Background: an optimization exercise with open tools, aiming at small area, a short achievable clock period and few clock cycles. Do not read the settings as production practice. At most, simulation tests tie the RTL to the original design; equivalence was not proved. Not every run is shown, and edits may drop behaviour that the tests do not exercise. Function not checked in runs 4 and 5: the RTL went through the layout flow alone.

==> run_1/io_fan.png <==
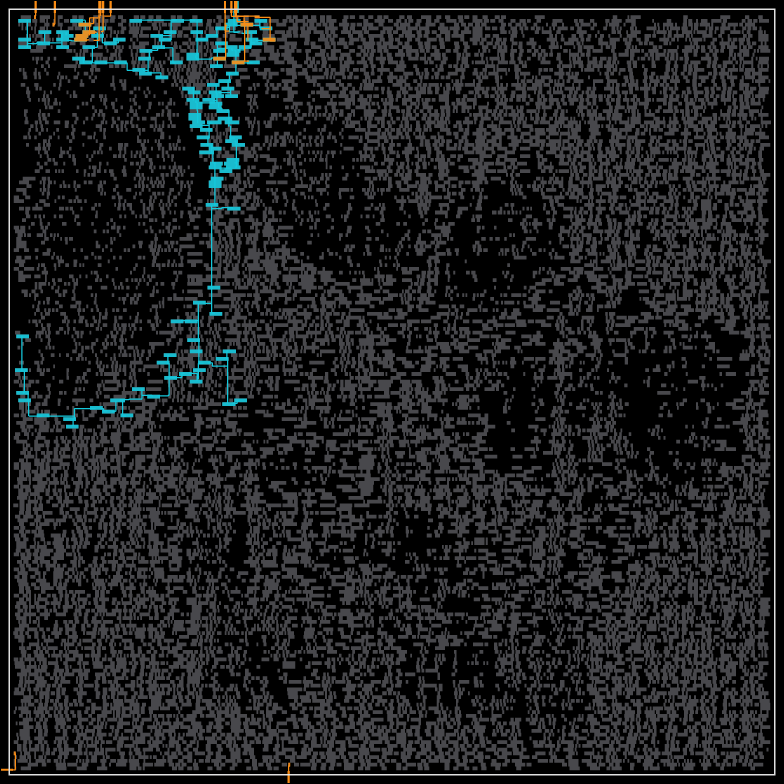
==> run_1/layer_met4.png <==
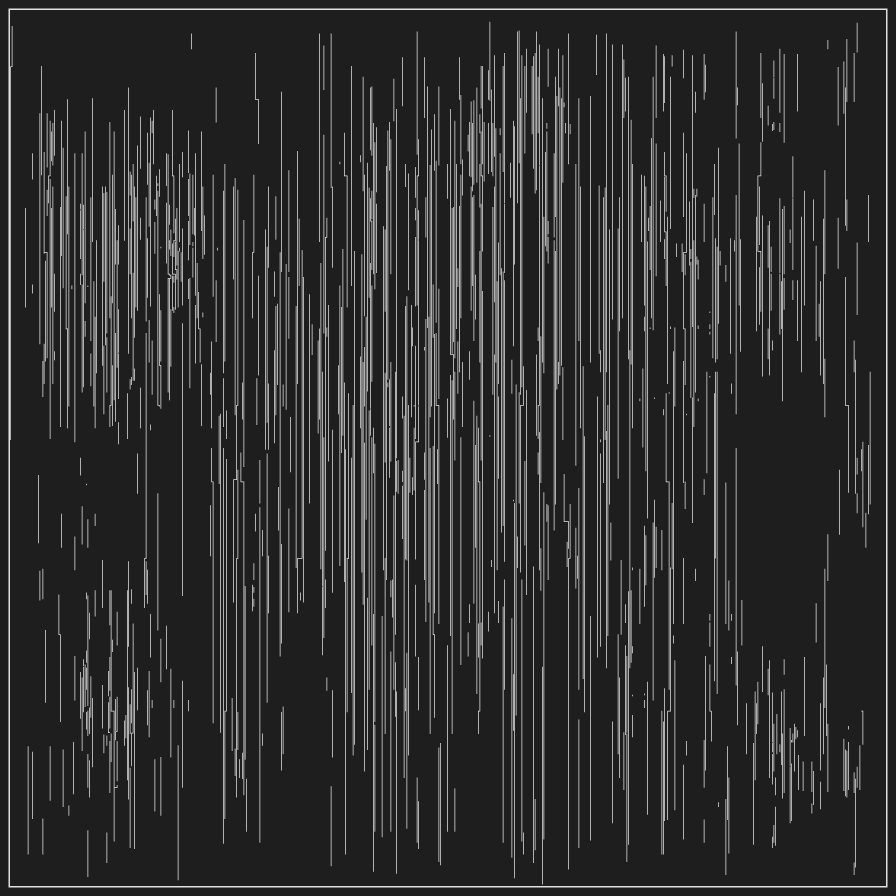
==> run_1/wires.png <==
Two of the layers only.
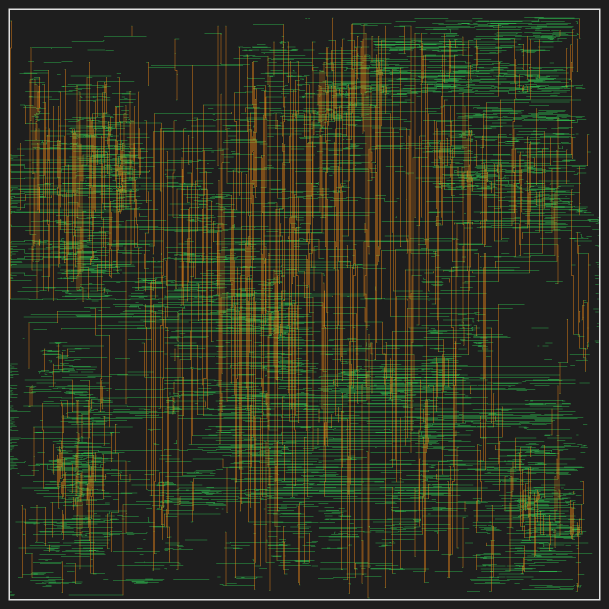
==> flow/design.v <==
module qr_scale_lane (
    input  wire [47:0] ps,
    input  wire [47:0] pc,
    input  wire        sh22,
    input  wire        sub,
    input  wire [23:0] base,
    output wire [23:0] o
);
    wire [47:0] p = ps + pc;
    wire fit13 = (&p[47:36]) | ~(|p[47:36]);
    wire fit22 = (&p[47:45]) | ~(|p[47:45]);
    wire [23:0] sat = p[47] ? 24'h800000 : 24'h7FFFFF;
    wire [23:0] y = sh22 ? (fit22 ? p[45:22] : sat) : (fit13 ? p[36:13] : sat);
    assign o = sub ? base - y : y;
endmodule
module qr_mul_cs(input [23:0] a, input [23:0] b, output [55:0] s, output [55:0] c);
  wire [24:0] ae = {a[23], a};
  wire [25:0] bb = {b, 1'b0};
  wire [2:0] g0 = bb[2:0];
  wire one0 = g0[0] ^ g0[1];
  wire two0 = (g0==3'b011) | (g0==3'b100);
  wire neg0 = g0[2];
  wire [24:0] y0 = (({25{one0}} & ae) | ({25{two0}} & {ae[23:0],1'b0})) ^ {25{neg0}};
  wire [2:0] g1 = bb[4:2];
  wire one1 = g1[0] ^ g1[1];
  wire two1 = (g1==3'b011) | (g1==3'b100);
  wire neg1 = g1[2];
  wire [24:0] y1 = (({25{one1}} & ae) | ({25{two1}} & {ae[23:0],1'b0})) ^ {25{neg1}};
  wire [2:0] g2 = bb[6:4];
  wire one2 = g2[0] ^ g2[1];
  wire two2 = (g2==3'b011) | (g2==3'b100);
  wire neg2 = g2[2];
  wire [24:0] y2 = (({25{one2}} & ae) | ({25{two2}} & {ae[23:0],1'b0})) ^ {25{neg2}};
  wire [2:0] g3 = bb[8:6];
  wire one3 = g3[0] ^ g3[1];
  wire two3 = (g3==3'b011) | (g3==3'b100);
  wire neg3 = g3[2];
  wire [24:0] y3 = (({25{one3}} & ae) | ({25{two3}} & {ae[23:0],1'b0})) ^ {25{neg3}};
  wire [2:0] g4 = bb[10:8];
  wire one4 = g4[0] ^ g4[1];
  wire two4 = (g4==3'b011) | (g4==3'b100);
  wire neg4 = g4[2];
  wire [24:0] y4 = (({25{one4}} & ae) | ({25{two4}} & {ae[23:0],1'b0})) ^ {25{neg4}};
  wire [2:0] g5 = bb[12:10];
  wire one5 = g5[0] ^ g5[1];
  wire two5 = (g5==3'b011) | (g5==3'b100);
  wire neg5 = g5[2];
  wire [24:0] y5 = (({25{one5}} & ae) | ({25{two5}} & {ae[23:0],1'b0})) ^ {25{neg5}};
  wire [2:0] g6 = bb[14:12];
  wire one6 = g6[0] ^ g6[1];
  wire two6 = (g6==3'b011) | (g6==3'b100);
  wire neg6 = g6[2];
  wire [24:0] y6 = (({25{one6}} & ae) | ({25{two6}} & {ae[23:0],1'b0})) ^ {25{neg6}};
  wire [2:0] g7 = bb[16:14];
  wire one7 = g7[0] ^ g7[1];
  wire two7 = (g7==3'b011) | (g7==3'b100);
  wire neg7 = g7[2];
  wire [24:0] y7 = (({25{one7}} & ae) | ({25{two7}} & {ae[23:0],1'b0})) ^ {25{neg7}};
  wire [2:0] g8 = bb[18:16];
  wire one8 = g8[0] ^ g8[1];
  wire two8 = (g8==3'b011) | (g8==3'b100);
  wire neg8 = g8[2];
  wire [24:0] y8 = (({25{one8}} & ae) | ({25{two8}} & {ae[23:0],1'b0})) ^ {25{neg8}};
  wire [2:0] g9 = bb[20:18];
  wire one9 = g9[0] ^ g9[1];
  wire two9 = (g9==3'b011) | (g9==3'b100);
  wire neg9 = g9[2];
  wire [24:0] y9 = (({25{one9}} & ae) | ({25{two9}} & {ae[23:0],1'b0})) ^ {25{neg9}};
  wire [2:0] g10 = bb[22:20];
  wire one10 = g10[0] ^ g10[1];
  wire two10 = (g10==3'b011) | (g10==3'b100);
  wire neg10 = g10[2];
  wire [24:0] y10 = (({25{one10}} & ae) | ({25{two10}} & {ae[23:0],1'b0})) ^ {25{neg10}};
  wire [2:0] g11 = bb[24:22];
  wire one11 = g11[0] ^ g11[1];
  wire two11 = (g11==3'b011) | (g11==3'b100);
  wire neg11 = g11[2];
  wire [24:0] y11 = (({25{one11}} & ae) | ({25{two11}} & {ae[23:0],1'b0})) ^ {25{neg11}};
  wire t_1 = y0[16] ^ y1[14];
  wire t_2 = y0[16] & y1[14];
  wire t_3 = y0[17] ^ y1[15];
  wire t_4 = y0[17] & y1[15];
  wire t_5 = y0[18] ^ y1[16] ^ y2[14];
  wire t_6 = (y0[18] & y1[16]) | (y0[18] & y2[14]) | (y1[16] & y2[14]);
  wire t_7 = y3[12] ^ y4[10];
  wire t_8 = y3[12] & y4[10];
  wire t_9 = y0[19] ^ y1[17] ^ y2[15];
  wire t_10 = (y0[19] & y1[17]) | (y0[19] & y2[15]) | (y1[17] & y2[15]);
  wire t_11 = y3[13] ^ y4[11];
  wire t_12 = y3[13] & y4[11];
  wire t_13 = y0[20] ^ y1[18] ^ y2[16];
  wire t_14 = (y0[20] & y1[18]) | (y0[20] & y2[16]) | (y1[18] & y2[16]);
  wire t_15 = y3[14] ^ y4[12] ^ y5[10];
  wire t_16 = (y3[14] & y4[12]) | (y3[14] & y5[10]) | (y4[12] & y5[10]);
  wire t_17 = y6[8] ^ y7[6];
  wire t_18 = y6[8] & y7[6];
  wire t_19 = y0[21] ^ y1[19] ^ y2[17];
  wire t_20 = (y0[21] & y1[19]) | (y0[21] & y2[17]) | (y1[19] & y2[17]);
  wire t_21 = y3[15] ^ y4[13] ^ y5[11];
  wire t_22 = (y3[15] & y4[13]) | (y3[15] & y5[11]) | (y4[13] & y5[11]);
  wire t_23 = y6[9] ^ y7[7];
  wire t_24 = y6[9] & y7[7];
  wire t_25 = y0[22] ^ y1[20] ^ y2[18];
  wire t_26 = (y0[22] & y1[20]) | (y0[22] & y2[18]) | (y1[20] & y2[18]);
  wire t_27 = y3[16] ^ y4[14] ^ y5[12];
  wire t_28 = (y3[16] & y4[14]) | (y3[16] & y5[12]) | (y4[14] & y5[12]);
  wire t_29 = y6[10] ^ y7[8] ^ y8[6];
  wire t_30 = (y6[10] & y7[8]) | (y6[10] & y8[6]) | (y7[8] & y8[6]);
  wire t_31 = y9[4] ^ y10[2];
  wire t_32 = y9[4] & y10[2];
  wire t_33 = y0[23] ^ y1[21] ^ y2[19];
  wire t_34 = (y0[23] & y1[21]) | (y0[23] & y2[19]) | (y1[21] & y2[19]);
  wire t_35 = y3[17] ^ y4[15] ^ y5[13];
  wire t_36 = (y3[17] & y4[15]) | (y3[17] & y5[13]) | (y4[15] & y5[13]);
  wire t_37 = y6[11] ^ y7[9] ^ y8[7];
  wire t_38 = (y6[11] & y7[9]) | (y6[11] & y8[7]) | (y7[9] & y8[7]);
  wire t_39 = y9[5] ^ y10[3];
  wire t_40 = y9[5] & y10[3];
  wire t_41 = ~y0[24] ^ y1[22] ^ y2[20];
  wire t_42 = (~y0[24] & y1[22]) | (~y0[24] & y2[20]) | (y1[22] & y2[20]);
  wire t_43 = y3[18] ^ y4[16] ^ y5[14];
  wire t_44 = (y3[18] & y4[16]) | (y3[18] & y5[14]) | (y4[16] & y5[14]);
  wire t_45 = y6[12] ^ y7[10] ^ y8[8];
  wire t_46 = (y6[12] & y7[10]) | (y6[12] & y8[8]) | (y7[10] & y8[8]);
  wire t_47 = y9[6] ^ y10[4] ^ y11[2];
  wire t_48 = (y9[6] & y10[4]) | (y9[6] & y11[2]) | (y10[4] & y11[2]);
  wire t_49 = y1[23] ^ y2[21] ^ y3[19];
  wire t_50 = (y1[23] & y2[21]) | (y1[23] & y3[19]) | (y2[21] & y3[19]);
  wire t_51 = y4[17] ^ y5[15] ^ y6[13];
  wire t_52 = (y4[17] & y5[15]) | (y4[17] & y6[13]) | (y5[15] & y6[13]);
  wire t_53 = y7[11] ^ y8[9] ^ y9[7];
  wire t_54 = (y7[11] & y8[9]) | (y7[11] & y9[7]) | (y8[9] & y9[7]);
  wire t_55 = y10[5] ^ y11[3];
  wire t_56 = y10[5] & y11[3];
  wire t_57 = ~y1[24] ^ y2[22] ^ y3[20];
  wire t_58 = (~y1[24] & y2[22]) | (~y1[24] & y3[20]) | (y2[22] & y3[20]);
  wire t_59 = y4[18] ^ y5[16] ^ y6[14];
  wire t_60 = (y4[18] & y5[16]) | (y4[18] & y6[14]) | (y5[16] & y6[14]);
  wire t_61 = y7[12] ^ y8[10] ^ y9[8];
  wire t_62 = (y7[12] & y8[10]) | (y7[12] & y9[8]) | (y8[10] & y9[8]);
  wire t_63 = y2[23] ^ y3[21] ^ y4[19];
  wire t_64 = (y2[23] & y3[21]) | (y2[23] & y4[19]) | (y3[21] & y4[19]);
  wire t_65 = y5[17] ^ y6[15] ^ y7[13];
  wire t_66 = (y5[17] & y6[15]) | (y5[17] & y7[13]) | (y6[15] & y7[13]);
  wire t_67 = y8[11] ^ y9[9];
  wire t_68 = y8[11] & y9[9];
  wire t_69 = ~y2[24] ^ y3[22] ^ y4[20];
  wire t_70 = (~y2[24] & y3[22]) | (~y2[24] & y4[20]) | (y3[22] & y4[20]);
  wire t_71 = y5[18] ^ y6[16] ^ y7[14];
  wire t_72 = (y5[18] & y6[16]) | (y5[18] & y7[14]) | (y6[16] & y7[14]);
  wire t_73 = y3[23] ^ y4[21] ^ y5[19];
  wire t_74 = (y3[23] & y4[21]) | (y3[23] & y5[19]) | (y4[21] & y5[19]);
  wire t_75 = y6[17] ^ y7[15];
  wire t_76 = y6[17] & y7[15];
  wire t_77 = ~y3[24] ^ y4[22] ^ y5[20];
  wire t_78 = (~y3[24] & y4[22]) | (~y3[24] & y5[20]) | (y4[22] & y5[20]);
  wire t_79 = y4[23] ^ y5[21];
  wire t_80 = y4[23] & y5[21];
  wire t_81 = y0[10] ^ y1[8];
  wire t_82 = y0[10] & y1[8];
  wire t_83 = y0[11] ^ y1[9];
  wire t_84 = y0[11] & y1[9];
  wire t_85 = y0[12] ^ y1[10] ^ y2[8];
  wire t_86 = (y0[12] & y1[10]) | (y0[12] & y2[8]) | (y1[10] & y2[8]);
  wire t_87 = y3[6] ^ y4[4];
  wire t_88 = y3[6] & y4[4];
  wire t_89 = y0[13] ^ y1[11] ^ y2[9];
  wire t_90 = (y0[13] & y1[11]) | (y0[13] & y2[9]) | (y1[11] & y2[9]);
  wire t_91 = y3[7] ^ y4[5];
  wire t_92 = y3[7] & y4[5];
  wire t_93 = y0[14] ^ y1[12] ^ y2[10];
  wire t_94 = (y0[14] & y1[12]) | (y0[14] & y2[10]) | (y1[12] & y2[10]);
  wire t_95 = y3[8] ^ y4[6] ^ y5[4];
  wire t_96 = (y3[8] & y4[6]) | (y3[8] & y5[4]) | (y4[6] & y5[4]);
  wire t_97 = y6[2] ^ y7[0];
  wire t_98 = y6[2] & y7[0];
  wire t_99 = y0[15] ^ y1[13] ^ y2[11];
  wire t_100 = (y0[15] & y1[13]) | (y0[15] & y2[11]) | (y1[13] & y2[11]);
  wire t_101 = y3[9] ^ y4[7] ^ y5[5];
  wire t_102 = (y3[9] & y4[7]) | (y3[9] & y5[5]) | (y4[7] & y5[5]);
  wire t_103 = y6[3] ^ y7[1];
  wire t_104 = y6[3] & y7[1];
  wire t_105 = y2[12] ^ y3[10] ^ y4[8];
  wire t_106 = (y2[12] & y3[10]) | (y2[12] & y4[8]) | (y3[10] & y4[8]);
  wire t_107 = y5[6] ^ y6[4] ^ y7[2];
  wire t_108 = (y5[6] & y6[4]) | (y5[6] & y7[2]) | (y6[4] & y7[2]);
  wire t_109 = y8[0] ^ neg8 ^ t_1;
  wire t_110 = (y8[0] & neg8) | (y8[0] & t_1) | (neg8 & t_1);
  wire t_111 = y2[13] ^ y3[11] ^ y4[9];
  wire t_112 = (y2[13] & y3[11]) | (y2[13] & y4[9]) | (y3[11] & y4[9]);
  wire t_113 = y5[7] ^ y6[5] ^ y7[3];
  wire t_114 = (y5[7] & y6[5]) | (y5[7] & y7[3]) | (y6[5] & y7[3]);
  wire t_115 = y8[1] ^ t_3 ^ t_2;
  wire t_116 = (y8[1] & t_3) | (y8[1] & t_2) | (t_3 & t_2);
  wire t_117 = y5[8] ^ y6[6] ^ y7[4];
  wire t_118 = (y5[8] & y6[6]) | (y5[8] & y7[4]) | (y6[6] & y7[4]);
  wire t_119 = y8[2] ^ y9[0] ^ neg9;
  wire t_120 = (y8[2] & y9[0]) | (y8[2] & neg9) | (y9[0] & neg9);
  wire t_121 = t_5 ^ t_7 ^ t_4;
  wire t_122 = (t_5 & t_7) | (t_5 & t_4) | (t_7 & t_4);
  wire t_123 = y5[9] ^ y6[7] ^ y7[5];
  wire t_124 = (y5[9] & y6[7]) | (y5[9] & y7[5]) | (y6[7] & y7[5]);
  wire t_125 = y8[3] ^ y9[1] ^ t_9;
  wire t_126 = (y8[3] & y9[1]) | (y8[3] & t_9) | (y9[1] & t_9);
  wire t_127 = t_11 ^ t_6 ^ t_8;
  wire t_128 = (t_11 & t_6) | (t_11 & t_8) | (t_6 & t_8);
  wire t_129 = y8[4] ^ y9[2] ^ y10[0];
  wire t_130 = (y8[4] & y9[2]) | (y8[4] & y10[0]) | (y9[2] & y10[0]);
  wire t_131 = neg10 ^ t_13 ^ t_15;
  wire t_132 = (neg10 & t_13) | (neg10 & t_15) | (t_13 & t_15);
  wire t_133 = t_17 ^ t_10 ^ t_12;
  wire t_134 = (t_17 & t_10) | (t_17 & t_12) | (t_10 & t_12);
  wire t_135 = y8[5] ^ y9[3] ^ y10[1];
  wire t_136 = (y8[5] & y9[3]) | (y8[5] & y10[1]) | (y9[3] & y10[1]);
  wire t_137 = t_19 ^ t_21 ^ t_23;
  wire t_138 = (t_19 & t_21) | (t_19 & t_23) | (t_21 & t_23);
  wire t_139 = t_14 ^ t_16 ^ t_18;
  wire t_140 = (t_14 & t_16) | (t_14 & t_18) | (t_16 & t_18);
  wire t_141 = y11[0] ^ neg11 ^ t_25;
  wire t_142 = (y11[0] & neg11) | (y11[0] & t_25) | (neg11 & t_25);
  wire t_143 = t_27 ^ t_29 ^ t_31;
  wire t_144 = (t_27 & t_29) | (t_27 & t_31) | (t_29 & t_31);
  wire t_145 = t_20 ^ t_22 ^ t_24;
  wire t_146 = (t_20 & t_22) | (t_20 & t_24) | (t_22 & t_24);
  wire t_147 = y11[1] ^ t_33 ^ t_35;
  wire t_148 = (y11[1] & t_33) | (y11[1] & t_35) | (t_33 & t_35);
  wire t_149 = t_37 ^ t_39 ^ t_26;
  wire t_150 = (t_37 & t_39) | (t_37 & t_26) | (t_39 & t_26);
  wire t_151 = t_28 ^ t_30 ^ t_32;
  wire t_152 = (t_28 & t_30) | (t_28 & t_32) | (t_30 & t_32);
  wire t_153 = 1'b1 ^ t_41 ^ t_43;
  wire t_154 = (1'b1 & t_41) | (1'b1 & t_43) | (t_41 & t_43);
  wire t_155 = t_45 ^ t_47 ^ t_34;
  wire t_156 = (t_45 & t_47) | (t_45 & t_34) | (t_47 & t_34);
  wire t_157 = t_36 ^ t_38 ^ t_40;
  wire t_158 = (t_36 & t_38) | (t_36 & t_40) | (t_38 & t_40);
  wire t_159 = 1'b1 ^ t_49 ^ t_51;
  wire t_160 = (1'b1 & t_49) | (1'b1 & t_51) | (t_49 & t_51);
  wire t_161 = t_53 ^ t_55 ^ t_42;
  wire t_162 = (t_53 & t_55) | (t_53 & t_42) | (t_55 & t_42);
  wire t_163 = t_44 ^ t_46 ^ t_48;
  wire t_164 = (t_44 & t_46) | (t_44 & t_48) | (t_46 & t_48);
  wire t_165 = y10[6] ^ y11[4] ^ t_57;
  wire t_166 = (y10[6] & y11[4]) | (y10[6] & t_57) | (y11[4] & t_57);
  wire t_167 = t_59 ^ t_61 ^ t_50;
  wire t_168 = (t_59 & t_61) | (t_59 & t_50) | (t_61 & t_50);
  wire t_169 = t_52 ^ t_54 ^ t_56;
  wire t_170 = (t_52 & t_54) | (t_52 & t_56) | (t_54 & t_56);
  wire t_171 = y10[7] ^ y11[5] ^ 1'b1;
  wire t_172 = (y10[7] & y11[5]) | (y10[7] & 1'b1) | (y11[5] & 1'b1);
  wire t_173 = t_63 ^ t_65 ^ t_67;
  wire t_174 = (t_63 & t_65) | (t_63 & t_67) | (t_65 & t_67);
  wire t_175 = t_58 ^ t_60 ^ t_62;
  wire t_176 = (t_58 & t_60) | (t_58 & t_62) | (t_60 & t_62);
  wire t_177 = y8[12] ^ y9[10] ^ y10[8];
  wire t_178 = (y8[12] & y9[10]) | (y8[12] & y10[8]) | (y9[10] & y10[8]);
  wire t_179 = y11[6] ^ t_69 ^ t_71;
  wire t_180 = (y11[6] & t_69) | (y11[6] & t_71) | (t_69 & t_71);
  wire t_181 = t_64 ^ t_66 ^ t_68;
  wire t_182 = (t_64 & t_66) | (t_64 & t_68) | (t_66 & t_68);
  wire t_183 = y8[13] ^ y9[11] ^ y10[9];
  wire t_184 = (y8[13] & y9[11]) | (y8[13] & y10[9]) | (y9[11] & y10[9]);
  wire t_185 = y11[7] ^ 1'b1 ^ t_73;
  wire t_186 = (y11[7] & 1'b1) | (y11[7] & t_73) | (1'b1 & t_73);
  wire t_187 = t_75 ^ t_70 ^ t_72;
  wire t_188 = (t_75 & t_70) | (t_75 & t_72) | (t_70 & t_72);
  wire t_189 = y6[18] ^ y7[16] ^ y8[14];
  wire t_190 = (y6[18] & y7[16]) | (y6[18] & y8[14]) | (y7[16] & y8[14]);
  wire t_191 = y9[12] ^ y10[10] ^ y11[8];
  wire t_192 = (y9[12] & y10[10]) | (y9[12] & y11[8]) | (y10[10] & y11[8]);
  wire t_193 = t_77 ^ t_74 ^ t_76;
  wire t_194 = (t_77 & t_74) | (t_77 & t_76) | (t_74 & t_76);
  wire t_195 = y6[19] ^ y7[17] ^ y8[15];
  wire t_196 = (y6[19] & y7[17]) | (y6[19] & y8[15]) | (y7[17] & y8[15]);
  wire t_197 = y9[13] ^ y10[11] ^ y11[9];
  wire t_198 = (y9[13] & y10[11]) | (y9[13] & y11[9]) | (y10[11] & y11[9]);
  wire t_199 = 1'b1 ^ t_79 ^ t_78;
  wire t_200 = (1'b1 & t_79) | (1'b1 & t_78) | (t_79 & t_78);
  wire t_201 = ~y4[24] ^ y5[22] ^ y6[20];
  wire t_202 = (~y4[24] & y5[22]) | (~y4[24] & y6[20]) | (y5[22] & y6[20]);
  wire t_203 = y7[18] ^ y8[16] ^ y9[14];
  wire t_204 = (y7[18] & y8[16]) | (y7[18] & y9[14]) | (y8[16] & y9[14]);
  wire t_205 = y10[12] ^ y11[10] ^ t_80;
  wire t_206 = (y10[12] & y11[10]) | (y10[12] & t_80) | (y11[10] & t_80);
  wire t_207 = y5[23] ^ y6[21] ^ y7[19];
  wire t_208 = (y5[23] & y6[21]) | (y5[23] & y7[19]) | (y6[21] & y7[19]);
  wire t_209 = y8[17] ^ y9[15] ^ y10[13];
  wire t_210 = (y8[17] & y9[15]) | (y8[17] & y10[13]) | (y9[15] & y10[13]);
  wire t_211 = y11[11] ^ 1'b1;
  wire t_212 = y11[11] & 1'b1;
  wire t_213 = ~y5[24] ^ y6[22] ^ y7[20];
  wire t_214 = (~y5[24] & y6[22]) | (~y5[24] & y7[20]) | (y6[22] & y7[20]);
  wire t_215 = y8[18] ^ y9[16] ^ y10[14];
  wire t_216 = (y8[18] & y9[16]) | (y8[18] & y10[14]) | (y9[16] & y10[14]);
  wire t_217 = y6[23] ^ y7[21] ^ y8[19];
  wire t_218 = (y6[23] & y7[21]) | (y6[23] & y8[19]) | (y7[21] & y8[19]);
  wire t_219 = y9[17] ^ y10[15];
  wire t_220 = y9[17] & y10[15];
  wire t_221 = ~y6[24] ^ y7[22] ^ y8[20];
  wire t_222 = (~y6[24] & y7[22]) | (~y6[24] & y8[20]) | (y7[22] & y8[20]);
  wire t_223 = y7[23] ^ y8[21];
  wire t_224 = y7[23] & y8[21];
  wire t_225 = y0[6] ^ y1[4];
  wire t_226 = y0[6] & y1[4];
  wire t_227 = y0[7] ^ y1[5];
  wire t_228 = y0[7] & y1[5];
  wire t_229 = y0[8] ^ y1[6] ^ y2[4];
  wire t_230 = (y0[8] & y1[6]) | (y0[8] & y2[4]) | (y1[6] & y2[4]);
  wire t_231 = y3[2] ^ y4[0];
  wire t_232 = y3[2] & y4[0];
  wire t_233 = y0[9] ^ y1[7] ^ y2[5];
  wire t_234 = (y0[9] & y1[7]) | (y0[9] & y2[5]) | (y1[7] & y2[5]);
  wire t_235 = y3[3] ^ y4[1];
  wire t_236 = y3[3] & y4[1];
  wire t_237 = y2[6] ^ y3[4] ^ y4[2];
  wire t_238 = (y2[6] & y3[4]) | (y2[6] & y4[2]) | (y3[4] & y4[2]);
  wire t_239 = y5[0] ^ neg5 ^ t_81;
  wire t_240 = (y5[0] & neg5) | (y5[0] & t_81) | (neg5 & t_81);
  wire t_241 = y2[7] ^ y3[5] ^ y4[3];
  wire t_242 = (y2[7] & y3[5]) | (y2[7] & y4[3]) | (y3[5] & y4[3]);
  wire t_243 = y5[1] ^ t_83 ^ t_82;
  wire t_244 = (y5[1] & t_83) | (y5[1] & t_82) | (t_83 & t_82);
  wire t_245 = y5[2] ^ y6[0] ^ neg6;
  wire t_246 = (y5[2] & y6[0]) | (y5[2] & neg6) | (y6[0] & neg6);
  wire t_247 = t_85 ^ t_87 ^ t_84;
  wire t_248 = (t_85 & t_87) | (t_85 & t_84) | (t_87 & t_84);
  wire t_249 = y5[3] ^ y6[1] ^ t_89;
  wire t_250 = (y5[3] & y6[1]) | (y5[3] & t_89) | (y6[1] & t_89);
  wire t_251 = t_91 ^ t_86 ^ t_88;
  wire t_252 = (t_91 & t_86) | (t_91 & t_88) | (t_86 & t_88);
  wire t_253 = neg7 ^ t_93 ^ t_95;
  wire t_254 = (neg7 & t_93) | (neg7 & t_95) | (t_93 & t_95);
  wire t_255 = t_97 ^ t_90 ^ t_92;
  wire t_256 = (t_97 & t_90) | (t_97 & t_92) | (t_90 & t_92);
  wire t_257 = t_99 ^ t_101 ^ t_103;
  wire t_258 = (t_99 & t_101) | (t_99 & t_103) | (t_101 & t_103);
  wire t_259 = t_94 ^ t_96 ^ t_98;
  wire t_260 = (t_94 & t_96) | (t_94 & t_98) | (t_96 & t_98);
  wire t_261 = t_105 ^ t_107 ^ t_109;
  wire t_262 = (t_105 & t_107) | (t_105 & t_109) | (t_107 & t_109);
  wire t_263 = t_100 ^ t_102 ^ t_104;
  wire t_264 = (t_100 & t_102) | (t_100 & t_104) | (t_102 & t_104);
  wire t_265 = t_111 ^ t_113 ^ t_115;
  wire t_266 = (t_111 & t_113) | (t_111 & t_115) | (t_113 & t_115);
  wire t_267 = t_106 ^ t_108 ^ t_110;
  wire t_268 = (t_106 & t_108) | (t_106 & t_110) | (t_108 & t_110);
  wire t_269 = t_117 ^ t_119 ^ t_121;
  wire t_270 = (t_117 & t_119) | (t_117 & t_121) | (t_119 & t_121);
  wire t_271 = t_112 ^ t_114 ^ t_116;
  wire t_272 = (t_112 & t_114) | (t_112 & t_116) | (t_114 & t_116);
  wire t_273 = t_123 ^ t_125 ^ t_127;
  wire t_274 = (t_123 & t_125) | (t_123 & t_127) | (t_125 & t_127);
  wire t_275 = t_118 ^ t_120 ^ t_122;
  wire t_276 = (t_118 & t_120) | (t_118 & t_122) | (t_120 & t_122);
  wire t_277 = t_129 ^ t_131 ^ t_133;
  wire t_278 = (t_129 & t_131) | (t_129 & t_133) | (t_131 & t_133);
  wire t_279 = t_124 ^ t_126 ^ t_128;
  wire t_280 = (t_124 & t_126) | (t_124 & t_128) | (t_126 & t_128);
  wire t_281 = t_135 ^ t_137 ^ t_139;
  wire t_282 = (t_135 & t_137) | (t_135 & t_139) | (t_137 & t_139);
  wire t_283 = t_130 ^ t_132 ^ t_134;
  wire t_284 = (t_130 & t_132) | (t_130 & t_134) | (t_132 & t_134);
  wire t_285 = t_141 ^ t_143 ^ t_145;
  wire t_286 = (t_141 & t_143) | (t_141 & t_145) | (t_143 & t_145);
  wire t_287 = t_136 ^ t_138 ^ t_140;
  wire t_288 = (t_136 & t_138) | (t_136 & t_140) | (t_138 & t_140);
  wire t_289 = t_147 ^ t_149 ^ t_151;
  wire t_290 = (t_147 & t_149) | (t_147 & t_151) | (t_149 & t_151);
  wire t_291 = t_142 ^ t_144 ^ t_146;
  wire t_292 = (t_142 & t_144) | (t_142 & t_146) | (t_144 & t_146);
  wire t_293 = t_153 ^ t_155 ^ t_157;
  wire t_294 = (t_153 & t_155) | (t_153 & t_157) | (t_155 & t_157);
  wire t_295 = t_148 ^ t_150 ^ t_152;
  wire t_296 = (t_148 & t_150) | (t_148 & t_152) | (t_150 & t_152);
  wire t_297 = t_159 ^ t_161 ^ t_163;
  wire t_298 = (t_159 & t_161) | (t_159 & t_163) | (t_161 & t_163);
  wire t_299 = t_154 ^ t_156 ^ t_158;
  wire t_300 = (t_154 & t_156) | (t_154 & t_158) | (t_156 & t_158);
  wire t_301 = t_165 ^ t_167 ^ t_169;
  wire t_302 = (t_165 & t_167) | (t_165 & t_169) | (t_167 & t_169);
  wire t_303 = t_160 ^ t_162 ^ t_164;
  wire t_304 = (t_160 & t_162) | (t_160 & t_164) | (t_162 & t_164);
  wire t_305 = t_171 ^ t_173 ^ t_175;
  wire t_306 = (t_171 & t_173) | (t_171 & t_175) | (t_173 & t_175);
  wire t_307 = t_166 ^ t_168 ^ t_170;
  wire t_308 = (t_166 & t_168) | (t_166 & t_170) | (t_168 & t_170);
  wire t_309 = t_177 ^ t_179 ^ t_181;
  wire t_310 = (t_177 & t_179) | (t_177 & t_181) | (t_179 & t_181);
  wire t_311 = t_172 ^ t_174 ^ t_176;
  wire t_312 = (t_172 & t_174) | (t_172 & t_176) | (t_174 & t_176);
  wire t_313 = t_183 ^ t_185 ^ t_187;
  wire t_314 = (t_183 & t_185) | (t_183 & t_187) | (t_185 & t_187);
  wire t_315 = t_178 ^ t_180 ^ t_182;
  wire t_316 = (t_178 & t_180) | (t_178 & t_182) | (t_180 & t_182);
  wire t_317 = t_189 ^ t_191 ^ t_193;
  wire t_318 = (t_189 & t_191) | (t_189 & t_193) | (t_191 & t_193);
  wire t_319 = t_184 ^ t_186 ^ t_188;
  wire t_320 = (t_184 & t_186) | (t_184 & t_188) | (t_186 & t_188);
  wire t_321 = t_195 ^ t_197 ^ t_199;
  wire t_322 = (t_195 & t_197) | (t_195 & t_199) | (t_197 & t_199);
  wire t_323 = t_190 ^ t_192 ^ t_194;
  wire t_324 = (t_190 & t_192) | (t_190 & t_194) | (t_192 & t_194);
  wire t_325 = t_201 ^ t_203 ^ t_205;
  wire t_326 = (t_201 & t_203) | (t_201 & t_205) | (t_203 & t_205);
  wire t_327 = t_196 ^ t_198 ^ t_200;
  wire t_328 = (t_196 & t_198) | (t_196 & t_200) | (t_198 & t_200);
  wire t_329 = t_207 ^ t_209 ^ t_211;
  wire t_330 = (t_207 & t_209) | (t_207 & t_211) | (t_209 & t_211);
  wire t_331 = t_202 ^ t_204 ^ t_206;
  wire t_332 = (t_202 & t_204) | (t_202 & t_206) | (t_204 & t_206);
  wire t_333 = y11[12] ^ t_213 ^ t_215;
  wire t_334 = (y11[12] & t_213) | (y11[12] & t_215) | (t_213 & t_215);
  wire t_335 = t_208 ^ t_210 ^ t_212;
  wire t_336 = (t_208 & t_210) | (t_208 & t_212) | (t_210 & t_212);
  wire t_337 = y11[13] ^ 1'b1 ^ t_217;
  wire t_338 = (y11[13] & 1'b1) | (y11[13] & t_217) | (1'b1 & t_217);
  wire t_339 = t_219 ^ t_214 ^ t_216;
  wire t_340 = (t_219 & t_214) | (t_219 & t_216) | (t_214 & t_216);
  wire t_341 = y9[18] ^ y10[16] ^ y11[14];
  wire t_342 = (y9[18] & y10[16]) | (y9[18] & y11[14]) | (y10[16] & y11[14]);
  wire t_343 = t_221 ^ t_218 ^ t_220;
  wire t_344 = (t_221 & t_218) | (t_221 & t_220) | (t_218 & t_220);
  wire t_345 = y9[19] ^ y10[17] ^ y11[15];
  wire t_346 = (y9[19] & y10[17]) | (y9[19] & y11[15]) | (y10[17] & y11[15]);
  wire t_347 = 1'b1 ^ t_223 ^ t_222;
  wire t_348 = (1'b1 & t_223) | (1'b1 & t_222) | (t_223 & t_222);
  wire t_349 = ~y7[24] ^ y8[22] ^ y9[20];
  wire t_350 = (~y7[24] & y8[22]) | (~y7[24] & y9[20]) | (y8[22] & y9[20]);
  wire t_351 = y10[18] ^ y11[16] ^ t_224;
  wire t_352 = (y10[18] & y11[16]) | (y10[18] & t_224) | (y11[16] & t_224);
  wire t_353 = y8[23] ^ y9[21] ^ y10[19];
  wire t_354 = (y8[23] & y9[21]) | (y8[23] & y10[19]) | (y9[21] & y10[19]);
  wire t_355 = y11[17] ^ 1'b1;
  wire t_356 = y11[17] & 1'b1;
  wire t_357 = ~y8[24] ^ y9[22] ^ y10[20];
  wire t_358 = (~y8[24] & y9[22]) | (~y8[24] & y10[20]) | (y9[22] & y10[20]);
  wire t_359 = y9[23] ^ y10[21];
  wire t_360 = y9[23] & y10[21];
  wire t_361 = y0[4] ^ y1[2];
  wire t_362 = y0[4] & y1[2];
  wire t_363 = y0[5] ^ y1[3];
  wire t_364 = y0[5] & y1[3];
  wire t_365 = y2[2] ^ y3[0] ^ neg3;
  wire t_366 = (y2[2] & y3[0]) | (y2[2] & neg3) | (y3[0] & neg3);
  wire t_367 = y2[3] ^ y3[1] ^ t_227;
  wire t_368 = (y2[3] & y3[1]) | (y2[3] & t_227) | (y3[1] & t_227);
  wire t_369 = neg4 ^ t_229 ^ t_231;
  wire t_370 = (neg4 & t_229) | (neg4 & t_231) | (t_229 & t_231);
  wire t_371 = t_233 ^ t_235 ^ t_230;
  wire t_372 = (t_233 & t_235) | (t_233 & t_230) | (t_235 & t_230);
  wire t_373 = t_237 ^ t_239 ^ t_234;
  wire t_374 = (t_237 & t_239) | (t_237 & t_234) | (t_239 & t_234);
  wire t_375 = t_241 ^ t_243 ^ t_238;
  wire t_376 = (t_241 & t_243) | (t_241 & t_238) | (t_243 & t_238);
  wire t_377 = t_245 ^ t_247 ^ t_242;
  wire t_378 = (t_245 & t_247) | (t_245 & t_242) | (t_247 & t_242);
  wire t_379 = t_249 ^ t_251 ^ t_246;
  wire t_380 = (t_249 & t_251) | (t_249 & t_246) | (t_251 & t_246);
  wire t_381 = t_253 ^ t_255 ^ t_250;
  wire t_382 = (t_253 & t_255) | (t_253 & t_250) | (t_255 & t_250);
  wire t_383 = t_257 ^ t_259 ^ t_254;
  wire t_384 = (t_257 & t_259) | (t_257 & t_254) | (t_259 & t_254);
  wire t_385 = t_261 ^ t_263 ^ t_258;
  wire t_386 = (t_261 & t_263) | (t_261 & t_258) | (t_263 & t_258);
  wire t_387 = t_265 ^ t_267 ^ t_262;
  wire t_388 = (t_265 & t_267) | (t_265 & t_262) | (t_267 & t_262);
  wire t_389 = t_269 ^ t_271 ^ t_266;
  wire t_390 = (t_269 & t_271) | (t_269 & t_266) | (t_271 & t_266);
  wire t_391 = t_273 ^ t_275 ^ t_270;
  wire t_392 = (t_273 & t_275) | (t_273 & t_270) | (t_275 & t_270);
  wire t_393 = t_277 ^ t_279 ^ t_274;
  wire t_394 = (t_277 & t_279) | (t_277 & t_274) | (t_279 & t_274);
  wire t_395 = t_281 ^ t_283 ^ t_278;
  wire t_396 = (t_281 & t_283) | (t_281 & t_278) | (t_283 & t_278);
  wire t_397 = t_285 ^ t_287 ^ t_282;
  wire t_398 = (t_285 & t_287) | (t_285 & t_282) | (t_287 & t_282);
  wire t_399 = t_289 ^ t_291 ^ t_286;
  wire t_400 = (t_289 & t_291) | (t_289 & t_286) | (t_291 & t_286);
  wire t_401 = t_293 ^ t_295 ^ t_290;
  wire t_402 = (t_293 & t_295) | (t_293 & t_290) | (t_295 & t_290);
  wire t_403 = t_297 ^ t_299 ^ t_294;
  wire t_404 = (t_297 & t_299) | (t_297 & t_294) | (t_299 & t_294);
  wire t_405 = t_301 ^ t_303 ^ t_298;
  wire t_406 = (t_301 & t_303) | (t_301 & t_298) | (t_303 & t_298);
  wire t_407 = t_305 ^ t_307 ^ t_302;
  wire t_408 = (t_305 & t_307) | (t_305 & t_302) | (t_307 & t_302);
  wire t_409 = t_309 ^ t_311 ^ t_306;
  wire t_410 = (t_309 & t_311) | (t_309 & t_306) | (t_311 & t_306);
  wire t_411 = t_313 ^ t_315 ^ t_310;
  wire t_412 = (t_313 & t_315) | (t_313 & t_310) | (t_315 & t_310);
  wire t_413 = t_317 ^ t_319 ^ t_314;
  wire t_414 = (t_317 & t_319) | (t_317 & t_314) | (t_319 & t_314);
  wire t_415 = t_321 ^ t_323 ^ t_318;
  wire t_416 = (t_321 & t_323) | (t_321 & t_318) | (t_323 & t_318);
  wire t_417 = t_325 ^ t_327 ^ t_322;
  wire t_418 = (t_325 & t_327) | (t_325 & t_322) | (t_327 & t_322);
  wire t_419 = t_329 ^ t_331 ^ t_326;
  wire t_420 = (t_329 & t_331) | (t_329 & t_326) | (t_331 & t_326);
  wire t_421 = t_333 ^ t_335 ^ t_330;
  wire t_422 = (t_333 & t_335) | (t_333 & t_330) | (t_335 & t_330);
  wire t_423 = t_337 ^ t_339 ^ t_334;
  wire t_424 = (t_337 & t_339) | (t_337 & t_334) | (t_339 & t_334);
  wire t_425 = t_341 ^ t_343 ^ t_338;
  wire t_426 = (t_341 & t_343) | (t_341 & t_338) | (t_343 & t_338);
  wire t_427 = t_345 ^ t_347 ^ t_342;
  wire t_428 = (t_345 & t_347) | (t_345 & t_342) | (t_347 & t_342);
  wire t_429 = t_349 ^ t_351 ^ t_346;
  wire t_430 = (t_349 & t_351) | (t_349 & t_346) | (t_351 & t_346);
  wire t_431 = t_353 ^ t_355 ^ t_350;
  wire t_432 = (t_353 & t_355) | (t_353 & t_350) | (t_355 & t_350);
  wire t_433 = y11[18] ^ t_357 ^ t_354;
  wire t_434 = (y11[18] & t_357) | (y11[18] & t_354) | (t_357 & t_354);
  wire t_435 = y11[19] ^ 1'b1 ^ t_359;
  wire t_436 = (y11[19] & 1'b1) | (y11[19] & t_359) | (1'b1 & t_359);
  wire t_437 = ~y9[24] ^ y10[22] ^ y11[20];
  wire t_438 = (~y9[24] & y10[22]) | (~y9[24] & y11[20]) | (y10[22] & y11[20]);
  wire t_439 = y10[23] ^ y11[21];
  wire t_440 = y10[23] & y11[21];
  wire t_441 = y0[2] ^ y1[0];
  wire t_442 = y0[2] & y1[0];
  wire t_443 = y0[3] ^ y1[1];
  wire t_444 = y0[3] & y1[1];
  wire t_445 = y2[0] ^ neg2 ^ t_361;
  wire t_446 = (y2[0] & neg2) | (y2[0] & t_361) | (neg2 & t_361);
  wire t_447 = y2[1] ^ t_363 ^ t_362;
  wire t_448 = (y2[1] & t_363) | (y2[1] & t_362) | (t_363 & t_362);
  wire t_449 = t_225 ^ t_365 ^ t_364;
  wire t_450 = (t_225 & t_365) | (t_225 & t_364) | (t_365 & t_364);
  wire t_451 = t_226 ^ t_367 ^ t_366;
  wire t_452 = (t_226 & t_367) | (t_226 & t_366) | (t_367 & t_366);
  wire t_453 = t_228 ^ t_369 ^ t_368;
  wire t_454 = (t_228 & t_369) | (t_228 & t_368) | (t_369 & t_368);
  wire t_455 = t_232 ^ t_371 ^ t_370;
  wire t_456 = (t_232 & t_371) | (t_232 & t_370) | (t_371 & t_370);
  wire t_457 = t_236 ^ t_373 ^ t_372;
  wire t_458 = (t_236 & t_373) | (t_236 & t_372) | (t_373 & t_372);
  wire t_459 = t_240 ^ t_375 ^ t_374;
  wire t_460 = (t_240 & t_375) | (t_240 & t_374) | (t_375 & t_374);
  wire t_461 = t_244 ^ t_377 ^ t_376;
  wire t_462 = (t_244 & t_377) | (t_244 & t_376) | (t_377 & t_376);
  wire t_463 = t_248 ^ t_379 ^ t_378;
  wire t_464 = (t_248 & t_379) | (t_248 & t_378) | (t_379 & t_378);
  wire t_465 = t_252 ^ t_381 ^ t_380;
  wire t_466 = (t_252 & t_381) | (t_252 & t_380) | (t_381 & t_380);
  wire t_467 = t_256 ^ t_383 ^ t_382;
  wire t_468 = (t_256 & t_383) | (t_256 & t_382) | (t_383 & t_382);
  wire t_469 = t_260 ^ t_385 ^ t_384;
  wire t_470 = (t_260 & t_385) | (t_260 & t_384) | (t_385 & t_384);
  wire t_471 = t_264 ^ t_387 ^ t_386;
  wire t_472 = (t_264 & t_387) | (t_264 & t_386) | (t_387 & t_386);
  wire t_473 = t_268 ^ t_389 ^ t_388;
  wire t_474 = (t_268 & t_389) | (t_268 & t_388) | (t_389 & t_388);
  wire t_475 = t_272 ^ t_391 ^ t_390;
  wire t_476 = (t_272 & t_391) | (t_272 & t_390) | (t_391 & t_390);
  wire t_477 = t_276 ^ t_393 ^ t_392;
  wire t_478 = (t_276 & t_393) | (t_276 & t_392) | (t_393 & t_392);
  wire t_479 = t_280 ^ t_395 ^ t_394;
  wire t_480 = (t_280 & t_395) | (t_280 & t_394) | (t_395 & t_394);
  wire t_481 = t_284 ^ t_397 ^ t_396;
  wire t_482 = (t_284 & t_397) | (t_284 & t_396) | (t_397 & t_396);
  wire t_483 = t_288 ^ t_399 ^ t_398;
  wire t_484 = (t_288 & t_399) | (t_288 & t_398) | (t_399 & t_398);
  wire t_485 = t_292 ^ t_401 ^ t_400;
  wire t_486 = (t_292 & t_401) | (t_292 & t_400) | (t_401 & t_400);
  wire t_487 = t_296 ^ t_403 ^ t_402;
  wire t_488 = (t_296 & t_403) | (t_296 & t_402) | (t_403 & t_402);
  wire t_489 = t_300 ^ t_405 ^ t_404;
  wire t_490 = (t_300 & t_405) | (t_300 & t_404) | (t_405 & t_404);
  wire t_491 = t_304 ^ t_407 ^ t_406;
  wire t_492 = (t_304 & t_407) | (t_304 & t_406) | (t_407 & t_406);
  wire t_493 = t_308 ^ t_409 ^ t_408;
  wire t_494 = (t_308 & t_409) | (t_308 & t_408) | (t_409 & t_408);
  wire t_495 = t_312 ^ t_411 ^ t_410;
  wire t_496 = (t_312 & t_411) | (t_312 & t_410) | (t_411 & t_410);
  wire t_497 = t_316 ^ t_413 ^ t_412;
  wire t_498 = (t_316 & t_413) | (t_316 & t_412) | (t_413 & t_412);
  wire t_499 = t_320 ^ t_415 ^ t_414;
  wire t_500 = (t_320 & t_415) | (t_320 & t_414) | (t_415 & t_414);
  wire t_501 = t_324 ^ t_417 ^ t_416;
  wire t_502 = (t_324 & t_417) | (t_324 & t_416) | (t_417 & t_416);
  wire t_503 = t_328 ^ t_419 ^ t_418;
  wire t_504 = (t_328 & t_419) | (t_328 & t_418) | (t_419 & t_418);
  wire t_505 = t_332 ^ t_421 ^ t_420;
  wire t_506 = (t_332 & t_421) | (t_332 & t_420) | (t_421 & t_420);
  wire t_507 = t_336 ^ t_423 ^ t_422;
  wire t_508 = (t_336 & t_423) | (t_336 & t_422) | (t_423 & t_422);
  wire t_509 = t_340 ^ t_425 ^ t_424;
  wire t_510 = (t_340 & t_425) | (t_340 & t_424) | (t_425 & t_424);
  wire t_511 = t_344 ^ t_427 ^ t_426;
  wire t_512 = (t_344 & t_427) | (t_344 & t_426) | (t_427 & t_426);
  wire t_513 = t_348 ^ t_429 ^ t_428;
  wire t_514 = (t_348 & t_429) | (t_348 & t_428) | (t_429 & t_428);
  wire t_515 = t_352 ^ t_431 ^ t_430;
  wire t_516 = (t_352 & t_431) | (t_352 & t_430) | (t_431 & t_430);
  wire t_517 = t_356 ^ t_433 ^ t_432;
  wire t_518 = (t_356 & t_433) | (t_356 & t_432) | (t_433 & t_432);
  wire t_519 = t_358 ^ t_435 ^ t_434;
  wire t_520 = (t_358 & t_435) | (t_358 & t_434) | (t_435 & t_434);
  wire t_521 = t_360 ^ t_437 ^ t_436;
  wire t_522 = (t_360 & t_437) | (t_360 & t_436) | (t_437 & t_436);
  wire t_523 = 1'b1 ^ t_439 ^ t_438;
  wire t_524 = (1'b1 & t_439) | (1'b1 & t_438) | (t_439 & t_438);
  wire t_525 = ~y10[24] ^ y11[22] ^ t_440;
  wire t_526 = (~y10[24] & y11[22]) | (~y10[24] & t_440) | (y11[22] & t_440);
  wire t_527 = y11[23] ^ 1'b1;
  wire t_528 = y11[23] & 1'b1;
  assign s = {1'b1, 1'b1, 1'b1, 1'b1, 1'b1, 1'b1, 1'b1, 1'b1, 1'b1, ~y11[24], t_527, t_525, t_523, t_521, t_519, t_517, t_515, t_513, t_511, t_509, t_507, t_505, t_503, t_501, t_499, t_497, t_495, t_493, t_491, t_489, t_487, t_485, t_483, t_481, t_479, t_477, t_475, t_473, t_471, t_469, t_467, t_465, t_463, t_461, t_459, t_457, t_455, t_453, t_451, t_449, t_447, t_445, t_443, neg1, y0[1], y0[0]};
  assign c = {1'b0, 1'b0, 1'b0, 1'b0, 1'b0, 1'b0, 1'b0, 1'b0, 1'b0, t_528, t_526, t_524, t_522, t_520, t_518, t_516, t_514, t_512, t_510, t_508, t_506, t_504, t_502, t_500, t_498, t_496, t_494, t_492, t_490, t_488, t_486, t_484, t_482, t_480, t_478, t_476, t_474, t_472, t_470, t_468, t_466, t_464, t_462, t_460, t_458, t_456, t_454, t_452, t_450, t_448, t_446, t_444, t_442, t_441, 1'b0, neg0};
endmodule
module qr_isr_lut(input [7:0] a, output reg [23:0] y);
  always @(*) begin
    case (a)
      8'h00: y = 24'hFFFFFF;
      8'h01: y = 24'hFFFFFF;
      8'h02: y = 24'hB504F3;
      8'h03: y = 24'h93CD3A;
      8'h04: y = 24'h800000;
      8'h05: y = 24'h727C97;
      8'h06: y = 24'h6882F6;
      8'h07: y = 24'h60C248;
      8'h08: y = 24'h5A827A;
      8'h09: y = 24'h555555;
      8'h0A: y = 24'h50F44E;
      8'h0B: y = 24'h4D2FD9;
      8'h0C: y = 24'h49E69D;
      8'h0D: y = 24'h47006B;
      8'h0E: y = 24'h446B3C;
      8'h0F: y = 24'h421953;
      8'h10: y = 24'h400000;
      8'h11: y = 24'h3E16D1;
      8'h12: y = 24'h3C56FC;
      8'h13: y = 24'h3ABAFD;
      8'h14: y = 24'h393E4C;
      8'h15: y = 24'h37DD21;
      8'h16: y = 24'h369452;
      8'h17: y = 24'h356133;
      8'h18: y = 24'h34417B;
      8'h19: y = 24'h333333;
      8'h1A: y = 24'h3234AB;
      8'h1B: y = 24'h314469;
      8'h1C: y = 24'h306124;
      8'h1D: y = 24'h2F89BB;
      8'h1E: y = 24'h2EBD2F;
      8'h1F: y = 24'h2DFA9D;
      8'h20: y = 24'h2D413D;
      8'h21: y = 24'h2C905A;
      8'h22: y = 24'h2BE755;
      8'h23: y = 24'h2B459B;
      8'h24: y = 24'h2AAAAB;
      8'h25: y = 24'h2A160D;
      8'h26: y = 24'h298758;
      8'h27: y = 24'h28FE29;
      8'h28: y = 24'h287A27;
      8'h29: y = 24'h27FB01;
      8'h2A: y = 24'h27806D;
      8'h2B: y = 24'h270A25;
      8'h2C: y = 24'h2697EC;
      8'h2D: y = 24'h262988;
      8'h2E: y = 24'h25BEC2;
      8'h2F: y = 24'h255768;
      8'h30: y = 24'h24F34F;
      8'h31: y = 24'h249249;
      8'h32: y = 24'h243431;
      8'h33: y = 24'h23D8E0;
      8'h34: y = 24'h238035;
      8'h35: y = 24'h232A10;
      8'h36: y = 24'h22D652;
      8'h37: y = 24'h2284DF;
      8'h38: y = 24'h22359E;
      8'h39: y = 24'h21E875;
      8'h3A: y = 24'h219D4C;
      8'h3B: y = 24'h21540F;
      8'h3C: y = 24'h210CA9;
      8'h3D: y = 24'h20C706;
      8'h3E: y = 24'h208315;
      8'h3F: y = 24'h2040C3;
      8'h40: y = 24'h200000;
      8'h41: y = 24'h1FC0BE;
      8'h42: y = 24'h1F82ED;
      8'h43: y = 24'h1F467F;
      8'h44: y = 24'h1F0B68;
      8'h45: y = 24'h1ED19B;
      8'h46: y = 24'h1E990D;
      8'h47: y = 24'h1E61B1;
      8'h48: y = 24'h1E2B7E;
      8'h49: y = 24'h1DF669;
      8'h4A: y = 24'h1DC268;
      8'h4B: y = 24'h1D8F72;
      8'h4C: y = 24'h1D5D7F;
      8'h4D: y = 24'h1D2C85;
      8'h4E: y = 24'h1CFC7E;
      8'h4F: y = 24'h1CCD60;
      8'h50: y = 24'h1C9F26;
      8'h51: y = 24'h1C71C7;
      8'h52: y = 24'h1C453E;
      8'h53: y = 24'h1C1983;
      8'h54: y = 24'h1BEE90;
      8'h55: y = 24'h1BC461;
      8'h56: y = 24'h1B9AEE;
      8'h57: y = 24'h1B7232;
      8'h58: y = 24'h1B4A29;
      8'h59: y = 24'h1B22CD;
      8'h5A: y = 24'h1AFC1A;
      8'h5B: y = 24'h1AD60A;
      8'h5C: y = 24'h1AB09A;
      8'h5D: y = 24'h1A8BC4;
      8'h5E: y = 24'h1A6786;
      8'h5F: y = 24'h1A43DA;
      8'h60: y = 24'h1A20BD;
      8'h61: y = 24'h19FE2C;
      8'h62: y = 24'h19DC23;
      8'h63: y = 24'h19BA9E;
      8'h64: y = 24'h19999A;
      8'h65: y = 24'h197913;
      8'h66: y = 24'h195908;
      8'h67: y = 24'h193974;
      8'h68: y = 24'h191A55;
      8'h69: y = 24'h18FBA9;
      8'h6A: y = 24'h18DD6B;
      8'h6B: y = 24'h18BF9B;
      8'h6C: y = 24'h18A234;
      8'h6D: y = 24'h188536;
      8'h6E: y = 24'h18689D;
      8'h6F: y = 24'h184C67;
      8'h70: y = 24'h183092;
      8'h71: y = 24'h18151C;
      8'h72: y = 24'h17FA02;
      8'h73: y = 24'h17DF43;
      8'h74: y = 24'h17C4DD;
      8'h75: y = 24'h17AACE;
      8'h76: y = 24'h179114;
      8'h77: y = 24'h1777AD;
      8'h78: y = 24'h175E97;
      8'h79: y = 24'h1745D1;
      8'h7A: y = 24'h172D5A;
      8'h7B: y = 24'h17152F;
      8'h7C: y = 24'h16FD4E;
      8'h7D: y = 24'h16E5B8;
      8'h7E: y = 24'h16CE69;
      8'h7F: y = 24'h16B761;
      8'h80: y = 24'h16A09E;
      8'h81: y = 24'h168A20;
      8'h82: y = 24'h1673E3;
      8'h83: y = 24'h165DE8;
      8'h84: y = 24'h16482D;
      8'h85: y = 24'h1632B1;
      8'h86: y = 24'h161D73;
      8'h87: y = 24'h160871;
      8'h88: y = 24'h15F3AA;
      8'h89: y = 24'h15DF1E;
      8'h8A: y = 24'h15CACB;
      8'h8B: y = 24'h15B6B1;
      8'h8C: y = 24'h15A2CE;
      8'h8D: y = 24'h158F20;
      8'h8E: y = 24'h157BA9;
      8'h8F: y = 24'h156865;
      8'h90: y = 24'h155555;
      8'h91: y = 24'h154278;
      8'h92: y = 24'h152FCC;
      8'h93: y = 24'h151D51;
      8'h94: y = 24'h150B07;
      8'h95: y = 24'h14F8EB;
      8'h96: y = 24'h14E6FE;
      8'h97: y = 24'h14D53E;
      8'h98: y = 24'h14C3AC;
      8'h99: y = 24'h14B246;
      8'h9A: y = 24'h14A10B;
      8'h9B: y = 24'h148FFA;
      8'h9C: y = 24'h147F14;
      8'h9D: y = 24'h146E58;
      8'h9E: y = 24'h145DC4;
      8'h9F: y = 24'h144D58;
      8'hA0: y = 24'h143D13;
      8'hA1: y = 24'h142CF6;
      8'hA2: y = 24'h141CFF;
      8'hA3: y = 24'h140D2D;
      8'hA4: y = 24'h13FD80;
      8'hA5: y = 24'h13EDF8;
      8'hA6: y = 24'h13DE95;
      8'hA7: y = 24'h13CF54;
      8'hA8: y = 24'h13C036;
      8'hA9: y = 24'h13B13B;
      8'hAA: y = 24'h13A262;
      8'hAB: y = 24'h1393AA;
      8'hAC: y = 24'h138513;
      8'hAD: y = 24'h13769C;
      8'hAE: y = 24'h136845;
      8'hAF: y = 24'h135A0E;
      8'hB0: y = 24'h134BF6;
      8'hB1: y = 24'h133DFD;
      8'hB2: y = 24'h133022;
      8'hB3: y = 24'h132264;
      8'hB4: y = 24'h1314C4;
      8'hB5: y = 24'h130741;
      8'hB6: y = 24'h12F9DA;
      8'hB7: y = 24'h12EC8F;
      8'hB8: y = 24'h12DF61;
      8'hB9: y = 24'h12D24D;
      8'hBA: y = 24'h12C555;
      8'hBB: y = 24'h12B878;
      8'hBC: y = 24'h12ABB4;
      8'hBD: y = 24'h129F0B;
      8'hBE: y = 24'h12927B;
      8'hBF: y = 24'h128605;
      8'hC0: y = 24'h1279A7;
      8'hC1: y = 24'h126D62;
      8'hC2: y = 24'h126136;
      8'hC3: y = 24'h125521;
      8'hC4: y = 24'h124925;
      8'hC5: y = 24'h123D3F;
      8'hC6: y = 24'h123171;
      8'hC7: y = 24'h1225B9;
      8'hC8: y = 24'h121A18;
      8'hC9: y = 24'h120E8E;
      8'hCA: y = 24'h120319;
      8'hCB: y = 24'h11F7BA;
      8'hCC: y = 24'h11EC70;
      8'hCD: y = 24'h11E13C;
      8'hCE: y = 24'h11D61C;
      8'hCF: y = 24'h11CB11;
      8'hD0: y = 24'h11C01B;
      8'hD1: y = 24'h11B538;
      8'hD2: y = 24'h11AA6A;
      8'hD3: y = 24'h119FAF;
      8'hD4: y = 24'h119508;
      8'hD5: y = 24'h118A74;
      8'hD6: y = 24'h117FF3;
      8'hD7: y = 24'h117585;
      8'hD8: y = 24'h116B29;
      8'hD9: y = 24'h1160E0;
      8'hDA: y = 24'h1156A8;
      8'hDB: y = 24'h114C83;
      8'hDC: y = 24'h114270;
      8'hDD: y = 24'h11386E;
      8'hDE: y = 24'h112E7D;
      8'hDF: y = 24'h11249D;
      8'hE0: y = 24'h111ACF;
      8'hE1: y = 24'h111111;
      8'hE2: y = 24'h110764;
      8'hE3: y = 24'h10FDC7;
      8'hE4: y = 24'h10F43A;
      8'hE5: y = 24'h10EABE;
      8'hE6: y = 24'h10E151;
      8'hE7: y = 24'h10D7F4;
      8'hE8: y = 24'h10CEA6;
      8'hE9: y = 24'h10C568;
      8'hEA: y = 24'h10BC39;
      8'hEB: y = 24'h10B319;
      8'hEC: y = 24'h10AA08;
      8'hED: y = 24'h10A105;
      8'hEE: y = 24'h109811;
      8'hEF: y = 24'h108F2C;
      8'hF0: y = 24'h108655;
      8'hF1: y = 24'h107D8B;
      8'hF2: y = 24'h1074D0;
      8'hF3: y = 24'h106C23;
      8'hF4: y = 24'h106383;
      8'hF5: y = 24'h105AF1;
      8'hF6: y = 24'h10526C;
      8'hF7: y = 24'h1049F5;
      8'hF8: y = 24'h10418A;
      8'hF9: y = 24'h10392D;
      8'hFA: y = 24'h1030DC;
      8'hFB: y = 24'h102898;
      8'hFC: y = 24'h102061;
      8'hFD: y = 24'h101837;
      8'hFE: y = 24'h101018;
      8'hFF: y = 24'h100806;
      default: y = 24'h400000;
    endcase
  end
endmodule
module qr_add9(input [55:0] i0, input [55:0] i1, input [55:0] i2, input [55:0] i3, input [55:0] i4, input [55:0] i5, input [55:0] i6, input [55:0] i7, input [55:0] i8, output [55:0] o);
  wire t_1 = i0[0] ^ i1[0] ^ i2[0];
  wire t_2 = (i0[0] & i1[0]) | (i0[0] & i2[0]) | (i1[0] & i2[0]);
  wire t_3 = i3[0] ^ i4[0];
  wire t_4 = i3[0] & i4[0];
  wire t_5 = i0[1] ^ i1[1] ^ i2[1];
  wire t_6 = (i0[1] & i1[1]) | (i0[1] & i2[1]) | (i1[1] & i2[1]);
  wire t_7 = i3[1] ^ i4[1] ^ i5[1];
  wire t_8 = (i3[1] & i4[1]) | (i3[1] & i5[1]) | (i4[1] & i5[1]);
  wire t_9 = i6[1] ^ i7[1];
  wire t_10 = i6[1] & i7[1];
  wire t_11 = i0[2] ^ i1[2] ^ i2[2];
  wire t_12 = (i0[2] & i1[2]) | (i0[2] & i2[2]) | (i1[2] & i2[2]);
  wire t_13 = i3[2] ^ i4[2] ^ i5[2];
  wire t_14 = (i3[2] & i4[2]) | (i3[2] & i5[2]) | (i4[2] & i5[2]);
  wire t_15 = i6[2] ^ i7[2] ^ i8[2];
  wire t_16 = (i6[2] & i7[2]) | (i6[2] & i8[2]) | (i7[2] & i8[2]);
  wire t_17 = i0[3] ^ i1[3] ^ i2[3];
  wire t_18 = (i0[3] & i1[3]) | (i0[3] & i2[3]) | (i1[3] & i2[3]);
  wire t_19 = i3[3] ^ i4[3] ^ i5[3];
  wire t_20 = (i3[3] & i4[3]) | (i3[3] & i5[3]) | (i4[3] & i5[3]);
  wire t_21 = i6[3] ^ i7[3] ^ i8[3];
  wire t_22 = (i6[3] & i7[3]) | (i6[3] & i8[3]) | (i7[3] & i8[3]);
  wire t_23 = i0[4] ^ i1[4] ^ i2[4];
  wire t_24 = (i0[4] & i1[4]) | (i0[4] & i2[4]) | (i1[4] & i2[4]);
  wire t_25 = i3[4] ^ i4[4] ^ i5[4];
  wire t_26 = (i3[4] & i4[4]) | (i3[4] & i5[4]) | (i4[4] & i5[4]);
  wire t_27 = i6[4] ^ i7[4] ^ i8[4];
  wire t_28 = (i6[4] & i7[4]) | (i6[4] & i8[4]) | (i7[4] & i8[4]);
  wire t_29 = i0[5] ^ i1[5] ^ i2[5];
  wire t_30 = (i0[5] & i1[5]) | (i0[5] & i2[5]) | (i1[5] & i2[5]);
  wire t_31 = i3[5] ^ i4[5] ^ i5[5];
  wire t_32 = (i3[5] & i4[5]) | (i3[5] & i5[5]) | (i4[5] & i5[5]);
  wire t_33 = i6[5] ^ i7[5] ^ i8[5];
  wire t_34 = (i6[5] & i7[5]) | (i6[5] & i8[5]) | (i7[5] & i8[5]);
  wire t_35 = i0[6] ^ i1[6] ^ i2[6];
  wire t_36 = (i0[6] & i1[6]) | (i0[6] & i2[6]) | (i1[6] & i2[6]);
  wire t_37 = i3[6] ^ i4[6] ^ i5[6];
  wire t_38 = (i3[6] & i4[6]) | (i3[6] & i5[6]) | (i4[6] & i5[6]);
  wire t_39 = i6[6] ^ i7[6] ^ i8[6];
  wire t_40 = (i6[6] & i7[6]) | (i6[6] & i8[6]) | (i7[6] & i8[6]);
  wire t_41 = i0[7] ^ i1[7] ^ i2[7];
  wire t_42 = (i0[7] & i1[7]) | (i0[7] & i2[7]) | (i1[7] & i2[7]);
  wire t_43 = i3[7] ^ i4[7] ^ i5[7];
  wire t_44 = (i3[7] & i4[7]) | (i3[7] & i5[7]) | (i4[7] & i5[7]);
  wire t_45 = i6[7] ^ i7[7] ^ i8[7];
  wire t_46 = (i6[7] & i7[7]) | (i6[7] & i8[7]) | (i7[7] & i8[7]);
  wire t_47 = i0[8] ^ i1[8] ^ i2[8];
  wire t_48 = (i0[8] & i1[8]) | (i0[8] & i2[8]) | (i1[8] & i2[8]);
  wire t_49 = i3[8] ^ i4[8] ^ i5[8];
  wire t_50 = (i3[8] & i4[8]) | (i3[8] & i5[8]) | (i4[8] & i5[8]);
  wire t_51 = i6[8] ^ i7[8] ^ i8[8];
  wire t_52 = (i6[8] & i7[8]) | (i6[8] & i8[8]) | (i7[8] & i8[8]);
  wire t_53 = i0[9] ^ i1[9] ^ i2[9];
  wire t_54 = (i0[9] & i1[9]) | (i0[9] & i2[9]) | (i1[9] & i2[9]);
  wire t_55 = i3[9] ^ i4[9] ^ i5[9];
  wire t_56 = (i3[9] & i4[9]) | (i3[9] & i5[9]) | (i4[9] & i5[9]);
  wire t_57 = i6[9] ^ i7[9] ^ i8[9];
  wire t_58 = (i6[9] & i7[9]) | (i6[9] & i8[9]) | (i7[9] & i8[9]);
  wire t_59 = i0[10] ^ i1[10] ^ i2[10];
  wire t_60 = (i0[10] & i1[10]) | (i0[10] & i2[10]) | (i1[10] & i2[10]);
  wire t_61 = i3[10] ^ i4[10] ^ i5[10];
  wire t_62 = (i3[10] & i4[10]) | (i3[10] & i5[10]) | (i4[10] & i5[10]);
  wire t_63 = i6[10] ^ i7[10] ^ i8[10];
  wire t_64 = (i6[10] & i7[10]) | (i6[10] & i8[10]) | (i7[10] & i8[10]);
  wire t_65 = i0[11] ^ i1[11] ^ i2[11];
  wire t_66 = (i0[11] & i1[11]) | (i0[11] & i2[11]) | (i1[11] & i2[11]);
  wire t_67 = i3[11] ^ i4[11] ^ i5[11];
  wire t_68 = (i3[11] & i4[11]) | (i3[11] & i5[11]) | (i4[11] & i5[11]);
  wire t_69 = i6[11] ^ i7[11] ^ i8[11];
  wire t_70 = (i6[11] & i7[11]) | (i6[11] & i8[11]) | (i7[11] & i8[11]);
  wire t_71 = i0[12] ^ i1[12] ^ i2[12];
  wire t_72 = (i0[12] & i1[12]) | (i0[12] & i2[12]) | (i1[12] & i2[12]);
  wire t_73 = i3[12] ^ i4[12] ^ i5[12];
  wire t_74 = (i3[12] & i4[12]) | (i3[12] & i5[12]) | (i4[12] & i5[12]);
  wire t_75 = i6[12] ^ i7[12] ^ i8[12];
  wire t_76 = (i6[12] & i7[12]) | (i6[12] & i8[12]) | (i7[12] & i8[12]);
  wire t_77 = i0[13] ^ i1[13] ^ i2[13];
  wire t_78 = (i0[13] & i1[13]) | (i0[13] & i2[13]) | (i1[13] & i2[13]);
  wire t_79 = i3[13] ^ i4[13] ^ i5[13];
  wire t_80 = (i3[13] & i4[13]) | (i3[13] & i5[13]) | (i4[13] & i5[13]);
  wire t_81 = i6[13] ^ i7[13] ^ i8[13];
  wire t_82 = (i6[13] & i7[13]) | (i6[13] & i8[13]) | (i7[13] & i8[13]);
  wire t_83 = i0[14] ^ i1[14] ^ i2[14];
  wire t_84 = (i0[14] & i1[14]) | (i0[14] & i2[14]) | (i1[14] & i2[14]);
  wire t_85 = i3[14] ^ i4[14] ^ i5[14];
  wire t_86 = (i3[14] & i4[14]) | (i3[14] & i5[14]) | (i4[14] & i5[14]);
  wire t_87 = i6[14] ^ i7[14] ^ i8[14];
  wire t_88 = (i6[14] & i7[14]) | (i6[14] & i8[14]) | (i7[14] & i8[14]);
  wire t_89 = i0[15] ^ i1[15] ^ i2[15];
  wire t_90 = (i0[15] & i1[15]) | (i0[15] & i2[15]) | (i1[15] & i2[15]);
  wire t_91 = i3[15] ^ i4[15] ^ i5[15];
  wire t_92 = (i3[15] & i4[15]) | (i3[15] & i5[15]) | (i4[15] & i5[15]);
  wire t_93 = i6[15] ^ i7[15] ^ i8[15];
  wire t_94 = (i6[15] & i7[15]) | (i6[15] & i8[15]) | (i7[15] & i8[15]);
  wire t_95 = i0[16] ^ i1[16] ^ i2[16];
  wire t_96 = (i0[16] & i1[16]) | (i0[16] & i2[16]) | (i1[16] & i2[16]);
  wire t_97 = i3[16] ^ i4[16] ^ i5[16];
  wire t_98 = (i3[16] & i4[16]) | (i3[16] & i5[16]) | (i4[16] & i5[16]);
  wire t_99 = i6[16] ^ i7[16] ^ i8[16];
  wire t_100 = (i6[16] & i7[16]) | (i6[16] & i8[16]) | (i7[16] & i8[16]);
  wire t_101 = i0[17] ^ i1[17] ^ i2[17];
  wire t_102 = (i0[17] & i1[17]) | (i0[17] & i2[17]) | (i1[17] & i2[17]);
  wire t_103 = i3[17] ^ i4[17] ^ i5[17];
  wire t_104 = (i3[17] & i4[17]) | (i3[17] & i5[17]) | (i4[17] & i5[17]);
  wire t_105 = i6[17] ^ i7[17] ^ i8[17];
  wire t_106 = (i6[17] & i7[17]) | (i6[17] & i8[17]) | (i7[17] & i8[17]);
  wire t_107 = i0[18] ^ i1[18] ^ i2[18];
  wire t_108 = (i0[18] & i1[18]) | (i0[18] & i2[18]) | (i1[18] & i2[18]);
  wire t_109 = i3[18] ^ i4[18] ^ i5[18];
  wire t_110 = (i3[18] & i4[18]) | (i3[18] & i5[18]) | (i4[18] & i5[18]);
  wire t_111 = i6[18] ^ i7[18] ^ i8[18];
  wire t_112 = (i6[18] & i7[18]) | (i6[18] & i8[18]) | (i7[18] & i8[18]);
  wire t_113 = i0[19] ^ i1[19] ^ i2[19];
  wire t_114 = (i0[19] & i1[19]) | (i0[19] & i2[19]) | (i1[19] & i2[19]);
  wire t_115 = i3[19] ^ i4[19] ^ i5[19];
  wire t_116 = (i3[19] & i4[19]) | (i3[19] & i5[19]) | (i4[19] & i5[19]);
  wire t_117 = i6[19] ^ i7[19] ^ i8[19];
  wire t_118 = (i6[19] & i7[19]) | (i6[19] & i8[19]) | (i7[19] & i8[19]);
  wire t_119 = i0[20] ^ i1[20] ^ i2[20];
  wire t_120 = (i0[20] & i1[20]) | (i0[20] & i2[20]) | (i1[20] & i2[20]);
  wire t_121 = i3[20] ^ i4[20] ^ i5[20];
  wire t_122 = (i3[20] & i4[20]) | (i3[20] & i5[20]) | (i4[20] & i5[20]);
  wire t_123 = i6[20] ^ i7[20] ^ i8[20];
  wire t_124 = (i6[20] & i7[20]) | (i6[20] & i8[20]) | (i7[20] & i8[20]);
  wire t_125 = i0[21] ^ i1[21] ^ i2[21];
  wire t_126 = (i0[21] & i1[21]) | (i0[21] & i2[21]) | (i1[21] & i2[21]);
  wire t_127 = i3[21] ^ i4[21] ^ i5[21];
  wire t_128 = (i3[21] & i4[21]) | (i3[21] & i5[21]) | (i4[21] & i5[21]);
  wire t_129 = i6[21] ^ i7[21] ^ i8[21];
  wire t_130 = (i6[21] & i7[21]) | (i6[21] & i8[21]) | (i7[21] & i8[21]);
  wire t_131 = i0[22] ^ i1[22] ^ i2[22];
  wire t_132 = (i0[22] & i1[22]) | (i0[22] & i2[22]) | (i1[22] & i2[22]);
  wire t_133 = i3[22] ^ i4[22] ^ i5[22];
  wire t_134 = (i3[22] & i4[22]) | (i3[22] & i5[22]) | (i4[22] & i5[22]);
  wire t_135 = i6[22] ^ i7[22] ^ i8[22];
  wire t_136 = (i6[22] & i7[22]) | (i6[22] & i8[22]) | (i7[22] & i8[22]);
  wire t_137 = i0[23] ^ i1[23] ^ i2[23];
  wire t_138 = (i0[23] & i1[23]) | (i0[23] & i2[23]) | (i1[23] & i2[23]);
  wire t_139 = i3[23] ^ i4[23] ^ i5[23];
  wire t_140 = (i3[23] & i4[23]) | (i3[23] & i5[23]) | (i4[23] & i5[23]);
  wire t_141 = i6[23] ^ i7[23] ^ i8[23];
  wire t_142 = (i6[23] & i7[23]) | (i6[23] & i8[23]) | (i7[23] & i8[23]);
  wire t_143 = i0[24] ^ i1[24] ^ i2[24];
  wire t_144 = (i0[24] & i1[24]) | (i0[24] & i2[24]) | (i1[24] & i2[24]);
  wire t_145 = i3[24] ^ i4[24] ^ i5[24];
  wire t_146 = (i3[24] & i4[24]) | (i3[24] & i5[24]) | (i4[24] & i5[24]);
  wire t_147 = i6[24] ^ i7[24] ^ i8[24];
  wire t_148 = (i6[24] & i7[24]) | (i6[24] & i8[24]) | (i7[24] & i8[24]);
  wire t_149 = i0[25] ^ i1[25] ^ i2[25];
  wire t_150 = (i0[25] & i1[25]) | (i0[25] & i2[25]) | (i1[25] & i2[25]);
  wire t_151 = i3[25] ^ i4[25] ^ i5[25];
  wire t_152 = (i3[25] & i4[25]) | (i3[25] & i5[25]) | (i4[25] & i5[25]);
  wire t_153 = i6[25] ^ i7[25] ^ i8[25];
  wire t_154 = (i6[25] & i7[25]) | (i6[25] & i8[25]) | (i7[25] & i8[25]);
  wire t_155 = i0[26] ^ i1[26] ^ i2[26];
  wire t_156 = (i0[26] & i1[26]) | (i0[26] & i2[26]) | (i1[26] & i2[26]);
  wire t_157 = i3[26] ^ i4[26] ^ i5[26];
  wire t_158 = (i3[26] & i4[26]) | (i3[26] & i5[26]) | (i4[26] & i5[26]);
  wire t_159 = i6[26] ^ i7[26] ^ i8[26];
  wire t_160 = (i6[26] & i7[26]) | (i6[26] & i8[26]) | (i7[26] & i8[26]);
  wire t_161 = i0[27] ^ i1[27] ^ i2[27];
  wire t_162 = (i0[27] & i1[27]) | (i0[27] & i2[27]) | (i1[27] & i2[27]);
  wire t_163 = i3[27] ^ i4[27] ^ i5[27];
  wire t_164 = (i3[27] & i4[27]) | (i3[27] & i5[27]) | (i4[27] & i5[27]);
  wire t_165 = i6[27] ^ i7[27] ^ i8[27];
  wire t_166 = (i6[27] & i7[27]) | (i6[27] & i8[27]) | (i7[27] & i8[27]);
  wire t_167 = i0[28] ^ i1[28] ^ i2[28];
  wire t_168 = (i0[28] & i1[28]) | (i0[28] & i2[28]) | (i1[28] & i2[28]);
  wire t_169 = i3[28] ^ i4[28] ^ i5[28];
  wire t_170 = (i3[28] & i4[28]) | (i3[28] & i5[28]) | (i4[28] & i5[28]);
  wire t_171 = i6[28] ^ i7[28] ^ i8[28];
  wire t_172 = (i6[28] & i7[28]) | (i6[28] & i8[28]) | (i7[28] & i8[28]);
  wire t_173 = i0[29] ^ i1[29] ^ i2[29];
  wire t_174 = (i0[29] & i1[29]) | (i0[29] & i2[29]) | (i1[29] & i2[29]);
  wire t_175 = i3[29] ^ i4[29] ^ i5[29];
  wire t_176 = (i3[29] & i4[29]) | (i3[29] & i5[29]) | (i4[29] & i5[29]);
  wire t_177 = i6[29] ^ i7[29] ^ i8[29];
  wire t_178 = (i6[29] & i7[29]) | (i6[29] & i8[29]) | (i7[29] & i8[29]);
  wire t_179 = i0[30] ^ i1[30] ^ i2[30];
  wire t_180 = (i0[30] & i1[30]) | (i0[30] & i2[30]) | (i1[30] & i2[30]);
  wire t_181 = i3[30] ^ i4[30] ^ i5[30];
  wire t_182 = (i3[30] & i4[30]) | (i3[30] & i5[30]) | (i4[30] & i5[30]);
  wire t_183 = i6[30] ^ i7[30] ^ i8[30];
  wire t_184 = (i6[30] & i7[30]) | (i6[30] & i8[30]) | (i7[30] & i8[30]);
  wire t_185 = i0[31] ^ i1[31] ^ i2[31];
  wire t_186 = (i0[31] & i1[31]) | (i0[31] & i2[31]) | (i1[31] & i2[31]);
  wire t_187 = i3[31] ^ i4[31] ^ i5[31];
  wire t_188 = (i3[31] & i4[31]) | (i3[31] & i5[31]) | (i4[31] & i5[31]);
  wire t_189 = i6[31] ^ i7[31] ^ i8[31];
  wire t_190 = (i6[31] & i7[31]) | (i6[31] & i8[31]) | (i7[31] & i8[31]);
  wire t_191 = i0[32] ^ i1[32] ^ i2[32];
  wire t_192 = (i0[32] & i1[32]) | (i0[32] & i2[32]) | (i1[32] & i2[32]);
  wire t_193 = i3[32] ^ i4[32] ^ i5[32];
  wire t_194 = (i3[32] & i4[32]) | (i3[32] & i5[32]) | (i4[32] & i5[32]);
  wire t_195 = i6[32] ^ i7[32] ^ i8[32];
  wire t_196 = (i6[32] & i7[32]) | (i6[32] & i8[32]) | (i7[32] & i8[32]);
  wire t_197 = i0[33] ^ i1[33] ^ i2[33];
  wire t_198 = (i0[33] & i1[33]) | (i0[33] & i2[33]) | (i1[33] & i2[33]);
  wire t_199 = i3[33] ^ i4[33] ^ i5[33];
  wire t_200 = (i3[33] & i4[33]) | (i3[33] & i5[33]) | (i4[33] & i5[33]);
  wire t_201 = i6[33] ^ i7[33] ^ i8[33];
  wire t_202 = (i6[33] & i7[33]) | (i6[33] & i8[33]) | (i7[33] & i8[33]);
  wire t_203 = i0[34] ^ i1[34] ^ i2[34];
  wire t_204 = (i0[34] & i1[34]) | (i0[34] & i2[34]) | (i1[34] & i2[34]);
  wire t_205 = i3[34] ^ i4[34] ^ i5[34];
  wire t_206 = (i3[34] & i4[34]) | (i3[34] & i5[34]) | (i4[34] & i5[34]);
  wire t_207 = i6[34] ^ i7[34] ^ i8[34];
  wire t_208 = (i6[34] & i7[34]) | (i6[34] & i8[34]) | (i7[34] & i8[34]);
  wire t_209 = i0[35] ^ i1[35] ^ i2[35];
  wire t_210 = (i0[35] & i1[35]) | (i0[35] & i2[35]) | (i1[35] & i2[35]);
  wire t_211 = i3[35] ^ i4[35] ^ i5[35];
  wire t_212 = (i3[35] & i4[35]) | (i3[35] & i5[35]) | (i4[35] & i5[35]);
  wire t_213 = i6[35] ^ i7[35] ^ i8[35];
  wire t_214 = (i6[35] & i7[35]) | (i6[35] & i8[35]) | (i7[35] & i8[35]);
  wire t_215 = i0[36] ^ i1[36] ^ i2[36];
  wire t_216 = (i0[36] & i1[36]) | (i0[36] & i2[36]) | (i1[36] & i2[36]);
  wire t_217 = i3[36] ^ i4[36] ^ i5[36];
  wire t_218 = (i3[36] & i4[36]) | (i3[36] & i5[36]) | (i4[36] & i5[36]);
  wire t_219 = i6[36] ^ i7[36] ^ i8[36];
  wire t_220 = (i6[36] & i7[36]) | (i6[36] & i8[36]) | (i7[36] & i8[36]);
  wire t_221 = i0[37] ^ i1[37] ^ i2[37];
  wire t_222 = (i0[37] & i1[37]) | (i0[37] & i2[37]) | (i1[37] & i2[37]);
  wire t_223 = i3[37] ^ i4[37] ^ i5[37];
  wire t_224 = (i3[37] & i4[37]) | (i3[37] & i5[37]) | (i4[37] & i5[37]);
  wire t_225 = i6[37] ^ i7[37] ^ i8[37];
  wire t_226 = (i6[37] & i7[37]) | (i6[37] & i8[37]) | (i7[37] & i8[37]);
  wire t_227 = i0[38] ^ i1[38] ^ i2[38];
  wire t_228 = (i0[38] & i1[38]) | (i0[38] & i2[38]) | (i1[38] & i2[38]);
  wire t_229 = i3[38] ^ i4[38] ^ i5[38];
  wire t_230 = (i3[38] & i4[38]) | (i3[38] & i5[38]) | (i4[38] & i5[38]);
  wire t_231 = i6[38] ^ i7[38] ^ i8[38];
  wire t_232 = (i6[38] & i7[38]) | (i6[38] & i8[38]) | (i7[38] & i8[38]);
  wire t_233 = i0[39] ^ i1[39] ^ i2[39];
  wire t_234 = (i0[39] & i1[39]) | (i0[39] & i2[39]) | (i1[39] & i2[39]);
  wire t_235 = i3[39] ^ i4[39] ^ i5[39];
  wire t_236 = (i3[39] & i4[39]) | (i3[39] & i5[39]) | (i4[39] & i5[39]);
  wire t_237 = i6[39] ^ i7[39] ^ i8[39];
  wire t_238 = (i6[39] & i7[39]) | (i6[39] & i8[39]) | (i7[39] & i8[39]);
  wire t_239 = i0[40] ^ i1[40] ^ i2[40];
  wire t_240 = (i0[40] & i1[40]) | (i0[40] & i2[40]) | (i1[40] & i2[40]);
  wire t_241 = i3[40] ^ i4[40] ^ i5[40];
  wire t_242 = (i3[40] & i4[40]) | (i3[40] & i5[40]) | (i4[40] & i5[40]);
  wire t_243 = i6[40] ^ i7[40] ^ i8[40];
  wire t_244 = (i6[40] & i7[40]) | (i6[40] & i8[40]) | (i7[40] & i8[40]);
  wire t_245 = i0[41] ^ i1[41] ^ i2[41];
  wire t_246 = (i0[41] & i1[41]) | (i0[41] & i2[41]) | (i1[41] & i2[41]);
  wire t_247 = i3[41] ^ i4[41] ^ i5[41];
  wire t_248 = (i3[41] & i4[41]) | (i3[41] & i5[41]) | (i4[41] & i5[41]);
  wire t_249 = i6[41] ^ i7[41] ^ i8[41];
  wire t_250 = (i6[41] & i7[41]) | (i6[41] & i8[41]) | (i7[41] & i8[41]);
  wire t_251 = i0[42] ^ i1[42] ^ i2[42];
  wire t_252 = (i0[42] & i1[42]) | (i0[42] & i2[42]) | (i1[42] & i2[42]);
  wire t_253 = i3[42] ^ i4[42] ^ i5[42];
  wire t_254 = (i3[42] & i4[42]) | (i3[42] & i5[42]) | (i4[42] & i5[42]);
  wire t_255 = i6[42] ^ i7[42] ^ i8[42];
  wire t_256 = (i6[42] & i7[42]) | (i6[42] & i8[42]) | (i7[42] & i8[42]);
  wire t_257 = i0[43] ^ i1[43] ^ i2[43];
  wire t_258 = (i0[43] & i1[43]) | (i0[43] & i2[43]) | (i1[43] & i2[43]);
  wire t_259 = i3[43] ^ i4[43] ^ i5[43];
  wire t_260 = (i3[43] & i4[43]) | (i3[43] & i5[43]) | (i4[43] & i5[43]);
  wire t_261 = i6[43] ^ i7[43] ^ i8[43];
  wire t_262 = (i6[43] & i7[43]) | (i6[43] & i8[43]) | (i7[43] & i8[43]);
  wire t_263 = i0[44] ^ i1[44] ^ i2[44];
  wire t_264 = (i0[44] & i1[44]) | (i0[44] & i2[44]) | (i1[44] & i2[44]);
  wire t_265 = i3[44] ^ i4[44] ^ i5[44];
  wire t_266 = (i3[44] & i4[44]) | (i3[44] & i5[44]) | (i4[44] & i5[44]);
  wire t_267 = i6[44] ^ i7[44] ^ i8[44];
  wire t_268 = (i6[44] & i7[44]) | (i6[44] & i8[44]) | (i7[44] & i8[44]);
  wire t_269 = i0[45] ^ i1[45] ^ i2[45];
  wire t_270 = (i0[45] & i1[45]) | (i0[45] & i2[45]) | (i1[45] & i2[45]);
  wire t_271 = i3[45] ^ i4[45] ^ i5[45];
  wire t_272 = (i3[45] & i4[45]) | (i3[45] & i5[45]) | (i4[45] & i5[45]);
  wire t_273 = i6[45] ^ i7[45] ^ i8[45];
  wire t_274 = (i6[45] & i7[45]) | (i6[45] & i8[45]) | (i7[45] & i8[45]);
  wire t_275 = i0[46] ^ i1[46] ^ i2[46];
  wire t_276 = (i0[46] & i1[46]) | (i0[46] & i2[46]) | (i1[46] & i2[46]);
  wire t_277 = i3[46] ^ i4[46] ^ i5[46];
  wire t_278 = (i3[46] & i4[46]) | (i3[46] & i5[46]) | (i4[46] & i5[46]);
  wire t_279 = i6[46] ^ i7[46] ^ i8[46];
  wire t_280 = (i6[46] & i7[46]) | (i6[46] & i8[46]) | (i7[46] & i8[46]);
  wire t_281 = i0[47] ^ i1[47] ^ i2[47];
  wire t_282 = (i0[47] & i1[47]) | (i0[47] & i2[47]) | (i1[47] & i2[47]);
  wire t_283 = i3[47] ^ i4[47] ^ i5[47];
  wire t_284 = (i3[47] & i4[47]) | (i3[47] & i5[47]) | (i4[47] & i5[47]);
  wire t_285 = i6[47] ^ i7[47] ^ i8[47];
  wire t_286 = (i6[47] & i7[47]) | (i6[47] & i8[47]) | (i7[47] & i8[47]);
  wire t_287 = i0[48] ^ i1[48] ^ i2[48];
  wire t_288 = (i0[48] & i1[48]) | (i0[48] & i2[48]) | (i1[48] & i2[48]);
  wire t_289 = i3[48] ^ i4[48] ^ i5[48];
  wire t_290 = (i3[48] & i4[48]) | (i3[48] & i5[48]) | (i4[48] & i5[48]);
  wire t_291 = i6[48] ^ i7[48] ^ i8[48];
  wire t_292 = (i6[48] & i7[48]) | (i6[48] & i8[48]) | (i7[48] & i8[48]);
  wire t_293 = i0[49] ^ i1[49] ^ i2[49];
  wire t_294 = (i0[49] & i1[49]) | (i0[49] & i2[49]) | (i1[49] & i2[49]);
  wire t_295 = i3[49] ^ i4[49] ^ i5[49];
  wire t_296 = (i3[49] & i4[49]) | (i3[49] & i5[49]) | (i4[49] & i5[49]);
  wire t_297 = i6[49] ^ i7[49] ^ i8[49];
  wire t_298 = (i6[49] & i7[49]) | (i6[49] & i8[49]) | (i7[49] & i8[49]);
  wire t_299 = i0[50] ^ i1[50] ^ i2[50];
  wire t_300 = (i0[50] & i1[50]) | (i0[50] & i2[50]) | (i1[50] & i2[50]);
  wire t_301 = i3[50] ^ i4[50] ^ i5[50];
  wire t_302 = (i3[50] & i4[50]) | (i3[50] & i5[50]) | (i4[50] & i5[50]);
  wire t_303 = i6[50] ^ i7[50] ^ i8[50];
  wire t_304 = (i6[50] & i7[50]) | (i6[50] & i8[50]) | (i7[50] & i8[50]);
  wire t_305 = i0[51] ^ i1[51] ^ i2[51];
  wire t_306 = (i0[51] & i1[51]) | (i0[51] & i2[51]) | (i1[51] & i2[51]);
  wire t_307 = i3[51] ^ i4[51] ^ i5[51];
  wire t_308 = (i3[51] & i4[51]) | (i3[51] & i5[51]) | (i4[51] & i5[51]);
  wire t_309 = i6[51] ^ i7[51] ^ i8[51];
  wire t_310 = (i6[51] & i7[51]) | (i6[51] & i8[51]) | (i7[51] & i8[51]);
  wire t_311 = i0[52] ^ i1[52] ^ i2[52];
  wire t_312 = (i0[52] & i1[52]) | (i0[52] & i2[52]) | (i1[52] & i2[52]);
  wire t_313 = i3[52] ^ i4[52] ^ i5[52];
  wire t_314 = (i3[52] & i4[52]) | (i3[52] & i5[52]) | (i4[52] & i5[52]);
  wire t_315 = i6[52] ^ i7[52] ^ i8[52];
  wire t_316 = (i6[52] & i7[52]) | (i6[52] & i8[52]) | (i7[52] & i8[52]);
  wire t_317 = i0[53] ^ i1[53] ^ i2[53];
  wire t_318 = (i0[53] & i1[53]) | (i0[53] & i2[53]) | (i1[53] & i2[53]);
  wire t_319 = i3[53] ^ i4[53] ^ i5[53];
  wire t_320 = (i3[53] & i4[53]) | (i3[53] & i5[53]) | (i4[53] & i5[53]);
  wire t_321 = i6[53] ^ i7[53] ^ i8[53];
  wire t_322 = (i6[53] & i7[53]) | (i6[53] & i8[53]) | (i7[53] & i8[53]);
  wire t_323 = i0[54] ^ i1[54] ^ i2[54];
  wire t_324 = (i0[54] & i1[54]) | (i0[54] & i2[54]) | (i1[54] & i2[54]);
  wire t_325 = i3[54] ^ i4[54] ^ i5[54];
  wire t_326 = (i3[54] & i4[54]) | (i3[54] & i5[54]) | (i4[54] & i5[54]);
  wire t_327 = i6[54] ^ i7[54] ^ i8[54];
  wire t_328 = (i6[54] & i7[54]) | (i6[54] & i8[54]) | (i7[54] & i8[54]);
  wire t_329 = i0[55] ^ i1[55] ^ i2[55];
  wire t_330 = (i0[55] & i1[55]) | (i0[55] & i2[55]) | (i1[55] & i2[55]);
  wire t_331 = i3[55] ^ i4[55] ^ i5[55];
  wire t_332 = (i3[55] & i4[55]) | (i3[55] & i5[55]) | (i4[55] & i5[55]);
  wire t_333 = i6[55] ^ i7[55] ^ i8[55];
  wire t_334 = (i6[55] & i7[55]) | (i6[55] & i8[55]) | (i7[55] & i8[55]);
  wire t_335 = i5[0] ^ i6[0] ^ i7[0];
  wire t_336 = (i5[0] & i6[0]) | (i5[0] & i7[0]) | (i6[0] & i7[0]);
  wire t_337 = i8[1] ^ t_5 ^ t_7;
  wire t_338 = (i8[1] & t_5) | (i8[1] & t_7) | (t_5 & t_7);
  wire t_339 = t_9 ^ t_2;
  wire t_340 = t_9 & t_2;
  wire t_341 = t_11 ^ t_13 ^ t_15;
  wire t_342 = (t_11 & t_13) | (t_11 & t_15) | (t_13 & t_15);
  wire t_343 = t_6 ^ t_8 ^ t_10;
  wire t_344 = (t_6 & t_8) | (t_6 & t_10) | (t_8 & t_10);
  wire t_345 = t_17 ^ t_19 ^ t_21;
  wire t_346 = (t_17 & t_19) | (t_17 & t_21) | (t_19 & t_21);
  wire t_347 = t_12 ^ t_14 ^ t_16;
  wire t_348 = (t_12 & t_14) | (t_12 & t_16) | (t_14 & t_16);
  wire t_349 = t_23 ^ t_25 ^ t_27;
  wire t_350 = (t_23 & t_25) | (t_23 & t_27) | (t_25 & t_27);
  wire t_351 = t_18 ^ t_20 ^ t_22;
  wire t_352 = (t_18 & t_20) | (t_18 & t_22) | (t_20 & t_22);
  wire t_353 = t_29 ^ t_31 ^ t_33;
  wire t_354 = (t_29 & t_31) | (t_29 & t_33) | (t_31 & t_33);
  wire t_355 = t_24 ^ t_26 ^ t_28;
  wire t_356 = (t_24 & t_26) | (t_24 & t_28) | (t_26 & t_28);
  wire t_357 = t_35 ^ t_37 ^ t_39;
  wire t_358 = (t_35 & t_37) | (t_35 & t_39) | (t_37 & t_39);
  wire t_359 = t_30 ^ t_32 ^ t_34;
  wire t_360 = (t_30 & t_32) | (t_30 & t_34) | (t_32 & t_34);
  wire t_361 = t_41 ^ t_43 ^ t_45;
  wire t_362 = (t_41 & t_43) | (t_41 & t_45) | (t_43 & t_45);
  wire t_363 = t_36 ^ t_38 ^ t_40;
  wire t_364 = (t_36 & t_38) | (t_36 & t_40) | (t_38 & t_40);
  wire t_365 = t_47 ^ t_49 ^ t_51;
  wire t_366 = (t_47 & t_49) | (t_47 & t_51) | (t_49 & t_51);
  wire t_367 = t_42 ^ t_44 ^ t_46;
  wire t_368 = (t_42 & t_44) | (t_42 & t_46) | (t_44 & t_46);
  wire t_369 = t_53 ^ t_55 ^ t_57;
  wire t_370 = (t_53 & t_55) | (t_53 & t_57) | (t_55 & t_57);
  wire t_371 = t_48 ^ t_50 ^ t_52;
  wire t_372 = (t_48 & t_50) | (t_48 & t_52) | (t_50 & t_52);
  wire t_373 = t_59 ^ t_61 ^ t_63;
  wire t_374 = (t_59 & t_61) | (t_59 & t_63) | (t_61 & t_63);
  wire t_375 = t_54 ^ t_56 ^ t_58;
  wire t_376 = (t_54 & t_56) | (t_54 & t_58) | (t_56 & t_58);
  wire t_377 = t_65 ^ t_67 ^ t_69;
  wire t_378 = (t_65 & t_67) | (t_65 & t_69) | (t_67 & t_69);
  wire t_379 = t_60 ^ t_62 ^ t_64;
  wire t_380 = (t_60 & t_62) | (t_60 & t_64) | (t_62 & t_64);
  wire t_381 = t_71 ^ t_73 ^ t_75;
  wire t_382 = (t_71 & t_73) | (t_71 & t_75) | (t_73 & t_75);
  wire t_383 = t_66 ^ t_68 ^ t_70;
  wire t_384 = (t_66 & t_68) | (t_66 & t_70) | (t_68 & t_70);
  wire t_385 = t_77 ^ t_79 ^ t_81;
  wire t_386 = (t_77 & t_79) | (t_77 & t_81) | (t_79 & t_81);
  wire t_387 = t_72 ^ t_74 ^ t_76;
  wire t_388 = (t_72 & t_74) | (t_72 & t_76) | (t_74 & t_76);
  wire t_389 = t_83 ^ t_85 ^ t_87;
  wire t_390 = (t_83 & t_85) | (t_83 & t_87) | (t_85 & t_87);
  wire t_391 = t_78 ^ t_80 ^ t_82;
  wire t_392 = (t_78 & t_80) | (t_78 & t_82) | (t_80 & t_82);
  wire t_393 = t_89 ^ t_91 ^ t_93;
  wire t_394 = (t_89 & t_91) | (t_89 & t_93) | (t_91 & t_93);
  wire t_395 = t_84 ^ t_86 ^ t_88;
  wire t_396 = (t_84 & t_86) | (t_84 & t_88) | (t_86 & t_88);
  wire t_397 = t_95 ^ t_97 ^ t_99;
  wire t_398 = (t_95 & t_97) | (t_95 & t_99) | (t_97 & t_99);
  wire t_399 = t_90 ^ t_92 ^ t_94;
  wire t_400 = (t_90 & t_92) | (t_90 & t_94) | (t_92 & t_94);
  wire t_401 = t_101 ^ t_103 ^ t_105;
  wire t_402 = (t_101 & t_103) | (t_101 & t_105) | (t_103 & t_105);
  wire t_403 = t_96 ^ t_98 ^ t_100;
  wire t_404 = (t_96 & t_98) | (t_96 & t_100) | (t_98 & t_100);
  wire t_405 = t_107 ^ t_109 ^ t_111;
  wire t_406 = (t_107 & t_109) | (t_107 & t_111) | (t_109 & t_111);
  wire t_407 = t_102 ^ t_104 ^ t_106;
  wire t_408 = (t_102 & t_104) | (t_102 & t_106) | (t_104 & t_106);
  wire t_409 = t_113 ^ t_115 ^ t_117;
  wire t_410 = (t_113 & t_115) | (t_113 & t_117) | (t_115 & t_117);
  wire t_411 = t_108 ^ t_110 ^ t_112;
  wire t_412 = (t_108 & t_110) | (t_108 & t_112) | (t_110 & t_112);
  wire t_413 = t_119 ^ t_121 ^ t_123;
  wire t_414 = (t_119 & t_121) | (t_119 & t_123) | (t_121 & t_123);
  wire t_415 = t_114 ^ t_116 ^ t_118;
  wire t_416 = (t_114 & t_116) | (t_114 & t_118) | (t_116 & t_118);
  wire t_417 = t_125 ^ t_127 ^ t_129;
  wire t_418 = (t_125 & t_127) | (t_125 & t_129) | (t_127 & t_129);
  wire t_419 = t_120 ^ t_122 ^ t_124;
  wire t_420 = (t_120 & t_122) | (t_120 & t_124) | (t_122 & t_124);
  wire t_421 = t_131 ^ t_133 ^ t_135;
  wire t_422 = (t_131 & t_133) | (t_131 & t_135) | (t_133 & t_135);
  wire t_423 = t_126 ^ t_128 ^ t_130;
  wire t_424 = (t_126 & t_128) | (t_126 & t_130) | (t_128 & t_130);
  wire t_425 = t_137 ^ t_139 ^ t_141;
  wire t_426 = (t_137 & t_139) | (t_137 & t_141) | (t_139 & t_141);
  wire t_427 = t_132 ^ t_134 ^ t_136;
  wire t_428 = (t_132 & t_134) | (t_132 & t_136) | (t_134 & t_136);
  wire t_429 = t_143 ^ t_145 ^ t_147;
  wire t_430 = (t_143 & t_145) | (t_143 & t_147) | (t_145 & t_147);
  wire t_431 = t_138 ^ t_140 ^ t_142;
  wire t_432 = (t_138 & t_140) | (t_138 & t_142) | (t_140 & t_142);
  wire t_433 = t_149 ^ t_151 ^ t_153;
  wire t_434 = (t_149 & t_151) | (t_149 & t_153) | (t_151 & t_153);
  wire t_435 = t_144 ^ t_146 ^ t_148;
  wire t_436 = (t_144 & t_146) | (t_144 & t_148) | (t_146 & t_148);
  wire t_437 = t_155 ^ t_157 ^ t_159;
  wire t_438 = (t_155 & t_157) | (t_155 & t_159) | (t_157 & t_159);
  wire t_439 = t_150 ^ t_152 ^ t_154;
  wire t_440 = (t_150 & t_152) | (t_150 & t_154) | (t_152 & t_154);
  wire t_441 = t_161 ^ t_163 ^ t_165;
  wire t_442 = (t_161 & t_163) | (t_161 & t_165) | (t_163 & t_165);
  wire t_443 = t_156 ^ t_158 ^ t_160;
  wire t_444 = (t_156 & t_158) | (t_156 & t_160) | (t_158 & t_160);
  wire t_445 = t_167 ^ t_169 ^ t_171;
  wire t_446 = (t_167 & t_169) | (t_167 & t_171) | (t_169 & t_171);
  wire t_447 = t_162 ^ t_164 ^ t_166;
  wire t_448 = (t_162 & t_164) | (t_162 & t_166) | (t_164 & t_166);
  wire t_449 = t_173 ^ t_175 ^ t_177;
  wire t_450 = (t_173 & t_175) | (t_173 & t_177) | (t_175 & t_177);
  wire t_451 = t_168 ^ t_170 ^ t_172;
  wire t_452 = (t_168 & t_170) | (t_168 & t_172) | (t_170 & t_172);
  wire t_453 = t_179 ^ t_181 ^ t_183;
  wire t_454 = (t_179 & t_181) | (t_179 & t_183) | (t_181 & t_183);
  wire t_455 = t_174 ^ t_176 ^ t_178;
  wire t_456 = (t_174 & t_176) | (t_174 & t_178) | (t_176 & t_178);
  wire t_457 = t_185 ^ t_187 ^ t_189;
  wire t_458 = (t_185 & t_187) | (t_185 & t_189) | (t_187 & t_189);
  wire t_459 = t_180 ^ t_182 ^ t_184;
  wire t_460 = (t_180 & t_182) | (t_180 & t_184) | (t_182 & t_184);
  wire t_461 = t_191 ^ t_193 ^ t_195;
  wire t_462 = (t_191 & t_193) | (t_191 & t_195) | (t_193 & t_195);
  wire t_463 = t_186 ^ t_188 ^ t_190;
  wire t_464 = (t_186 & t_188) | (t_186 & t_190) | (t_188 & t_190);
  wire t_465 = t_197 ^ t_199 ^ t_201;
  wire t_466 = (t_197 & t_199) | (t_197 & t_201) | (t_199 & t_201);
  wire t_467 = t_192 ^ t_194 ^ t_196;
  wire t_468 = (t_192 & t_194) | (t_192 & t_196) | (t_194 & t_196);
  wire t_469 = t_203 ^ t_205 ^ t_207;
  wire t_470 = (t_203 & t_205) | (t_203 & t_207) | (t_205 & t_207);
  wire t_471 = t_198 ^ t_200 ^ t_202;
  wire t_472 = (t_198 & t_200) | (t_198 & t_202) | (t_200 & t_202);
  wire t_473 = t_209 ^ t_211 ^ t_213;
  wire t_474 = (t_209 & t_211) | (t_209 & t_213) | (t_211 & t_213);
  wire t_475 = t_204 ^ t_206 ^ t_208;
  wire t_476 = (t_204 & t_206) | (t_204 & t_208) | (t_206 & t_208);
  wire t_477 = t_215 ^ t_217 ^ t_219;
  wire t_478 = (t_215 & t_217) | (t_215 & t_219) | (t_217 & t_219);
  wire t_479 = t_210 ^ t_212 ^ t_214;
  wire t_480 = (t_210 & t_212) | (t_210 & t_214) | (t_212 & t_214);
  wire t_481 = t_221 ^ t_223 ^ t_225;
  wire t_482 = (t_221 & t_223) | (t_221 & t_225) | (t_223 & t_225);
  wire t_483 = t_216 ^ t_218 ^ t_220;
  wire t_484 = (t_216 & t_218) | (t_216 & t_220) | (t_218 & t_220);
  wire t_485 = t_227 ^ t_229 ^ t_231;
  wire t_486 = (t_227 & t_229) | (t_227 & t_231) | (t_229 & t_231);
  wire t_487 = t_222 ^ t_224 ^ t_226;
  wire t_488 = (t_222 & t_224) | (t_222 & t_226) | (t_224 & t_226);
  wire t_489 = t_233 ^ t_235 ^ t_237;
  wire t_490 = (t_233 & t_235) | (t_233 & t_237) | (t_235 & t_237);
  wire t_491 = t_228 ^ t_230 ^ t_232;
  wire t_492 = (t_228 & t_230) | (t_228 & t_232) | (t_230 & t_232);
  wire t_493 = t_239 ^ t_241 ^ t_243;
  wire t_494 = (t_239 & t_241) | (t_239 & t_243) | (t_241 & t_243);
  wire t_495 = t_234 ^ t_236 ^ t_238;
  wire t_496 = (t_234 & t_236) | (t_234 & t_238) | (t_236 & t_238);
  wire t_497 = t_245 ^ t_247 ^ t_249;
  wire t_498 = (t_245 & t_247) | (t_245 & t_249) | (t_247 & t_249);
  wire t_499 = t_240 ^ t_242 ^ t_244;
  wire t_500 = (t_240 & t_242) | (t_240 & t_244) | (t_242 & t_244);
  wire t_501 = t_251 ^ t_253 ^ t_255;
  wire t_502 = (t_251 & t_253) | (t_251 & t_255) | (t_253 & t_255);
  wire t_503 = t_246 ^ t_248 ^ t_250;
  wire t_504 = (t_246 & t_248) | (t_246 & t_250) | (t_248 & t_250);
  wire t_505 = t_257 ^ t_259 ^ t_261;
  wire t_506 = (t_257 & t_259) | (t_257 & t_261) | (t_259 & t_261);
  wire t_507 = t_252 ^ t_254 ^ t_256;
  wire t_508 = (t_252 & t_254) | (t_252 & t_256) | (t_254 & t_256);
  wire t_509 = t_263 ^ t_265 ^ t_267;
  wire t_510 = (t_263 & t_265) | (t_263 & t_267) | (t_265 & t_267);
  wire t_511 = t_258 ^ t_260 ^ t_262;
  wire t_512 = (t_258 & t_260) | (t_258 & t_262) | (t_260 & t_262);
  wire t_513 = t_269 ^ t_271 ^ t_273;
  wire t_514 = (t_269 & t_271) | (t_269 & t_273) | (t_271 & t_273);
  wire t_515 = t_264 ^ t_266 ^ t_268;
  wire t_516 = (t_264 & t_266) | (t_264 & t_268) | (t_266 & t_268);
  wire t_517 = t_275 ^ t_277 ^ t_279;
  wire t_518 = (t_275 & t_277) | (t_275 & t_279) | (t_277 & t_279);
  wire t_519 = t_270 ^ t_272 ^ t_274;
  wire t_520 = (t_270 & t_272) | (t_270 & t_274) | (t_272 & t_274);
  wire t_521 = t_281 ^ t_283 ^ t_285;
  wire t_522 = (t_281 & t_283) | (t_281 & t_285) | (t_283 & t_285);
  wire t_523 = t_276 ^ t_278 ^ t_280;
  wire t_524 = (t_276 & t_278) | (t_276 & t_280) | (t_278 & t_280);
  wire t_525 = t_287 ^ t_289 ^ t_291;
  wire t_526 = (t_287 & t_289) | (t_287 & t_291) | (t_289 & t_291);
  wire t_527 = t_282 ^ t_284 ^ t_286;
  wire t_528 = (t_282 & t_284) | (t_282 & t_286) | (t_284 & t_286);
  wire t_529 = t_293 ^ t_295 ^ t_297;
  wire t_530 = (t_293 & t_295) | (t_293 & t_297) | (t_295 & t_297);
  wire t_531 = t_288 ^ t_290 ^ t_292;
  wire t_532 = (t_288 & t_290) | (t_288 & t_292) | (t_290 & t_292);
  wire t_533 = t_299 ^ t_301 ^ t_303;
  wire t_534 = (t_299 & t_301) | (t_299 & t_303) | (t_301 & t_303);
  wire t_535 = t_294 ^ t_296 ^ t_298;
  wire t_536 = (t_294 & t_296) | (t_294 & t_298) | (t_296 & t_298);
  wire t_537 = t_305 ^ t_307 ^ t_309;
  wire t_538 = (t_305 & t_307) | (t_305 & t_309) | (t_307 & t_309);
  wire t_539 = t_300 ^ t_302 ^ t_304;
  wire t_540 = (t_300 & t_302) | (t_300 & t_304) | (t_302 & t_304);
  wire t_541 = t_311 ^ t_313 ^ t_315;
  wire t_542 = (t_311 & t_313) | (t_311 & t_315) | (t_313 & t_315);
  wire t_543 = t_306 ^ t_308 ^ t_310;
  wire t_544 = (t_306 & t_308) | (t_306 & t_310) | (t_308 & t_310);
  wire t_545 = t_317 ^ t_319 ^ t_321;
  wire t_546 = (t_317 & t_319) | (t_317 & t_321) | (t_319 & t_321);
  wire t_547 = t_312 ^ t_314 ^ t_316;
  wire t_548 = (t_312 & t_314) | (t_312 & t_316) | (t_314 & t_316);
  wire t_549 = t_323 ^ t_325 ^ t_327;
  wire t_550 = (t_323 & t_325) | (t_323 & t_327) | (t_325 & t_327);
  wire t_551 = t_318 ^ t_320 ^ t_322;
  wire t_552 = (t_318 & t_320) | (t_318 & t_322) | (t_320 & t_322);
  wire t_553 = t_329 ^ t_331 ^ t_333;
  wire t_554 = (t_329 & t_331) | (t_329 & t_333) | (t_331 & t_333);
  wire t_555 = t_324 ^ t_326 ^ t_328;
  wire t_556 = (t_324 & t_326) | (t_324 & t_328) | (t_326 & t_328);
  wire t_557 = i8[0] ^ t_1;
  wire t_558 = i8[0] & t_1;
  wire t_559 = t_4 ^ t_337 ^ t_339;
  wire t_560 = (t_4 & t_337) | (t_4 & t_339) | (t_337 & t_339);
  wire t_561 = t_341 ^ t_343 ^ t_338;
  wire t_562 = (t_341 & t_343) | (t_341 & t_338) | (t_343 & t_338);
  wire t_563 = t_345 ^ t_347 ^ t_342;
  wire t_564 = (t_345 & t_347) | (t_345 & t_342) | (t_347 & t_342);
  wire t_565 = t_349 ^ t_351 ^ t_346;
  wire t_566 = (t_349 & t_351) | (t_349 & t_346) | (t_351 & t_346);
  wire t_567 = t_353 ^ t_355 ^ t_350;
  wire t_568 = (t_353 & t_355) | (t_353 & t_350) | (t_355 & t_350);
  wire t_569 = t_357 ^ t_359 ^ t_354;
  wire t_570 = (t_357 & t_359) | (t_357 & t_354) | (t_359 & t_354);
  wire t_571 = t_361 ^ t_363 ^ t_358;
  wire t_572 = (t_361 & t_363) | (t_361 & t_358) | (t_363 & t_358);
  wire t_573 = t_365 ^ t_367 ^ t_362;
  wire t_574 = (t_365 & t_367) | (t_365 & t_362) | (t_367 & t_362);
  wire t_575 = t_369 ^ t_371 ^ t_366;
  wire t_576 = (t_369 & t_371) | (t_369 & t_366) | (t_371 & t_366);
  wire t_577 = t_373 ^ t_375 ^ t_370;
  wire t_578 = (t_373 & t_375) | (t_373 & t_370) | (t_375 & t_370);
  wire t_579 = t_377 ^ t_379 ^ t_374;
  wire t_580 = (t_377 & t_379) | (t_377 & t_374) | (t_379 & t_374);
  wire t_581 = t_381 ^ t_383 ^ t_378;
  wire t_582 = (t_381 & t_383) | (t_381 & t_378) | (t_383 & t_378);
  wire t_583 = t_385 ^ t_387 ^ t_382;
  wire t_584 = (t_385 & t_387) | (t_385 & t_382) | (t_387 & t_382);
  wire t_585 = t_389 ^ t_391 ^ t_386;
  wire t_586 = (t_389 & t_391) | (t_389 & t_386) | (t_391 & t_386);
  wire t_587 = t_393 ^ t_395 ^ t_390;
  wire t_588 = (t_393 & t_395) | (t_393 & t_390) | (t_395 & t_390);
  wire t_589 = t_397 ^ t_399 ^ t_394;
  wire t_590 = (t_397 & t_399) | (t_397 & t_394) | (t_399 & t_394);
  wire t_591 = t_401 ^ t_403 ^ t_398;
  wire t_592 = (t_401 & t_403) | (t_401 & t_398) | (t_403 & t_398);
  wire t_593 = t_405 ^ t_407 ^ t_402;
  wire t_594 = (t_405 & t_407) | (t_405 & t_402) | (t_407 & t_402);
  wire t_595 = t_409 ^ t_411 ^ t_406;
  wire t_596 = (t_409 & t_411) | (t_409 & t_406) | (t_411 & t_406);
  wire t_597 = t_413 ^ t_415 ^ t_410;
  wire t_598 = (t_413 & t_415) | (t_413 & t_410) | (t_415 & t_410);
  wire t_599 = t_417 ^ t_419 ^ t_414;
  wire t_600 = (t_417 & t_419) | (t_417 & t_414) | (t_419 & t_414);
  wire t_601 = t_421 ^ t_423 ^ t_418;
  wire t_602 = (t_421 & t_423) | (t_421 & t_418) | (t_423 & t_418);
  wire t_603 = t_425 ^ t_427 ^ t_422;
  wire t_604 = (t_425 & t_427) | (t_425 & t_422) | (t_427 & t_422);
  wire t_605 = t_429 ^ t_431 ^ t_426;
  wire t_606 = (t_429 & t_431) | (t_429 & t_426) | (t_431 & t_426);
  wire t_607 = t_433 ^ t_435 ^ t_430;
  wire t_608 = (t_433 & t_435) | (t_433 & t_430) | (t_435 & t_430);
  wire t_609 = t_437 ^ t_439 ^ t_434;
  wire t_610 = (t_437 & t_439) | (t_437 & t_434) | (t_439 & t_434);
  wire t_611 = t_441 ^ t_443 ^ t_438;
  wire t_612 = (t_441 & t_443) | (t_441 & t_438) | (t_443 & t_438);
  wire t_613 = t_445 ^ t_447 ^ t_442;
  wire t_614 = (t_445 & t_447) | (t_445 & t_442) | (t_447 & t_442);
  wire t_615 = t_449 ^ t_451 ^ t_446;
  wire t_616 = (t_449 & t_451) | (t_449 & t_446) | (t_451 & t_446);
  wire t_617 = t_453 ^ t_455 ^ t_450;
  wire t_618 = (t_453 & t_455) | (t_453 & t_450) | (t_455 & t_450);
  wire t_619 = t_457 ^ t_459 ^ t_454;
  wire t_620 = (t_457 & t_459) | (t_457 & t_454) | (t_459 & t_454);
  wire t_621 = t_461 ^ t_463 ^ t_458;
  wire t_622 = (t_461 & t_463) | (t_461 & t_458) | (t_463 & t_458);
  wire t_623 = t_465 ^ t_467 ^ t_462;
  wire t_624 = (t_465 & t_467) | (t_465 & t_462) | (t_467 & t_462);
  wire t_625 = t_469 ^ t_471 ^ t_466;
  wire t_626 = (t_469 & t_471) | (t_469 & t_466) | (t_471 & t_466);
  wire t_627 = t_473 ^ t_475 ^ t_470;
  wire t_628 = (t_473 & t_475) | (t_473 & t_470) | (t_475 & t_470);
  wire t_629 = t_477 ^ t_479 ^ t_474;
  wire t_630 = (t_477 & t_479) | (t_477 & t_474) | (t_479 & t_474);
  wire t_631 = t_481 ^ t_483 ^ t_478;
  wire t_632 = (t_481 & t_483) | (t_481 & t_478) | (t_483 & t_478);
  wire t_633 = t_485 ^ t_487 ^ t_482;
  wire t_634 = (t_485 & t_487) | (t_485 & t_482) | (t_487 & t_482);
  wire t_635 = t_489 ^ t_491 ^ t_486;
  wire t_636 = (t_489 & t_491) | (t_489 & t_486) | (t_491 & t_486);
  wire t_637 = t_493 ^ t_495 ^ t_490;
  wire t_638 = (t_493 & t_495) | (t_493 & t_490) | (t_495 & t_490);
  wire t_639 = t_497 ^ t_499 ^ t_494;
  wire t_640 = (t_497 & t_499) | (t_497 & t_494) | (t_499 & t_494);
  wire t_641 = t_501 ^ t_503 ^ t_498;
  wire t_642 = (t_501 & t_503) | (t_501 & t_498) | (t_503 & t_498);
  wire t_643 = t_505 ^ t_507 ^ t_502;
  wire t_644 = (t_505 & t_507) | (t_505 & t_502) | (t_507 & t_502);
  wire t_645 = t_509 ^ t_511 ^ t_506;
  wire t_646 = (t_509 & t_511) | (t_509 & t_506) | (t_511 & t_506);
  wire t_647 = t_513 ^ t_515 ^ t_510;
  wire t_648 = (t_513 & t_515) | (t_513 & t_510) | (t_515 & t_510);
  wire t_649 = t_517 ^ t_519 ^ t_514;
  wire t_650 = (t_517 & t_519) | (t_517 & t_514) | (t_519 & t_514);
  wire t_651 = t_521 ^ t_523 ^ t_518;
  wire t_652 = (t_521 & t_523) | (t_521 & t_518) | (t_523 & t_518);
  wire t_653 = t_525 ^ t_527 ^ t_522;
  wire t_654 = (t_525 & t_527) | (t_525 & t_522) | (t_527 & t_522);
  wire t_655 = t_529 ^ t_531 ^ t_526;
  wire t_656 = (t_529 & t_531) | (t_529 & t_526) | (t_531 & t_526);
  wire t_657 = t_533 ^ t_535 ^ t_530;
  wire t_658 = (t_533 & t_535) | (t_533 & t_530) | (t_535 & t_530);
  wire t_659 = t_537 ^ t_539 ^ t_534;
  wire t_660 = (t_537 & t_539) | (t_537 & t_534) | (t_539 & t_534);
  wire t_661 = t_541 ^ t_543 ^ t_538;
  wire t_662 = (t_541 & t_543) | (t_541 & t_538) | (t_543 & t_538);
  wire t_663 = t_545 ^ t_547 ^ t_542;
  wire t_664 = (t_545 & t_547) | (t_545 & t_542) | (t_547 & t_542);
  wire t_665 = t_549 ^ t_551 ^ t_546;
  wire t_666 = (t_549 & t_551) | (t_549 & t_546) | (t_551 & t_546);
  wire t_667 = t_553 ^ t_555 ^ t_550;
  wire t_668 = (t_553 & t_555) | (t_553 & t_550) | (t_555 & t_550);
  wire t_669 = t_3 ^ t_335;
  wire t_670 = t_3 & t_335;
  wire t_671 = t_336 ^ t_559 ^ t_558;
  wire t_672 = (t_336 & t_559) | (t_336 & t_558) | (t_559 & t_558);
  wire t_673 = t_340 ^ t_561 ^ t_560;
  wire t_674 = (t_340 & t_561) | (t_340 & t_560) | (t_561 & t_560);
  wire t_675 = t_344 ^ t_563 ^ t_562;
  wire t_676 = (t_344 & t_563) | (t_344 & t_562) | (t_563 & t_562);
  wire t_677 = t_348 ^ t_565 ^ t_564;
  wire t_678 = (t_348 & t_565) | (t_348 & t_564) | (t_565 & t_564);
  wire t_679 = t_352 ^ t_567 ^ t_566;
  wire t_680 = (t_352 & t_567) | (t_352 & t_566) | (t_567 & t_566);
  wire t_681 = t_356 ^ t_569 ^ t_568;
  wire t_682 = (t_356 & t_569) | (t_356 & t_568) | (t_569 & t_568);
  wire t_683 = t_360 ^ t_571 ^ t_570;
  wire t_684 = (t_360 & t_571) | (t_360 & t_570) | (t_571 & t_570);
  wire t_685 = t_364 ^ t_573 ^ t_572;
  wire t_686 = (t_364 & t_573) | (t_364 & t_572) | (t_573 & t_572);
  wire t_687 = t_368 ^ t_575 ^ t_574;
  wire t_688 = (t_368 & t_575) | (t_368 & t_574) | (t_575 & t_574);
  wire t_689 = t_372 ^ t_577 ^ t_576;
  wire t_690 = (t_372 & t_577) | (t_372 & t_576) | (t_577 & t_576);
  wire t_691 = t_376 ^ t_579 ^ t_578;
  wire t_692 = (t_376 & t_579) | (t_376 & t_578) | (t_579 & t_578);
  wire t_693 = t_380 ^ t_581 ^ t_580;
  wire t_694 = (t_380 & t_581) | (t_380 & t_580) | (t_581 & t_580);
  wire t_695 = t_384 ^ t_583 ^ t_582;
  wire t_696 = (t_384 & t_583) | (t_384 & t_582) | (t_583 & t_582);
  wire t_697 = t_388 ^ t_585 ^ t_584;
  wire t_698 = (t_388 & t_585) | (t_388 & t_584) | (t_585 & t_584);
  wire t_699 = t_392 ^ t_587 ^ t_586;
  wire t_700 = (t_392 & t_587) | (t_392 & t_586) | (t_587 & t_586);
  wire t_701 = t_396 ^ t_589 ^ t_588;
  wire t_702 = (t_396 & t_589) | (t_396 & t_588) | (t_589 & t_588);
  wire t_703 = t_400 ^ t_591 ^ t_590;
  wire t_704 = (t_400 & t_591) | (t_400 & t_590) | (t_591 & t_590);
  wire t_705 = t_404 ^ t_593 ^ t_592;
  wire t_706 = (t_404 & t_593) | (t_404 & t_592) | (t_593 & t_592);
  wire t_707 = t_408 ^ t_595 ^ t_594;
  wire t_708 = (t_408 & t_595) | (t_408 & t_594) | (t_595 & t_594);
  wire t_709 = t_412 ^ t_597 ^ t_596;
  wire t_710 = (t_412 & t_597) | (t_412 & t_596) | (t_597 & t_596);
  wire t_711 = t_416 ^ t_599 ^ t_598;
  wire t_712 = (t_416 & t_599) | (t_416 & t_598) | (t_599 & t_598);
  wire t_713 = t_420 ^ t_601 ^ t_600;
  wire t_714 = (t_420 & t_601) | (t_420 & t_600) | (t_601 & t_600);
  wire t_715 = t_424 ^ t_603 ^ t_602;
  wire t_716 = (t_424 & t_603) | (t_424 & t_602) | (t_603 & t_602);
  wire t_717 = t_428 ^ t_605 ^ t_604;
  wire t_718 = (t_428 & t_605) | (t_428 & t_604) | (t_605 & t_604);
  wire t_719 = t_432 ^ t_607 ^ t_606;
  wire t_720 = (t_432 & t_607) | (t_432 & t_606) | (t_607 & t_606);
  wire t_721 = t_436 ^ t_609 ^ t_608;
  wire t_722 = (t_436 & t_609) | (t_436 & t_608) | (t_609 & t_608);
  wire t_723 = t_440 ^ t_611 ^ t_610;
  wire t_724 = (t_440 & t_611) | (t_440 & t_610) | (t_611 & t_610);
  wire t_725 = t_444 ^ t_613 ^ t_612;
  wire t_726 = (t_444 & t_613) | (t_444 & t_612) | (t_613 & t_612);
  wire t_727 = t_448 ^ t_615 ^ t_614;
  wire t_728 = (t_448 & t_615) | (t_448 & t_614) | (t_615 & t_614);
  wire t_729 = t_452 ^ t_617 ^ t_616;
  wire t_730 = (t_452 & t_617) | (t_452 & t_616) | (t_617 & t_616);
  wire t_731 = t_456 ^ t_619 ^ t_618;
  wire t_732 = (t_456 & t_619) | (t_456 & t_618) | (t_619 & t_618);
  wire t_733 = t_460 ^ t_621 ^ t_620;
  wire t_734 = (t_460 & t_621) | (t_460 & t_620) | (t_621 & t_620);
  wire t_735 = t_464 ^ t_623 ^ t_622;
  wire t_736 = (t_464 & t_623) | (t_464 & t_622) | (t_623 & t_622);
  wire t_737 = t_468 ^ t_625 ^ t_624;
  wire t_738 = (t_468 & t_625) | (t_468 & t_624) | (t_625 & t_624);
  wire t_739 = t_472 ^ t_627 ^ t_626;
  wire t_740 = (t_472 & t_627) | (t_472 & t_626) | (t_627 & t_626);
  wire t_741 = t_476 ^ t_629 ^ t_628;
  wire t_742 = (t_476 & t_629) | (t_476 & t_628) | (t_629 & t_628);
  wire t_743 = t_480 ^ t_631 ^ t_630;
  wire t_744 = (t_480 & t_631) | (t_480 & t_630) | (t_631 & t_630);
  wire t_745 = t_484 ^ t_633 ^ t_632;
  wire t_746 = (t_484 & t_633) | (t_484 & t_632) | (t_633 & t_632);
  wire t_747 = t_488 ^ t_635 ^ t_634;
  wire t_748 = (t_488 & t_635) | (t_488 & t_634) | (t_635 & t_634);
  wire t_749 = t_492 ^ t_637 ^ t_636;
  wire t_750 = (t_492 & t_637) | (t_492 & t_636) | (t_637 & t_636);
  wire t_751 = t_496 ^ t_639 ^ t_638;
  wire t_752 = (t_496 & t_639) | (t_496 & t_638) | (t_639 & t_638);
  wire t_753 = t_500 ^ t_641 ^ t_640;
  wire t_754 = (t_500 & t_641) | (t_500 & t_640) | (t_641 & t_640);
  wire t_755 = t_504 ^ t_643 ^ t_642;
  wire t_756 = (t_504 & t_643) | (t_504 & t_642) | (t_643 & t_642);
  wire t_757 = t_508 ^ t_645 ^ t_644;
  wire t_758 = (t_508 & t_645) | (t_508 & t_644) | (t_645 & t_644);
  wire t_759 = t_512 ^ t_647 ^ t_646;
  wire t_760 = (t_512 & t_647) | (t_512 & t_646) | (t_647 & t_646);
  wire t_761 = t_516 ^ t_649 ^ t_648;
  wire t_762 = (t_516 & t_649) | (t_516 & t_648) | (t_649 & t_648);
  wire t_763 = t_520 ^ t_651 ^ t_650;
  wire t_764 = (t_520 & t_651) | (t_520 & t_650) | (t_651 & t_650);
  wire t_765 = t_524 ^ t_653 ^ t_652;
  wire t_766 = (t_524 & t_653) | (t_524 & t_652) | (t_653 & t_652);
  wire t_767 = t_528 ^ t_655 ^ t_654;
  wire t_768 = (t_528 & t_655) | (t_528 & t_654) | (t_655 & t_654);
  wire t_769 = t_532 ^ t_657 ^ t_656;
  wire t_770 = (t_532 & t_657) | (t_532 & t_656) | (t_657 & t_656);
  wire t_771 = t_536 ^ t_659 ^ t_658;
  wire t_772 = (t_536 & t_659) | (t_536 & t_658) | (t_659 & t_658);
  wire t_773 = t_540 ^ t_661 ^ t_660;
  wire t_774 = (t_540 & t_661) | (t_540 & t_660) | (t_661 & t_660);
  wire t_775 = t_544 ^ t_663 ^ t_662;
  wire t_776 = (t_544 & t_663) | (t_544 & t_662) | (t_663 & t_662);
  wire t_777 = t_548 ^ t_665 ^ t_664;
  wire t_778 = (t_548 & t_665) | (t_548 & t_664) | (t_665 & t_664);
  wire t_779 = t_552 ^ t_667 ^ t_666;
  wire t_780 = (t_552 & t_667) | (t_552 & t_666) | (t_667 & t_666);
  wire [55:0] ra = {t_779, t_777, t_775, t_773, t_771, t_769, t_767, t_765, t_763, t_761, t_759, t_757, t_755, t_753, t_751, t_749, t_747, t_745, t_743, t_741, t_739, t_737, t_735, t_733, t_731, t_729, t_727, t_725, t_723, t_721, t_719, t_717, t_715, t_713, t_711, t_709, t_707, t_705, t_703, t_701, t_699, t_697, t_695, t_693, t_691, t_689, t_687, t_685, t_683, t_681, t_679, t_677, t_675, t_673, t_671, t_557};
  wire [55:0] rb = {t_778, t_776, t_774, t_772, t_770, t_768, t_766, t_764, t_762, t_760, t_758, t_756, t_754, t_752, t_750, t_748, t_746, t_744, t_742, t_740, t_738, t_736, t_734, t_732, t_730, t_728, t_726, t_724, t_722, t_720, t_718, t_716, t_714, t_712, t_710, t_708, t_706, t_704, t_702, t_700, t_698, t_696, t_694, t_692, t_690, t_688, t_686, t_684, t_682, t_680, t_678, t_676, t_674, t_672, t_670, t_669};
  assign o = ra + rb;
endmodule
`timescale 1ns / 1ps
module qr_mgs_core #
(
    parameter NUM_MAC    = 4,
    parameter DW         = 24,
    parameter DOT_W      = 56,
    parameter COL_W      = 8,
    parameter I_W        = 4,
    parameter M_W        = 6,
    parameter ROW_N      = 4,
    parameter ADDR_W_PHI = 12,
    parameter ADDR_W_Q   = 12,
    parameter ADDR_W_R   = 12,
    parameter FW_DATA    = 13,
    parameter FW_ISR     = 22
)
(
    input  wire                    clk,
    input  wire                    rst_n,
    input  wire                    start_core,
    input  wire [COL_W-1:0]        lambda_i,
    input  wire [I_W-1:0]          current_i,
    input  wire [M_W-1:0]          M_rows_in,
    output reg  [ADDR_W_PHI-1:0]   phi_addr,
    input  wire [(NUM_MAC*DW)-1:0] phi_data,
    output reg  [ADDR_W_R-1:0]     r_addr_a,
    output reg                     r_we_a,
    output reg  [DW-1:0]           r_din_a,
    output reg  [ADDR_W_Q-1:0]     q_addr_a,
    output reg                     q_we_a,
    output wire [(NUM_MAC*DW)-1:0] q_din_a,
    output reg  [ADDR_W_Q-1:0]     q_addr_b,
    input  wire [(NUM_MAC*DW)-1:0] q_dout_b,
    output reg  [M_W-1:0]          res_addr_a,
    output reg                     res_we_a,
    output wire [(NUM_MAC*DW)-1:0] res_din_a,
    output reg  [M_W-1:0]          res_addr_b,
    input  wire [(NUM_MAC*DW)-1:0] res_dout_b,
    output reg                     core_done
);
    localparam P_LD0 = 3'd0,   
               P_LU  = 3'd1,   
               P_D   = 3'd2,   
               P_U   = 3'd3,   
               P_UQ  = 3'd4,   
               P_N1  = 3'd5,   
               P_N2  = 3'd6,   
               P_RR  = 3'd7;   
    localparam S_IDLE = 2'd0, S_PASS = 2'd1, S_GAP = 2'd2, S_WISR = 2'd3;
    reg [1:0] st;
    reg [2:0] ptype;
    reg [3:0] pcnt;           
    reg [3:0] jc;
    reg       gcnt;
    reg [3:0] cur_i;
    reg [5:0] mrow;
    reg [7:0] lam;
    wire isr_go;
    wire       start_now = (st == S_IDLE) && start_core;
    wire       issue     = (st == S_PASS) || start_now;
    wire [2:0] iss_type  = start_now ? ((current_i == 4'd0) ? P_LU : P_LD0) : ptype;
    wire [3:0] rr        = start_now ? 4'd0 : pcnt;
    wire [5:0] mm        = start_now ? M_rows_in : mrow;
    wire       iss_val   = ({2'b00, rr} <= mm);
    wire       iss_first = start_now || (pcnt == 4'd0);
    wire       iss_last  = (st == S_PASS) && (pcnt == 4'd15);
    wire [3:0] jq        = start_now ? 4'd0 : (ptype == P_N2 || ptype == P_RR) ? cur_i : jc;
    always @(posedge clk or negedge rst_n) begin
        if (!rst_n) begin
            st <= S_IDLE; ptype <= P_LD0; pcnt <= 4'd0; jc <= 4'd0; gcnt <= 1'b0;
            cur_i <= 4'd0; mrow <= 6'd0; lam <= 8'd0;
        end else begin
            case (st)
                S_IDLE: if (start_core) begin
                    cur_i <= current_i; mrow <= M_rows_in; lam <= lambda_i;
                    ptype <= (current_i == 4'd0) ? P_LU : P_LD0;
                    jc <= 4'd0; pcnt <= 4'd1; st <= S_PASS;
                end
                S_PASS: begin
                    pcnt <= pcnt + 4'd1;
                    if (pcnt == 4'd15) begin
                        case (ptype)
                            P_LD0, P_D: begin ptype <= P_U; st <= S_GAP; gcnt <= 1'b1; end
                            P_U: begin
                                if (jc == cur_i - 4'd1) ptype <= P_UQ;
                                else begin jc <= jc + 4'd1; ptype <= P_D; end
                            end
                            P_LU, P_UQ: begin ptype <= P_N1; st <= S_WISR; end
                            P_N1: ptype <= P_N2;
                            P_N2: begin ptype <= P_RR; st <= S_GAP; gcnt <= 1'b1; end
                            default: st <= S_IDLE;    
                        endcase
                    end
                end
                S_GAP: begin
                    if (!gcnt) st <= S_PASS;
                    gcnt <= 1'b0;
                end
                default: if (isr_go) st <= S_PASS;    
            endcase
        end
    end
    always @(posedge clk) begin
        phi_addr   <= {start_now ? lambda_i : lam, rr};
        q_addr_b   <= {4'd0, jq, rr};
        res_addr_b <= {2'b00, rr};
    end
    reg       a_v, a_val, a_first, a_last;
    reg [2:0] a_type;
    reg [3:0] a_row;
    always @(posedge clk or negedge rst_n) begin
        if (!rst_n) begin
            a_v <= 1'b0; a_val <= 1'b0; a_first <= 1'b0; a_last <= 1'b0; a_type <= 3'd0; a_row <= 4'd0;
        end else begin
            a_v <= issue; a_val <= issue && iss_val; a_first <= iss_first; a_last <= iss_last;
            a_type <= iss_type; a_row <= rr;
        end
    end
    reg d_v, d_val, d_first, d_last, d_load;
    reg [2:0] d_type;
    reg [3:0] d_row;
    reg d_xphi, d_xres, d_xscal, d_yq, d_yphi, d_yres, d_bq;
    always @(posedge clk or negedge rst_n) begin
        if (!rst_n) begin
            d_v <= 1'b0; d_val <= 1'b0; d_first <= 1'b0; d_last <= 1'b0; d_load <= 1'b0;
            d_type <= 3'd0; d_row <= 4'd0;
            d_xphi <= 1'b0; d_xres <= 1'b0; d_xscal <= 1'b0;
            d_yq <= 1'b0; d_yphi <= 1'b0; d_yres <= 1'b0; d_bq <= 1'b0;
        end else begin
            d_v <= a_v; d_val <= a_val; d_first <= a_first; d_last <= a_last; d_type <= a_type; d_row <= a_row;
            d_load  <= a_val && (a_type == P_LD0 || a_type == P_LU);
            d_xphi  <= a_val && (a_type == P_LD0 || a_type == P_LU);
            d_xres  <= a_val && (a_type == P_D || a_type == P_UQ || a_type == P_N2);
            d_xscal <= a_v && (a_type == P_U || a_type == P_RR || a_type == P_N1);
            d_yq    <= a_type == P_LD0 || a_type == P_D || a_type == P_U || a_type == P_N2;
            d_yphi  <= a_type == P_LU;
            d_yres  <= a_type == P_UQ || a_type == P_N1 || a_type == P_RR;
            d_bq    <= a_type == P_RR;
        end
    end
    reg        isr_act;
    reg [3:0]  ic;
    reg [23:0] y0reg;
    reg [52:0] ureg;          
    reg [22:0] sreg0, sreg1;  
    reg [1:0]  sreg2;
    reg [55:0] acc;
    wire       s2_lastu;
    wire [7:0]  lut_a = (|acc[55:30]) ? 8'hFF : acc[29:22];
    wire [23:0] lut_y;
    qr_isr_lut u_lut (.a(lut_a), .y(lut_y));
    wire [22:0] yc0 = y0reg[22:0];
    wire        yc1 = y0reg[23];
    wire [22:0] u0 = ureg[22:0];
    wire [22:0] u1 = ureg[45:23];
    wire [6:0]  u2 = ureg[52:46];
    wire [31:0] dreg = ureg[31:0];
    wire [31:0] diff = 32'h00C00000 - {acc[10:0], sreg0[22:2]} + (sreg2[1] ? ureg[31:0] : 32'd0);
    always @(posedge clk or negedge rst_n) begin
        if (!rst_n) begin
            isr_act <= 1'b0; ic <= 4'd0;
        end else if (s2_lastu) begin
            isr_act <= 1'b1; ic <= 4'd0;
        end else if (isr_act) begin
            ic <= ic + 4'd1;
            if (ic == 4'd14) isr_act <= 1'b0;
        end
    end
    assign isr_go = isr_act && (ic == 4'd11);
    always @(posedge clk) begin
        if (isr_act) begin
            if (ic == 4'd0) begin y0reg <= lut_y; ureg <= acc[52:0]; end
            if (ic == 4'd4) sreg0 <= acc[22:0];
            if (ic == 4'd5) begin sreg1 <= acc[22:0]; sreg2 <= acc[24:23]; end
            if (ic == 4'd9) sreg0 <= acc[22:0];
            if (ic == 4'd10) ureg[31:0] <= diff;
        end
    end
    wire [23:0] isr_y = dreg[31] ? y0reg : ((|acc[40:24]) ? 24'hFFFFFF : acc[23:0]);
    reg [23:0] ix0, iy0, ix1, iy1, ix2, iy2;
    reg        i_ld, i_clr;
    always @(*) begin
        ix0 = 24'd0; iy0 = 24'd0; ix1 = 24'd0; iy1 = 24'd0; ix2 = 24'd0; iy2 = 24'd0;
        i_ld = 1'b0; i_clr = 1'b0;
        if (isr_act) begin
            case (ic)
                4'd1: begin i_ld = 1'b1; i_clr = 1'b1; ix0 = {1'b0, yc0}; iy0 = {1'b0, yc0}; end
                4'd2: begin i_ld = 1'b1; ix0 = {1'b0, yc0}; iy0 = {22'd0, yc1, 1'b0};
                            ix1 = {1'b0, yc1, 22'd0}; iy1 = 24'd2; end
                4'd4: begin i_ld = 1'b1; i_clr = 1'b1; ix0 = {1'b0, u0}; iy0 = {1'b0, acc[22:0]}; end
                4'd5: begin i_ld = 1'b1; ix0 = {1'b0, u0}; iy0 = {1'b0, acc[22:0]};
                            ix1 = {1'b0, u1}; iy1 = {1'b0, sreg0}; end
                4'd6: begin i_ld = 1'b1; ix0 = {1'b0, u0}; iy0 = {22'd0, sreg2};
                            ix1 = {1'b0, u1}; iy1 = {1'b0, sreg1};
                            ix2 = {17'd0, u2}; iy2 = {1'b0, sreg0}; end
                4'd7: begin i_ld = 1'b1; ix0 = {1'b0, u1}; iy0 = {22'd0, sreg2};
                            ix1 = {17'd0, u2}; iy1 = {1'b0, sreg1}; end
                4'd10: begin i_ld = 1'b1; i_clr = 1'b1; ix0 = {1'b0, yc0}; iy0 = {1'b0, diff[22:0]}; end
                4'd11: begin i_ld = 1'b1; ix0 = {1'b0, yc0}; iy0 = {16'd0, dreg[30:23]};
                             ix1 = {23'd0, yc1}; iy1 = {1'b0, dreg[22:0]};
                             ix2 = {1'b0, (yc1 ? dreg[30:23] : 8'd0), 15'd0}; iy2 = 24'd256; end
                default: ;
            endcase
        end
    end
    wire [23:0] scal = (d_type == P_N1) ? isr_y : acc[36:13];
    reg [95:0] xr, yr;        
    reg [95:0] br1, br2;      
    reg [95:0] qd;            
    reg [95:0] rd;            
    wire [95:0] sc_out;
    integer l;
    always @(posedge clk) begin
        for (l = 0; l < 4; l = l + 1) begin
            xr[l*24 +: 24] <= ({24{d_xphi}}  & phi_data[l*24 +: 24]) |
                              ({24{d_xres}}  & res_dout_b[l*24 +: 24]) |
                              ({24{d_xscal}} & scal);
            yr[l*24 +: 24] <= ({24{d_yq}}    & q_dout_b[l*24 +: 24]) |
                              ({24{d_yphi}}  & phi_data[l*24 +: 24]) |
                              ({24{d_yres}}  & res_dout_b[l*24 +: 24]);
        end
        if (i_ld) begin
            xr[23:0]  <= ix0; yr[23:0]  <= iy0;
            xr[47:24] <= ix1; yr[47:24] <= iy1;
            xr[71:48] <= ix2; yr[71:48] <= iy2;
            xr[95:72] <= 24'd0; yr[95:72] <= 24'd0;
        end
        br1 <= d_bq ? q_dout_b : res_dout_b;
        br2 <= br1;
        qd  <= res_dout_b;
        rd  <= d_load ? phi_data : sc_out;
    end
    assign q_din_a   = qd;
    assign res_din_a = rd;
    reg s1_acc, s1_clr, s1_shift, s1_wres, s1_sh22, s1_sub, s1_lastu, s1_done;
    reg [3:0] s1_row;
    always @(posedge clk or negedge rst_n) begin
        if (!rst_n) begin
            s1_acc <= 1'b0; s1_clr <= 1'b0; s1_shift <= 1'b0; s1_wres <= 1'b0;
            s1_sh22 <= 1'b0; s1_sub <= 1'b0; s1_lastu <= 1'b0; s1_done <= 1'b0; s1_row <= 4'd0;
        end else begin
            s1_acc   <= (d_v && (d_type == P_LD0 || d_type == P_LU || d_type == P_D ||
                                 d_type == P_UQ || d_type == P_N2)) || i_ld;
            s1_clr   <= (d_v && d_first) || i_clr;
            s1_shift <= i_ld && !i_clr;
            s1_wres  <= d_val && (d_type == P_U || d_type == P_N1 || d_type == P_RR);
            s1_sh22  <= d_type == P_N1;
            s1_sub   <= d_type != P_N1;
            s1_lastu <= d_v && d_last && (d_type == P_LU || d_type == P_UQ);
            s1_done  <= d_v && d_last && (d_type == P_RR);
            s1_row   <= d_row;
        end
    end
    reg  [223:0] cs_s, cs_c;                   
    wire [223:0] ms, mc;
    genvar g;
    generate
        for (g = 0; g < 4; g = g + 1) begin : lane
            qr_mul_cs u_mul (.a(xr[g*24 +: 24]), .b(yr[g*24 +: 24]), .s(ms[g*56 +: 56]), .c(mc[g*56 +: 56]));
        end
    endgenerate
    always @(posedge clk) begin
        cs_s <= ms;
        cs_c <= mc;
    end
    reg s2_acc, s2_clr, s2_shift, s2_wres, s2_sh22, s2_sub, s2_lastu_r, s2_done;
    reg [3:0] s2_row;
    always @(posedge clk or negedge rst_n) begin
        if (!rst_n) begin
            s2_acc <= 1'b0; s2_clr <= 1'b0; s2_shift <= 1'b0; s2_wres <= 1'b0; s2_sh22 <= 1'b0;
            s2_sub <= 1'b0; s2_lastu_r <= 1'b0; s2_done <= 1'b0; s2_row <= 4'd0;
        end else begin
            s2_acc <= s1_acc; s2_clr <= s1_clr; s2_shift <= s1_shift; s2_wres <= s1_wres;
            s2_sh22 <= s1_sh22; s2_sub <= s1_sub; s2_lastu_r <= s1_lastu; s2_done <= s1_done;
            s2_row <= s1_row;
        end
    end
    assign s2_lastu = s2_lastu_r;
    wire [55:0] acc_src = s2_clr ? 56'd0 : (s2_shift ? {23'd0, acc[55:23]} : acc);
    wire [55:0] acc_next;
    qr_add9 u_add (.i0(cs_s[0 +: 56]), .i1(cs_c[0 +: 56]), .i2(cs_s[56 +: 56]), .i3(cs_c[56 +: 56]),
                   .i4(cs_s[112 +: 56]), .i5(cs_c[112 +: 56]), .i6(cs_s[168 +: 56]), .i7(cs_c[168 +: 56]),
                   .i8(acc_src), .o(acc_next));
    always @(posedge clk) begin
        if (s2_acc) acc <= acc_next;
    end
    generate
        for (g = 0; g < 4; g = g + 1) begin : slane
            qr_scale_lane u_sc (.ps(cs_s[g*56 +: 48]), .pc(cs_c[g*56 +: 48]), .sh22(s2_sh22), .sub(s2_sub),
                                .base(br2[g*24 +: 24]), .o(sc_out[g*24 +: 24]));
        end
    endgenerate
    always @(posedge clk or negedge rst_n) begin
        if (!rst_n) begin
            q_we_a <= 1'b0; q_addr_a <= 12'd0; res_we_a <= 1'b0; res_addr_a <= 6'd0;
            r_we_a <= 1'b0; r_addr_a <= 12'd0; r_din_a <= 24'd0; core_done <= 1'b0;
        end else begin
            q_we_a     <= d_val && (d_type == P_LD0 || d_type == P_LU || d_type == P_RR);
            q_addr_a   <= {4'd0, cur_i, d_row};
            res_we_a   <= d_load || s2_wres;
            res_addr_a <= {2'b00, d_load ? d_row : s2_row};
            core_done  <= s2_done;
            r_we_a     <= 1'b0;
            if (d_v && d_first && d_type == P_U) begin
                r_we_a <= 1'b1; r_addr_a <= {4'd0, jc, cur_i}; r_din_a <= acc[36:13];
            end
            if (isr_act && ic == 4'd14) begin
                r_we_a <= 1'b1; r_addr_a <= {4'd0, cur_i, cur_i}; r_din_a <= isr_y;
            end
        end
    end
endmodule
==> flow/run.sh <==
#!/bin/bash
# synth_recipe.tcl (not shown) runs the flow's synth.tcl, then flattens the netlist and writes it again
# the make line also repeats each setting of config.mk as NAME=value (left out here)
make -C /OpenROAD-flow-scripts/flow DESIGN_CONFIG=/design/flow/config.mk WORK_HOME=/design/flow/orfs CLKGATE_MAP_FILE= SYNTH_SCRIPT=/design/flow/synth_recipe.tcl finish
==> flow/config.mk <==
export PLATFORM = sky130hd
export DESIGN_NAME = qr_mgs_core
export DESIGN_NICKNAME = qr_mgs_core
export VERILOG_FILES = /design/flow/design.v
export SDC_FILE = /design/flow/constraint.sdc
export NUM_CORES = 8
export LEC_CHECK = 0
export CAP_MARGIN = 20
export CELL_PAD_IN_SITES_DETAIL_PLACEMENT = 1
export CORE_MARGIN = 2
export CORE_UTILIZATION = 40
export PLACE_DENSITY = 0.45
export SLEW_MARGIN = 20
export SYNTH_MEMORY_MAX_BITS = 8192
==> flow/constraint.sdc <==
create_clock -name core_clock -period 25.0 [get_ports {clk}]
set_input_delay 5.0000 -clock core_clock [delete_from_list [all_inputs] [get_ports {clk}]]
set_output_delay 5.0000 -clock core_clock [all_outputs]
set_load 0.01 [all_outputs]
==> impl_metrics.toml, run 1 <==
[clock_network]
ctsHtreeMaxLevel = 4
clk_pin_slew_worst_paths_ns = 0.06
cts_buffers = 167
insertion_delay_ns = 0.90
cts_tree = "built"

[timing]
maxSlewHeadroom_pct = 8.35
finalCriticalPeriod_ns = 9.63
post-route-period-util_pct = 38.5
finalSetupViolCount = 0

[yosys]
syn-cell-area_um2 = 121000
synth_area_leaders = "fa_1 (20%), dfxtp_1 (16%), xnor2_1 (8.7%), ha_1 (7.0%), a22oi_1 (6.7%)"
synth_cell_types = 106
synth_flop_cell = "dfxtp_1"
synth_area_leader_cell = "fa_1"
synth_top_area_share_pct = 19.7
yosys_warnings = 2
synth_seq_cells = 1279
synth_edf_count = 181

[drt]
via_per_inst = 6.51
drt-initial-drc-count = 16492
drtAntennaViolNets = 0
drcViolationCount = 0

[global_route]
grt_max_degree = 94
overflow = 0
grt_pass1_wl_um = 946000

[die]
core_area_um2 = 300000
initial_utilization_pct = 40.2
die_w_um = 553
fp.dieArea_um2 = 306000
die_h_um = 553

[run_status]
status = "no timing/DRC/antenna violations"

[setup_path]
crit_start = "cs_c[84]$_DFF_P_"
criticalPathCategory = "reg2reg"
cpPeakStageDelay_ns = 0.85
crit_top_cell = "o21ai_0"
critPathMaxFanout = 28

[finish]
stdcell_area_um2 = 136000
utilization_pct = 45.5
mostFrequentLayoutCells = "inv_1 (1545), xnor2_1 (1204), fa_1 (1188)"
syn_to_final_growth_pct = 13.0

[min_path]
hold_path_class = "reg2reg"

[place]
dp.cells = 17139
dpl_worst_slack_ns = 15.71

[flow_run]
drv_cap = 0
Testbench counts for the RTL of run 1, summed over its fixed seeds: cycles 98,226.
Back to the opening pictures, io_fan.png:
cyan -> rst_n  # bits 1, direction input, edge top, end cells 134, buffers 2, wire 1230 µm
orange -> q_addr_a  # bits 12, direction output, edge 10 top, 1 left, 1 bottom, end cells 12, buffers 8, wire 318 µm
I/O pin count: 589
port bufs: 572

Back to the opening pictures, layer_met4.png:
share of all routed wire = 8.1%
nets with wire on the layer = 616
wire length on this layer = 55.2 mm
routed wire length: 686000 µm
via count: 113910

Back to the opening pictures, wires.png:
green -> metal 3  # wire length 74.8 mm
orange -> metal 4  # wire length 55.2 mm

==> run 1: critical path, delay by kind of cell (launching register included) <==
kind	cells	cell delay (ns)
AOI/OAI and AO/OA	15	4.92
DFF	1	0.33
buffers and inverters	1	0.06
adders and majority gates	3	1.03
and+or+nand+nor	9	2.85
xor gates and xnor gates	2	0.28
==> run 1: state kept, by name, indices dropped and copies added, names as in the netlist, 96 cells and up <==
signal / cells
br1: 96
br2: 96
cs_c: 184
cs_s: 188
qd: 96
rd: 96
xr: 96
yr: 96
==> run 1: final timing paths <==
| kind | endpoint | slack (ns) | depth (start not counted) |
|---|---|---|---|
| min reg2reg | br2[21]$_DFF_P_ | 0.32 | 0 |
| max | rd[46]$_DFF_P_ | 15.37 | 30 |
| min in group asynchronous | res_addr_a[0]$_DFF_PN0_ | 4.17 | 1 |
| min | br2[21]$_DFF_P_ | 0.32 | 0 |
| max reg2reg | rd[46]$_DFF_P_ | 15.37 | 30 |
| max in group asynchronous | s2_sub$_DFF_PN0_ | 19.47 | 2 |
==> run 1: routing by layer <==
layer | GRT usage (%) | routed length [µm]
met2 | 64.6 | 292000
met5 | 0 | 514
met3 | 11.9 | 74800
met4 | 29.0 | 55200
met1 | 55.5 | 263000
==> run 1: area by class of cell <==
cell class	count	area, µm²	share of cell area, %
Antenna cell	64	160	0.117
Clock buffer	217	4680	3.43
Clock inverter	83	937	0.687
Inverter	1589	5960	4.37
Multi-Input combinational cell	9340	82800	60.7
Sequential cell	1279	28100	20.6
Tap cell	3958	4950	3.63
Timing Repair Buffer	976	8790	6.44
==> run 1: cells by family after synthesis <==
family                   after synthesis  share of synthesized area, %
AND/OR/NAND/NOR                     2083                          8.01
XOR/XNOR                            1463                          10.6
other                                  1                       0.00311
flip-flops                          1279                          23.3
buffers and inverters               2638                          8.31
adder cells (fa/ha/maj)             1866                          26.7
multiplexers                         248                          2.26
AO/OA/AOI/OAI                       3664                          20.8
==> run 2: too many edits to list; what changed since run 1 <==
flow/design.v: 1969 -> 2213 lines; modules unchanged: 1
  qr_scale_lane: edited, 15 -> 22 lines
  qr_mul_cs: edited, 594 -> 825 lines
  qr_csa6: new, 782 lines
  qr_mgs_core: edited, 311 -> 320 lines
  removed: qr_add9
==> module qr_scale_lane as of run 2 <==
module qr_scale_lane (
    input  wire [47:0] ps,
    input  wire [47:0] pc,
    input  wire        sh22,
    input  wire [23:0] base,
    output wire [47:0] p,
    output wire [23:0] o
);
    assign p = ps + pc;
    wire fit13 = (&p[47:36]) | ~(|p[47:36]);
    wire fit22 = (&p[47:45]) | ~(|p[47:45]);
    wire [23:0] sat = p[47] ? 24'h800000 : 24'h7FFFFF;
    wire [13:0] lo = {1'b0, ps[12:0]} + {1'b0, pc[12:0]};
    wire c13 = lo[13];
    wire [23:0] na = ~ps[36:13];
    wire [23:0] nb = ~pc[36:13];
    wire [23:0] t_s = base ^ na ^ nb;
    wire [23:0] t_c = (base & na) | (base & nb) | (na & nb);
    wire [23:0] dif = t_s + {t_c[22:0], 1'b1} + {23'd0, ~c13};
    wire [23:0] bsat = p[47] ? (base ^ 24'h800000) : ((base + 24'd1) ^ 24'h800000);
    assign o = sh22 ? (fit22 ? p[45:22] : sat) : (fit13 ? dif : bsat);
endmodule
==> module qr_mgs_core as of run 2 <==
module qr_mgs_core #
(
    parameter NUM_MAC    = 4,
    parameter DW         = 24,
    parameter DOT_W      = 56,
    parameter COL_W      = 8,
    parameter I_W        = 4,
    parameter M_W        = 6,
    parameter ROW_N      = 4,
    parameter ADDR_W_PHI = 12,
    parameter ADDR_W_Q   = 12,
    parameter ADDR_W_R   = 12,
    parameter FW_DATA    = 13,
    parameter FW_ISR     = 22
)
(
    input  wire                    clk,
    input  wire                    rst_n,
    input  wire                    start_core,
    input  wire [COL_W-1:0]        lambda_i,
    input  wire [I_W-1:0]          current_i,
    input  wire [M_W-1:0]          M_rows_in,
    output reg  [ADDR_W_PHI-1:0]   phi_addr,
    input  wire [(NUM_MAC*DW)-1:0] phi_data,
    output reg  [ADDR_W_R-1:0]     r_addr_a,
    output reg                     r_we_a,
    output reg  [DW-1:0]           r_din_a,
    output reg  [ADDR_W_Q-1:0]     q_addr_a,
    output reg                     q_we_a,
    output wire [(NUM_MAC*DW)-1:0] q_din_a,
    output reg  [ADDR_W_Q-1:0]     q_addr_b,
    input  wire [(NUM_MAC*DW)-1:0] q_dout_b,
    output reg  [M_W-1:0]          res_addr_a,
    output reg                     res_we_a,
    output wire [(NUM_MAC*DW)-1:0] res_din_a,
    output reg  [M_W-1:0]          res_addr_b,
    input  wire [(NUM_MAC*DW)-1:0] res_dout_b,
    output reg                     core_done
);
    localparam P_LD0 = 3'd0,   
               P_LU  = 3'd1,   
               P_D   = 3'd2,   
               P_U   = 3'd3,   
               P_UQ  = 3'd4,   
               P_N1  = 3'd5,   
               P_N2  = 3'd6,   
               P_RR  = 3'd7;   
    localparam S_IDLE = 2'd0, S_PASS = 2'd1, S_GAP = 2'd2, S_WISR = 2'd3;
    reg [1:0] st;
    reg [2:0] ptype;
    reg [3:0] pcnt;           
    reg [3:0] jc;
    reg       gcnt;
    reg [3:0] cur_i;
    reg [5:0] mrow;
    reg [7:0] lam;
    wire isr_go;
    wire       start_now = (st == S_IDLE) && start_core;
    wire       issue     = (st == S_PASS) || start_now;
    wire [2:0] iss_type  = start_now ? ((current_i == 4'd0) ? P_LU : P_LD0) : ptype;
    wire [3:0] rr        = start_now ? 4'd0 : pcnt;
    wire [5:0] mm        = start_now ? M_rows_in : mrow;
    wire       iss_val   = ({2'b00, rr} <= mm);
    wire       iss_first = start_now || (pcnt == 4'd0);
    wire       iss_last  = (st == S_PASS) && (pcnt == 4'd15);
    wire [3:0] jq        = start_now ? 4'd0 : (ptype == P_N2 || ptype == P_RR) ? cur_i : jc;
    always @(posedge clk or negedge rst_n) begin
        if (!rst_n) begin
            st <= S_IDLE; ptype <= P_LD0; pcnt <= 4'd0; jc <= 4'd0; gcnt <= 1'b0;
            cur_i <= 4'd0; mrow <= 6'd0; lam <= 8'd0;
        end else begin
            case (st)
                S_IDLE: if (start_core) begin
                    cur_i <= current_i; mrow <= M_rows_in; lam <= lambda_i;
                    ptype <= (current_i == 4'd0) ? P_LU : P_LD0;
                    jc <= 4'd0; pcnt <= 4'd1; st <= S_PASS;
                end
                S_PASS: begin
                    pcnt <= pcnt + 4'd1;
                    if (pcnt == 4'd15) begin
                        case (ptype)
                            P_LD0, P_D: begin ptype <= P_U; st <= S_GAP; gcnt <= 1'b1; end
                            P_U: begin
                                if (jc == cur_i - 4'd1) ptype <= P_UQ;
                                else begin jc <= jc + 4'd1; ptype <= P_D; end
                            end
                            P_LU, P_UQ: begin ptype <= P_N1; st <= S_WISR; end
                            P_N1: ptype <= P_N2;
                            P_N2: begin ptype <= P_RR; st <= S_GAP; gcnt <= 1'b1; end
                            default: st <= S_IDLE;    
                        endcase
                    end
                end
                S_GAP: begin
                    if (!gcnt) st <= S_PASS;
                    gcnt <= 1'b0;
                end
                default: if (isr_go) st <= S_PASS;    
            endcase
        end
    end
    always @(posedge clk) begin
        phi_addr   <= {start_now ? lambda_i : lam, rr};
        q_addr_b   <= {4'd0, jq, rr};
        res_addr_b <= {2'b00, rr};
    end
    reg       a_v, a_val, a_first, a_last;
    reg [2:0] a_type;
    reg [3:0] a_row;
    always @(posedge clk or negedge rst_n) begin
        if (!rst_n) begin
            a_v <= 1'b0; a_val <= 1'b0; a_first <= 1'b0; a_last <= 1'b0; a_type <= 3'd0; a_row <= 4'd0;
        end else begin
            a_v <= issue; a_val <= issue && iss_val; a_first <= iss_first; a_last <= iss_last;
            a_type <= iss_type; a_row <= rr;
        end
    end
    reg d_v, d_val, d_first, d_last, d_load;
    reg [2:0] d_type;
    reg [3:0] d_row;
    reg d_xphi, d_xres, d_xscal, d_yq, d_yphi, d_yres, d_bq;
    always @(posedge clk or negedge rst_n) begin
        if (!rst_n) begin
            d_v <= 1'b0; d_val <= 1'b0; d_first <= 1'b0; d_last <= 1'b0; d_load <= 1'b0;
            d_type <= 3'd0; d_row <= 4'd0;
            d_xphi <= 1'b0; d_xres <= 1'b0; d_xscal <= 1'b0;
            d_yq <= 1'b0; d_yphi <= 1'b0; d_yres <= 1'b0; d_bq <= 1'b0;
        end else begin
            d_v <= a_v; d_val <= a_val; d_first <= a_first; d_last <= a_last; d_type <= a_type; d_row <= a_row;
            d_load  <= a_val && (a_type == P_LD0 || a_type == P_LU);
            d_xphi  <= a_val && (a_type == P_LD0 || a_type == P_LU);
            d_xres  <= a_val && (a_type == P_D || a_type == P_UQ || a_type == P_N2);
            d_xscal <= a_v && (a_type == P_U || a_type == P_RR || a_type == P_N1);
            d_yq    <= a_type == P_LD0 || a_type == P_D || a_type == P_U || a_type == P_N2;
            d_yphi  <= a_type == P_LU;
            d_yres  <= a_type == P_UQ || a_type == P_N1 || a_type == P_RR;
            d_bq    <= a_type == P_RR;
        end
    end
    reg        isr_act;
    reg [3:0]  ic;
    reg [23:0] y0reg;
    reg [52:0] ureg;          
    reg [22:0] sreg0, sreg1;  
    reg [1:0]  sreg2;
    wire [55:0] accv;         
    wire       s2_lastu;
    wire [7:0]  lut_a = (|ureg[52:30]) ? 8'hFF : ureg[29:22];
    wire [23:0] lut_y;
    qr_isr_lut u_lut (.a(lut_a), .y(lut_y));
    wire [22:0] yc0 = y0reg[22:0];
    wire        yc1 = y0reg[23];
    wire [22:0] u0 = ureg[22:0];
    wire [22:0] u1 = ureg[45:23];
    wire [6:0]  u2 = ureg[52:46];
    wire [31:0] dreg = ureg[31:0];
    wire [31:0] diff = 32'h00C00000 - {accv[10:0], sreg0[22:2]} + (sreg2[1] ? ureg[31:0] : 32'd0);
    always @(posedge clk or negedge rst_n) begin
        if (!rst_n) begin
            isr_act <= 1'b0; ic <= 4'd0;
        end else if (s2_lastu) begin
            isr_act <= 1'b1; ic <= 4'd0;
        end else if (isr_act) begin
            ic <= ic + 4'd1;
            if (ic == 4'd15) isr_act <= 1'b0;
        end
    end
    assign isr_go = isr_act && (ic == 4'd12);
    always @(posedge clk) begin
        if (isr_act) begin
            if (ic == 4'd0) ureg <= accv[52:0];
            if (ic == 4'd1) y0reg <= lut_y;
            if (ic == 4'd5) sreg0 <= accv[22:0];
            if (ic == 4'd6) begin sreg1 <= accv[22:0]; sreg2 <= accv[24:23]; end
            if (ic == 4'd10) sreg0 <= accv[22:0];
            if (ic == 4'd11) ureg[31:0] <= diff;
        end
    end
    wire [23:0] isr_y = dreg[31] ? y0reg : ((|accv[40:24]) ? 24'hFFFFFF : accv[23:0]);
    reg [23:0] ix0, iy0, ix1, iy1, ix2, iy2;
    reg        i_ld, i_clr;
    always @(*) begin
        ix0 = 24'd0; iy0 = 24'd0; ix1 = 24'd0; iy1 = 24'd0; ix2 = 24'd0; iy2 = 24'd0;
        i_ld = 1'b0; i_clr = 1'b0;
        if (isr_act) begin
            case (ic)
                4'd2: begin i_ld = 1'b1; i_clr = 1'b1; ix0 = {1'b0, yc0}; iy0 = {1'b0, yc0}; end
                4'd3: begin i_ld = 1'b1; ix0 = {1'b0, yc0}; iy0 = {22'd0, yc1, 1'b0};
                            ix1 = {1'b0, yc1, 22'd0}; iy1 = 24'd2; end
                4'd5: begin i_ld = 1'b1; i_clr = 1'b1; ix0 = {1'b0, u0}; iy0 = {1'b0, accv[22:0]}; end
                4'd6: begin i_ld = 1'b1; ix0 = {1'b0, u0}; iy0 = {1'b0, accv[22:0]};
                            ix1 = {1'b0, u1}; iy1 = {1'b0, sreg0}; end
                4'd7: begin i_ld = 1'b1; ix0 = {1'b0, u0}; iy0 = {22'd0, sreg2};
                            ix1 = {1'b0, u1}; iy1 = {1'b0, sreg1};
                            ix2 = {17'd0, u2}; iy2 = {1'b0, sreg0}; end
                4'd8: begin i_ld = 1'b1; ix0 = {1'b0, u1}; iy0 = {22'd0, sreg2};
                            ix1 = {17'd0, u2}; iy1 = {1'b0, sreg1}; end
                4'd11: begin i_ld = 1'b1; i_clr = 1'b1; ix0 = {1'b0, yc0}; iy0 = {1'b0, diff[22:0]}; end
                4'd12: begin i_ld = 1'b1; ix0 = {1'b0, yc0}; iy0 = {16'd0, dreg[30:23]};
                             ix1 = {23'd0, yc1}; iy1 = {1'b0, dreg[22:0]};
                             ix2 = {1'b0, (yc1 ? dreg[30:23] : 8'd0), 15'd0}; iy2 = 24'd256; end
                default: ;
            endcase
        end
    end
    wire [23:0] scal = (d_type == P_N1) ? isr_y : accv[36:13];
    reg [95:0] xr, yr;        
    reg [95:0] br1, br2;      
    reg [95:0] qd;            
    reg [95:0] rd;            
    wire [95:0] sc_out;
    integer l;
    always @(posedge clk) begin
        for (l = 0; l < 4; l = l + 1) begin
            xr[l*24 +: 24] <= ({24{d_xphi}}  & phi_data[l*24 +: 24]) |
                              ({24{d_xres}}  & res_dout_b[l*24 +: 24]) |
                              ({24{d_xscal}} & scal);
            yr[l*24 +: 24] <= ({24{d_yq}}    & q_dout_b[l*24 +: 24]) |
                              ({24{d_yphi}}  & phi_data[l*24 +: 24]) |
                              ({24{d_yres}}  & res_dout_b[l*24 +: 24]);
        end
        if (i_ld) begin
            xr[23:0]  <= ix0; yr[23:0]  <= iy0;
            xr[47:24] <= ix1; yr[47:24] <= iy1;
            xr[71:48] <= ix2; yr[71:48] <= iy2;
            xr[95:72] <= 24'd0; yr[95:72] <= 24'd0;
        end
        br1 <= d_bq ? q_dout_b : res_dout_b;
        br2 <= br1;
        qd  <= res_dout_b;
        rd  <= d_load ? phi_data : sc_out;
    end
    assign q_din_a   = qd;
    assign res_din_a = rd;
    reg s1_acc, s1_clr, s1_shift, s1_wres, s1_sh22, s1_lastu, s1_done;
    reg [3:0] s1_row;
    always @(posedge clk or negedge rst_n) begin
        if (!rst_n) begin
            s1_acc <= 1'b0; s1_clr <= 1'b0; s1_shift <= 1'b0; s1_wres <= 1'b0;
            s1_sh22 <= 1'b0; s1_lastu <= 1'b0; s1_done <= 1'b0; s1_row <= 4'd0;
        end else begin
            s1_acc   <= (d_v && (d_type == P_LD0 || d_type == P_LU || d_type == P_D ||
                                 d_type == P_UQ || d_type == P_N2)) || i_ld;
            s1_clr   <= (d_v && d_first) || i_clr;
            s1_shift <= i_ld && !i_clr;
            s1_wres  <= d_val && (d_type == P_U || d_type == P_N1 || d_type == P_RR);
            s1_sh22  <= d_type == P_N1;
            s1_lastu <= d_v && d_last && (d_type == P_LU || d_type == P_UQ);
            s1_done  <= d_v && d_last && (d_type == P_RR);
            s1_row   <= d_row;
        end
    end
    reg  [191:0] cs_s, cs_c;                   
    wire [191:0] ms, mc;
    genvar g;
    generate
        for (g = 0; g < 4; g = g + 1) begin : lane
            qr_mul_cs u_mul (.a(xr[g*24 +: 24]), .b(yr[g*24 +: 24]), .s(ms[g*48 +: 48]), .c(mc[g*48 +: 48]));
        end
    endgenerate
    always @(posedge clk) begin
        cs_s <= ms;
        cs_c <= mc;
    end
    reg s2_acc, s2_clr, s2_shift, s2_wres, s2_sh22, s2_lastu_r, s2_done;
    reg [3:0] s2_row;
    always @(posedge clk or negedge rst_n) begin
        if (!rst_n) begin
            s2_acc <= 1'b0; s2_clr <= 1'b0; s2_shift <= 1'b0; s2_wres <= 1'b0; s2_sh22 <= 1'b0;
            s2_lastu_r <= 1'b0; s2_done <= 1'b0; s2_row <= 4'd0;
        end else begin
            s2_acc <= s1_acc; s2_clr <= s1_clr; s2_shift <= s1_shift; s2_wres <= s1_wres;
            s2_sh22 <= s1_sh22; s2_lastu_r <= s1_lastu; s2_done <= s1_done;
            s2_row <= s1_row;
        end
    end
    assign s2_lastu = s2_lastu_r;
    wire [191:0] pl;          
    generate
        for (g = 0; g < 4; g = g + 1) begin : slane
            qr_scale_lane u_sc (.ps(cs_s[g*48 +: 48]), .pc(cs_c[g*48 +: 48]), .sh22(s2_sh22),
                                .base(br2[g*24 +: 24]), .p(pl[g*48 +: 48]), .o(sc_out[g*24 +: 24]));
        end
    endgenerate
    reg  [55:0] acc_s, acc_c;
    wire [23:0] lo23 = {1'b0, acc_s[22:0]} + {1'b0, acc_c[22:0]};
    wire [55:0] src_s = s2_clr ? 56'd0 : (s2_shift ? {23'd0, acc_s[55:23]} : acc_s);
    wire [55:0] src_c = s2_clr ? 56'd0 : (s2_shift ? {23'd0, acc_c[55:23]} : acc_c);
    wire        src_i = s2_shift && !s2_clr && lo23[23];
    wire [55:0] nx_s, nx_c;
    qr_csa6 u_csa (.i0({{8{pl[47]}}, pl[47:0]}), .i1({{8{pl[95]}}, pl[95:48]}),
                   .i2({{8{pl[143]}}, pl[143:96]}), .i3({{8{pl[191]}}, pl[191:144]}),
                   .i4(src_s), .i5(src_c), .ci(src_i), .s(nx_s), .c(nx_c));
    always @(posedge clk) begin
        if (s2_acc) begin
            acc_s <= nx_s;
            acc_c <= nx_c;
        end
    end
    assign accv = acc_s + acc_c;
    always @(posedge clk or negedge rst_n) begin
        if (!rst_n) begin
            q_we_a <= 1'b0; q_addr_a <= 12'd0; res_we_a <= 1'b0; res_addr_a <= 6'd0;
            r_we_a <= 1'b0; r_addr_a <= 12'd0; r_din_a <= 24'd0; core_done <= 1'b0;
        end else begin
            q_we_a     <= d_val && (d_type == P_LD0 || d_type == P_LU || d_type == P_RR);
            q_addr_a   <= {4'd0, cur_i, d_row};
            res_we_a   <= d_load || s2_wres;
            res_addr_a <= {2'b00, d_load ? d_row : s2_row};
            core_done  <= s2_done;
            r_we_a     <= 1'b0;
            if (d_v && d_first && d_type == P_U) begin
                r_we_a <= 1'b1; r_addr_a <= {4'd0, jc, cur_i}; r_din_a <= accv[36:13];
            end
            if (isr_act && ic == 4'd15) begin
                r_we_a <= 1'b1; r_addr_a <= {4'd0, cur_i, cur_i}; r_din_a <= isr_y;
            end
        end
    end
endmodule
==> run_2/io_fan.png <==
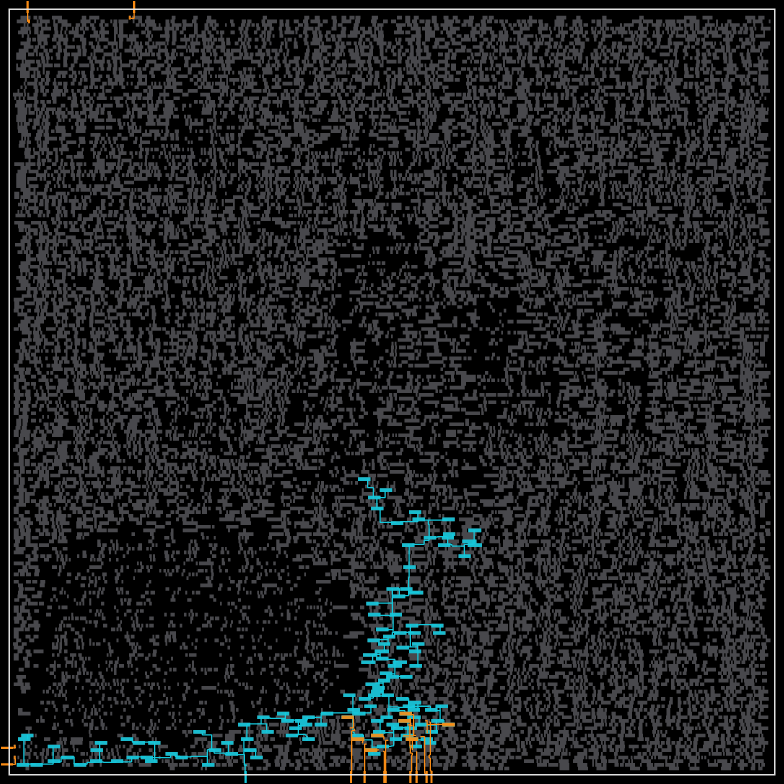

==> run_2/layer_met4.png <==
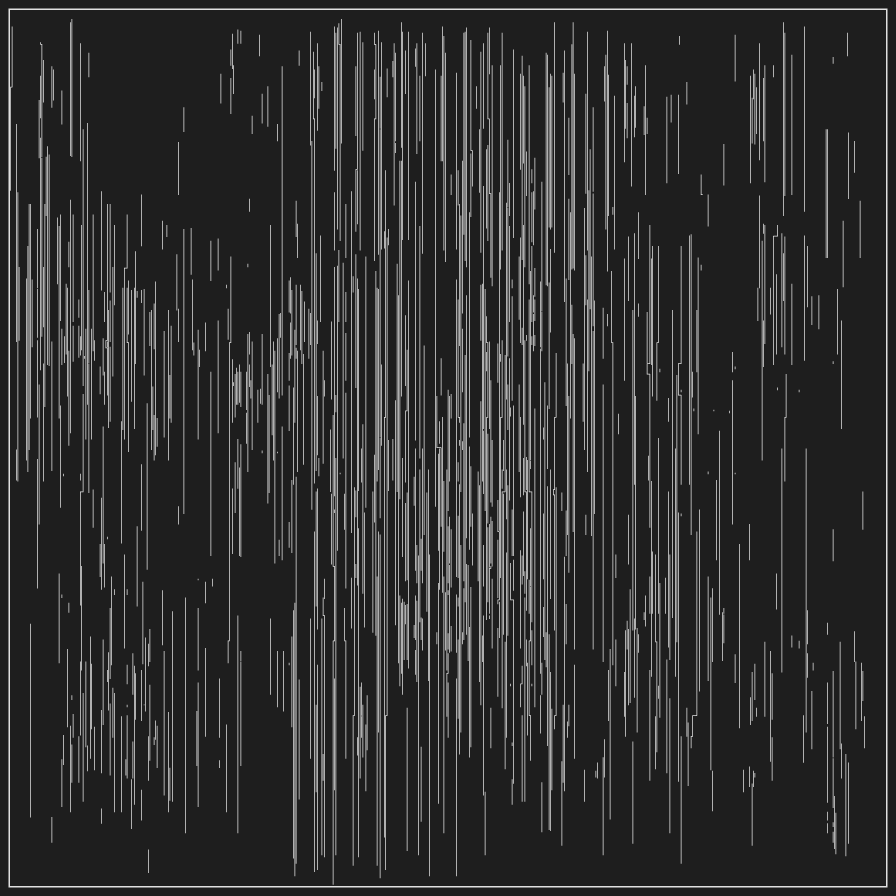
routed wire length: 717000 µm
via count: 119251

==> run_2/clocks.png <==
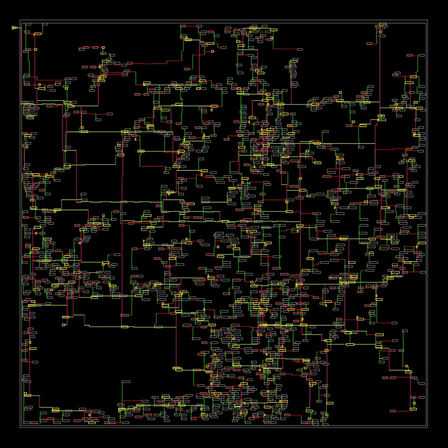
CTS buffer count: 174
clock latency on the worst-skew pair: 0.95 ns
Sink Count: 1333
Setup Skew: 0.0770 ns
Seq Cell Count: 1333

==> run_2/clk_routes.png <==
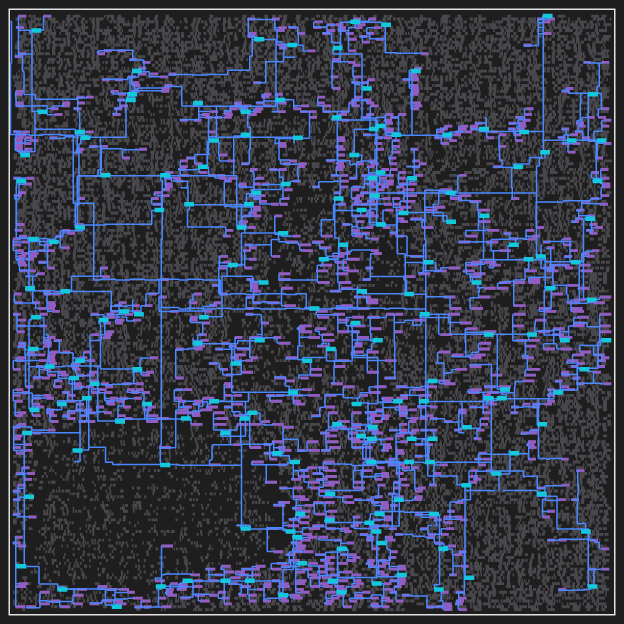
blue -> clock wires  # length 24.6 mm
purple -> flip-flops  # count 1333
cyan -> clock drivers  # count 174
routed clock nets = 175
flops lie = widely spread

==> impl_metrics.toml, run 2 <==
[run_status]
status = "no timing/DRC/antenna violations"

[yosys]
synth_area_leader_cell = "fa_1"
synth_xor_area_share_pct = 10.6
syn-instance-count = 13881
synthSimpleGateAreaFrac_pct = 9.04
synth_top_area_share_pct = 18.5
synthAdderAreaFrac_pct = 26.6
synth_cell_types = 102
synth_edf_count = 237
synth_area_leaders = "fa_1 (19%), dfxtp_1 (15%), xnor2_1 (9.0%), ha_1 (8.1%), a22oi_1 (6.4%)"
muxShareOfSynthArea_pct = 2.84
syn-cell-area_um2 = 127000
synth_seq_cells = 1333
syn_avg_cell_area_um2 = 9.15
synthTopCellsByCount = "inv_1 (1570), xnor2_1 (1304), fa_1 (1174)"
yosys_warnings = 2
synth_top_family_by_area = "adder cells"
synth_flop_cell = "dfxtp_1"
synth-compound-area-share_pct = 19.5

[setup_path]
critPathMaxFanout = 1
cp_cell_sequence = "clkdlybuf4s50_1"
criticalPathCategory = "reg2out"
critPathTopFamily = "flip-flops"
worstSetupStartpointType = "flip-flop"
critPathBufInv = 1
cpPeakStageDelay_ns = 0.79

[finish]
mostFrequentLayoutCells = "inv_1 (1568), xnor2_1 (1281), fa_1 (1174)"
nFillCells = 35656
syn_to_final_growth_pct = 13.2
reg_top3 = "cs_s x188, cs_c x184"
regMostFlops = "cs_s"
stdcell_area_um2 = 144000
largest_register_ffs = 188

[clock_network]
cts_tree = "built"
clk_pin_slew_worst_paths_ns = 0.06
ctsHtreeMaxLevel = 4

[min_path]
hold_path_class = "reg2reg"

[place]
port-buffer-count = 572

[timing]
finalCriticalPeriod_ns = 7.40
maxSlewHeadroom_pct = 12.9
post-route-period-util_pct = 29.6
setup_tns_ns = 0
finalSetupViolCount = 0

[drt]
top_layer = "met5"
wl_met3_um = 77200
dr_wl_met2_um = 306000
drt-initial-drc-count = 15890
drcViolationCount = 0
m1WireLength_um = 276000
via_per_inst = 6.50
drtAntennaViolNets = 0

[die]
die_h_um = 567
die_w_um = 567
pin_count = 589
core_area_um2 = 315000

[global_route]
grtUsageMet1_pct = 54.8
grt_pass1_wl_um = 985000
globalRouteMet2Util_pct = 64.2
use_met3_pct = 12.0
grt-busiest-layer = "met2"
overflow = 0

[flow_run]
drv_cap = 0
Testbench counts for the RTL of run 2, summed over its fixed seeds: cycles 98,514.
run 2: changes by cell type after synthesis, moves of 39 or more:
cell / delta
o22ai_1: -67
nor2b_1: +54
a21oi_1: -73
nand2b_1: +49
a21o_1: +61
ha_1: +143
nor2_1: +93
a211oi_1: +55
a31oi_1: +50
and3_1: +39
xnor2_1: +100
nand3_1: +106
mux2i_1: +108
edfxtp_1: +56
run 2: area by class of cell:
type                       instances  area (µm²)  share of cell area, %
tap                             4160        5200                   3.62
multi-input combinational       9882       87700                   61.1
clock inverter                    95         921                  0.641
inverter                        1601        6010                   4.18
antenna                           55         138                 0.0958
clock buffer                     223        4910                   3.42
sequential                      1333       29800                   20.7
timing repair buffer             999        8980                   6.25
run 2: path summary, 6_finish.rpt:
| path | startpoint | to | slack, ns | cells past startpoint |
|---|---|---|---|---|
| max reg2reg | ureg[34]$_DFFE_PP_ | y0reg[15]$_DFFE_PP_ | 17.94 | 14 |
| min reg2reg | br1[9]$_DFF_P_ | br2[9]$_DFF_P_ | 0.32 | 0 |
| min | br1[9]$_DFF_P_ | br2[9]$_DFF_P_ | 0.32 | 0 |
| max in group asynchronous | rst_n | d_xphi$_DFF_PN0_ | 19.43 | 2 |
| max | qd[9]$_DFF_P_ | q_din_a[9] | 17.60 | 1 |
| min in group asynchronous | rst_n | lam[7]$_DFFE_PN0P_ | 4.16 | 1 |
run 2: through the flow:
| stage | hold WS, ns | setup slack [ns] | util (%) | instances |
|---|---|---|---|---|
| 4_1_cts | 0.320 | 17.65 | 45.5 | 18288 |
| 2_1_floorplan | 0.310 | 18.22 | - | 13896 |
| 5_1_grt | 0.328 | 17.70 | 45.5 | 18316 |
| 3_3_place_gp | 0.313 | 17.35 | 43.6 | 17967 |
| 6_report | 0.317 | 17.60 | 45.5 | 18348 |
| 3_5_place_dp | 0.313 | 17.36 | 43.6 | 17970 |
run 2: logic make-up (layout without fill, tap and decap cells):
| logic type | Yosys count | count (layout) |
|---|---|---|
| muxes | 339 | 339 |
| and+or+nand+nor | 2402 | 2402 |
| xor gates and xnor gates | 1534 | 1534 |
| buffers and inverters | 2681 | 2918 |
| AOI/OAI and AO/OA | 3596 | 3596 |
| adders and majority gates | 1995 | 1995 |
| DFF | 1333 | 1333 |
| other | 1 | 71 |
## Run 3: what changed since run 2
==> flow/flow/run.sh (new file) <==
#!/bin/bash
# Standard layout, except that the port buffers are sky130_fd_sc_hd__buf_2 instead of the
# weakest buffer the resizer would pick. Each step's output goes to a log file of its own.
set -euo pipefail
bash standard.sh synth > synth.log 2>&1
BUFFER_PORTS_ARGS="-buffer_cell sky130_fd_sc_hd__buf_2" bash standard.sh > layout.log 2>&1
==> flow/standard.sh (new file) <==
#!/bin/bash
# synth_recipe.tcl (not shown) runs the flow's synth.tcl, then flattens the netlist and writes it again
# the make line also repeats each setting of config.mk as NAME=value (left out here)
make -C /OpenROAD-flow-scripts/flow DESIGN_CONFIG=/design/flow/config.mk WORK_HOME=/design/flow/orfs CLKGATE_MAP_FILE= SYNTH_SCRIPT=/design/flow/synth_recipe.tcl "${@:-finish}"
removed: flow/run.sh
==> run_3/layer_met4.png <==
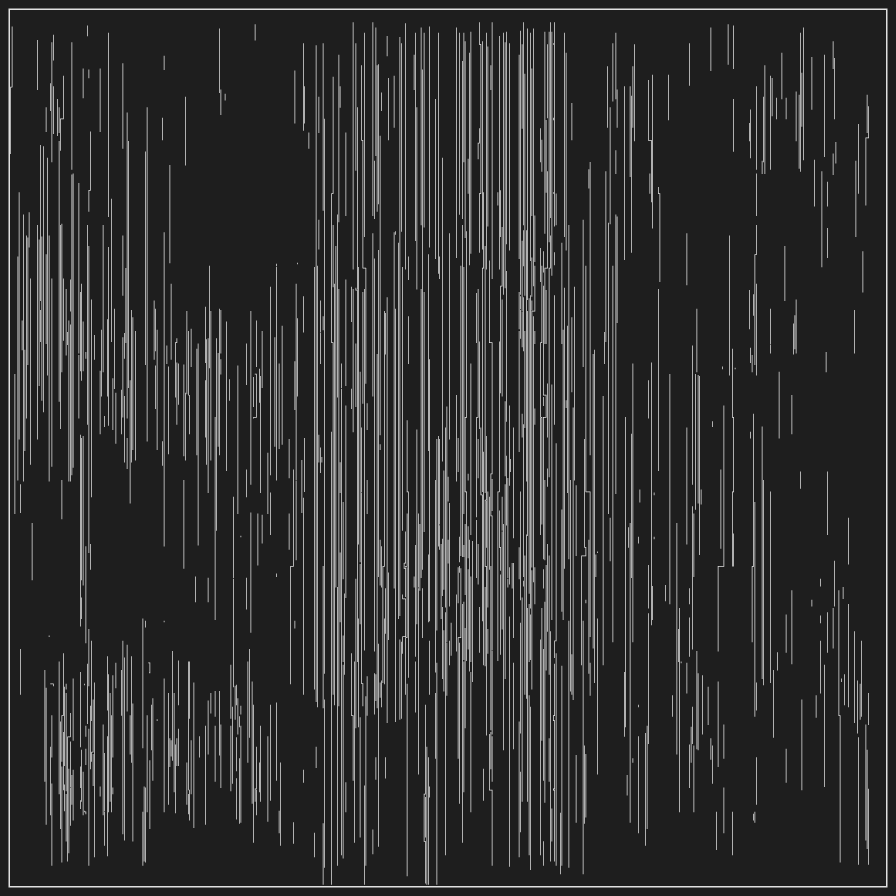
nets with wire on the layer = 643
main direction = vertical

==> run_3/clk_routes.png <==
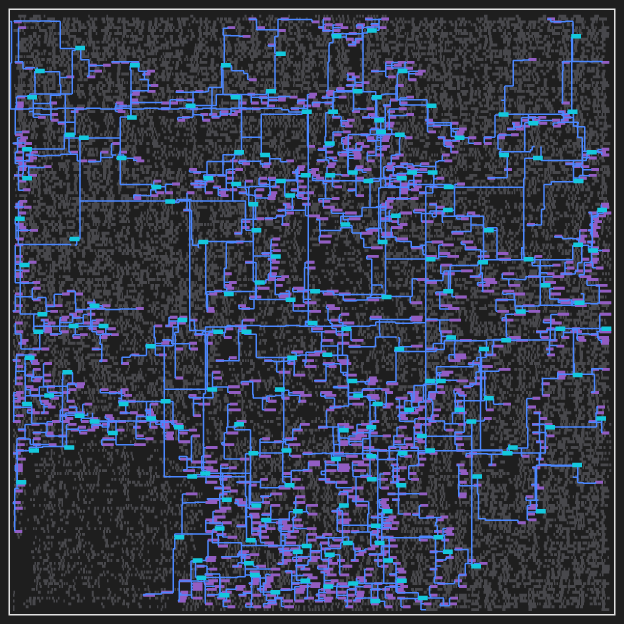
blue -> clock wires  # length 24.2 mm
purple -> flip-flops  # count 1333
cyan -> clock drivers  # count 177
routed clock nets = 178

==> run_3/io_fan.png <==
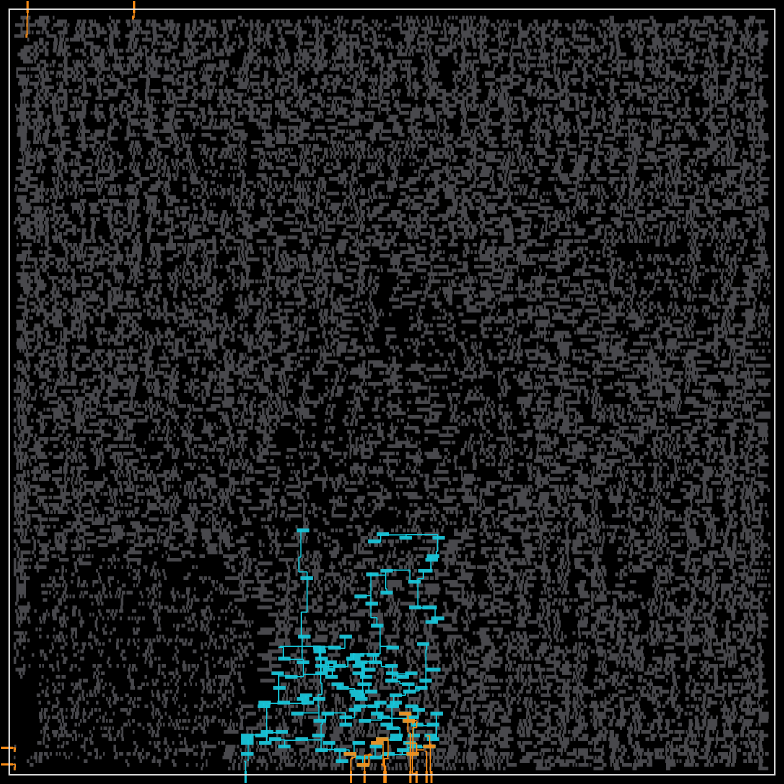
cyan -> rst_n  # bits 1, direction input, edge bottom, end cells 132, buffers 2, wire 1330 µm
orange -> q_addr_a  # bits 12, direction output, edge 8 bottom, 2 top, 2 left, end cells 12, buffers 8, wire 307 µm

==> run_3/clocks.png <==
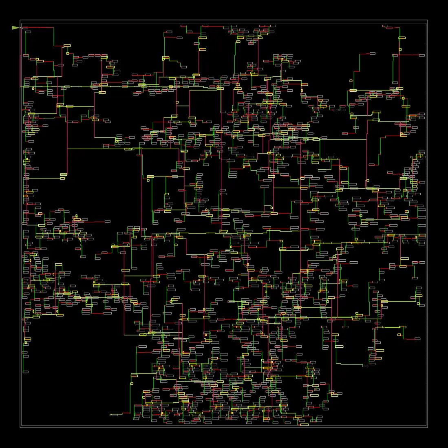
Setup Skew: 0.0767 ns
CTS buffer count: 177
clock buffer count: 236

==> impl_metrics.toml, run 3 <==
[run_status]
status = "no timing/DRC/antenna violations"

[clock_network]
insertion_delay_ns = 0.94
ctsHtreeMaxLevel = 4
cts-root-buf = "clkbuf_16"
post_cts_resized = 0
clk_pin_slew_worst_paths_ns = 0.06
cts_tree = "built"
postCtsSetupBuffers = 0
clock-sinks = 1333

[timing]
setup_tns_ns = 0
finalHoldViolCount = 0
maxSlewHeadroom_pct = 6.59
finalSetupViolCount = 0
worst_pin_slew_ns = 1.40
rsz0062_at_grt = "no"
finalCriticalPeriod_ns = 6.84
post-route-period-util_pct = 27.4
fmax_ghz = 0.146
finalMaxSlewViolations = 0

[place]
port-buffer-count = 572
hpwl_um = 535000
dp.cells = 17970

[setup_path]
critPathCaptureType = "primary output"
cpPeakStageDelay_ns = 0.71
worstSetupStartpointType = "flip-flop"
cp.arrival_ns = 1.84
criticalPathCategory = "reg2out"
critPathTopFamily = "flip-flops"
critical_path.slowest_cell = "dfxtp_1"
critPathBufInv = 1
cp_cell_sequence = "buf_2"
critPathMaxFanout = 1
crit_required_ns = 20.00

[finish]
mostFrequentLayoutCells = "inv_1 (1568), xnor2_1 (1283), fa_1 (1174)"
drive_gt1_share_pct = 11.8
largest_register_ffs = 188
multi_input_area_um2 = 87600
utilization_pct = 44.7
reg_top3 = "cs_s x188, cs_c x184"
syn_to_final_growth_pct = 11.1
regMostFlops = "cs_s"
nFillCells = 35861
final_common_cell = "inv_1"
final_cells = 18376
seq_area_um2 = 29800

[die]
die_h_um = 567
fp.dieArea_um2 = 322000
die_w_um = 567
core_area_um2 = 315000
initial_utilization_pct = 40.2
pin_count = 589

[drt]
vias = 118164
wire_per_inst_um = 38.0
via_per_inst = 6.43
postRouteWirelength_um = 698000
drcViolationCount = 0
drtAntennaViolNets = 0
first_pass_iters = 10
drt-initial-drc-count = 14692

[yosys]
synth_top_family_by_area = "adder cells"
synth_area_leader_cell = "fa_1"
synthTopCellsByCount = "inv_1 (1570), xnor2_1 (1304), fa_1 (1174)"
synthAdderAreaFrac_pct = 26.6
yosysSeqAreaShare_pct = 23.4
yosys_warnings = 2
synth_seq_cells = 1333
synth_edf_count = 237
synth_most_common_cell = "inv_1"
syn-cell-area_um2 = 127000
muxShareOfSynthArea_pct = 2.84
synth_area_leaders = "fa_1 (19%), dfxtp_1 (15%), xnor2_1 (9.0%), ha_1 (8.1%), a22oi_1 (6.4%)"
synth_xor_area_share_pct = 10.6
synth_flop_cell = "dfxtp_1"
synth-compound-area-share_pct = 19.5
synthSimpleGateAreaFrac_pct = 9.04
syn-instance-count = 13881
syn_avg_cell_area_um2 = 9.15
synth_top_area_share_pct = 18.5
synth_cell_types = 102

[global_route]
track_usage_pct = 42.2
grt_max_degree = 119
globalRouteMet2Util_pct = 62.9
grt_pass1_wl_um = 965000
overflow = 0
use_met3_pct = 10.3
grt-busiest-layer = "met2"
grt_antenna_before_repair = 117
grt_pass1_vias = 122051
grtUsageMet1_pct = 53.0

[flow_run]
drv_cap = 0

[min_path]
hold_path_class = "reg2reg"
run 3: changes by cell type in the layout (fill, tap and decap cells not counted), moves of 4 or more:
cell             before  now
o221ai_4              4    0
diode_2              55   82
clkinv_4             16   10
clkbuf_1             21   28
dfxtp_1             940  933
dfxtp_2              24   31
clkdlybuf4s50_1     571    0
clkinv_2             34   22
bufinv_16            10   20
inv_6                 8   14
buf_2                 3  575
run 3: routing by layer:
metal  wire length, µm  vias to the layer above
met1            268000                    60924
met2            298000                     7267
met4             61200                       46
met3             70100                     1905
met5               288                        -
li1                  -                    48022
run 3: cells by family (layout without fill, tap and decap cells):
| group | Yosys count | after routing |
|---|---|---|
| buffers and inverters | 2681 | 2919 |
| adder cells (fa/ha/maj) | 1995 | 1995 |
| other | 1 | 98 |
| flip-flops | 1333 | 1333 |
| AO/OA/AOI/OAI | 3596 | 3596 |
| AND/OR/NAND/NOR | 2402 | 2402 |
| multiplexers | 339 | 339 |
| XOR/XNOR | 1534 | 1534 |
run 3: worst paths after layout:
check	startpoint	endpoint	slack [ns]	cells after the start
setup / recovery	qd[9]$_DFF_P_	q_din_a[9]	18.16	1
hold / removal	br1[66]$_DFF_P_	br2[66]$_DFF_P_	0.30	0
setup reg to reg	cs_s[0]$_DFF_P_	acc_s[47]$_DFFE_PP_	18.20	17
hold reg to reg	br1[66]$_DFF_P_	br2[66]$_DFF_P_	0.30	0
max in group asynchronous	rst_n	s2_acc$_DFF_PN0_	19.38	2
min in group asynchronous	rst_n	lam[4]$_DFFE_PN0P_	4.09	1
run 3: metrics by stage:
stage | worst slack [ns] | instance area, µm² | hold WS, ns
CTS | 18.10 | 141000 | 0.283
finish | 18.16 | 141000 | 0.302
detailed placement | 17.63 | 135000 | 0.313
floorplan | 18.22 | 127000 | 0.310
global placement | 17.51 | 135000 | 0.311
global route | 18.15 | 141000 | 0.303
run 3: cell type report:
class,instances,share of cell area (%)
timing repair buffer,994,4.29
clock inverter,88,0.829
tap,4160,3.69
clock buffer,236,3.58
antenna,82,0.145
inverter,1601,4.26
multi-input combinational,9882,62.1
sequential,1333,21.1
==> run 4: too many edits to list; what changed since run 3 <==
flow/design.v: 2213 -> 2118 lines; modules unchanged: 1
  qr_scale_lane: edited, 22 -> 23 lines
  qr_mul_cs: edited, 825 -> 777 lines
  qr_booth_enc: new, 12 lines
  qr_csa_acc: new, 706 lines
  qr_mgs_core: edited, 320 -> 336 lines
  removed: qr_csa6
==> module qr_mgs_core as of run 4 <==
module qr_mgs_core #
(
    parameter NUM_MAC    = 4,
    parameter DW         = 24,
    parameter DOT_W      = 56,
    parameter COL_W      = 8,
    parameter I_W        = 4,
    parameter M_W        = 6,
    parameter ROW_N      = 4,
    parameter ADDR_W_PHI = 12,
    parameter ADDR_W_Q   = 12,
    parameter ADDR_W_R   = 12,
    parameter FW_DATA    = 13,
    parameter FW_ISR     = 22
)
(
    input  wire                    clk,
    input  wire                    rst_n,
    input  wire                    start_core,
    input  wire [COL_W-1:0]        lambda_i,
    input  wire [I_W-1:0]          current_i,
    input  wire [M_W-1:0]          M_rows_in,
    output reg  [ADDR_W_PHI-1:0]   phi_addr,
    input  wire [(NUM_MAC*DW)-1:0] phi_data,
    output reg  [ADDR_W_R-1:0]     r_addr_a,
    output reg                     r_we_a,
    output reg  [DW-1:0]           r_din_a,
    output reg  [ADDR_W_Q-1:0]     q_addr_a,
    output reg                     q_we_a,
    output wire [(NUM_MAC*DW)-1:0] q_din_a,
    output reg  [ADDR_W_Q-1:0]     q_addr_b,
    input  wire [(NUM_MAC*DW)-1:0] q_dout_b,
    output reg  [M_W-1:0]          res_addr_a,
    output reg                     res_we_a,
    output wire [(NUM_MAC*DW)-1:0] res_din_a,
    output reg  [M_W-1:0]          res_addr_b,
    input  wire [(NUM_MAC*DW)-1:0] res_dout_b,
    output reg                     core_done
);
    localparam P_LD0 = 3'd0,   
               P_LU  = 3'd1,   
               P_D   = 3'd2,   
               P_U   = 3'd3,   
               P_UQ  = 3'd4,   
               P_N1  = 3'd5,   
               P_N2  = 3'd6,   
               P_RR  = 3'd7;   
    localparam S_IDLE = 2'd0, S_PASS = 2'd1, S_GAP = 2'd2, S_WISR = 2'd3;
    reg [1:0] st;
    reg [2:0] ptype;
    reg [3:0] pcnt;           
    reg [3:0] jc;
    reg       gcnt;
    reg [3:0] cur_i;
    reg [5:0] mrow;
    reg [7:0] lam;
    wire isr_go;
    wire       start_now = (st == S_IDLE) && start_core;
    wire       issue     = (st == S_PASS) || start_now;
    wire [2:0] iss_type  = start_now ? ((current_i == 4'd0) ? P_LU : P_LD0) : ptype;
    wire [3:0] rr        = start_now ? 4'd0 : pcnt;
    wire [5:0] mm        = start_now ? M_rows_in : mrow;
    wire       iss_val   = ({2'b00, rr} <= mm);
    wire       iss_first = start_now || (pcnt == 4'd0);
    wire       iss_last  = (st == S_PASS) && (pcnt == 4'd15);
    wire [3:0] jq        = start_now ? 4'd0 : (ptype == P_N2 || ptype == P_RR) ? cur_i : jc;
    always @(posedge clk or negedge rst_n) begin
        if (!rst_n) begin
            st <= S_IDLE; ptype <= P_LD0; pcnt <= 4'd0; jc <= 4'd0; gcnt <= 1'b0;
            cur_i <= 4'd0; mrow <= 6'd0; lam <= 8'd0;
        end else begin
            case (st)
                S_IDLE: if (start_core) begin
                    cur_i <= current_i; mrow <= M_rows_in; lam <= lambda_i;
                    ptype <= (current_i == 4'd0) ? P_LU : P_LD0;
                    jc <= 4'd0; pcnt <= 4'd1; st <= S_PASS;
                end
                S_PASS: begin
                    pcnt <= pcnt + 4'd1;
                    if (pcnt == 4'd15) begin
                        case (ptype)
                            P_LD0, P_D: begin ptype <= P_U; st <= S_GAP; gcnt <= 1'b1; end
                            P_U: begin
                                if (jc == cur_i - 4'd1) ptype <= P_UQ;
                                else begin jc <= jc + 4'd1; ptype <= P_D; end
                            end
                            P_LU, P_UQ: begin ptype <= P_N1; st <= S_WISR; end
                            P_N1: ptype <= P_N2;
                            P_N2: begin ptype <= P_RR; st <= S_GAP; gcnt <= 1'b1; end
                            default: st <= S_IDLE;    
                        endcase
                    end
                end
                S_GAP: begin
                    if (!gcnt) st <= S_PASS;
                    gcnt <= 1'b0;
                end
                default: if (isr_go) st <= S_PASS;    
            endcase
        end
    end
    always @(posedge clk) begin
        phi_addr   <= {start_now ? lambda_i : lam, rr};
        q_addr_b   <= {4'd0, jq, rr};
        res_addr_b <= {2'b00, rr};
    end
    reg       a_v, a_val, a_first, a_last;
    reg [2:0] a_type;
    reg [3:0] a_row;
    always @(posedge clk or negedge rst_n) begin
        if (!rst_n) begin
            a_v <= 1'b0; a_val <= 1'b0; a_first <= 1'b0; a_last <= 1'b0; a_type <= 3'd0; a_row <= 4'd0;
        end else begin
            a_v <= issue; a_val <= issue && iss_val; a_first <= iss_first; a_last <= iss_last;
            a_type <= iss_type; a_row <= rr;
        end
    end
    reg d_v, d_val, d_first, d_last, d_load;
    reg [2:0] d_type;
    reg [3:0] d_row;
    reg d_xphi, d_xres, d_xscal, d_yq, d_yphi, d_yres, d_bq;
    always @(posedge clk or negedge rst_n) begin
        if (!rst_n) begin
            d_v <= 1'b0; d_val <= 1'b0; d_first <= 1'b0; d_last <= 1'b0; d_load <= 1'b0;
            d_type <= 3'd0; d_row <= 4'd0;
            d_xphi <= 1'b0; d_xres <= 1'b0; d_xscal <= 1'b0;
            d_yq <= 1'b0; d_yphi <= 1'b0; d_yres <= 1'b0; d_bq <= 1'b0;
        end else begin
            d_v <= a_v; d_val <= a_val; d_first <= a_first; d_last <= a_last; d_type <= a_type; d_row <= a_row;
            d_load  <= a_val && (a_type == P_LD0 || a_type == P_LU);
            d_xphi  <= a_val && (a_type == P_LD0 || a_type == P_LU);
            d_xres  <= a_val && (a_type == P_D || a_type == P_UQ || a_type == P_N2);
            d_xscal <= a_v && (a_type == P_U || a_type == P_RR || a_type == P_N1);
            d_yq    <= a_type == P_LD0 || a_type == P_D || a_type == P_U || a_type == P_N2;
            d_yphi  <= a_type == P_LU;
            d_yres  <= a_type == P_UQ || a_type == P_N1 || a_type == P_RR;
            d_bq    <= a_type == P_RR;
        end
    end
    reg        isr_act;
    reg [3:0]  ic;
    reg [23:0] y0reg;
    reg [52:0] ureg;          
    reg [22:0] sreg0, sreg1;  
    reg [1:0]  sreg2;
    wire [55:0] accv;         
    wire       s2_lastu;
    wire [7:0]  lut_a = (|ureg[52:30]) ? 8'hFF : ureg[29:22];
    wire [23:0] lut_y;
    qr_isr_lut u_lut (.a(lut_a), .y(lut_y));
    wire [22:0] yc0 = y0reg[22:0];
    wire        yc1 = y0reg[23];
    wire [22:0] u0 = ureg[22:0];
    wire [22:0] u1 = ureg[45:23];
    wire [6:0]  u2 = ureg[52:46];
    wire [31:0] dreg = ureg[31:0];
    wire [31:0] diff = 32'h00C00000 - {accv[10:0], sreg0[22:2]} + (sreg2[1] ? ureg[31:0] : 32'd0);
    always @(posedge clk or negedge rst_n) begin
        if (!rst_n) begin
            isr_act <= 1'b0; ic <= 4'd0;
        end else if (s2_lastu) begin
            isr_act <= 1'b1; ic <= 4'd0;
        end else if (isr_act) begin
            ic <= ic + 4'd1;
            if (ic == 4'd14) isr_act <= 1'b0;
        end
    end
    assign isr_go = isr_act && (ic == 4'd11);
    always @(posedge clk) begin
        if (isr_act) begin
            if (ic == 4'd0) ureg <= accv[52:0];
            if (ic == 4'd1) y0reg <= lut_y;
            if (ic == 4'd4) sreg0 <= accv[22:0];
            if (ic == 4'd5) begin sreg1 <= accv[22:0]; sreg2 <= accv[24:23]; end
            if (ic == 4'd9) sreg0 <= accv[22:0];
            if (ic == 4'd10) ureg[31:0] <= diff;
        end
    end
    wire [23:0] isr_y = dreg[31] ? y0reg : ((|accv[40:24]) ? 24'hFFFFFF : accv[23:0]);
    reg [23:0] ix0, iy0, ix1, iy1, ix2, iy2;
    reg        i_ld, i_clr;
    always @(*) begin
        ix0 = 24'd0; iy0 = 24'd0; ix1 = 24'd0; iy1 = 24'd0; ix2 = 24'd0; iy2 = 24'd0;
        i_ld = 1'b0; i_clr = 1'b0;
        if (isr_act) begin
            case (ic)
                4'd1: begin i_ld = 1'b1; i_clr = 1'b1; ix0 = {1'b0, lut_y[22:0]}; iy0 = {1'b0, lut_y[22:0]}; end
                4'd2: begin i_ld = 1'b1; ix0 = {1'b0, yc0}; iy0 = {22'd0, yc1, 1'b0};
                            ix1 = {1'b0, yc1, 22'd0}; iy1 = 24'd2; end
                4'd4: begin i_ld = 1'b1; i_clr = 1'b1; ix0 = {1'b0, u0}; iy0 = {1'b0, accv[22:0]}; end
                4'd5: begin i_ld = 1'b1; ix0 = {1'b0, u0}; iy0 = {1'b0, accv[22:0]};
                            ix1 = {1'b0, u1}; iy1 = {1'b0, sreg0}; end
                4'd6: begin i_ld = 1'b1; ix0 = {1'b0, u0}; iy0 = {22'd0, sreg2};
                            ix1 = {1'b0, u1}; iy1 = {1'b0, sreg1};
                            ix2 = {17'd0, u2}; iy2 = {1'b0, sreg0}; end
                4'd7: begin i_ld = 1'b1; ix0 = {1'b0, u1}; iy0 = {22'd0, sreg2};
                            ix1 = {17'd0, u2}; iy1 = {1'b0, sreg1}; end
                4'd10: begin i_ld = 1'b1; i_clr = 1'b1; ix0 = {1'b0, yc0}; iy0 = {1'b0, diff[22:0]}; end
                4'd11: begin i_ld = 1'b1; ix0 = {1'b0, yc0}; iy0 = {16'd0, dreg[30:23]};
                             ix1 = {23'd0, yc1}; iy1 = {1'b0, dreg[22:0]};
                             ix2 = {1'b0, (yc1 ? dreg[30:23] : 8'd0), 15'd0}; iy2 = 24'd256; end
                default: ;
            endcase
        end
    end
    wire [23:0] scal = (d_type == P_N1) ? isr_y : accv[36:13];
    reg  [95:0]  xr;          
    reg  [143:0] yenc;        
    wire [95:0]  yv;          
    wire [143:0] yenc_d;
    reg [95:0] br1, br2;      
    reg [95:0] qd;            
    reg [95:0] rd;            
    wire [95:0] sc_out;
    genvar g;
    generate
        for (g = 0; g < 4; g = g + 1) begin : ysel
            wire [23:0] ym = ({24{d_yq}}   & q_dout_b[g*24 +: 24]) |
                             ({24{d_yphi}} & phi_data[g*24 +: 24]) |
                             ({24{d_yres}} & res_dout_b[g*24 +: 24]);
            assign yv[g*24 +: 24] = i_ld ? (g == 0 ? iy0 : g == 1 ? iy1 : g == 2 ? iy2 : 24'd0) : ym;
            qr_booth_enc u_enc (.b(yv[g*24 +: 24]), .one(yenc_d[g*36 + 24 +: 12]),
                                .two(yenc_d[g*36 + 12 +: 12]), .neg(yenc_d[g*36 +: 12]));
        end
    endgenerate
    integer l;
    always @(posedge clk) begin
        for (l = 0; l < 4; l = l + 1) begin
            xr[l*24 +: 24] <= ({24{d_xphi}}  & phi_data[l*24 +: 24]) |
                              ({24{d_xres}}  & res_dout_b[l*24 +: 24]) |
                              ({24{d_xscal}} & scal);
        end
        if (i_ld) begin
            xr[23:0]  <= ix0;
            xr[47:24] <= ix1;
            xr[71:48] <= ix2;
            xr[95:72] <= 24'd0;
        end
        yenc <= yenc_d;
        br1 <= d_bq ? q_dout_b : res_dout_b;
        br2 <= br1;
        qd  <= res_dout_b;
        rd  <= d_load ? phi_data : sc_out;
    end
    assign q_din_a   = qd;
    assign res_din_a = rd;
    reg s1_acc, s1_clr, s1_shift, s1_wres, s1_sh22, s1_lastu, s1_done;
    reg [3:0] s1_row;
    always @(posedge clk or negedge rst_n) begin
        if (!rst_n) begin
            s1_acc <= 1'b0; s1_clr <= 1'b0; s1_shift <= 1'b0; s1_wres <= 1'b0;
            s1_sh22 <= 1'b0; s1_lastu <= 1'b0; s1_done <= 1'b0; s1_row <= 4'd0;
        end else begin
            s1_acc   <= (d_v && (d_type == P_LD0 || d_type == P_LU || d_type == P_D ||
                                 d_type == P_UQ || d_type == P_N2)) || i_ld;
            s1_clr   <= (d_v && d_first) || i_clr;
            s1_shift <= i_ld && !i_clr;
            s1_wres  <= d_val && (d_type == P_U || d_type == P_N1 || d_type == P_RR);
            s1_sh22  <= d_type == P_N1;
            s1_lastu <= d_v && d_last && (d_type == P_LU || d_type == P_UQ);
            s1_done  <= d_v && d_last && (d_type == P_RR);
            s1_row   <= d_row;
        end
    end
    reg  [191:0] cs_s, cs_c;                   
    wire [191:0] ms, mc;
    generate
        for (g = 0; g < 4; g = g + 1) begin : lane
            qr_mul_cs u_mul (.a(xr[g*24 +: 24]), .one(yenc[g*36 + 24 +: 12]), .two(yenc[g*36 + 12 +: 12]),
                             .neg(yenc[g*36 +: 12]), .s(ms[g*48 +: 48]), .c(mc[g*48 +: 48]));
        end
    endgenerate
    reg [3:0] psg;            
    always @(posedge clk) begin
        cs_s <= ms;
        cs_c <= mc;
        for (l = 0; l < 4; l = l + 1)
            psg[l] <= (xr[l*24 + 23] ^ yenc[l*36 + 11]) & (|xr[l*24 +: 24]) & (|yenc[l*36 + 12 +: 24]);
    end
    reg s2_acc, s2_clr, s2_shift, s2_wres, s2_sh22, s2_lastu_r, s2_done;
    reg [3:0] s2_row;
    always @(posedge clk or negedge rst_n) begin
        if (!rst_n) begin
            s2_acc <= 1'b0; s2_clr <= 1'b0; s2_shift <= 1'b0; s2_wres <= 1'b0; s2_sh22 <= 1'b0;
            s2_lastu_r <= 1'b0; s2_done <= 1'b0; s2_row <= 4'd0;
        end else begin
            s2_acc <= s1_acc; s2_clr <= s1_clr; s2_shift <= s1_shift; s2_wres <= s1_wres;
            s2_sh22 <= s1_sh22; s2_lastu_r <= s1_lastu; s2_done <= s1_done;
            s2_row <= s1_row;
        end
    end
    assign s2_lastu = s2_lastu_r;
    wire [191:0] pl;          
    generate
        for (g = 0; g < 4; g = g + 1) begin : slane
            qr_scale_lane u_sc (.ps(cs_s[g*48 +: 48]), .pc(cs_c[g*48 +: 48]), .sh22(s2_sh22),
                                .base(br2[g*24 +: 24]), .p(pl[g*48 +: 48]), .o(sc_out[g*24 +: 24]));
        end
    endgenerate
    reg  [55:0] acc_s, acc_c;
    wire [23:0] lo23 = {1'b0, acc_s[22:0]} + {1'b0, acc_c[22:0]};
    wire [55:0] src_s = s2_clr ? 56'd0 : (s2_shift ? {23'd0, acc_s[55:23]} : acc_s);
    wire [55:0] src_c = s2_clr ? 56'd0 : (s2_shift ? {23'd0, acc_c[55:23]} : acc_c);
    wire        src_i = s2_shift && !s2_clr && lo23[23];
    wire [55:0] nx_s, nx_c;
    wire [2:0] nneg = {2'b00, psg[0]} + {2'b00, psg[1]} + {2'b00, psg[2]} + {2'b00, psg[3]};
    wire [8:0] sgrow = 9'd0 - {6'd0, nneg};
    qr_csa_acc u_csa (.p0(pl[46:0]), .p1(pl[94:48]), .p2(pl[142:96]), .p3(pl[190:144]), .sg(sgrow),
                      .a0(src_s), .a1(src_c), .ci(src_i), .s(nx_s), .c(nx_c));
    always @(posedge clk) begin
        if (s2_acc) begin
            acc_s <= nx_s;
            acc_c <= nx_c;
        end
    end
    assign accv = acc_s + acc_c;
    always @(posedge clk or negedge rst_n) begin
        if (!rst_n) begin
            q_we_a <= 1'b0; q_addr_a <= 12'd0; res_we_a <= 1'b0; res_addr_a <= 6'd0;
            r_we_a <= 1'b0; r_addr_a <= 12'd0; r_din_a <= 24'd0; core_done <= 1'b0;
        end else begin
            q_we_a     <= d_val && (d_type == P_LD0 || d_type == P_LU || d_type == P_RR);
            q_addr_a   <= {4'd0, cur_i, d_row};
            res_we_a   <= d_load || s2_wres;
            res_addr_a <= {2'b00, d_load ? d_row : s2_row};
            core_done  <= s2_done;
            r_we_a     <= 1'b0;
            if (d_v && d_first && d_type == P_U) begin
                r_we_a <= 1'b1; r_addr_a <= {4'd0, jc, cur_i}; r_din_a <= accv[36:13];
            end
            if (isr_act && ic == 4'd14) begin
                r_we_a <= 1'b1; r_addr_a <= {4'd0, cur_i, cur_i}; r_din_a <= isr_y;
            end
        end
    end
endmodule
==> module qr_scale_lane as of run 4 <==
module qr_scale_lane (
    input  wire [47:0] ps,
    input  wire [47:0] pc,
    input  wire        sh22,
    input  wire [23:0] base,
    output wire [47:0] p,
    output wire [23:0] o
);
    assign p = ps + pc;
    wire fit13 = (&p[47:36]) | ~(|p[47:36]);
    wire fit22 = (&p[47:45]) | ~(|p[47:45]);
    wire [23:0] sat = p[47] ? 24'h800000 : 24'h7FFFFF;
    wire [13:0] lo = {1'b0, ps[12:0]} + {1'b0, pc[12:0]};
    wire c13 = lo[13];
    wire [23:0] na = ~ps[36:13];
    wire [23:0] nb = ~pc[36:13];
    wire [23:0] t_s = base ^ na ^ nb;
    wire [23:0] t_c = (base & na) | (base & nb) | (na & nb);
    wire [24:0] sum25 = {t_s, 1'b1} + {t_c[22:0], 1'b1, ~c13};
    wire [23:0] dif = sum25[24:1];
    wire [23:0] bsat = p[47] ? (base ^ 24'h800000) : ((base + 24'd1) ^ 24'h800000);
    assign o = sh22 ? (fit22 ? p[45:22] : sat) : (fit13 ? dif : bsat);
endmodule
==> module qr_booth_enc as of run 4 <==
module qr_booth_enc(input [23:0] b, output [11:0] one, output [11:0] two, output [11:0] neg);
  wire [24:0] bb = {b, 1'b0};
  genvar k;
  generate
    for (k = 0; k < 12; k = k + 1) begin : dg
      wire [2:0] g3 = bb[2*k+2 : 2*k];
      assign one[k] = g3[0] ^ g3[1];
      assign two[k] = (g3 == 3'b011) | (g3 == 3'b100);
      assign neg[k] = g3[2];
    end
  endgenerate
endmodule
==> flow/flow/run.sh (replaced) <==
#!/bin/bash
# Standard layout with two changes: the port buffers are sky130_fd_sc_hd__buf_2 instead of the
# weakest buffer the resizer would pick, and after placement the flip-flops that drive output
# ports get the 4x drive strength of their cell. Each step's output goes to a log file of its own.
set -euo pipefail
export BUFFER_PORTS_ARGS="-buffer_cell sky130_fd_sc_hd__buf_2"
bash standard.sh synth > synth.log 2>&1
bash standard.sh place > place.log 2>&1
RESULTS=orfs/results/sky130hd/qr_mgs_core/base openroad -no_init -exit flow/upsize.tcl > upsize.log 2>&1
bash standard.sh > layout.log 2>&1
==> flow/flow/upsize.tcl (new file) <==
# Upsize the flip-flops that drive output ports (through their port buffers) to the 4x drive
# strength of the same cell, then legalize the placement again.
read_liberty $::env(FLOW_HOME)/platforms/sky130hd/lib/sky130_fd_sc_hd__tt_025C_1v80.lib
set res $::env(RESULTS)
read_db $res/3_place.odb
set block [ord::get_db_block]
set n 0
foreach bterm [$block getBTerms] {
  if {[$bterm getIoType] != "OUTPUT"} continue
  set net [$bterm getNet]
  if {$net == "NULL"} continue
  set buf ""
  foreach it [$net getITerms] { if {[$it isOutputSignal]} { set buf [$it getInst] } }
  if {$buf == ""} continue
  set in_net ""
  foreach it [$buf getITerms] { if {[$it isInputSignal] && [$it getNet] != "NULL"} { set in_net [$it getNet] } }
  if {$in_net == "" || [$in_net getSigType] != "SIGNAL"} continue
  foreach it [$in_net getITerms] {
    if {![$it isOutputSignal]} continue
    set drv [$it getInst]
    set m [[$drv getMaster] getName]
    if {[regexp {^(sky130_fd_sc_hd__(dfxtp|dfrtp))_[12]$} $m -> base]} {
      replace_cell [$drv getName] ${base}_4
      incr n
    }
  }
}
puts "upsized $n flip-flops that drive outputs"
detailed_placement
check_placement -verbose
write_db $res/3_place.odb
--- a/flow/config.mk
+++ b/flow/config.mk
@@ -10,4 +10,6 @@
 export CORE_MARGIN = 2
 export CORE_UTILIZATION = 40
+export CTS_CLUSTER_DIAMETER = 100
+export CTS_CLUSTER_SIZE = 20
 export PLACE_DENSITY = 0.45
 export SLEW_MARGIN = 20
==> run_4/layer_met4.png <==
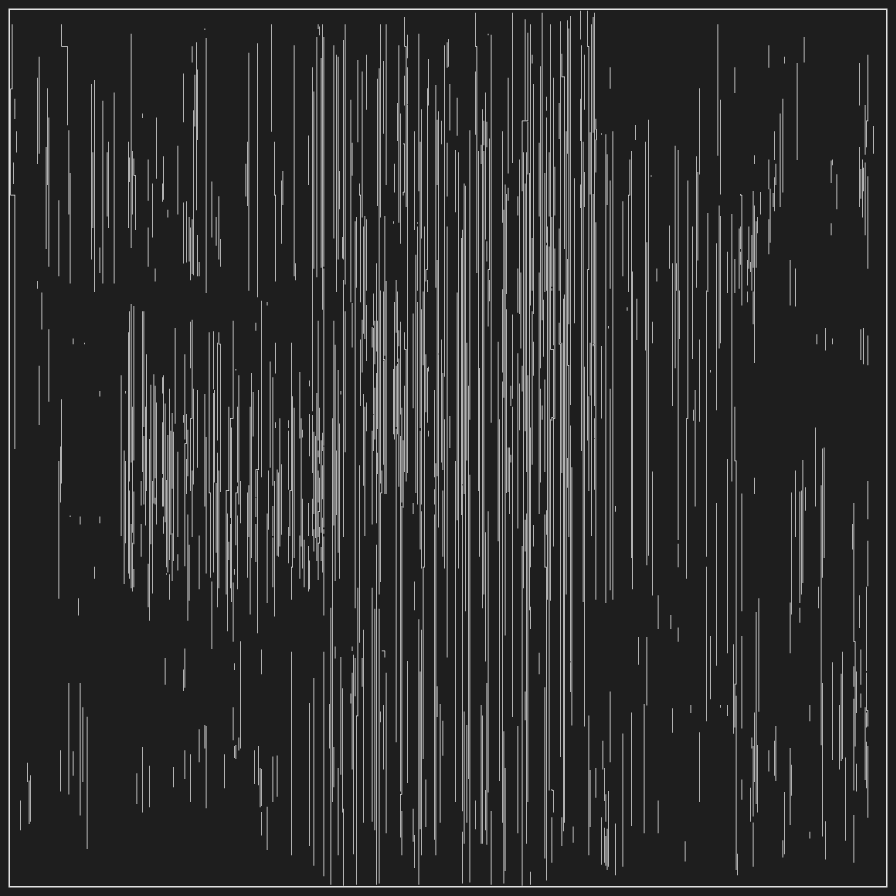
main direction = vertical
share of all routed wire = 8.0%
longest straight run = 353 µm
wire length on this layer = 56.4 mm
routed wire length: 703000 µm
via count: 117457

==> run_4/io_fan.png <==
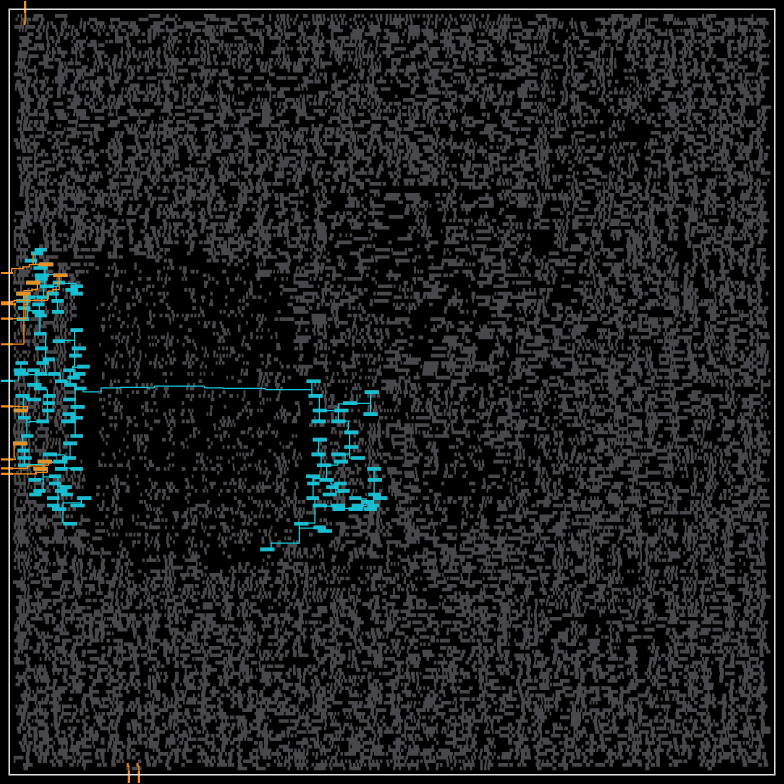
cyan -> rst_n  # bits 1, direction input, edge left, end cells 132, buffers 2, wire 1250 µm
orange -> q_addr_a  # bits 12, direction output, edge 9 left, 2 bottom, 1 top, end cells 12, buffers 8, wire 349 µm

==> run_4/wires.png <==
Two of the layers only.
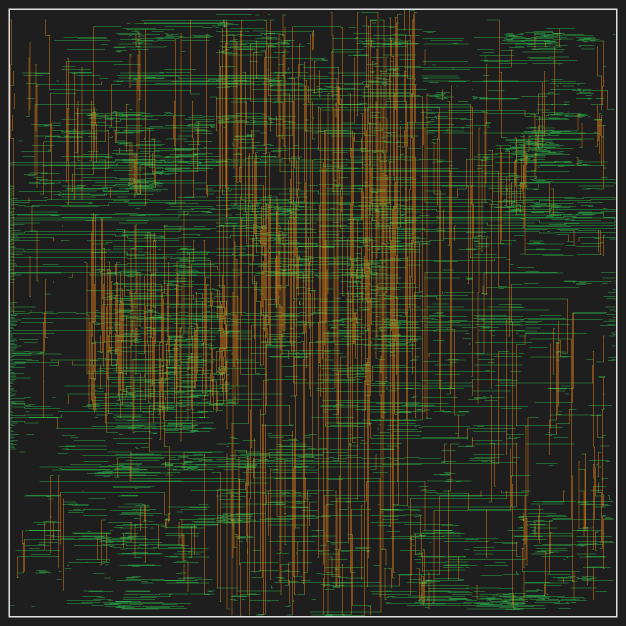
green -> metal 3  # wire length 68.2 mm
orange -> metal 4  # wire length 56.4 mm
global-route usage over all layers: 42.6%
drt wl/cell: 38.4 µm

==> run_4/clocks.png <==
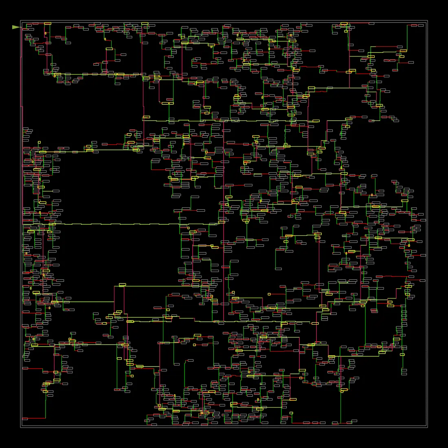
clock buffer count: 146
Setup Skew: 0.0791 ns

==> impl_metrics.toml, run 4 <==
[place]
routabilityCongestion = 1.05
dp.cells = 18001
hpwl_um = 534000
dpl_worst_slack_ns = 17.67
port-buffer-count = 572
place_area_um2 = 135000

[clock_network]
clk_path_buf_depth = 4
post_cts_resized = 0
insertion_delay_ns = 0.93
cts_tree = "built"
cts-root-buf = "clkbuf_16"
clock-sinks = 1385
hold_buffers = 0
clk_pin_slew_worst_paths_ns = 0.09
ctsHtreeMaxLevel = 3
cts_buffers = 109
postCtsSetupBuffers = 0

[finish]
final_cells = 18308
fin_nets = 16220
syn_to_final_growth_pct = 9.60
regMostFlops = "cs_s"
mostFrequentLayoutCells = "inv_1 (1567), a22oi_1 (1165), fa_1 (1150)"
largest_register_ffs = 188
reg_top3 = "cs_s x188, cs_c x184, yenc x144"
utilization_pct = 44.0
final_common_cell = "inv_1"
stdcell_area_um2 = 140000
drive_gt1_share_pct = 12.9

[yosys]
synth_cell_types = 106
synth_most_common_cell = "inv_1"
synthArstFlopShare_pct = 9.53
syn-cell-area_um2 = 128000
syn-instance-count = 13989
synth_area_leader_cell = "fa_1"
synthTopCellsByCount = "inv_1 (1568), a22oi_1 (1165), fa_1 (1150)"
synth_edf_count = 237
synth_area_leaders = "fa_1 (18%), dfxtp_1 (16%), ha_1 (8.1%), xor2_1 (6.9%), a22oi_1 (6.9%)"
synth_flop_cell = "dfxtp_1"
synth_seq_cells = 1385
yosys_warnings = 2
yosysSeqAreaShare_pct = 24.1
synth_top_area_share_pct = 18.0
syn_avg_cell_area_um2 = 9.12

[die]
die_h_um = 569
pin_count = 589
die_w_um = 569
rows = 207
core_area_um2 = 318000
fp.dieArea_um2 = 324000
initial_utilization_pct = 40.1

[timing]
rsz0062_at_grt = "no"
fmax_ghz = 0.130
holdWs_ns = 0.327
setup_tns_ns = 0
finalHoldViolCount = 0
finalCriticalPeriod_ns = 7.66
finalSetupViolCount = 0
setup_slack_ns = 17.34
maxSlewHeadroom_pct = 12.6
worst_pin_slew_ns = 1.31
finalMaxSlewViolations = 0
post-route-period-util_pct = 30.7

[min_path]
hold_path_class = "reg2reg"
worst_hold_startpoint = "br1[80]$_DFF_P_"

[drt]
first_pass_iters = 10
drtAntennaViolNets = 0
drt-initial-drc-count = 15194
drcViolationCount = 0
via_per_inst = 6.42

[run_status]
status = "no timing/DRC/antenna violations"

[setup_path]
criticalPathCategory = "reg2reg"
critPathCaptureType = "flip-flop"
crit_start = "ureg[49]$_DFFE_PP_"
crit_required_ns = 25.77
cp.arrival_ns = 8.44
worstSetupStartpointType = "flip-flop"
timing.rr.start = "ureg[49]$_DFFE_PP_"
critPathMaxFanout = 23

[global_route]
overflow = 0
grt_max_degree = 92
grt_pass1_vias = 120622
grt_pass1_wl_um = 975000
grt_antenna_before_repair = 148

[flow_run]
drv_cap = 0
## run 4: path summary, 6_finish.rpt
check | endpoint | slack [ns] | cells after the start
max | yenc[14]$_DFF_P_ | 17.34 | 21
min | br2[80]$_DFF_P_ | 0.33 | 0
max reg2reg | yenc[14]$_DFF_P_ | 17.34 | 21
min reg2reg | br2[80]$_DFF_P_ | 0.33 | 0
max in group asynchronous | s2_shift$_DFF_PN0_ | 19.54 | 2
min in group asynchronous | cur_i[2]$_DFFE_PN0P_ | 4.18 | 1
## run 4: cells by family (layout without fill, tap and decap cells)
logic type	count (synthesis)	in the layout	synth area share [%]
compound gates	3632	3632	19.5
xor+xnor	1633	1633	11.2
fa+ha+maj	1975	1975	26.1
buf+inv	2770	2788	8.27
flops	1385	1385	24.1
mux	281	281	2.38
other cells	1	122	0.00294
simple gates	2312	2312	8.39
## run 4: cell type report
cell class              instances  area (µm²)
clock inverters                51         636
well taps                    4180        5230
flip-flops and latches       1385       31800
inverters                    1569        5890
clock buffers                 146        2990
multi-input cells            9849       86800
repair buffers               1022        6260
diodes                        106         265
fillers                     36214      178000
## run 4: layer usage
layer  up-vias  routed length (µm)  track usage (%)
li1      47704                   -                -
met1     60996              280000             55.7
met2      6996              298000             63.4
met3      1705               68200             8.96
met4        56               56400             27.6
met5         -                 351                0
## run 4: critical path, cell delays in order (launching register included)
cell and delay, ns:
edfxtp_1 0.58, nor4_1 0.40, nand4_1 0.45, or2_2 0.44, buf_4 0.26, nor2_1 0.19, buf_4 0.29, inv_1 0.23
ha_2 0.75, buf_4 0.34, nor2b_1 0.09, nor2_1 0.82, a221oi_1 0.18, o21ai_0 0.23, o311a_1 0.19, a211oi_1 0.08
a21oi_1 0.70, nand2_1 0.18, a41oi_1 0.50, inv_1 0.10, ha_1 0.21, mux2_2 0.25
## Run 5: what changed since run 4
--- a/flow/config.mk
+++ b/flow/config.mk
@@ -9,8 +9,6 @@
 export CELL_PAD_IN_SITES_DETAIL_PLACEMENT = 1
 export CORE_MARGIN = 2
-export CORE_UTILIZATION = 40
-export CTS_CLUSTER_DIAMETER = 100
-export CTS_CLUSTER_SIZE = 20
-export PLACE_DENSITY = 0.45
+export CORE_UTILIZATION = 55
+export PLACE_DENSITY = 0.62
 export SLEW_MARGIN = 20
 export SYNTH_MEMORY_MAX_BITS = 8192
==> impl_metrics.toml, run 5 <==
[run_status]
status = "did not finish"
lastStage = "global routing (5_1_grt)"
firstError = "[ERROR GRT-0232] Routing congestion too high. Check the congestion heatmap in the GUI."

[yosys]
synth_top_area_share_pct = 18.0
syn-instance-count = 13989
yosysSeqAreaShare_pct = 24.1
synth_flop_cell = "dfxtp_1"
synth_cell_types = 106
synth_area_leaders = "fa_1 (18%), dfxtp_1 (16%), ha_1 (8.1%), xor2_1 (6.9%), a22oi_1 (6.9%)"
synthArstFlopShare_pct = 9.53
synthTopCellsByCount = "inv_1 (1568), a22oi_1 (1165), fa_1 (1150)"
syn-cell-area_um2 = 128000
syn_avg_cell_area_um2 = 9.12
yosys_warnings = 2
synth_most_common_cell = "inv_1"
synth_edf_count = 237
synth_seq_cells = 1385
synth_area_leader_cell = "fa_1"

[global_route]
grt_max_degree = 132
track_usage_pct = 74.8
overflow = 29

[clock_network]
postCtsSetupBuffers = 0
post_cts_resized = 0
ctsHtreeMaxLevel = 4
cts_buffers = 167
cts-root-buf = "clkbuf_16"
hold_buffers = 0
clk_path_buf_depth = 3
clock-sinks = 1385

[die]
pin_count = 589
rows = 176
die_h_um = 486
die_w_um = 486
initial_utilization_pct = 55.4

[place]
port-buffer-count = 572
dp.cells = 16825
routabilityCongestion = 1.07
hpwl_um = 541000
## run 5: cell counts after synthesis
Identical to the previous run, type by type.
## run 5: how the worst max path moves through the flow
stage	startpoint	to
floorplan	start_core	a_val$_DFF_PN0_
global placement	start_core	a_val$_DFF_PN0_
detailed placement	start_core	a_val$_DFF_PN0_
CTS	cs_s[98]$_DFF_P_	rd[70]$_DFF_P_
## run 5: per-layer routing
layer	global-route usage (%)	GRT overflow
met1	76.0	0
met2	90.1	11
met3	60.5	7
met4	72.2	11
met5	30.6	0
## run 5: logic make-up after synthesis
group / share of synthesized area (%)
XOR/XNOR: 11.2
adder cells (fa/ha/maj): 26.1
AO/OA/AOI/OAI: 19.5
flip-flops: 24.1
multiplexers: 2.38
other: 0.00294
AND/OR/NAND/NOR: 8.39
buffers and inverters: 8.27
## run 5: stage by stage
| step | worst slack, ns | cell area, µm² |
|---|---|---|
| after floorplan | 18.26 | 128000 |
| after global placement | 17.67 | 133000 |
| after detailed placement | 17.49 | 133000 |
| after CTS | 17.67 | 140000 |
## Run 6: what changed since run 5
--- a/flow/design.v
+++ b/flow/design.v
@@ -1945,16 +1945,16 @@
         end else if (isr_act) begin
             ic <= ic + 4'd1;
-            if (ic == 4'd14) isr_act <= 1'b0;
+            if (ic == 4'd15) isr_act <= 1'b0;
         end
     end
-    assign isr_go = isr_act && (ic == 4'd11);
+    assign isr_go = isr_act && (ic == 4'd12);
     always @(posedge clk) begin
         if (isr_act) begin
             if (ic == 4'd0) ureg <= accv[52:0];
             if (ic == 4'd1) y0reg <= lut_y;
-            if (ic == 4'd4) sreg0 <= accv[22:0];
-            if (ic == 4'd5) begin sreg1 <= accv[22:0]; sreg2 <= accv[24:23]; end
-            if (ic == 4'd9) sreg0 <= accv[22:0];
-            if (ic == 4'd10) ureg[31:0] <= diff;
+            if (ic == 4'd5) sreg0 <= accv[22:0];
+            if (ic == 4'd6) begin sreg1 <= accv[22:0]; sreg2 <= accv[24:23]; end
+            if (ic == 4'd10) sreg0 <= accv[22:0];
+            if (ic == 4'd11) ureg[31:0] <= diff;
         end
     end
@@ -1967,17 +1967,17 @@
         if (isr_act) begin
             case (ic)
-                4'd1: begin i_ld = 1'b1; i_clr = 1'b1; ix0 = {1'b0, lut_y[22:0]}; iy0 = {1'b0, lut_y[22:0]}; end
-                4'd2: begin i_ld = 1'b1; ix0 = {1'b0, yc0}; iy0 = {22'd0, yc1, 1'b0};
+                4'd2: begin i_ld = 1'b1; i_clr = 1'b1; ix0 = {1'b0, yc0}; iy0 = {1'b0, yc0}; end
+                4'd3: begin i_ld = 1'b1; ix0 = {1'b0, yc0}; iy0 = {22'd0, yc1, 1'b0};
                             ix1 = {1'b0, yc1, 22'd0}; iy1 = 24'd2; end
-                4'd4: begin i_ld = 1'b1; i_clr = 1'b1; ix0 = {1'b0, u0}; iy0 = {1'b0, accv[22:0]}; end
-                4'd5: begin i_ld = 1'b1; ix0 = {1'b0, u0}; iy0 = {1'b0, accv[22:0]};
+                4'd5: begin i_ld = 1'b1; i_clr = 1'b1; ix0 = {1'b0, u0}; iy0 = {1'b0, accv[22:0]}; end
+                4'd6: begin i_ld = 1'b1; ix0 = {1'b0, u0}; iy0 = {1'b0, accv[22:0]};
                             ix1 = {1'b0, u1}; iy1 = {1'b0, sreg0}; end
-                4'd6: begin i_ld = 1'b1; ix0 = {1'b0, u0}; iy0 = {22'd0, sreg2};
+                4'd7: begin i_ld = 1'b1; ix0 = {1'b0, u0}; iy0 = {22'd0, sreg2};
                             ix1 = {1'b0, u1}; iy1 = {1'b0, sreg1};
                             ix2 = {17'd0, u2}; iy2 = {1'b0, sreg0}; end
-                4'd7: begin i_ld = 1'b1; ix0 = {1'b0, u1}; iy0 = {22'd0, sreg2};
+                4'd8: begin i_ld = 1'b1; ix0 = {1'b0, u1}; iy0 = {22'd0, sreg2};
                             ix1 = {17'd0, u2}; iy1 = {1'b0, sreg1}; end
-                4'd10: begin i_ld = 1'b1; i_clr = 1'b1; ix0 = {1'b0, yc0}; iy0 = {1'b0, diff[22:0]}; end
-                4'd11: begin i_ld = 1'b1; ix0 = {1'b0, yc0}; iy0 = {16'd0, dreg[30:23]};
+                4'd11: begin i_ld = 1'b1; i_clr = 1'b1; ix0 = {1'b0, yc0}; iy0 = {1'b0, diff[22:0]}; end
+                4'd12: begin i_ld = 1'b1; ix0 = {1'b0, yc0}; iy0 = {16'd0, dreg[30:23]};
                              ix1 = {23'd0, yc1}; iy1 = {1'b0, dreg[22:0]};
                              ix2 = {1'b0, (yc1 ? dreg[30:23] : 8'd0), 15'd0}; iy2 = 24'd256; end
@@ -2111,5 +2111,5 @@
                 r_we_a <= 1'b1; r_addr_a <= {4'd0, jc, cur_i}; r_din_a <= accv[36:13];
             end
-            if (isr_act && ic == 4'd14) begin
+            if (isr_act && ic == 4'd15) begin
                 r_we_a <= 1'b1; r_addr_a <= {4'd0, cur_i, cur_i}; r_din_a <= isr_y;
             end
--- a/flow/config.mk
+++ b/flow/config.mk
@@ -9,6 +9,8 @@
 export CELL_PAD_IN_SITES_DETAIL_PLACEMENT = 1
 export CORE_MARGIN = 2
-export CORE_UTILIZATION = 55
-export PLACE_DENSITY = 0.62
+export CORE_UTILIZATION = 40
+export CTS_CLUSTER_DIAMETER = 100
+export CTS_CLUSTER_SIZE = 20
+export PLACE_DENSITY = 0.45
 export SLEW_MARGIN = 20
 export SYNTH_MEMORY_MAX_BITS = 8192
==> run_6/clk_routes.png <==
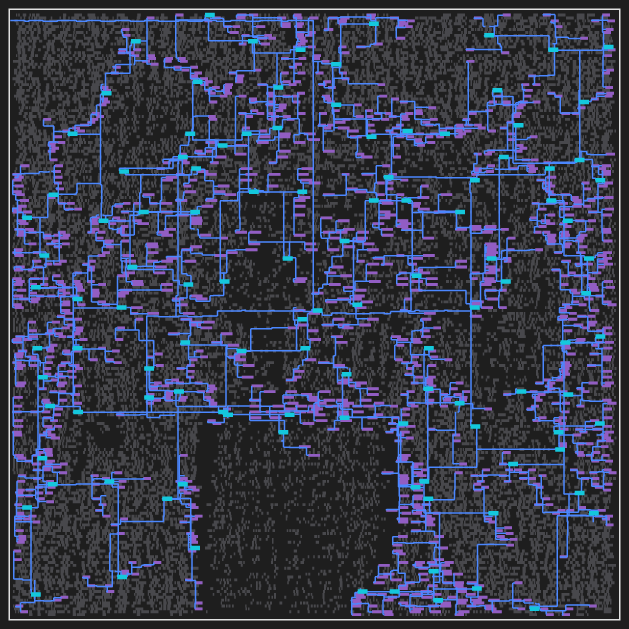
clock latency on the worst-skew pair: 0.96 ns
Setup Skew: 0.0774 ns

==> run_6/layer_met4.png <==
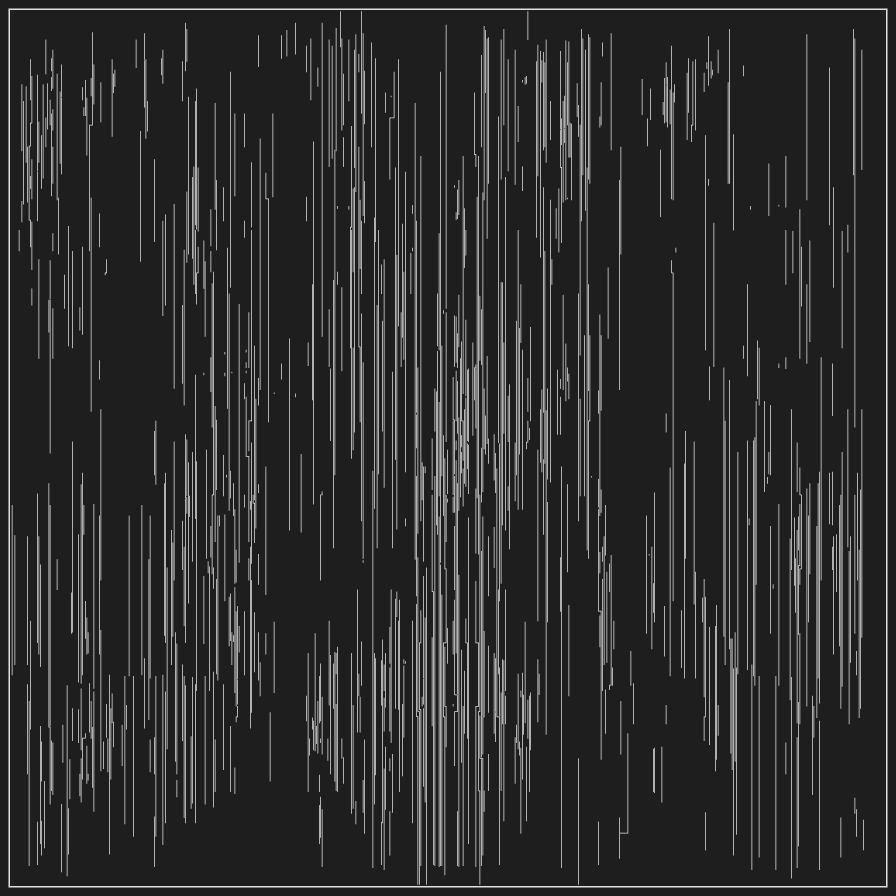
main direction = vertical
nets with wire on the layer = 596
share of all routed wire = 7.4%
longest straight run = 320 µm

==> run_6/clocks.png <==
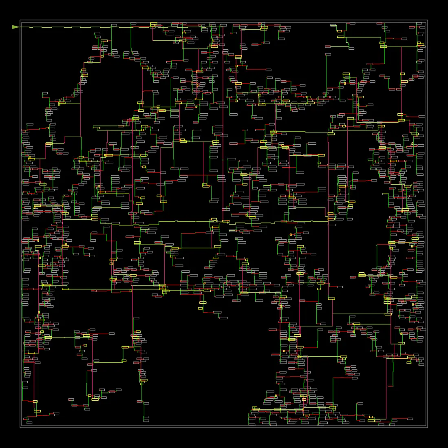
Seq Cell Count: 1385
CTS buffer count: 114

==> run_6/io_fan.png <==
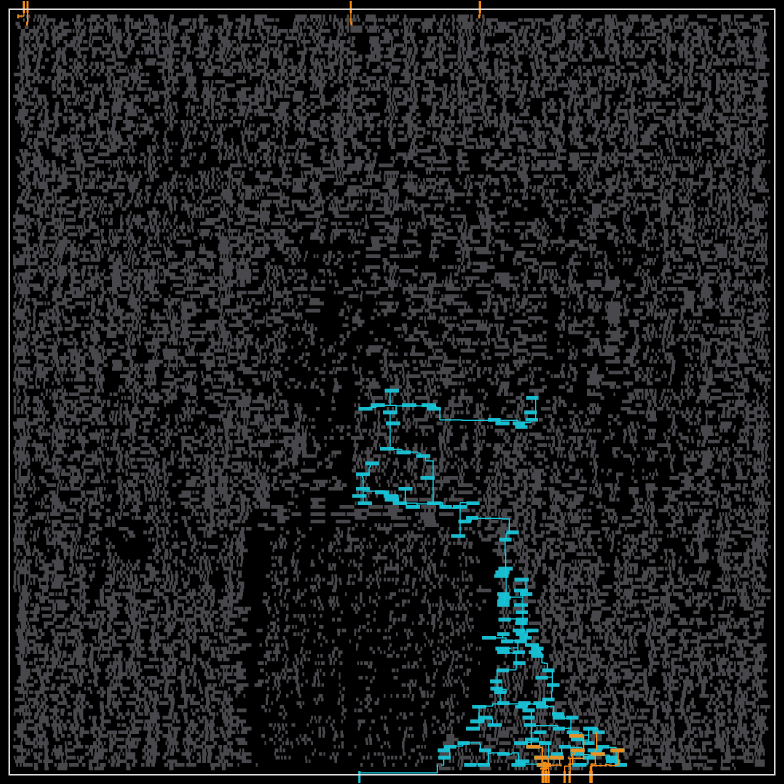
orange -> q_addr_a  # bits 12, direction output, edge 8 bottom, 4 top, end cells 12, buffers 8, wire 282 µm
cyan -> rst_n  # bits 1, direction input, edge bottom, end cells 132, buffers 2, wire 1280 µm

==> impl_metrics.toml, run 6 <==
[run_status]
status = "no timing/DRC/antenna violations"

[finish]
drive_gt1_share_pct = 13.2
largest_register_ffs = 188
syn_to_final_growth_pct = 9.73
regMostFlops = "cs_s"
fin_nets = 16410
utilization_pct = 44.1
final_common_cell = "inv_1"
mostFrequentLayoutCells = "inv_1 (1570), a22oi_1 (1160), fa_1 (1150)"
multi_input_area_um2 = 88100
nFillCells = 36652
reg_top3 = "cs_s x188, cs_c x184, yenc x144"
seq_area_um2 = 31800

[setup_path]
criticalPathCategory = "reg2reg"
critPathBufInv = 3
cp_cell_sequence = "ha_1 > inv_1 > fa_1 > nor2b_1 > o21ai_0 > a21boi_1 > o211ai_1 > a21oi_1 > a21oi_1 > o31a_1 > o21ai_0 > xnor2_1 > nand2_1 > a2111oi_2 > and4_1 > buf_4 > nand3_1 > a31oi_2 > buf_4 > o21ai_0"
crit_required_ns = 25.63
critPathCaptureType = "flip-flop"
critPathTopFamily = "compound AO/OA/AOI/OAI gates"
cpPeakStageDelay_ns = 0.70
crit_top_cell = "o21ai_0"
critPathMaxFanout = 25
worstSetupStartpointType = "flip-flop"
cp.arrival_ns = 7.45
critical_path.slowest_cell = "a31oi_2"

[timing]
holdWs_ns = 0.317
finalMaxSlewViolations = 0
rsz0062_at_grt = "no"
post-route-period-util_pct = 27.3
finalHoldViolCount = 0
finalCriticalPeriod_ns = 6.82
maxSlewHeadroom_pct = 8.31
finalSetupViolCount = 0
worst_pin_slew_ns = 1.38
setup_tns_ns = 0

[yosys]
synth_area_leader_cell = "fa_1"
synth_xor_area_share_pct = 11.0
syn-cell-area_um2 = 129000
synth_top_area_share_pct = 17.8
synthTopCellsByCount = "inv_1 (1571), a22oi_1 (1160), fa_1 (1150)"
syn-instance-count = 14182
yosys_warnings = 2
synthAdderAreaFrac_pct = 25.9
synth_top_family_by_area = "adder cells"
muxShareOfSynthArea_pct = 2.20
synth_edf_count = 237
yosysSeqAreaShare_pct = 23.8
synth_area_leaders = "fa_1 (18%), dfxtp_1 (16%), ha_1 (8.0%), a22oi_1 (6.8%), xor2_1 (6.6%)"
synth_flop_cell = "dfxtp_1"
synth-compound-area-share_pct = 19.7
synth_most_common_cell = "inv_1"
synthSimpleGateAreaFrac_pct = 9.12
synth_cell_types = 118
synth_seq_cells = 1385
syn_avg_cell_area_um2 = 9.10

[clock_network]
clk_pin_slew_worst_paths_ns = 0.09
ctsHtreeMaxLevel = 3
clk_path_buf_depth = 4
clock-sinks = 1385
hold_buffers = 0
post_cts_resized = 0
cts-root-buf = "clkbuf_16"
postCtsSetupBuffers = 0
cts_tree = "built"

[drt]
via_per_inst = 6.38
postRouteWirelength_um = 697000
vias = 118564
wire_per_inst_um = 37.5
drt-initial-drc-count = 14514
drtAntennaViolNets = 0
drcViolationCount = 0
first_pass_iters = 10

[global_route]
overflow = 0
grt_pass1_wl_um = 966000
track_usage_pct = 41.7
grt_max_degree = 129
grt-busiest-layer = "met2"
grt_antenna_before_repair = 92
grtUsageMet1_pct = 53.1
use_met3_pct = 10.2
globalRouteMet2Util_pct = 63.0

[die]
die_h_um = 572
pin_count = 589
rows = 208
core_area_um2 = 321000
initial_utilization_pct = 40.2
fp.dieArea_um2 = 327000
die_w_um = 572

[min_path]
hold_path_class = "reg2reg"

[flow_run]
drv_cap = 0

[place]
hpwl_um = 530000
port-buffer-count = 572
routabilityCongestion = 1.05
Testbench counts for the RTL of run 6, summed over its fixed seeds: cycles 98,514.
run 6: changes by cell type after synthesis, moves of 29 or more:
cell	change
a21oi_1	-31
xor2_1	-29
nand2b_1	+30
nor2_1	-29
nand2_1	+84
a21o_1	+56
run 6: kinds of logic after synthesis:
group                      after synthesis
muxes                                  263
other                                    1
AOI/OAI and AO/OA                     3651
buffers and inverters                 2790
adders and majority gates             1977
and+or+nand+nor                       2502
xor gates and xnor gates              1613
DFF                                   1385
run 6: path summary, 6_finish.rpt:
| path | from | endpoint | slack, ns | cells past startpoint |
|---|---|---|---|---|
| setup / recovery | acc_c[0]$_DFFE_PP_ | xr[95]$_SDFF_PP0_ | 18.18 | 20 |
| hold / removal | br1[29]$_DFF_P_ | br2[29]$_DFF_P_ | 0.32 | 0 |
| setup reg to reg | acc_c[0]$_DFFE_PP_ | xr[95]$_SDFF_PP0_ | 18.18 | 20 |
| hold reg to reg | br1[29]$_DFF_P_ | br2[29]$_DFF_P_ | 0.32 | 0 |
| max in group asynchronous | rst_n | r_din_a[17]$_DFFE_PN0P_ | 19.34 | 2 |
| min in group asynchronous | rst_n | lam[2]$_DFFE_PN0P_ | 4.07 | 1 |
run 6: final cells by class:
type | count | share of cell area, %
timing repair buffer | 1027 | 4.47
multi-input combinational | 10022 | 62.2
sequential | 1385 | 22.5
antenna | 58 | 0.103
clock buffer | 146 | 2.18
inverter | 1574 | 4.17
clock inverter | 63 | 0.552
tap | 4305 | 3.81
run 6: stage by stage:
stage,worst slack (ns),instance area [µm²],instances
final,18.18,142000,18580
after global routing,17.91,141000,18544
after CTS,18.25,141000,18519
after detailed placement,17.66,136000,18310
after global placement,17.71,136000,18306
after floorplan,18.24,129000,14197
run 6: routing by layer:
layer | vias to the layer above | routed length [µm]
li1 | 48307 | -
met1 | 61334 | 275000
met2 | 7092 | 302000
met3 | 1781 | 68500
met4 | 50 | 51700
met5 | - | 330
## Run 7: what changed since run 6
--- a/flow/config.mk
+++ b/flow/config.mk
@@ -10,6 +10,4 @@
 export CORE_MARGIN = 2
 export CORE_UTILIZATION = 40
-export CTS_CLUSTER_DIAMETER = 100
-export CTS_CLUSTER_SIZE = 20
 export PLACE_DENSITY = 0.45
 export SLEW_MARGIN = 20
==> run_7/io_fan.png <==
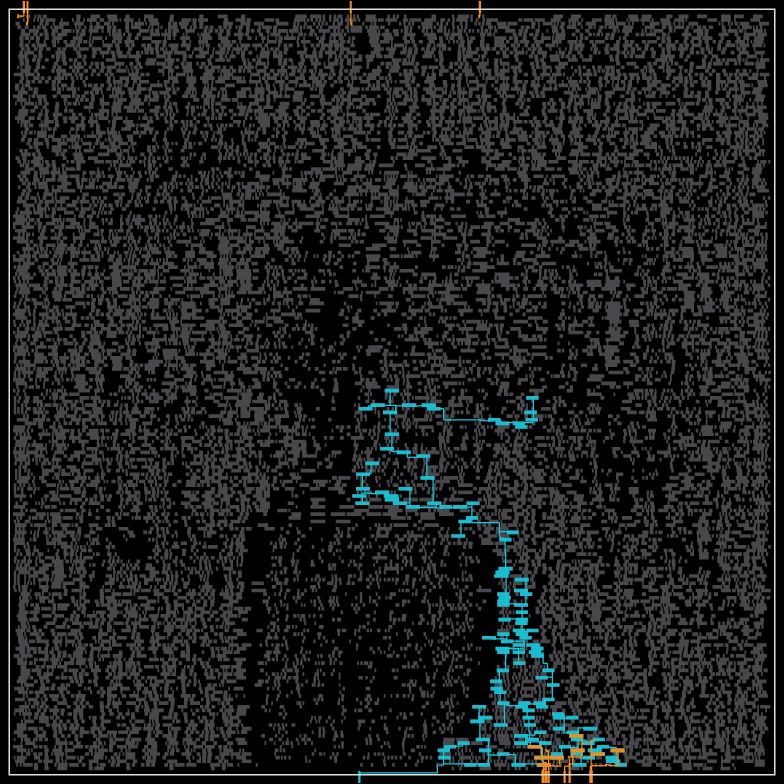

==> run_7/wires.png <==
Two of the layers only.
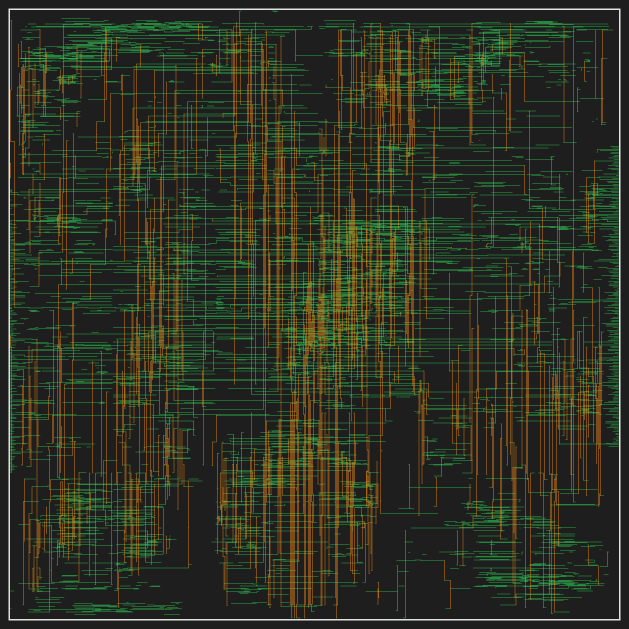
green -> metal 3  # wire length 69.1 mm
orange -> metal 4  # wire length 52.0 mm
drt wl/cell: 37.5 µm
via count: 119009
routed wire length: 702000 µm

==> run_7/clocks.png <==
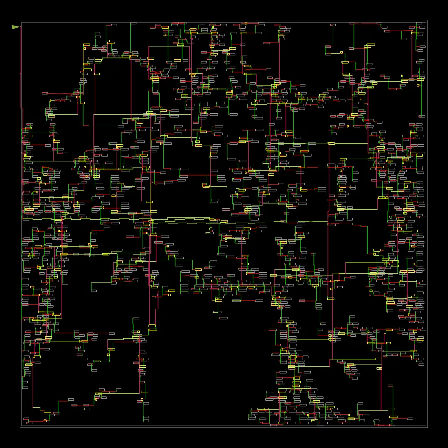
clock buffer count: 252
Setup Skew: 0.0713 ns
CTS buffer count: 180
Sink Count: 1385

==> run_7/layer_met4.png <==
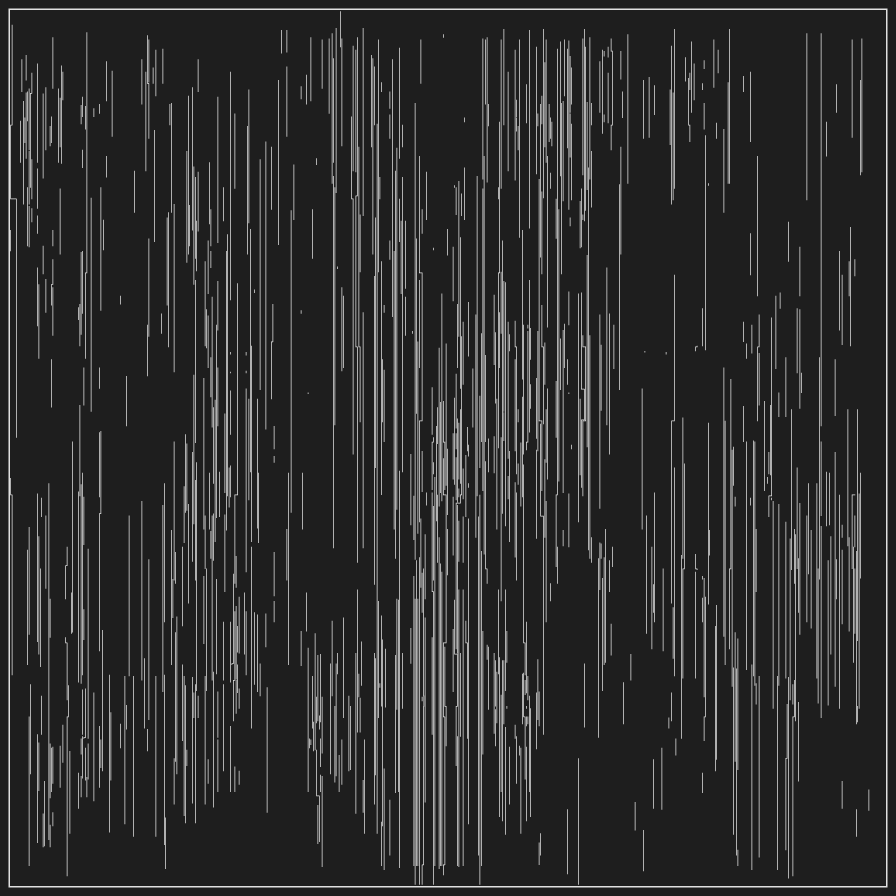
main direction = vertical
wire length on this layer = 52.0 mm

==> impl_metrics.toml, run 7 <==
[yosys]
yosysSeqAreaShare_pct = 23.8
synth_flop_cell = "dfxtp_1"
muxShareOfSynthArea_pct = 2.20
synth_xor_area_share_pct = 11.0
synthTopCellsByCount = "inv_1 (1571), a22oi_1 (1160), fa_1 (1150)"
syn-cell-area_um2 = 129000
synth-compound-area-share_pct = 19.7
synthArstFlopShare_pct = 9.53
synth_top_family_by_area = "adder cells"
yosys_warnings = 2
synth_edf_count = 237
synth_seq_cells = 1385
synth_area_leader_cell = "fa_1"
synth_cell_types = 118
synthSimpleGateAreaFrac_pct = 9.12
syn-instance-count = 14182

[timing]
setup_tns_ns = 0
fmax_ghz = 0.150
worst_pin_slew_ns = 1.31
post-route-period-util_pct = 26.7
rsz0062_at_grt = "no"
finalCriticalPeriod_ns = 6.68
finalSetupViolCount = 0
finalMaxSlewViolations = 0
setup_slack_ns = 18.32

[place]
dpl_worst_slack_ns = 17.66
dp.cells = 18310
hpwl_um = 530000
routabilityCongestion = 1.05
place_area_um2 = 136000

[global_route]
grt_pass1_wl_um = 971000
grt_pass1_vias = 122177
track_usage_pct = 41.9
grt_max_degree = 129
grt_antenna_before_repair = 86

[setup_path]
worstSetupStartpointType = "flip-flop"
r2r_cells = 20
critPathMaxFanout = 25
setup.worst_path.end = "xr[95]$_SDFF_PP0_"
r2r-end = "xr[95]$_SDFF_PP0_"
rrSetupSlack_ns = 18.32
timing.rr.start = "acc_c[0]$_DFFE_PP_"
crit_required_ns = 25.65
critPathCaptureType = "flip-flop"

[clock_network]
cts-root-buf = "clkbuf_16"
clk_pin_slew_worst_paths_ns = 0.07
clk_path_buf_depth = 4
cts_tree = "built"
postCtsSetupBuffers = 0
ctsHtreeMaxLevel = 4

[die]
initial_utilization_pct = 40.2
pin_count = 589
fp.dieArea_um2 = 327000
rows = 208

[finish]
utilization_pct = 44.8
final_common_cell = "inv_1"
reg_top3 = "cs_s x188, cs_c x184, yenc x144"
mostFrequentLayoutCells = "inv_1 (1570), a22oi_1 (1160), fa_1 (1150)"
final_cells = 18709
stdcell_area_um2 = 144000
drive_gt1_share_pct = 13.8
largest_register_ffs = 188
syn_to_final_growth_pct = 11.6
regMostFlops = "cs_s"

[min_path]
worst_hold_startpoint = "br1[94]$_DFF_P_"

[drt]
via_per_inst = 6.36
drtAntennaViolNets = 0

[run_status]
status = "no timing/DRC/antenna violations"

[flow_run]
drv_cap = 0
[run 7: cell counts after synthesis]
Identical to the previous run, type by type.
[run 7: final cells by class]
type | count | area (µm²)
multi-input cells | 10022 | 88100
fillers | 36511 | 177000
inverters | 1574 | 5910
well taps | 4305 | 5390
diodes | 63 | 158
repair buffers | 1027 | 6320
flip-flops and latches | 1385 | 31800
clock inverters | 81 | 940
clock buffers | 252 | 5270
[run 7: per-layer routing]
metal | vias to the layer above | track usage (%) | share of wire, % | wire [µm]
li1 | 48525 | - | - | -
met1 | 61513 | 53.5 | 39 | 277000
met2 | 7131 | 63.6 | 43 | 303000
met3 | 1792 | 10.2 | 9.9 | 69100
met4 | 48 | 26.3 | 7.4 | 52000
met5 | - | 0 | 0.050 | 350
[run 7: logic make-up (layout without fill, tap and decap cells)]
kind of cell               count (synthesis)  after routing
AOI/OAI and AO/OA                       3651           3651
buffers and inverters                   2790           2934
and+or+nand+nor                         2502           2502
adders and majority gates               1977           1977
xor gates and xnor gates                1613           1613
DFF                                     1385           1385
muxes                                    263            263
other                                      1             79
[run 7: critical path, stage by stage, from the launching register on]
cell and delay, ns:
edfxtp_1 0.37, ha_1 0.20, inv_1 0.06, fa_1 0.40, nor2b_1 0.14, o21ai_0 0.14
a21boi_1 0.37, o211ai_1 0.30, a21oi_1 0.44, a21oi_1 0.32, or3_1 0.45, a21oi_1 0.52
xnor2_1 0.23, nand3_1 0.10, nor3_1 0.23, and4_1 0.22, buf_4 0.32, nand3_1 0.17
a31oi_2 0.68, buf_4 0.34, o21ai_0 0.35
[run 7: worst min path at each step]
stage                      end  slack (ns)  depth (start not counted)
6_report       br2[94]$_DFF_P_        0.31                          0
5_1_grt        br2[94]$_DFF_P_        0.32                          0
4_1_cts        br2[94]$_DFF_P_        0.31                          0
3_5_place_dp   br2[32]$_DFF_P_        0.31                          0
3_3_place_gp   br2[95]$_DFF_P_        0.31                          0
2_1_floorplan   br2[0]$_DFF_P_        0.31                          0
## Run 8: what changed since run 7
--- a/flow/design.v
+++ b/flow/design.v
@@ -1987,8 +1987,6 @@
     end
     wire [23:0] scal = (d_type == P_N1) ? isr_y : accv[36:13];
-    reg  [95:0]  xr;          
-    reg  [143:0] yenc;        
-    wire [95:0]  yv;          
-    wire [143:0] yenc_d;
+    reg  [95:0]  xr, yr;      
+    wire [95:0]  yv;
     reg [95:0] br1, br2;      
     reg [95:0] qd;            
@@ -2002,6 +2000,4 @@
                              ({24{d_yres}} & res_dout_b[g*24 +: 24]);
             assign yv[g*24 +: 24] = i_ld ? (g == 0 ? iy0 : g == 1 ? iy1 : g == 2 ? iy2 : 24'd0) : ym;
-            qr_booth_enc u_enc (.b(yv[g*24 +: 24]), .one(yenc_d[g*36 + 24 +: 12]),
-                                .two(yenc_d[g*36 + 12 +: 12]), .neg(yenc_d[g*36 +: 12]));
         end
     endgenerate
@@ -2019,5 +2015,5 @@
             xr[95:72] <= 24'd0;
         end
-        yenc <= yenc_d;
+        yr <= yv;
         br1 <= d_bq ? q_dout_b : res_dout_b;
         br2 <= br1;
@@ -2049,6 +2045,8 @@
     generate
         for (g = 0; g < 4; g = g + 1) begin : lane
-            qr_mul_cs u_mul (.a(xr[g*24 +: 24]), .one(yenc[g*36 + 24 +: 12]), .two(yenc[g*36 + 12 +: 12]),
-                             .neg(yenc[g*36 +: 12]), .s(ms[g*48 +: 48]), .c(mc[g*48 +: 48]));
+            wire [11:0] one, two, neg;
+            qr_booth_enc u_enc (.b(yr[g*24 +: 24]), .one(one), .two(two), .neg(neg));
+            qr_mul_cs u_mul (.a(xr[g*24 +: 24]), .one(one), .two(two), .neg(neg),
+                             .s(ms[g*48 +: 48]), .c(mc[g*48 +: 48]));
         end
     endgenerate
@@ -2058,5 +2056,5 @@
         cs_c <= mc;
         for (l = 0; l < 4; l = l + 1)
-            psg[l] <= (xr[l*24 + 23] ^ yenc[l*36 + 11]) & (|xr[l*24 +: 24]) & (|yenc[l*36 + 12 +: 24]);
+            psg[l] <= (xr[l*24 + 23] ^ yr[l*24 + 23]) & (|xr[l*24 +: 24]) & (|yr[l*24 +: 24]);
     end
     reg s2_acc, s2_clr, s2_shift, s2_wres, s2_sh22, s2_lastu_r, s2_done;
--- a/flow/config.mk
+++ b/flow/config.mk
@@ -10,4 +10,6 @@
 export CORE_MARGIN = 2
 export CORE_UTILIZATION = 40
+export CTS_CLUSTER_DIAMETER = 100
+export CTS_CLUSTER_SIZE = 20
 export PLACE_DENSITY = 0.45
 export SLEW_MARGIN = 20
==> run_8/clocks.png <==
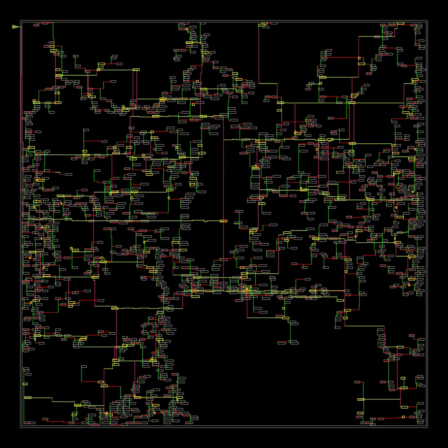
clock buffer count: 139
Seq Cell Count: 1337
Setup Skew: 0.102 ns
CTS buffer count: 107

==> run_8/clk_routes.png <==
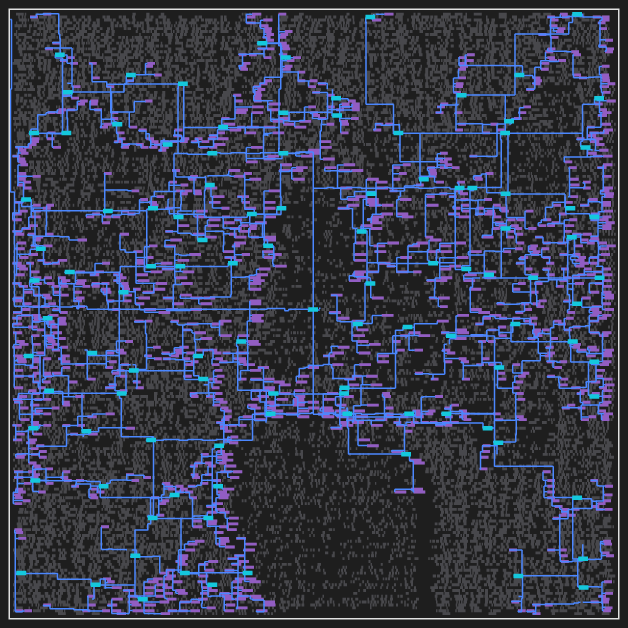
blue -> clock wires  # length 21.5 mm
cyan -> clock drivers  # count 107
purple -> flip-flops  # count 1337
routed clock nets = 108
flops lie = widely spread

==> run_8/layer_met4.png <==
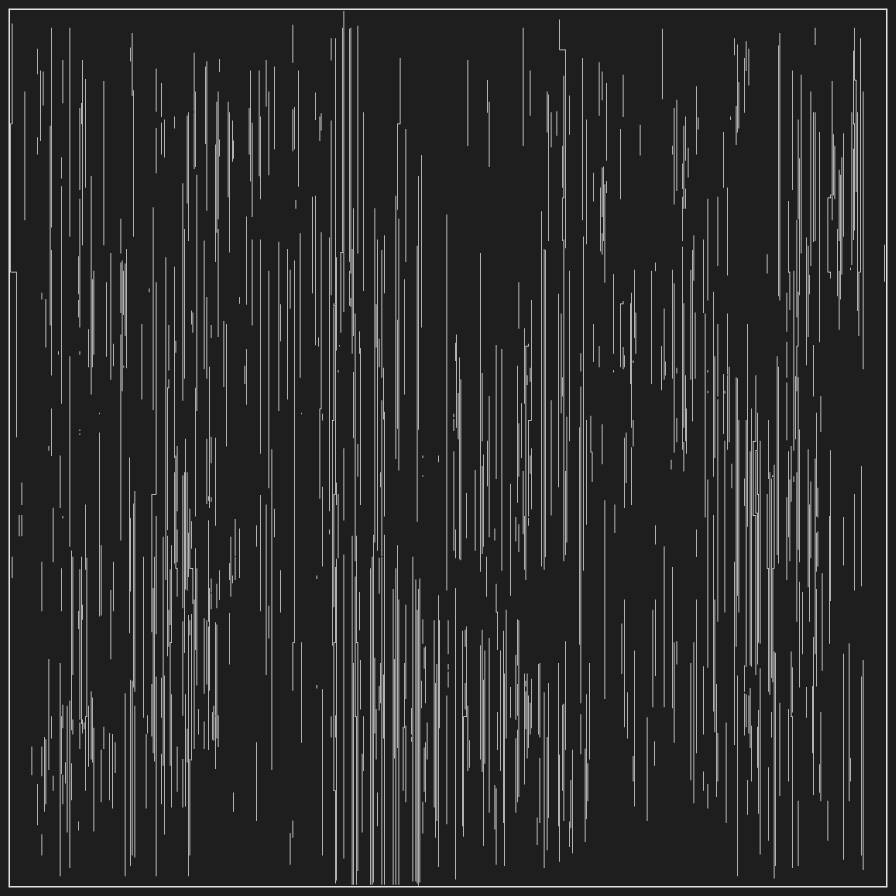
nets with wire on the layer = 552
wire length on this layer = 48.7 mm
main direction = vertical
longest straight run = 249 µm
via count: 119832
routed wire length: 699000 µm

==> run_8/wires.png <==
Two of the layers only.
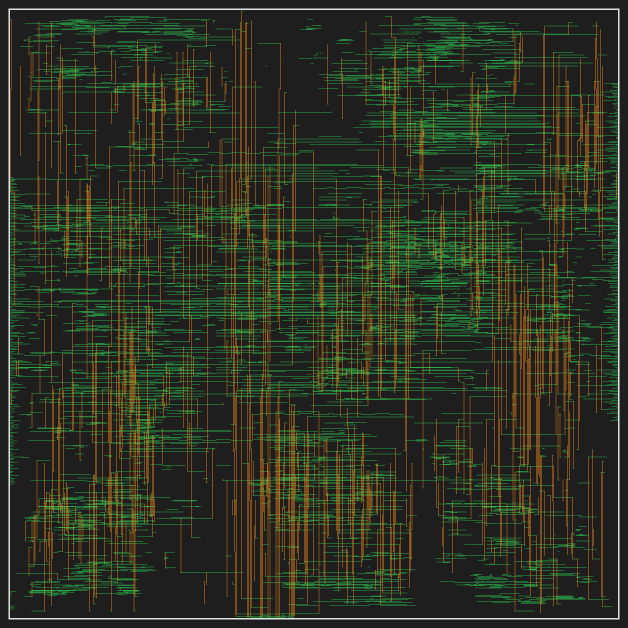
orange -> metal 4  # wire length 48.7 mm
green -> metal 3  # wire length 74.0 mm
drt wl/cell: 37.6 µm
global-route usage over all layers: 41.8%

==> impl_metrics.toml, run 8 <==
[run_status]
status = "no timing/DRC/antenna violations"

[place]
port-buffer-count = 572
place_area_um2 = 136000
routabilityCongestion = 1.04
hpwl_um = 530000

[yosys]
synth_cell_types = 105
synth_edf_count = 237
synth_flop_cell = "dfxtp_1"
syn_avg_cell_area_um2 = 9.04
synth_area_leader_cell = "fa_1"
syn-cell-area_um2 = 129000
synth_area_leaders = "fa_1 (18%), dfxtp_1 (15%), xnor2_1 (8.7%), ha_1 (8.0%), a22oi_1 (6.3%)"
yosysSeqAreaShare_pct = 23.2
synth_seq_cells = 1337
yosys_warnings = 2
syn-instance-count = 14231
synth_most_common_cell = "inv_1"
synth_top_area_share_pct = 17.9
synthTopCellsByCount = "inv_1 (1551), xnor2_1 (1276), fa_1 (1150)"

[setup_path]
criticalPathCategory = "reg2reg"
critPathBufInv = 1
cp.arrival_ns = 7.46
cp_cell_sequence = "ha_1 > inv_1 > fa_1 > nor2b_1 > o31ai_2 > a21oi_1 > o2111a_1 > a2111oi_2 > nor2_1 > xnor2_1 > o2111a_1 > nand4_1 > nor4_4 > nand3_2 > o22ai_2 > o221ai_1"
cpPeakStageDelay_ns = 1.25
crit_top_cell = "o2111a_1"
crit_required_ns = 25.71
worstSetupStartpointType = "flip-flop"
critPathTopFamily = "compound AO/OA/AOI/OAI gates"
critPathCaptureType = "flip-flop"
r2r_cells = 16
path_depth = 16
critical_path.slowest_cell = "o22ai_2"

[timing]
post-route-period-util_pct = 27.0
setup_tns_ns = 0
worst_pin_slew_ns = 1.39
finalHoldViolCount = 0
finalCriticalPeriod_ns = 6.76
finalMaxSlewViolations = 0
finalSetupViolCount = 0
rsz0062_at_grt = "no"
holdWs_ns = 0.329
fmax_ghz = 0.148

[finish]
drive_gt1_share_pct = 12.7
syn_to_final_growth_pct = 9.51
nFillCells = 36818
fin_nets = 16477
regMostFlops = "cs_s"
final_common_cell = "inv_1"
stdcell_area_um2 = 141000
mostFrequentLayoutCells = "inv_1 (1548), xnor2_1 (1246), fa_1 (1150)"
largest_register_ffs = 188

[clock_network]
clk_path_buf_depth = 4
ctsHtreeMaxLevel = 3
cts_tree = "built"
postCtsSetupBuffers = 0
post_cts_resized = 0
clock-sinks = 1337
clk_pin_slew_worst_paths_ns = 0.08
hold_buffers = 0

[global_route]
grt_pass1_wl_um = 967000
overflow = 0
globalRouteMet2Util_pct = 63.0
grt_antenna_before_repair = 95
grtUsageMet1_pct = 53.5
grt-busiest-layer = "met2"
use_met3_pct = 11.2
grt_max_degree = 128

[die]
pin_count = 589
rows = 208
die_w_um = 571
core_area_um2 = 321000
fp.dieArea_um2 = 326000

[min_path]
min_path_cells = 0
hold_path_class = "reg2reg"

[drt]
via_per_inst = 6.44
drcViolationCount = 0
drtAntennaViolNets = 0
drt-initial-drc-count = 15160
first_pass_iters = 10

[flow_run]
drv_cap = 0
Testbench counts for the RTL of run 8, summed over its fixed seeds: cycles 98,514.
run 8: final timing paths:
kind	start	endpoint	slack (ns)
worst max-delay path	acc_s[0]$_DFFE_PP_	xr[51]$_DFF_P_	18.24
worst min-delay path	br1[51]$_DFF_P_	br2[51]$_DFF_P_	0.33
worst max register to register	acc_s[0]$_DFFE_PP_	xr[51]$_DFF_P_	18.24
worst min register to register	br1[51]$_DFF_P_	br2[51]$_DFF_P_	0.33
max in group asynchronous	rst_n	r_din_a[11]$_DFFE_PN0P_	19.47
min in group asynchronous	rst_n	lam[5]$_DFFE_PN0P_	4.10
run 8: per-stage QoR:
step	cells	utilization, %	worst slack [ns]
floorplan	14246	-	18.21
CTS	18578	43.9	18.33
detailed placement	18383	42.4	17.61
global route	18592	43.9	18.11
global placement	18379	42.4	17.57
finish	18620	43.9	18.24
run 8: area by class of cell:
| class | instances | area, µm² | share of cell area (%) |
|---|---|---|---|
| clock buffers | 139 | 2870 | 2.04 |
| inverters | 1582 | 5940 | 4.22 |
| clock inverters | 56 | 756 | 0.537 |
| multi-input cells | 10175 | 88900 | 63.1 |
| well taps | 4305 | 5390 | 3.82 |
| diodes | 38 | 95.1 | 0.0675 |
| repair buffers | 988 | 6020 | 4.28 |
| flip-flops and latches | 1337 | 30800 | 21.9 |
run 8: logic make-up after synthesis:
kind of cell,after synthesis,share of synthesized area (%)
buf+inv,2734,8.13
mux,353,2.92
compound gates,3854,20.3
fa+ha+maj,1977,25.9
flops,1337,23.2
other cells,1,0.00292
xor+xnor,1517,10.3
simple gates,2458,9.16
run 8: metal layers:
metal / up-vias / wire length [µm] / part of all wire, %
met5: - / 414 / 0.059
met4: 60 / 48700 / 7.0
met3: 1619 / 74000 / 11
met2: 7341 / 302000 / 43
met1: 61849 / 274000 / 39
li1: 48963 / - / -
## Run 9: what changed since run 8
--- a/flow/design.v
+++ b/flow/design.v
@@ -1921,5 +1921,5 @@
     end
     reg        isr_act;
-    reg [3:0]  ic;
+    reg [4:0]  ic;
     reg [23:0] y0reg;
     reg [52:0] ureg;          
@@ -1944,9 +1944,9 @@
             isr_act <= 1'b1; ic <= 4'd0;
         end else if (isr_act) begin
-            ic <= ic + 4'd1;
-            if (ic == 4'd15) isr_act <= 1'b0;
+            ic <= ic + 5'd1;
+            if (ic == 5'd16) isr_act <= 1'b0;
         end
     end
-    assign isr_go = isr_act && (ic == 4'd12);
+    assign isr_go = isr_act && (ic == 5'd13);
     always @(posedge clk) begin
         if (isr_act) begin
@@ -1960,4 +1960,6 @@
     end
     wire [23:0] isr_y = dreg[31] ? y0reg : ((|accv[40:24]) ? 24'hFFFFFF : accv[23:0]);
+    reg  [23:0] yreg;         
+    always @(posedge clk) if (isr_act && ic == 5'd15) yreg <= isr_y;
     reg [23:0] ix0, iy0, ix1, iy1, ix2, iy2;
     reg        i_ld, i_clr;
@@ -1986,5 +1988,5 @@
         end
     end
-    wire [23:0] scal = (d_type == P_N1) ? isr_y : accv[36:13];
+    wire [23:0] scal = (d_type == P_N1) ? yreg : accv[36:13];
     reg  [95:0]  xr, yr;      
     wire [95:0]  yv;
@@ -2109,6 +2111,6 @@
                 r_we_a <= 1'b1; r_addr_a <= {4'd0, jc, cur_i}; r_din_a <= accv[36:13];
             end
-            if (isr_act && ic == 4'd15) begin
-                r_we_a <= 1'b1; r_addr_a <= {4'd0, cur_i, cur_i}; r_din_a <= isr_y;
+            if (isr_act && ic == 5'd16) begin
+                r_we_a <= 1'b1; r_addr_a <= {4'd0, cur_i, cur_i}; r_din_a <= yreg;
             end
         end
==> run_9/io_fan.png <==
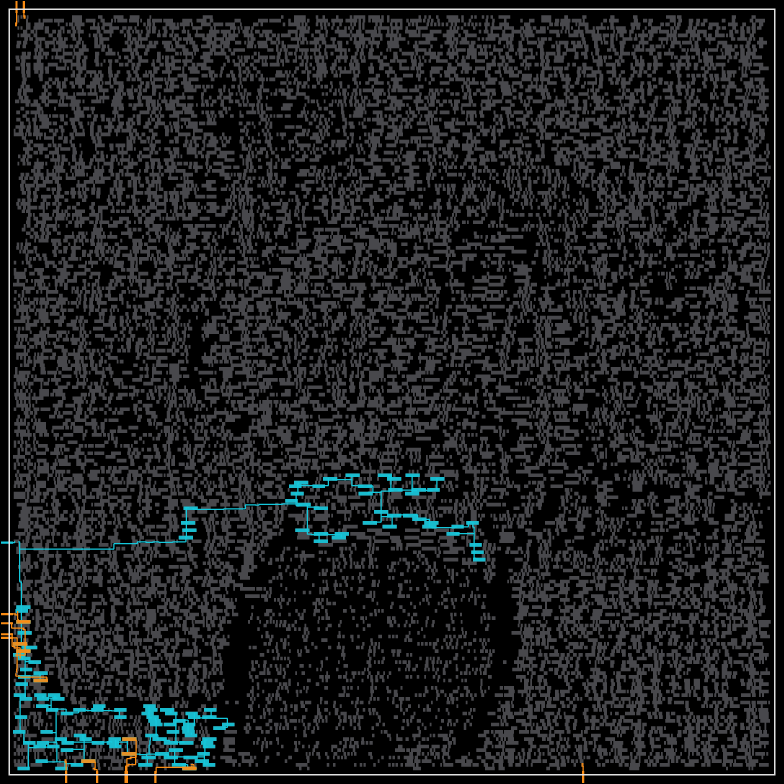
orange -> q_addr_a  # bits 12, direction output, edge 6 bottom, 4 left, 2 top, end cells 12, buffers 8, wire 294 µm
cyan -> rst_n  # bits 1, direction input, edge left, end cells 133, buffers 2, wire 1340 µm

==> run_9/clk_routes.png <==
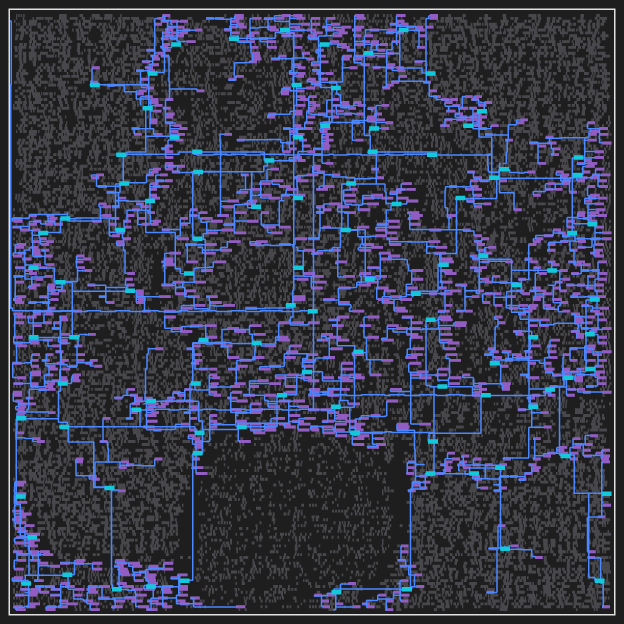
Setup Skew: 0.0771 ns
clock latency on the worst-skew pair: 0.95 ns

==> run_9/layer_met4.png <==
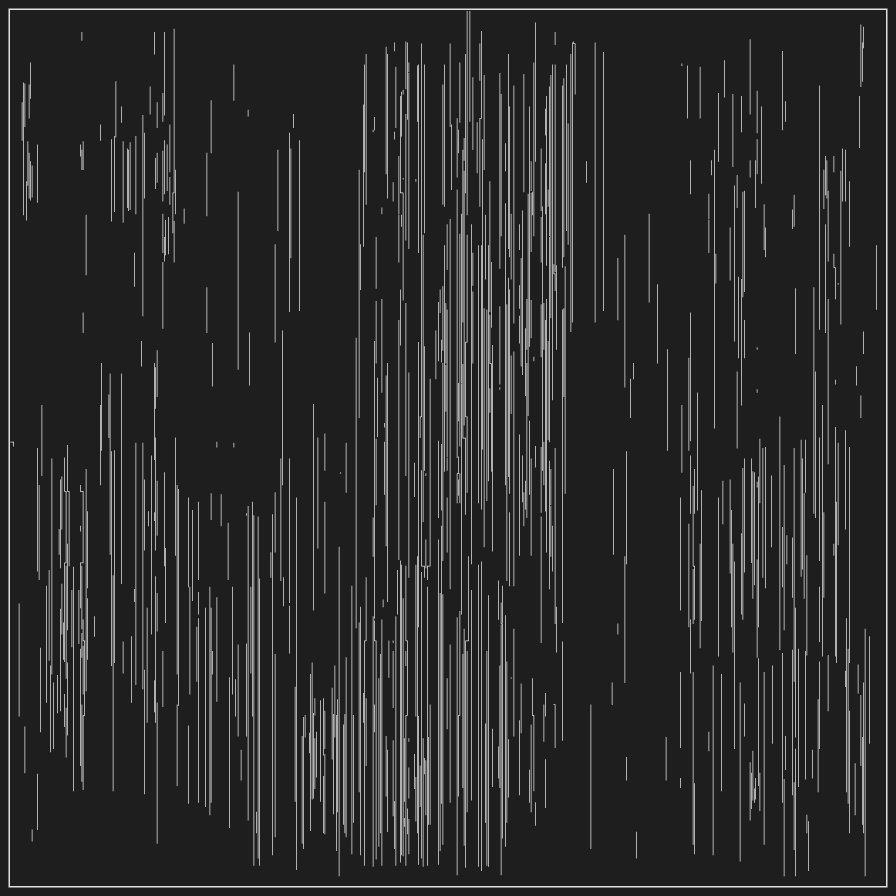
nets with wire on the layer = 512
main direction = vertical
longest straight run = 241 µm
share of all routed wire = 6.8%
wire length on this layer = 45.0 mm
routed wire length: 660000 µm
via count: 115221

==> run_9/clocks.png <==
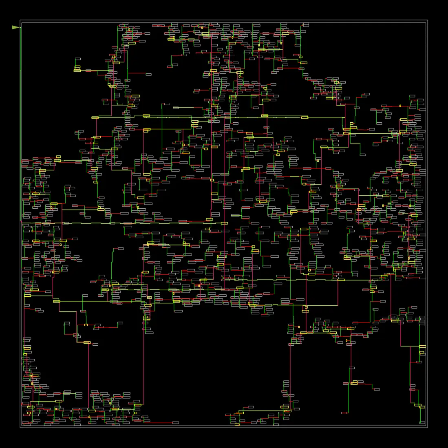
CTS buffer count: 102
Sink Count: 1362

==> impl_metrics.toml, run 9 <==
[run_status]
status = "no timing/DRC/antenna violations"

[setup_path]
cp.arrival_ns = 7.45
criticalPathCategory = "reg2reg"
crit_required_ns = 25.67
cp_cell_sequence = "ha_1 > ha_1 > a211oi_1 > o21ai_0 > nand4b_1 > a31o_2 > a211oi_1 > o21ai_0 > and2_1 > o31ai_1 > a211oi_1 > xnor2_1 > fa_1 > fa_1 > inv_1 > fa_1"
critPathCaptureType = "flip-flop"
critical_path.slowest_cell = "xnor2_1"
critPathTopFamily = "compound AO/OA/AOI/OAI gates"
critPathMaxFanout = 4
critPathBufInv = 1
worstSetupStartpointType = "flip-flop"
cpPeakStageDelay_ns = 0.80

[clock_network]
post_cts_resized = 0
cts-root-buf = "clkbuf_16"
postCtsSetupBuffers = 0
hold_buffers = 0
clk_path_buf_depth = 4
cts_tree = "built"
clk_pin_slew_worst_paths_ns = 0.09
ctsHtreeMaxLevel = 3

[place]
routabilityCongestion = 1.02
place_area_um2 = 134000
port-buffer-count = 572
hpwl_um = 501000

[finish]
drive_gt1_share_pct = 13.0
largest_register_ffs = 188
final_common_cell = "inv_1"
stdcell_area_um2 = 139000
regMostFlops = "cs_s"
reg_top3 = "cs_s x188, cs_c x184"
syn_to_final_growth_pct = 9.48
fin_nets = 16148
mostFrequentLayoutCells = "inv_1 (1511), xnor2_1 (1277), fa_1 (1150)"

[timing]
finalSetupViolCount = 0
finalMaxSlewViolations = 0
maxSlewHeadroom_pct = 9.79
setup_tns_ns = 0
finalCriticalPeriod_ns = 6.78
fmax_ghz = 0.147
finalHoldViolCount = 0
rsz0062_at_grt = "no"
post-route-period-util_pct = 27.1
worst_pin_slew_ns = 1.35

[yosys]
synth_top_family_by_area = "adder cells"
muxShareOfSynthArea_pct = 2.69
synth-compound-area-share_pct = 19.1
syn-instance-count = 13854
synth_edf_count = 261
synthSimpleGateAreaFrac_pct = 9.14
synth_cell_types = 101
yosysSeqAreaShare_pct = 24.1
synth_area_leaders = "fa_1 (18%), dfxtp_1 (15%), xnor2_1 (9.0%), ha_1 (8.1%), a22oi_1 (6.4%)"
synth_xor_area_share_pct = 10.8
syn_avg_cell_area_um2 = 9.15
synth_area_leader_cell = "fa_1"
synthTopCellsByCount = "inv_1 (1512), xnor2_1 (1296), fa_1 (1150)"
syn-cell-area_um2 = 127000
synth_seq_cells = 1362
synth_most_common_cell = "inv_1"
synthArstFlopShare_pct = 9.77
yosys_warnings = 2
synth_top_area_share_pct = 18.2
synthAdderAreaFrac_pct = 26.2
synth_flop_cell = "dfxtp_1"

[drt]
drtAntennaViolNets = 0
via_per_inst = 6.34
drcViolationCount = 0
drt-initial-drc-count = 14319
first_pass_iters = 10
wire_per_inst_um = 36.4

[die]
die_h_um = 567
pin_count = 589
fp.dieArea_um2 = 321000
initial_utilization_pct = 40.2
core_area_um2 = 315000
die_w_um = 567
rows = 206

[global_route]
grt_pass1_wl_um = 924000
track_usage_pct = 40.0
overflow = 0
grt_pass1_vias = 118421
grt_max_degree = 148
grt_antenna_before_repair = 83

[flow_run]
drv_cap = 0

[min_path]
hold_path_class = "reg2reg"
Testbench counts for the RTL of run 9, summed over its fixed seeds: cycles 98,802.
[run 9: changes by cell type after synthesis, moves of 38 or more]
cell,previous run,this run
o21a_1,86,46
clkbuf_1,955,903
nand2_1,791,836
inv_1,1551,1512
a21oi_1,866,703
a211oi_1,137,99
[run 9: cell families (layout without fill, tap and decap cells)]
logic type	after synthesis	count (layout)
compound gates	3559	3559
buf+inv	2638	2724
simple gates	2450	2450
fa+ha+maj	1967	1967
xor+xnor	1559	1559
flops	1362	1362
mux	318	318
other cells	1	63
[run 9: routing by layer]
metal	up-vias	GRT usage, %	wire length [µm]
li1	47401	-	-
met2	6696	60.6	286000
met5	-	0	220
met3	1454	7.87	61100
met4	34	23.0	45000
met1	59636	53.2	268000
[run 9: worst paths after layout]
kind	endpoint	slack, ns	cells past startpoint	startpoint
setup / recovery	acc_s[46]$_DFFE_PP_	18.22	16	cs_s[96]$_DFF_P_
hold / removal	br2[71]$_DFF_P_	0.28	0	br1[71]$_DFF_P_
setup reg to reg	acc_s[46]$_DFFE_PP_	18.22	16	cs_s[96]$_DFF_P_
hold reg to reg	br2[71]$_DFF_P_	0.28	0	br1[71]$_DFF_P_
max in group asynchronous	d_xphi$_DFF_PN0_	19.50	2	rst_n
min in group asynchronous	d_row[0]$_DFF_PN0_	4.08	1	rst_n
[run 9: area by class of cell]
class,count,area [µm²]
sequential,1362,31600
fill,35848,176000
multi-input combinational,9869,86600
clock buffer,139,2780
inverter,1541,5780
timing repair buffer,996,6080
tap,4160,5200
clock inverter,48,601
antenna,47,118
[run 9: stage by stage]
stage / instances / setup WS, ns / hold slack (ns) / utilization, %
3_5_place_dp: 17926 / 17.56 / 0.313 / 42.6
4_1_cts: 18113 / 18.29 / 0.278 / 44.0
2_1_floorplan: 13869 / 18.22 / 0.310 / -
5_1_grt: 18121 / 18.06 / 0.301 / 44.0
3_3_place_gp: 17925 / 17.58 / 0.311 / 42.6
6_report: 18162 / 18.22 / 0.283 / 44.0

## afterwards: timing with drivers on the ports
The flow's constraints put no driver on any port. The routed layouts listed below were extracted and timed again, unchanged, in two steps.
Step 1: set_driving_cell puts a clkbuf_16 on clk and a buf_2 on each other input, an assumption about the parent block.
Step 2 also shifts input and output timing later by t, the mid clock arrival at the registers, as if the neighbouring blocks saw the same clock.
a / b / c = ideal ports / drivers / drivers and shift; a / b = the first two.
run | t (ns) | slack for setup (ns) | worst hold slack (ns) | worst setup path after step 2 | worst slew at a driven data input, ns
run 1 | 0.972 | 15.374 / 15.374 / 15.374 | 0.319 / 0.319 / 0.319 | register to register | 0.20
run 2 | 1.024 | 17.602 / 17.484 / 17.202 | 0.317 / 0.317 / 0.317 | input to register | 0.31
run 3 | 1.014 | 18.157 / 18.042 / 17.561 | 0.302 / 0.302 / 0.302 | input to register | 0.36
run 4 | 1.016 | 17.335 / 17.335 / 17.335 | 0.327 / 0.327 / 0.327 | register to register | 0.44
run 6 | 1.042 | 18.184 / 18.159 / 17.638 | 0.317 / 0.317 / 0.317 | input to register | 0.35
run 7 | 1.043 | 18.320 / 18.201 / 17.637 | 0.312 / 0.312 / 0.312 | input to register | 0.34
run 8 | 1.028 | 18.242 / 18.229 / 17.648 | 0.329 / 0.329 / 0.329 | input to register | 0.21
run 9 | 1.003 | 18.217 / 18.217 / 17.631 | 0.283 / 0.283 / 0.283 | input to register | 0.16
After both steps setup and hold are still met in every run listed. The setup slack of run 7, which loses most, moves by -0.119 ns with the drivers and by -0.683 ns with both steps.
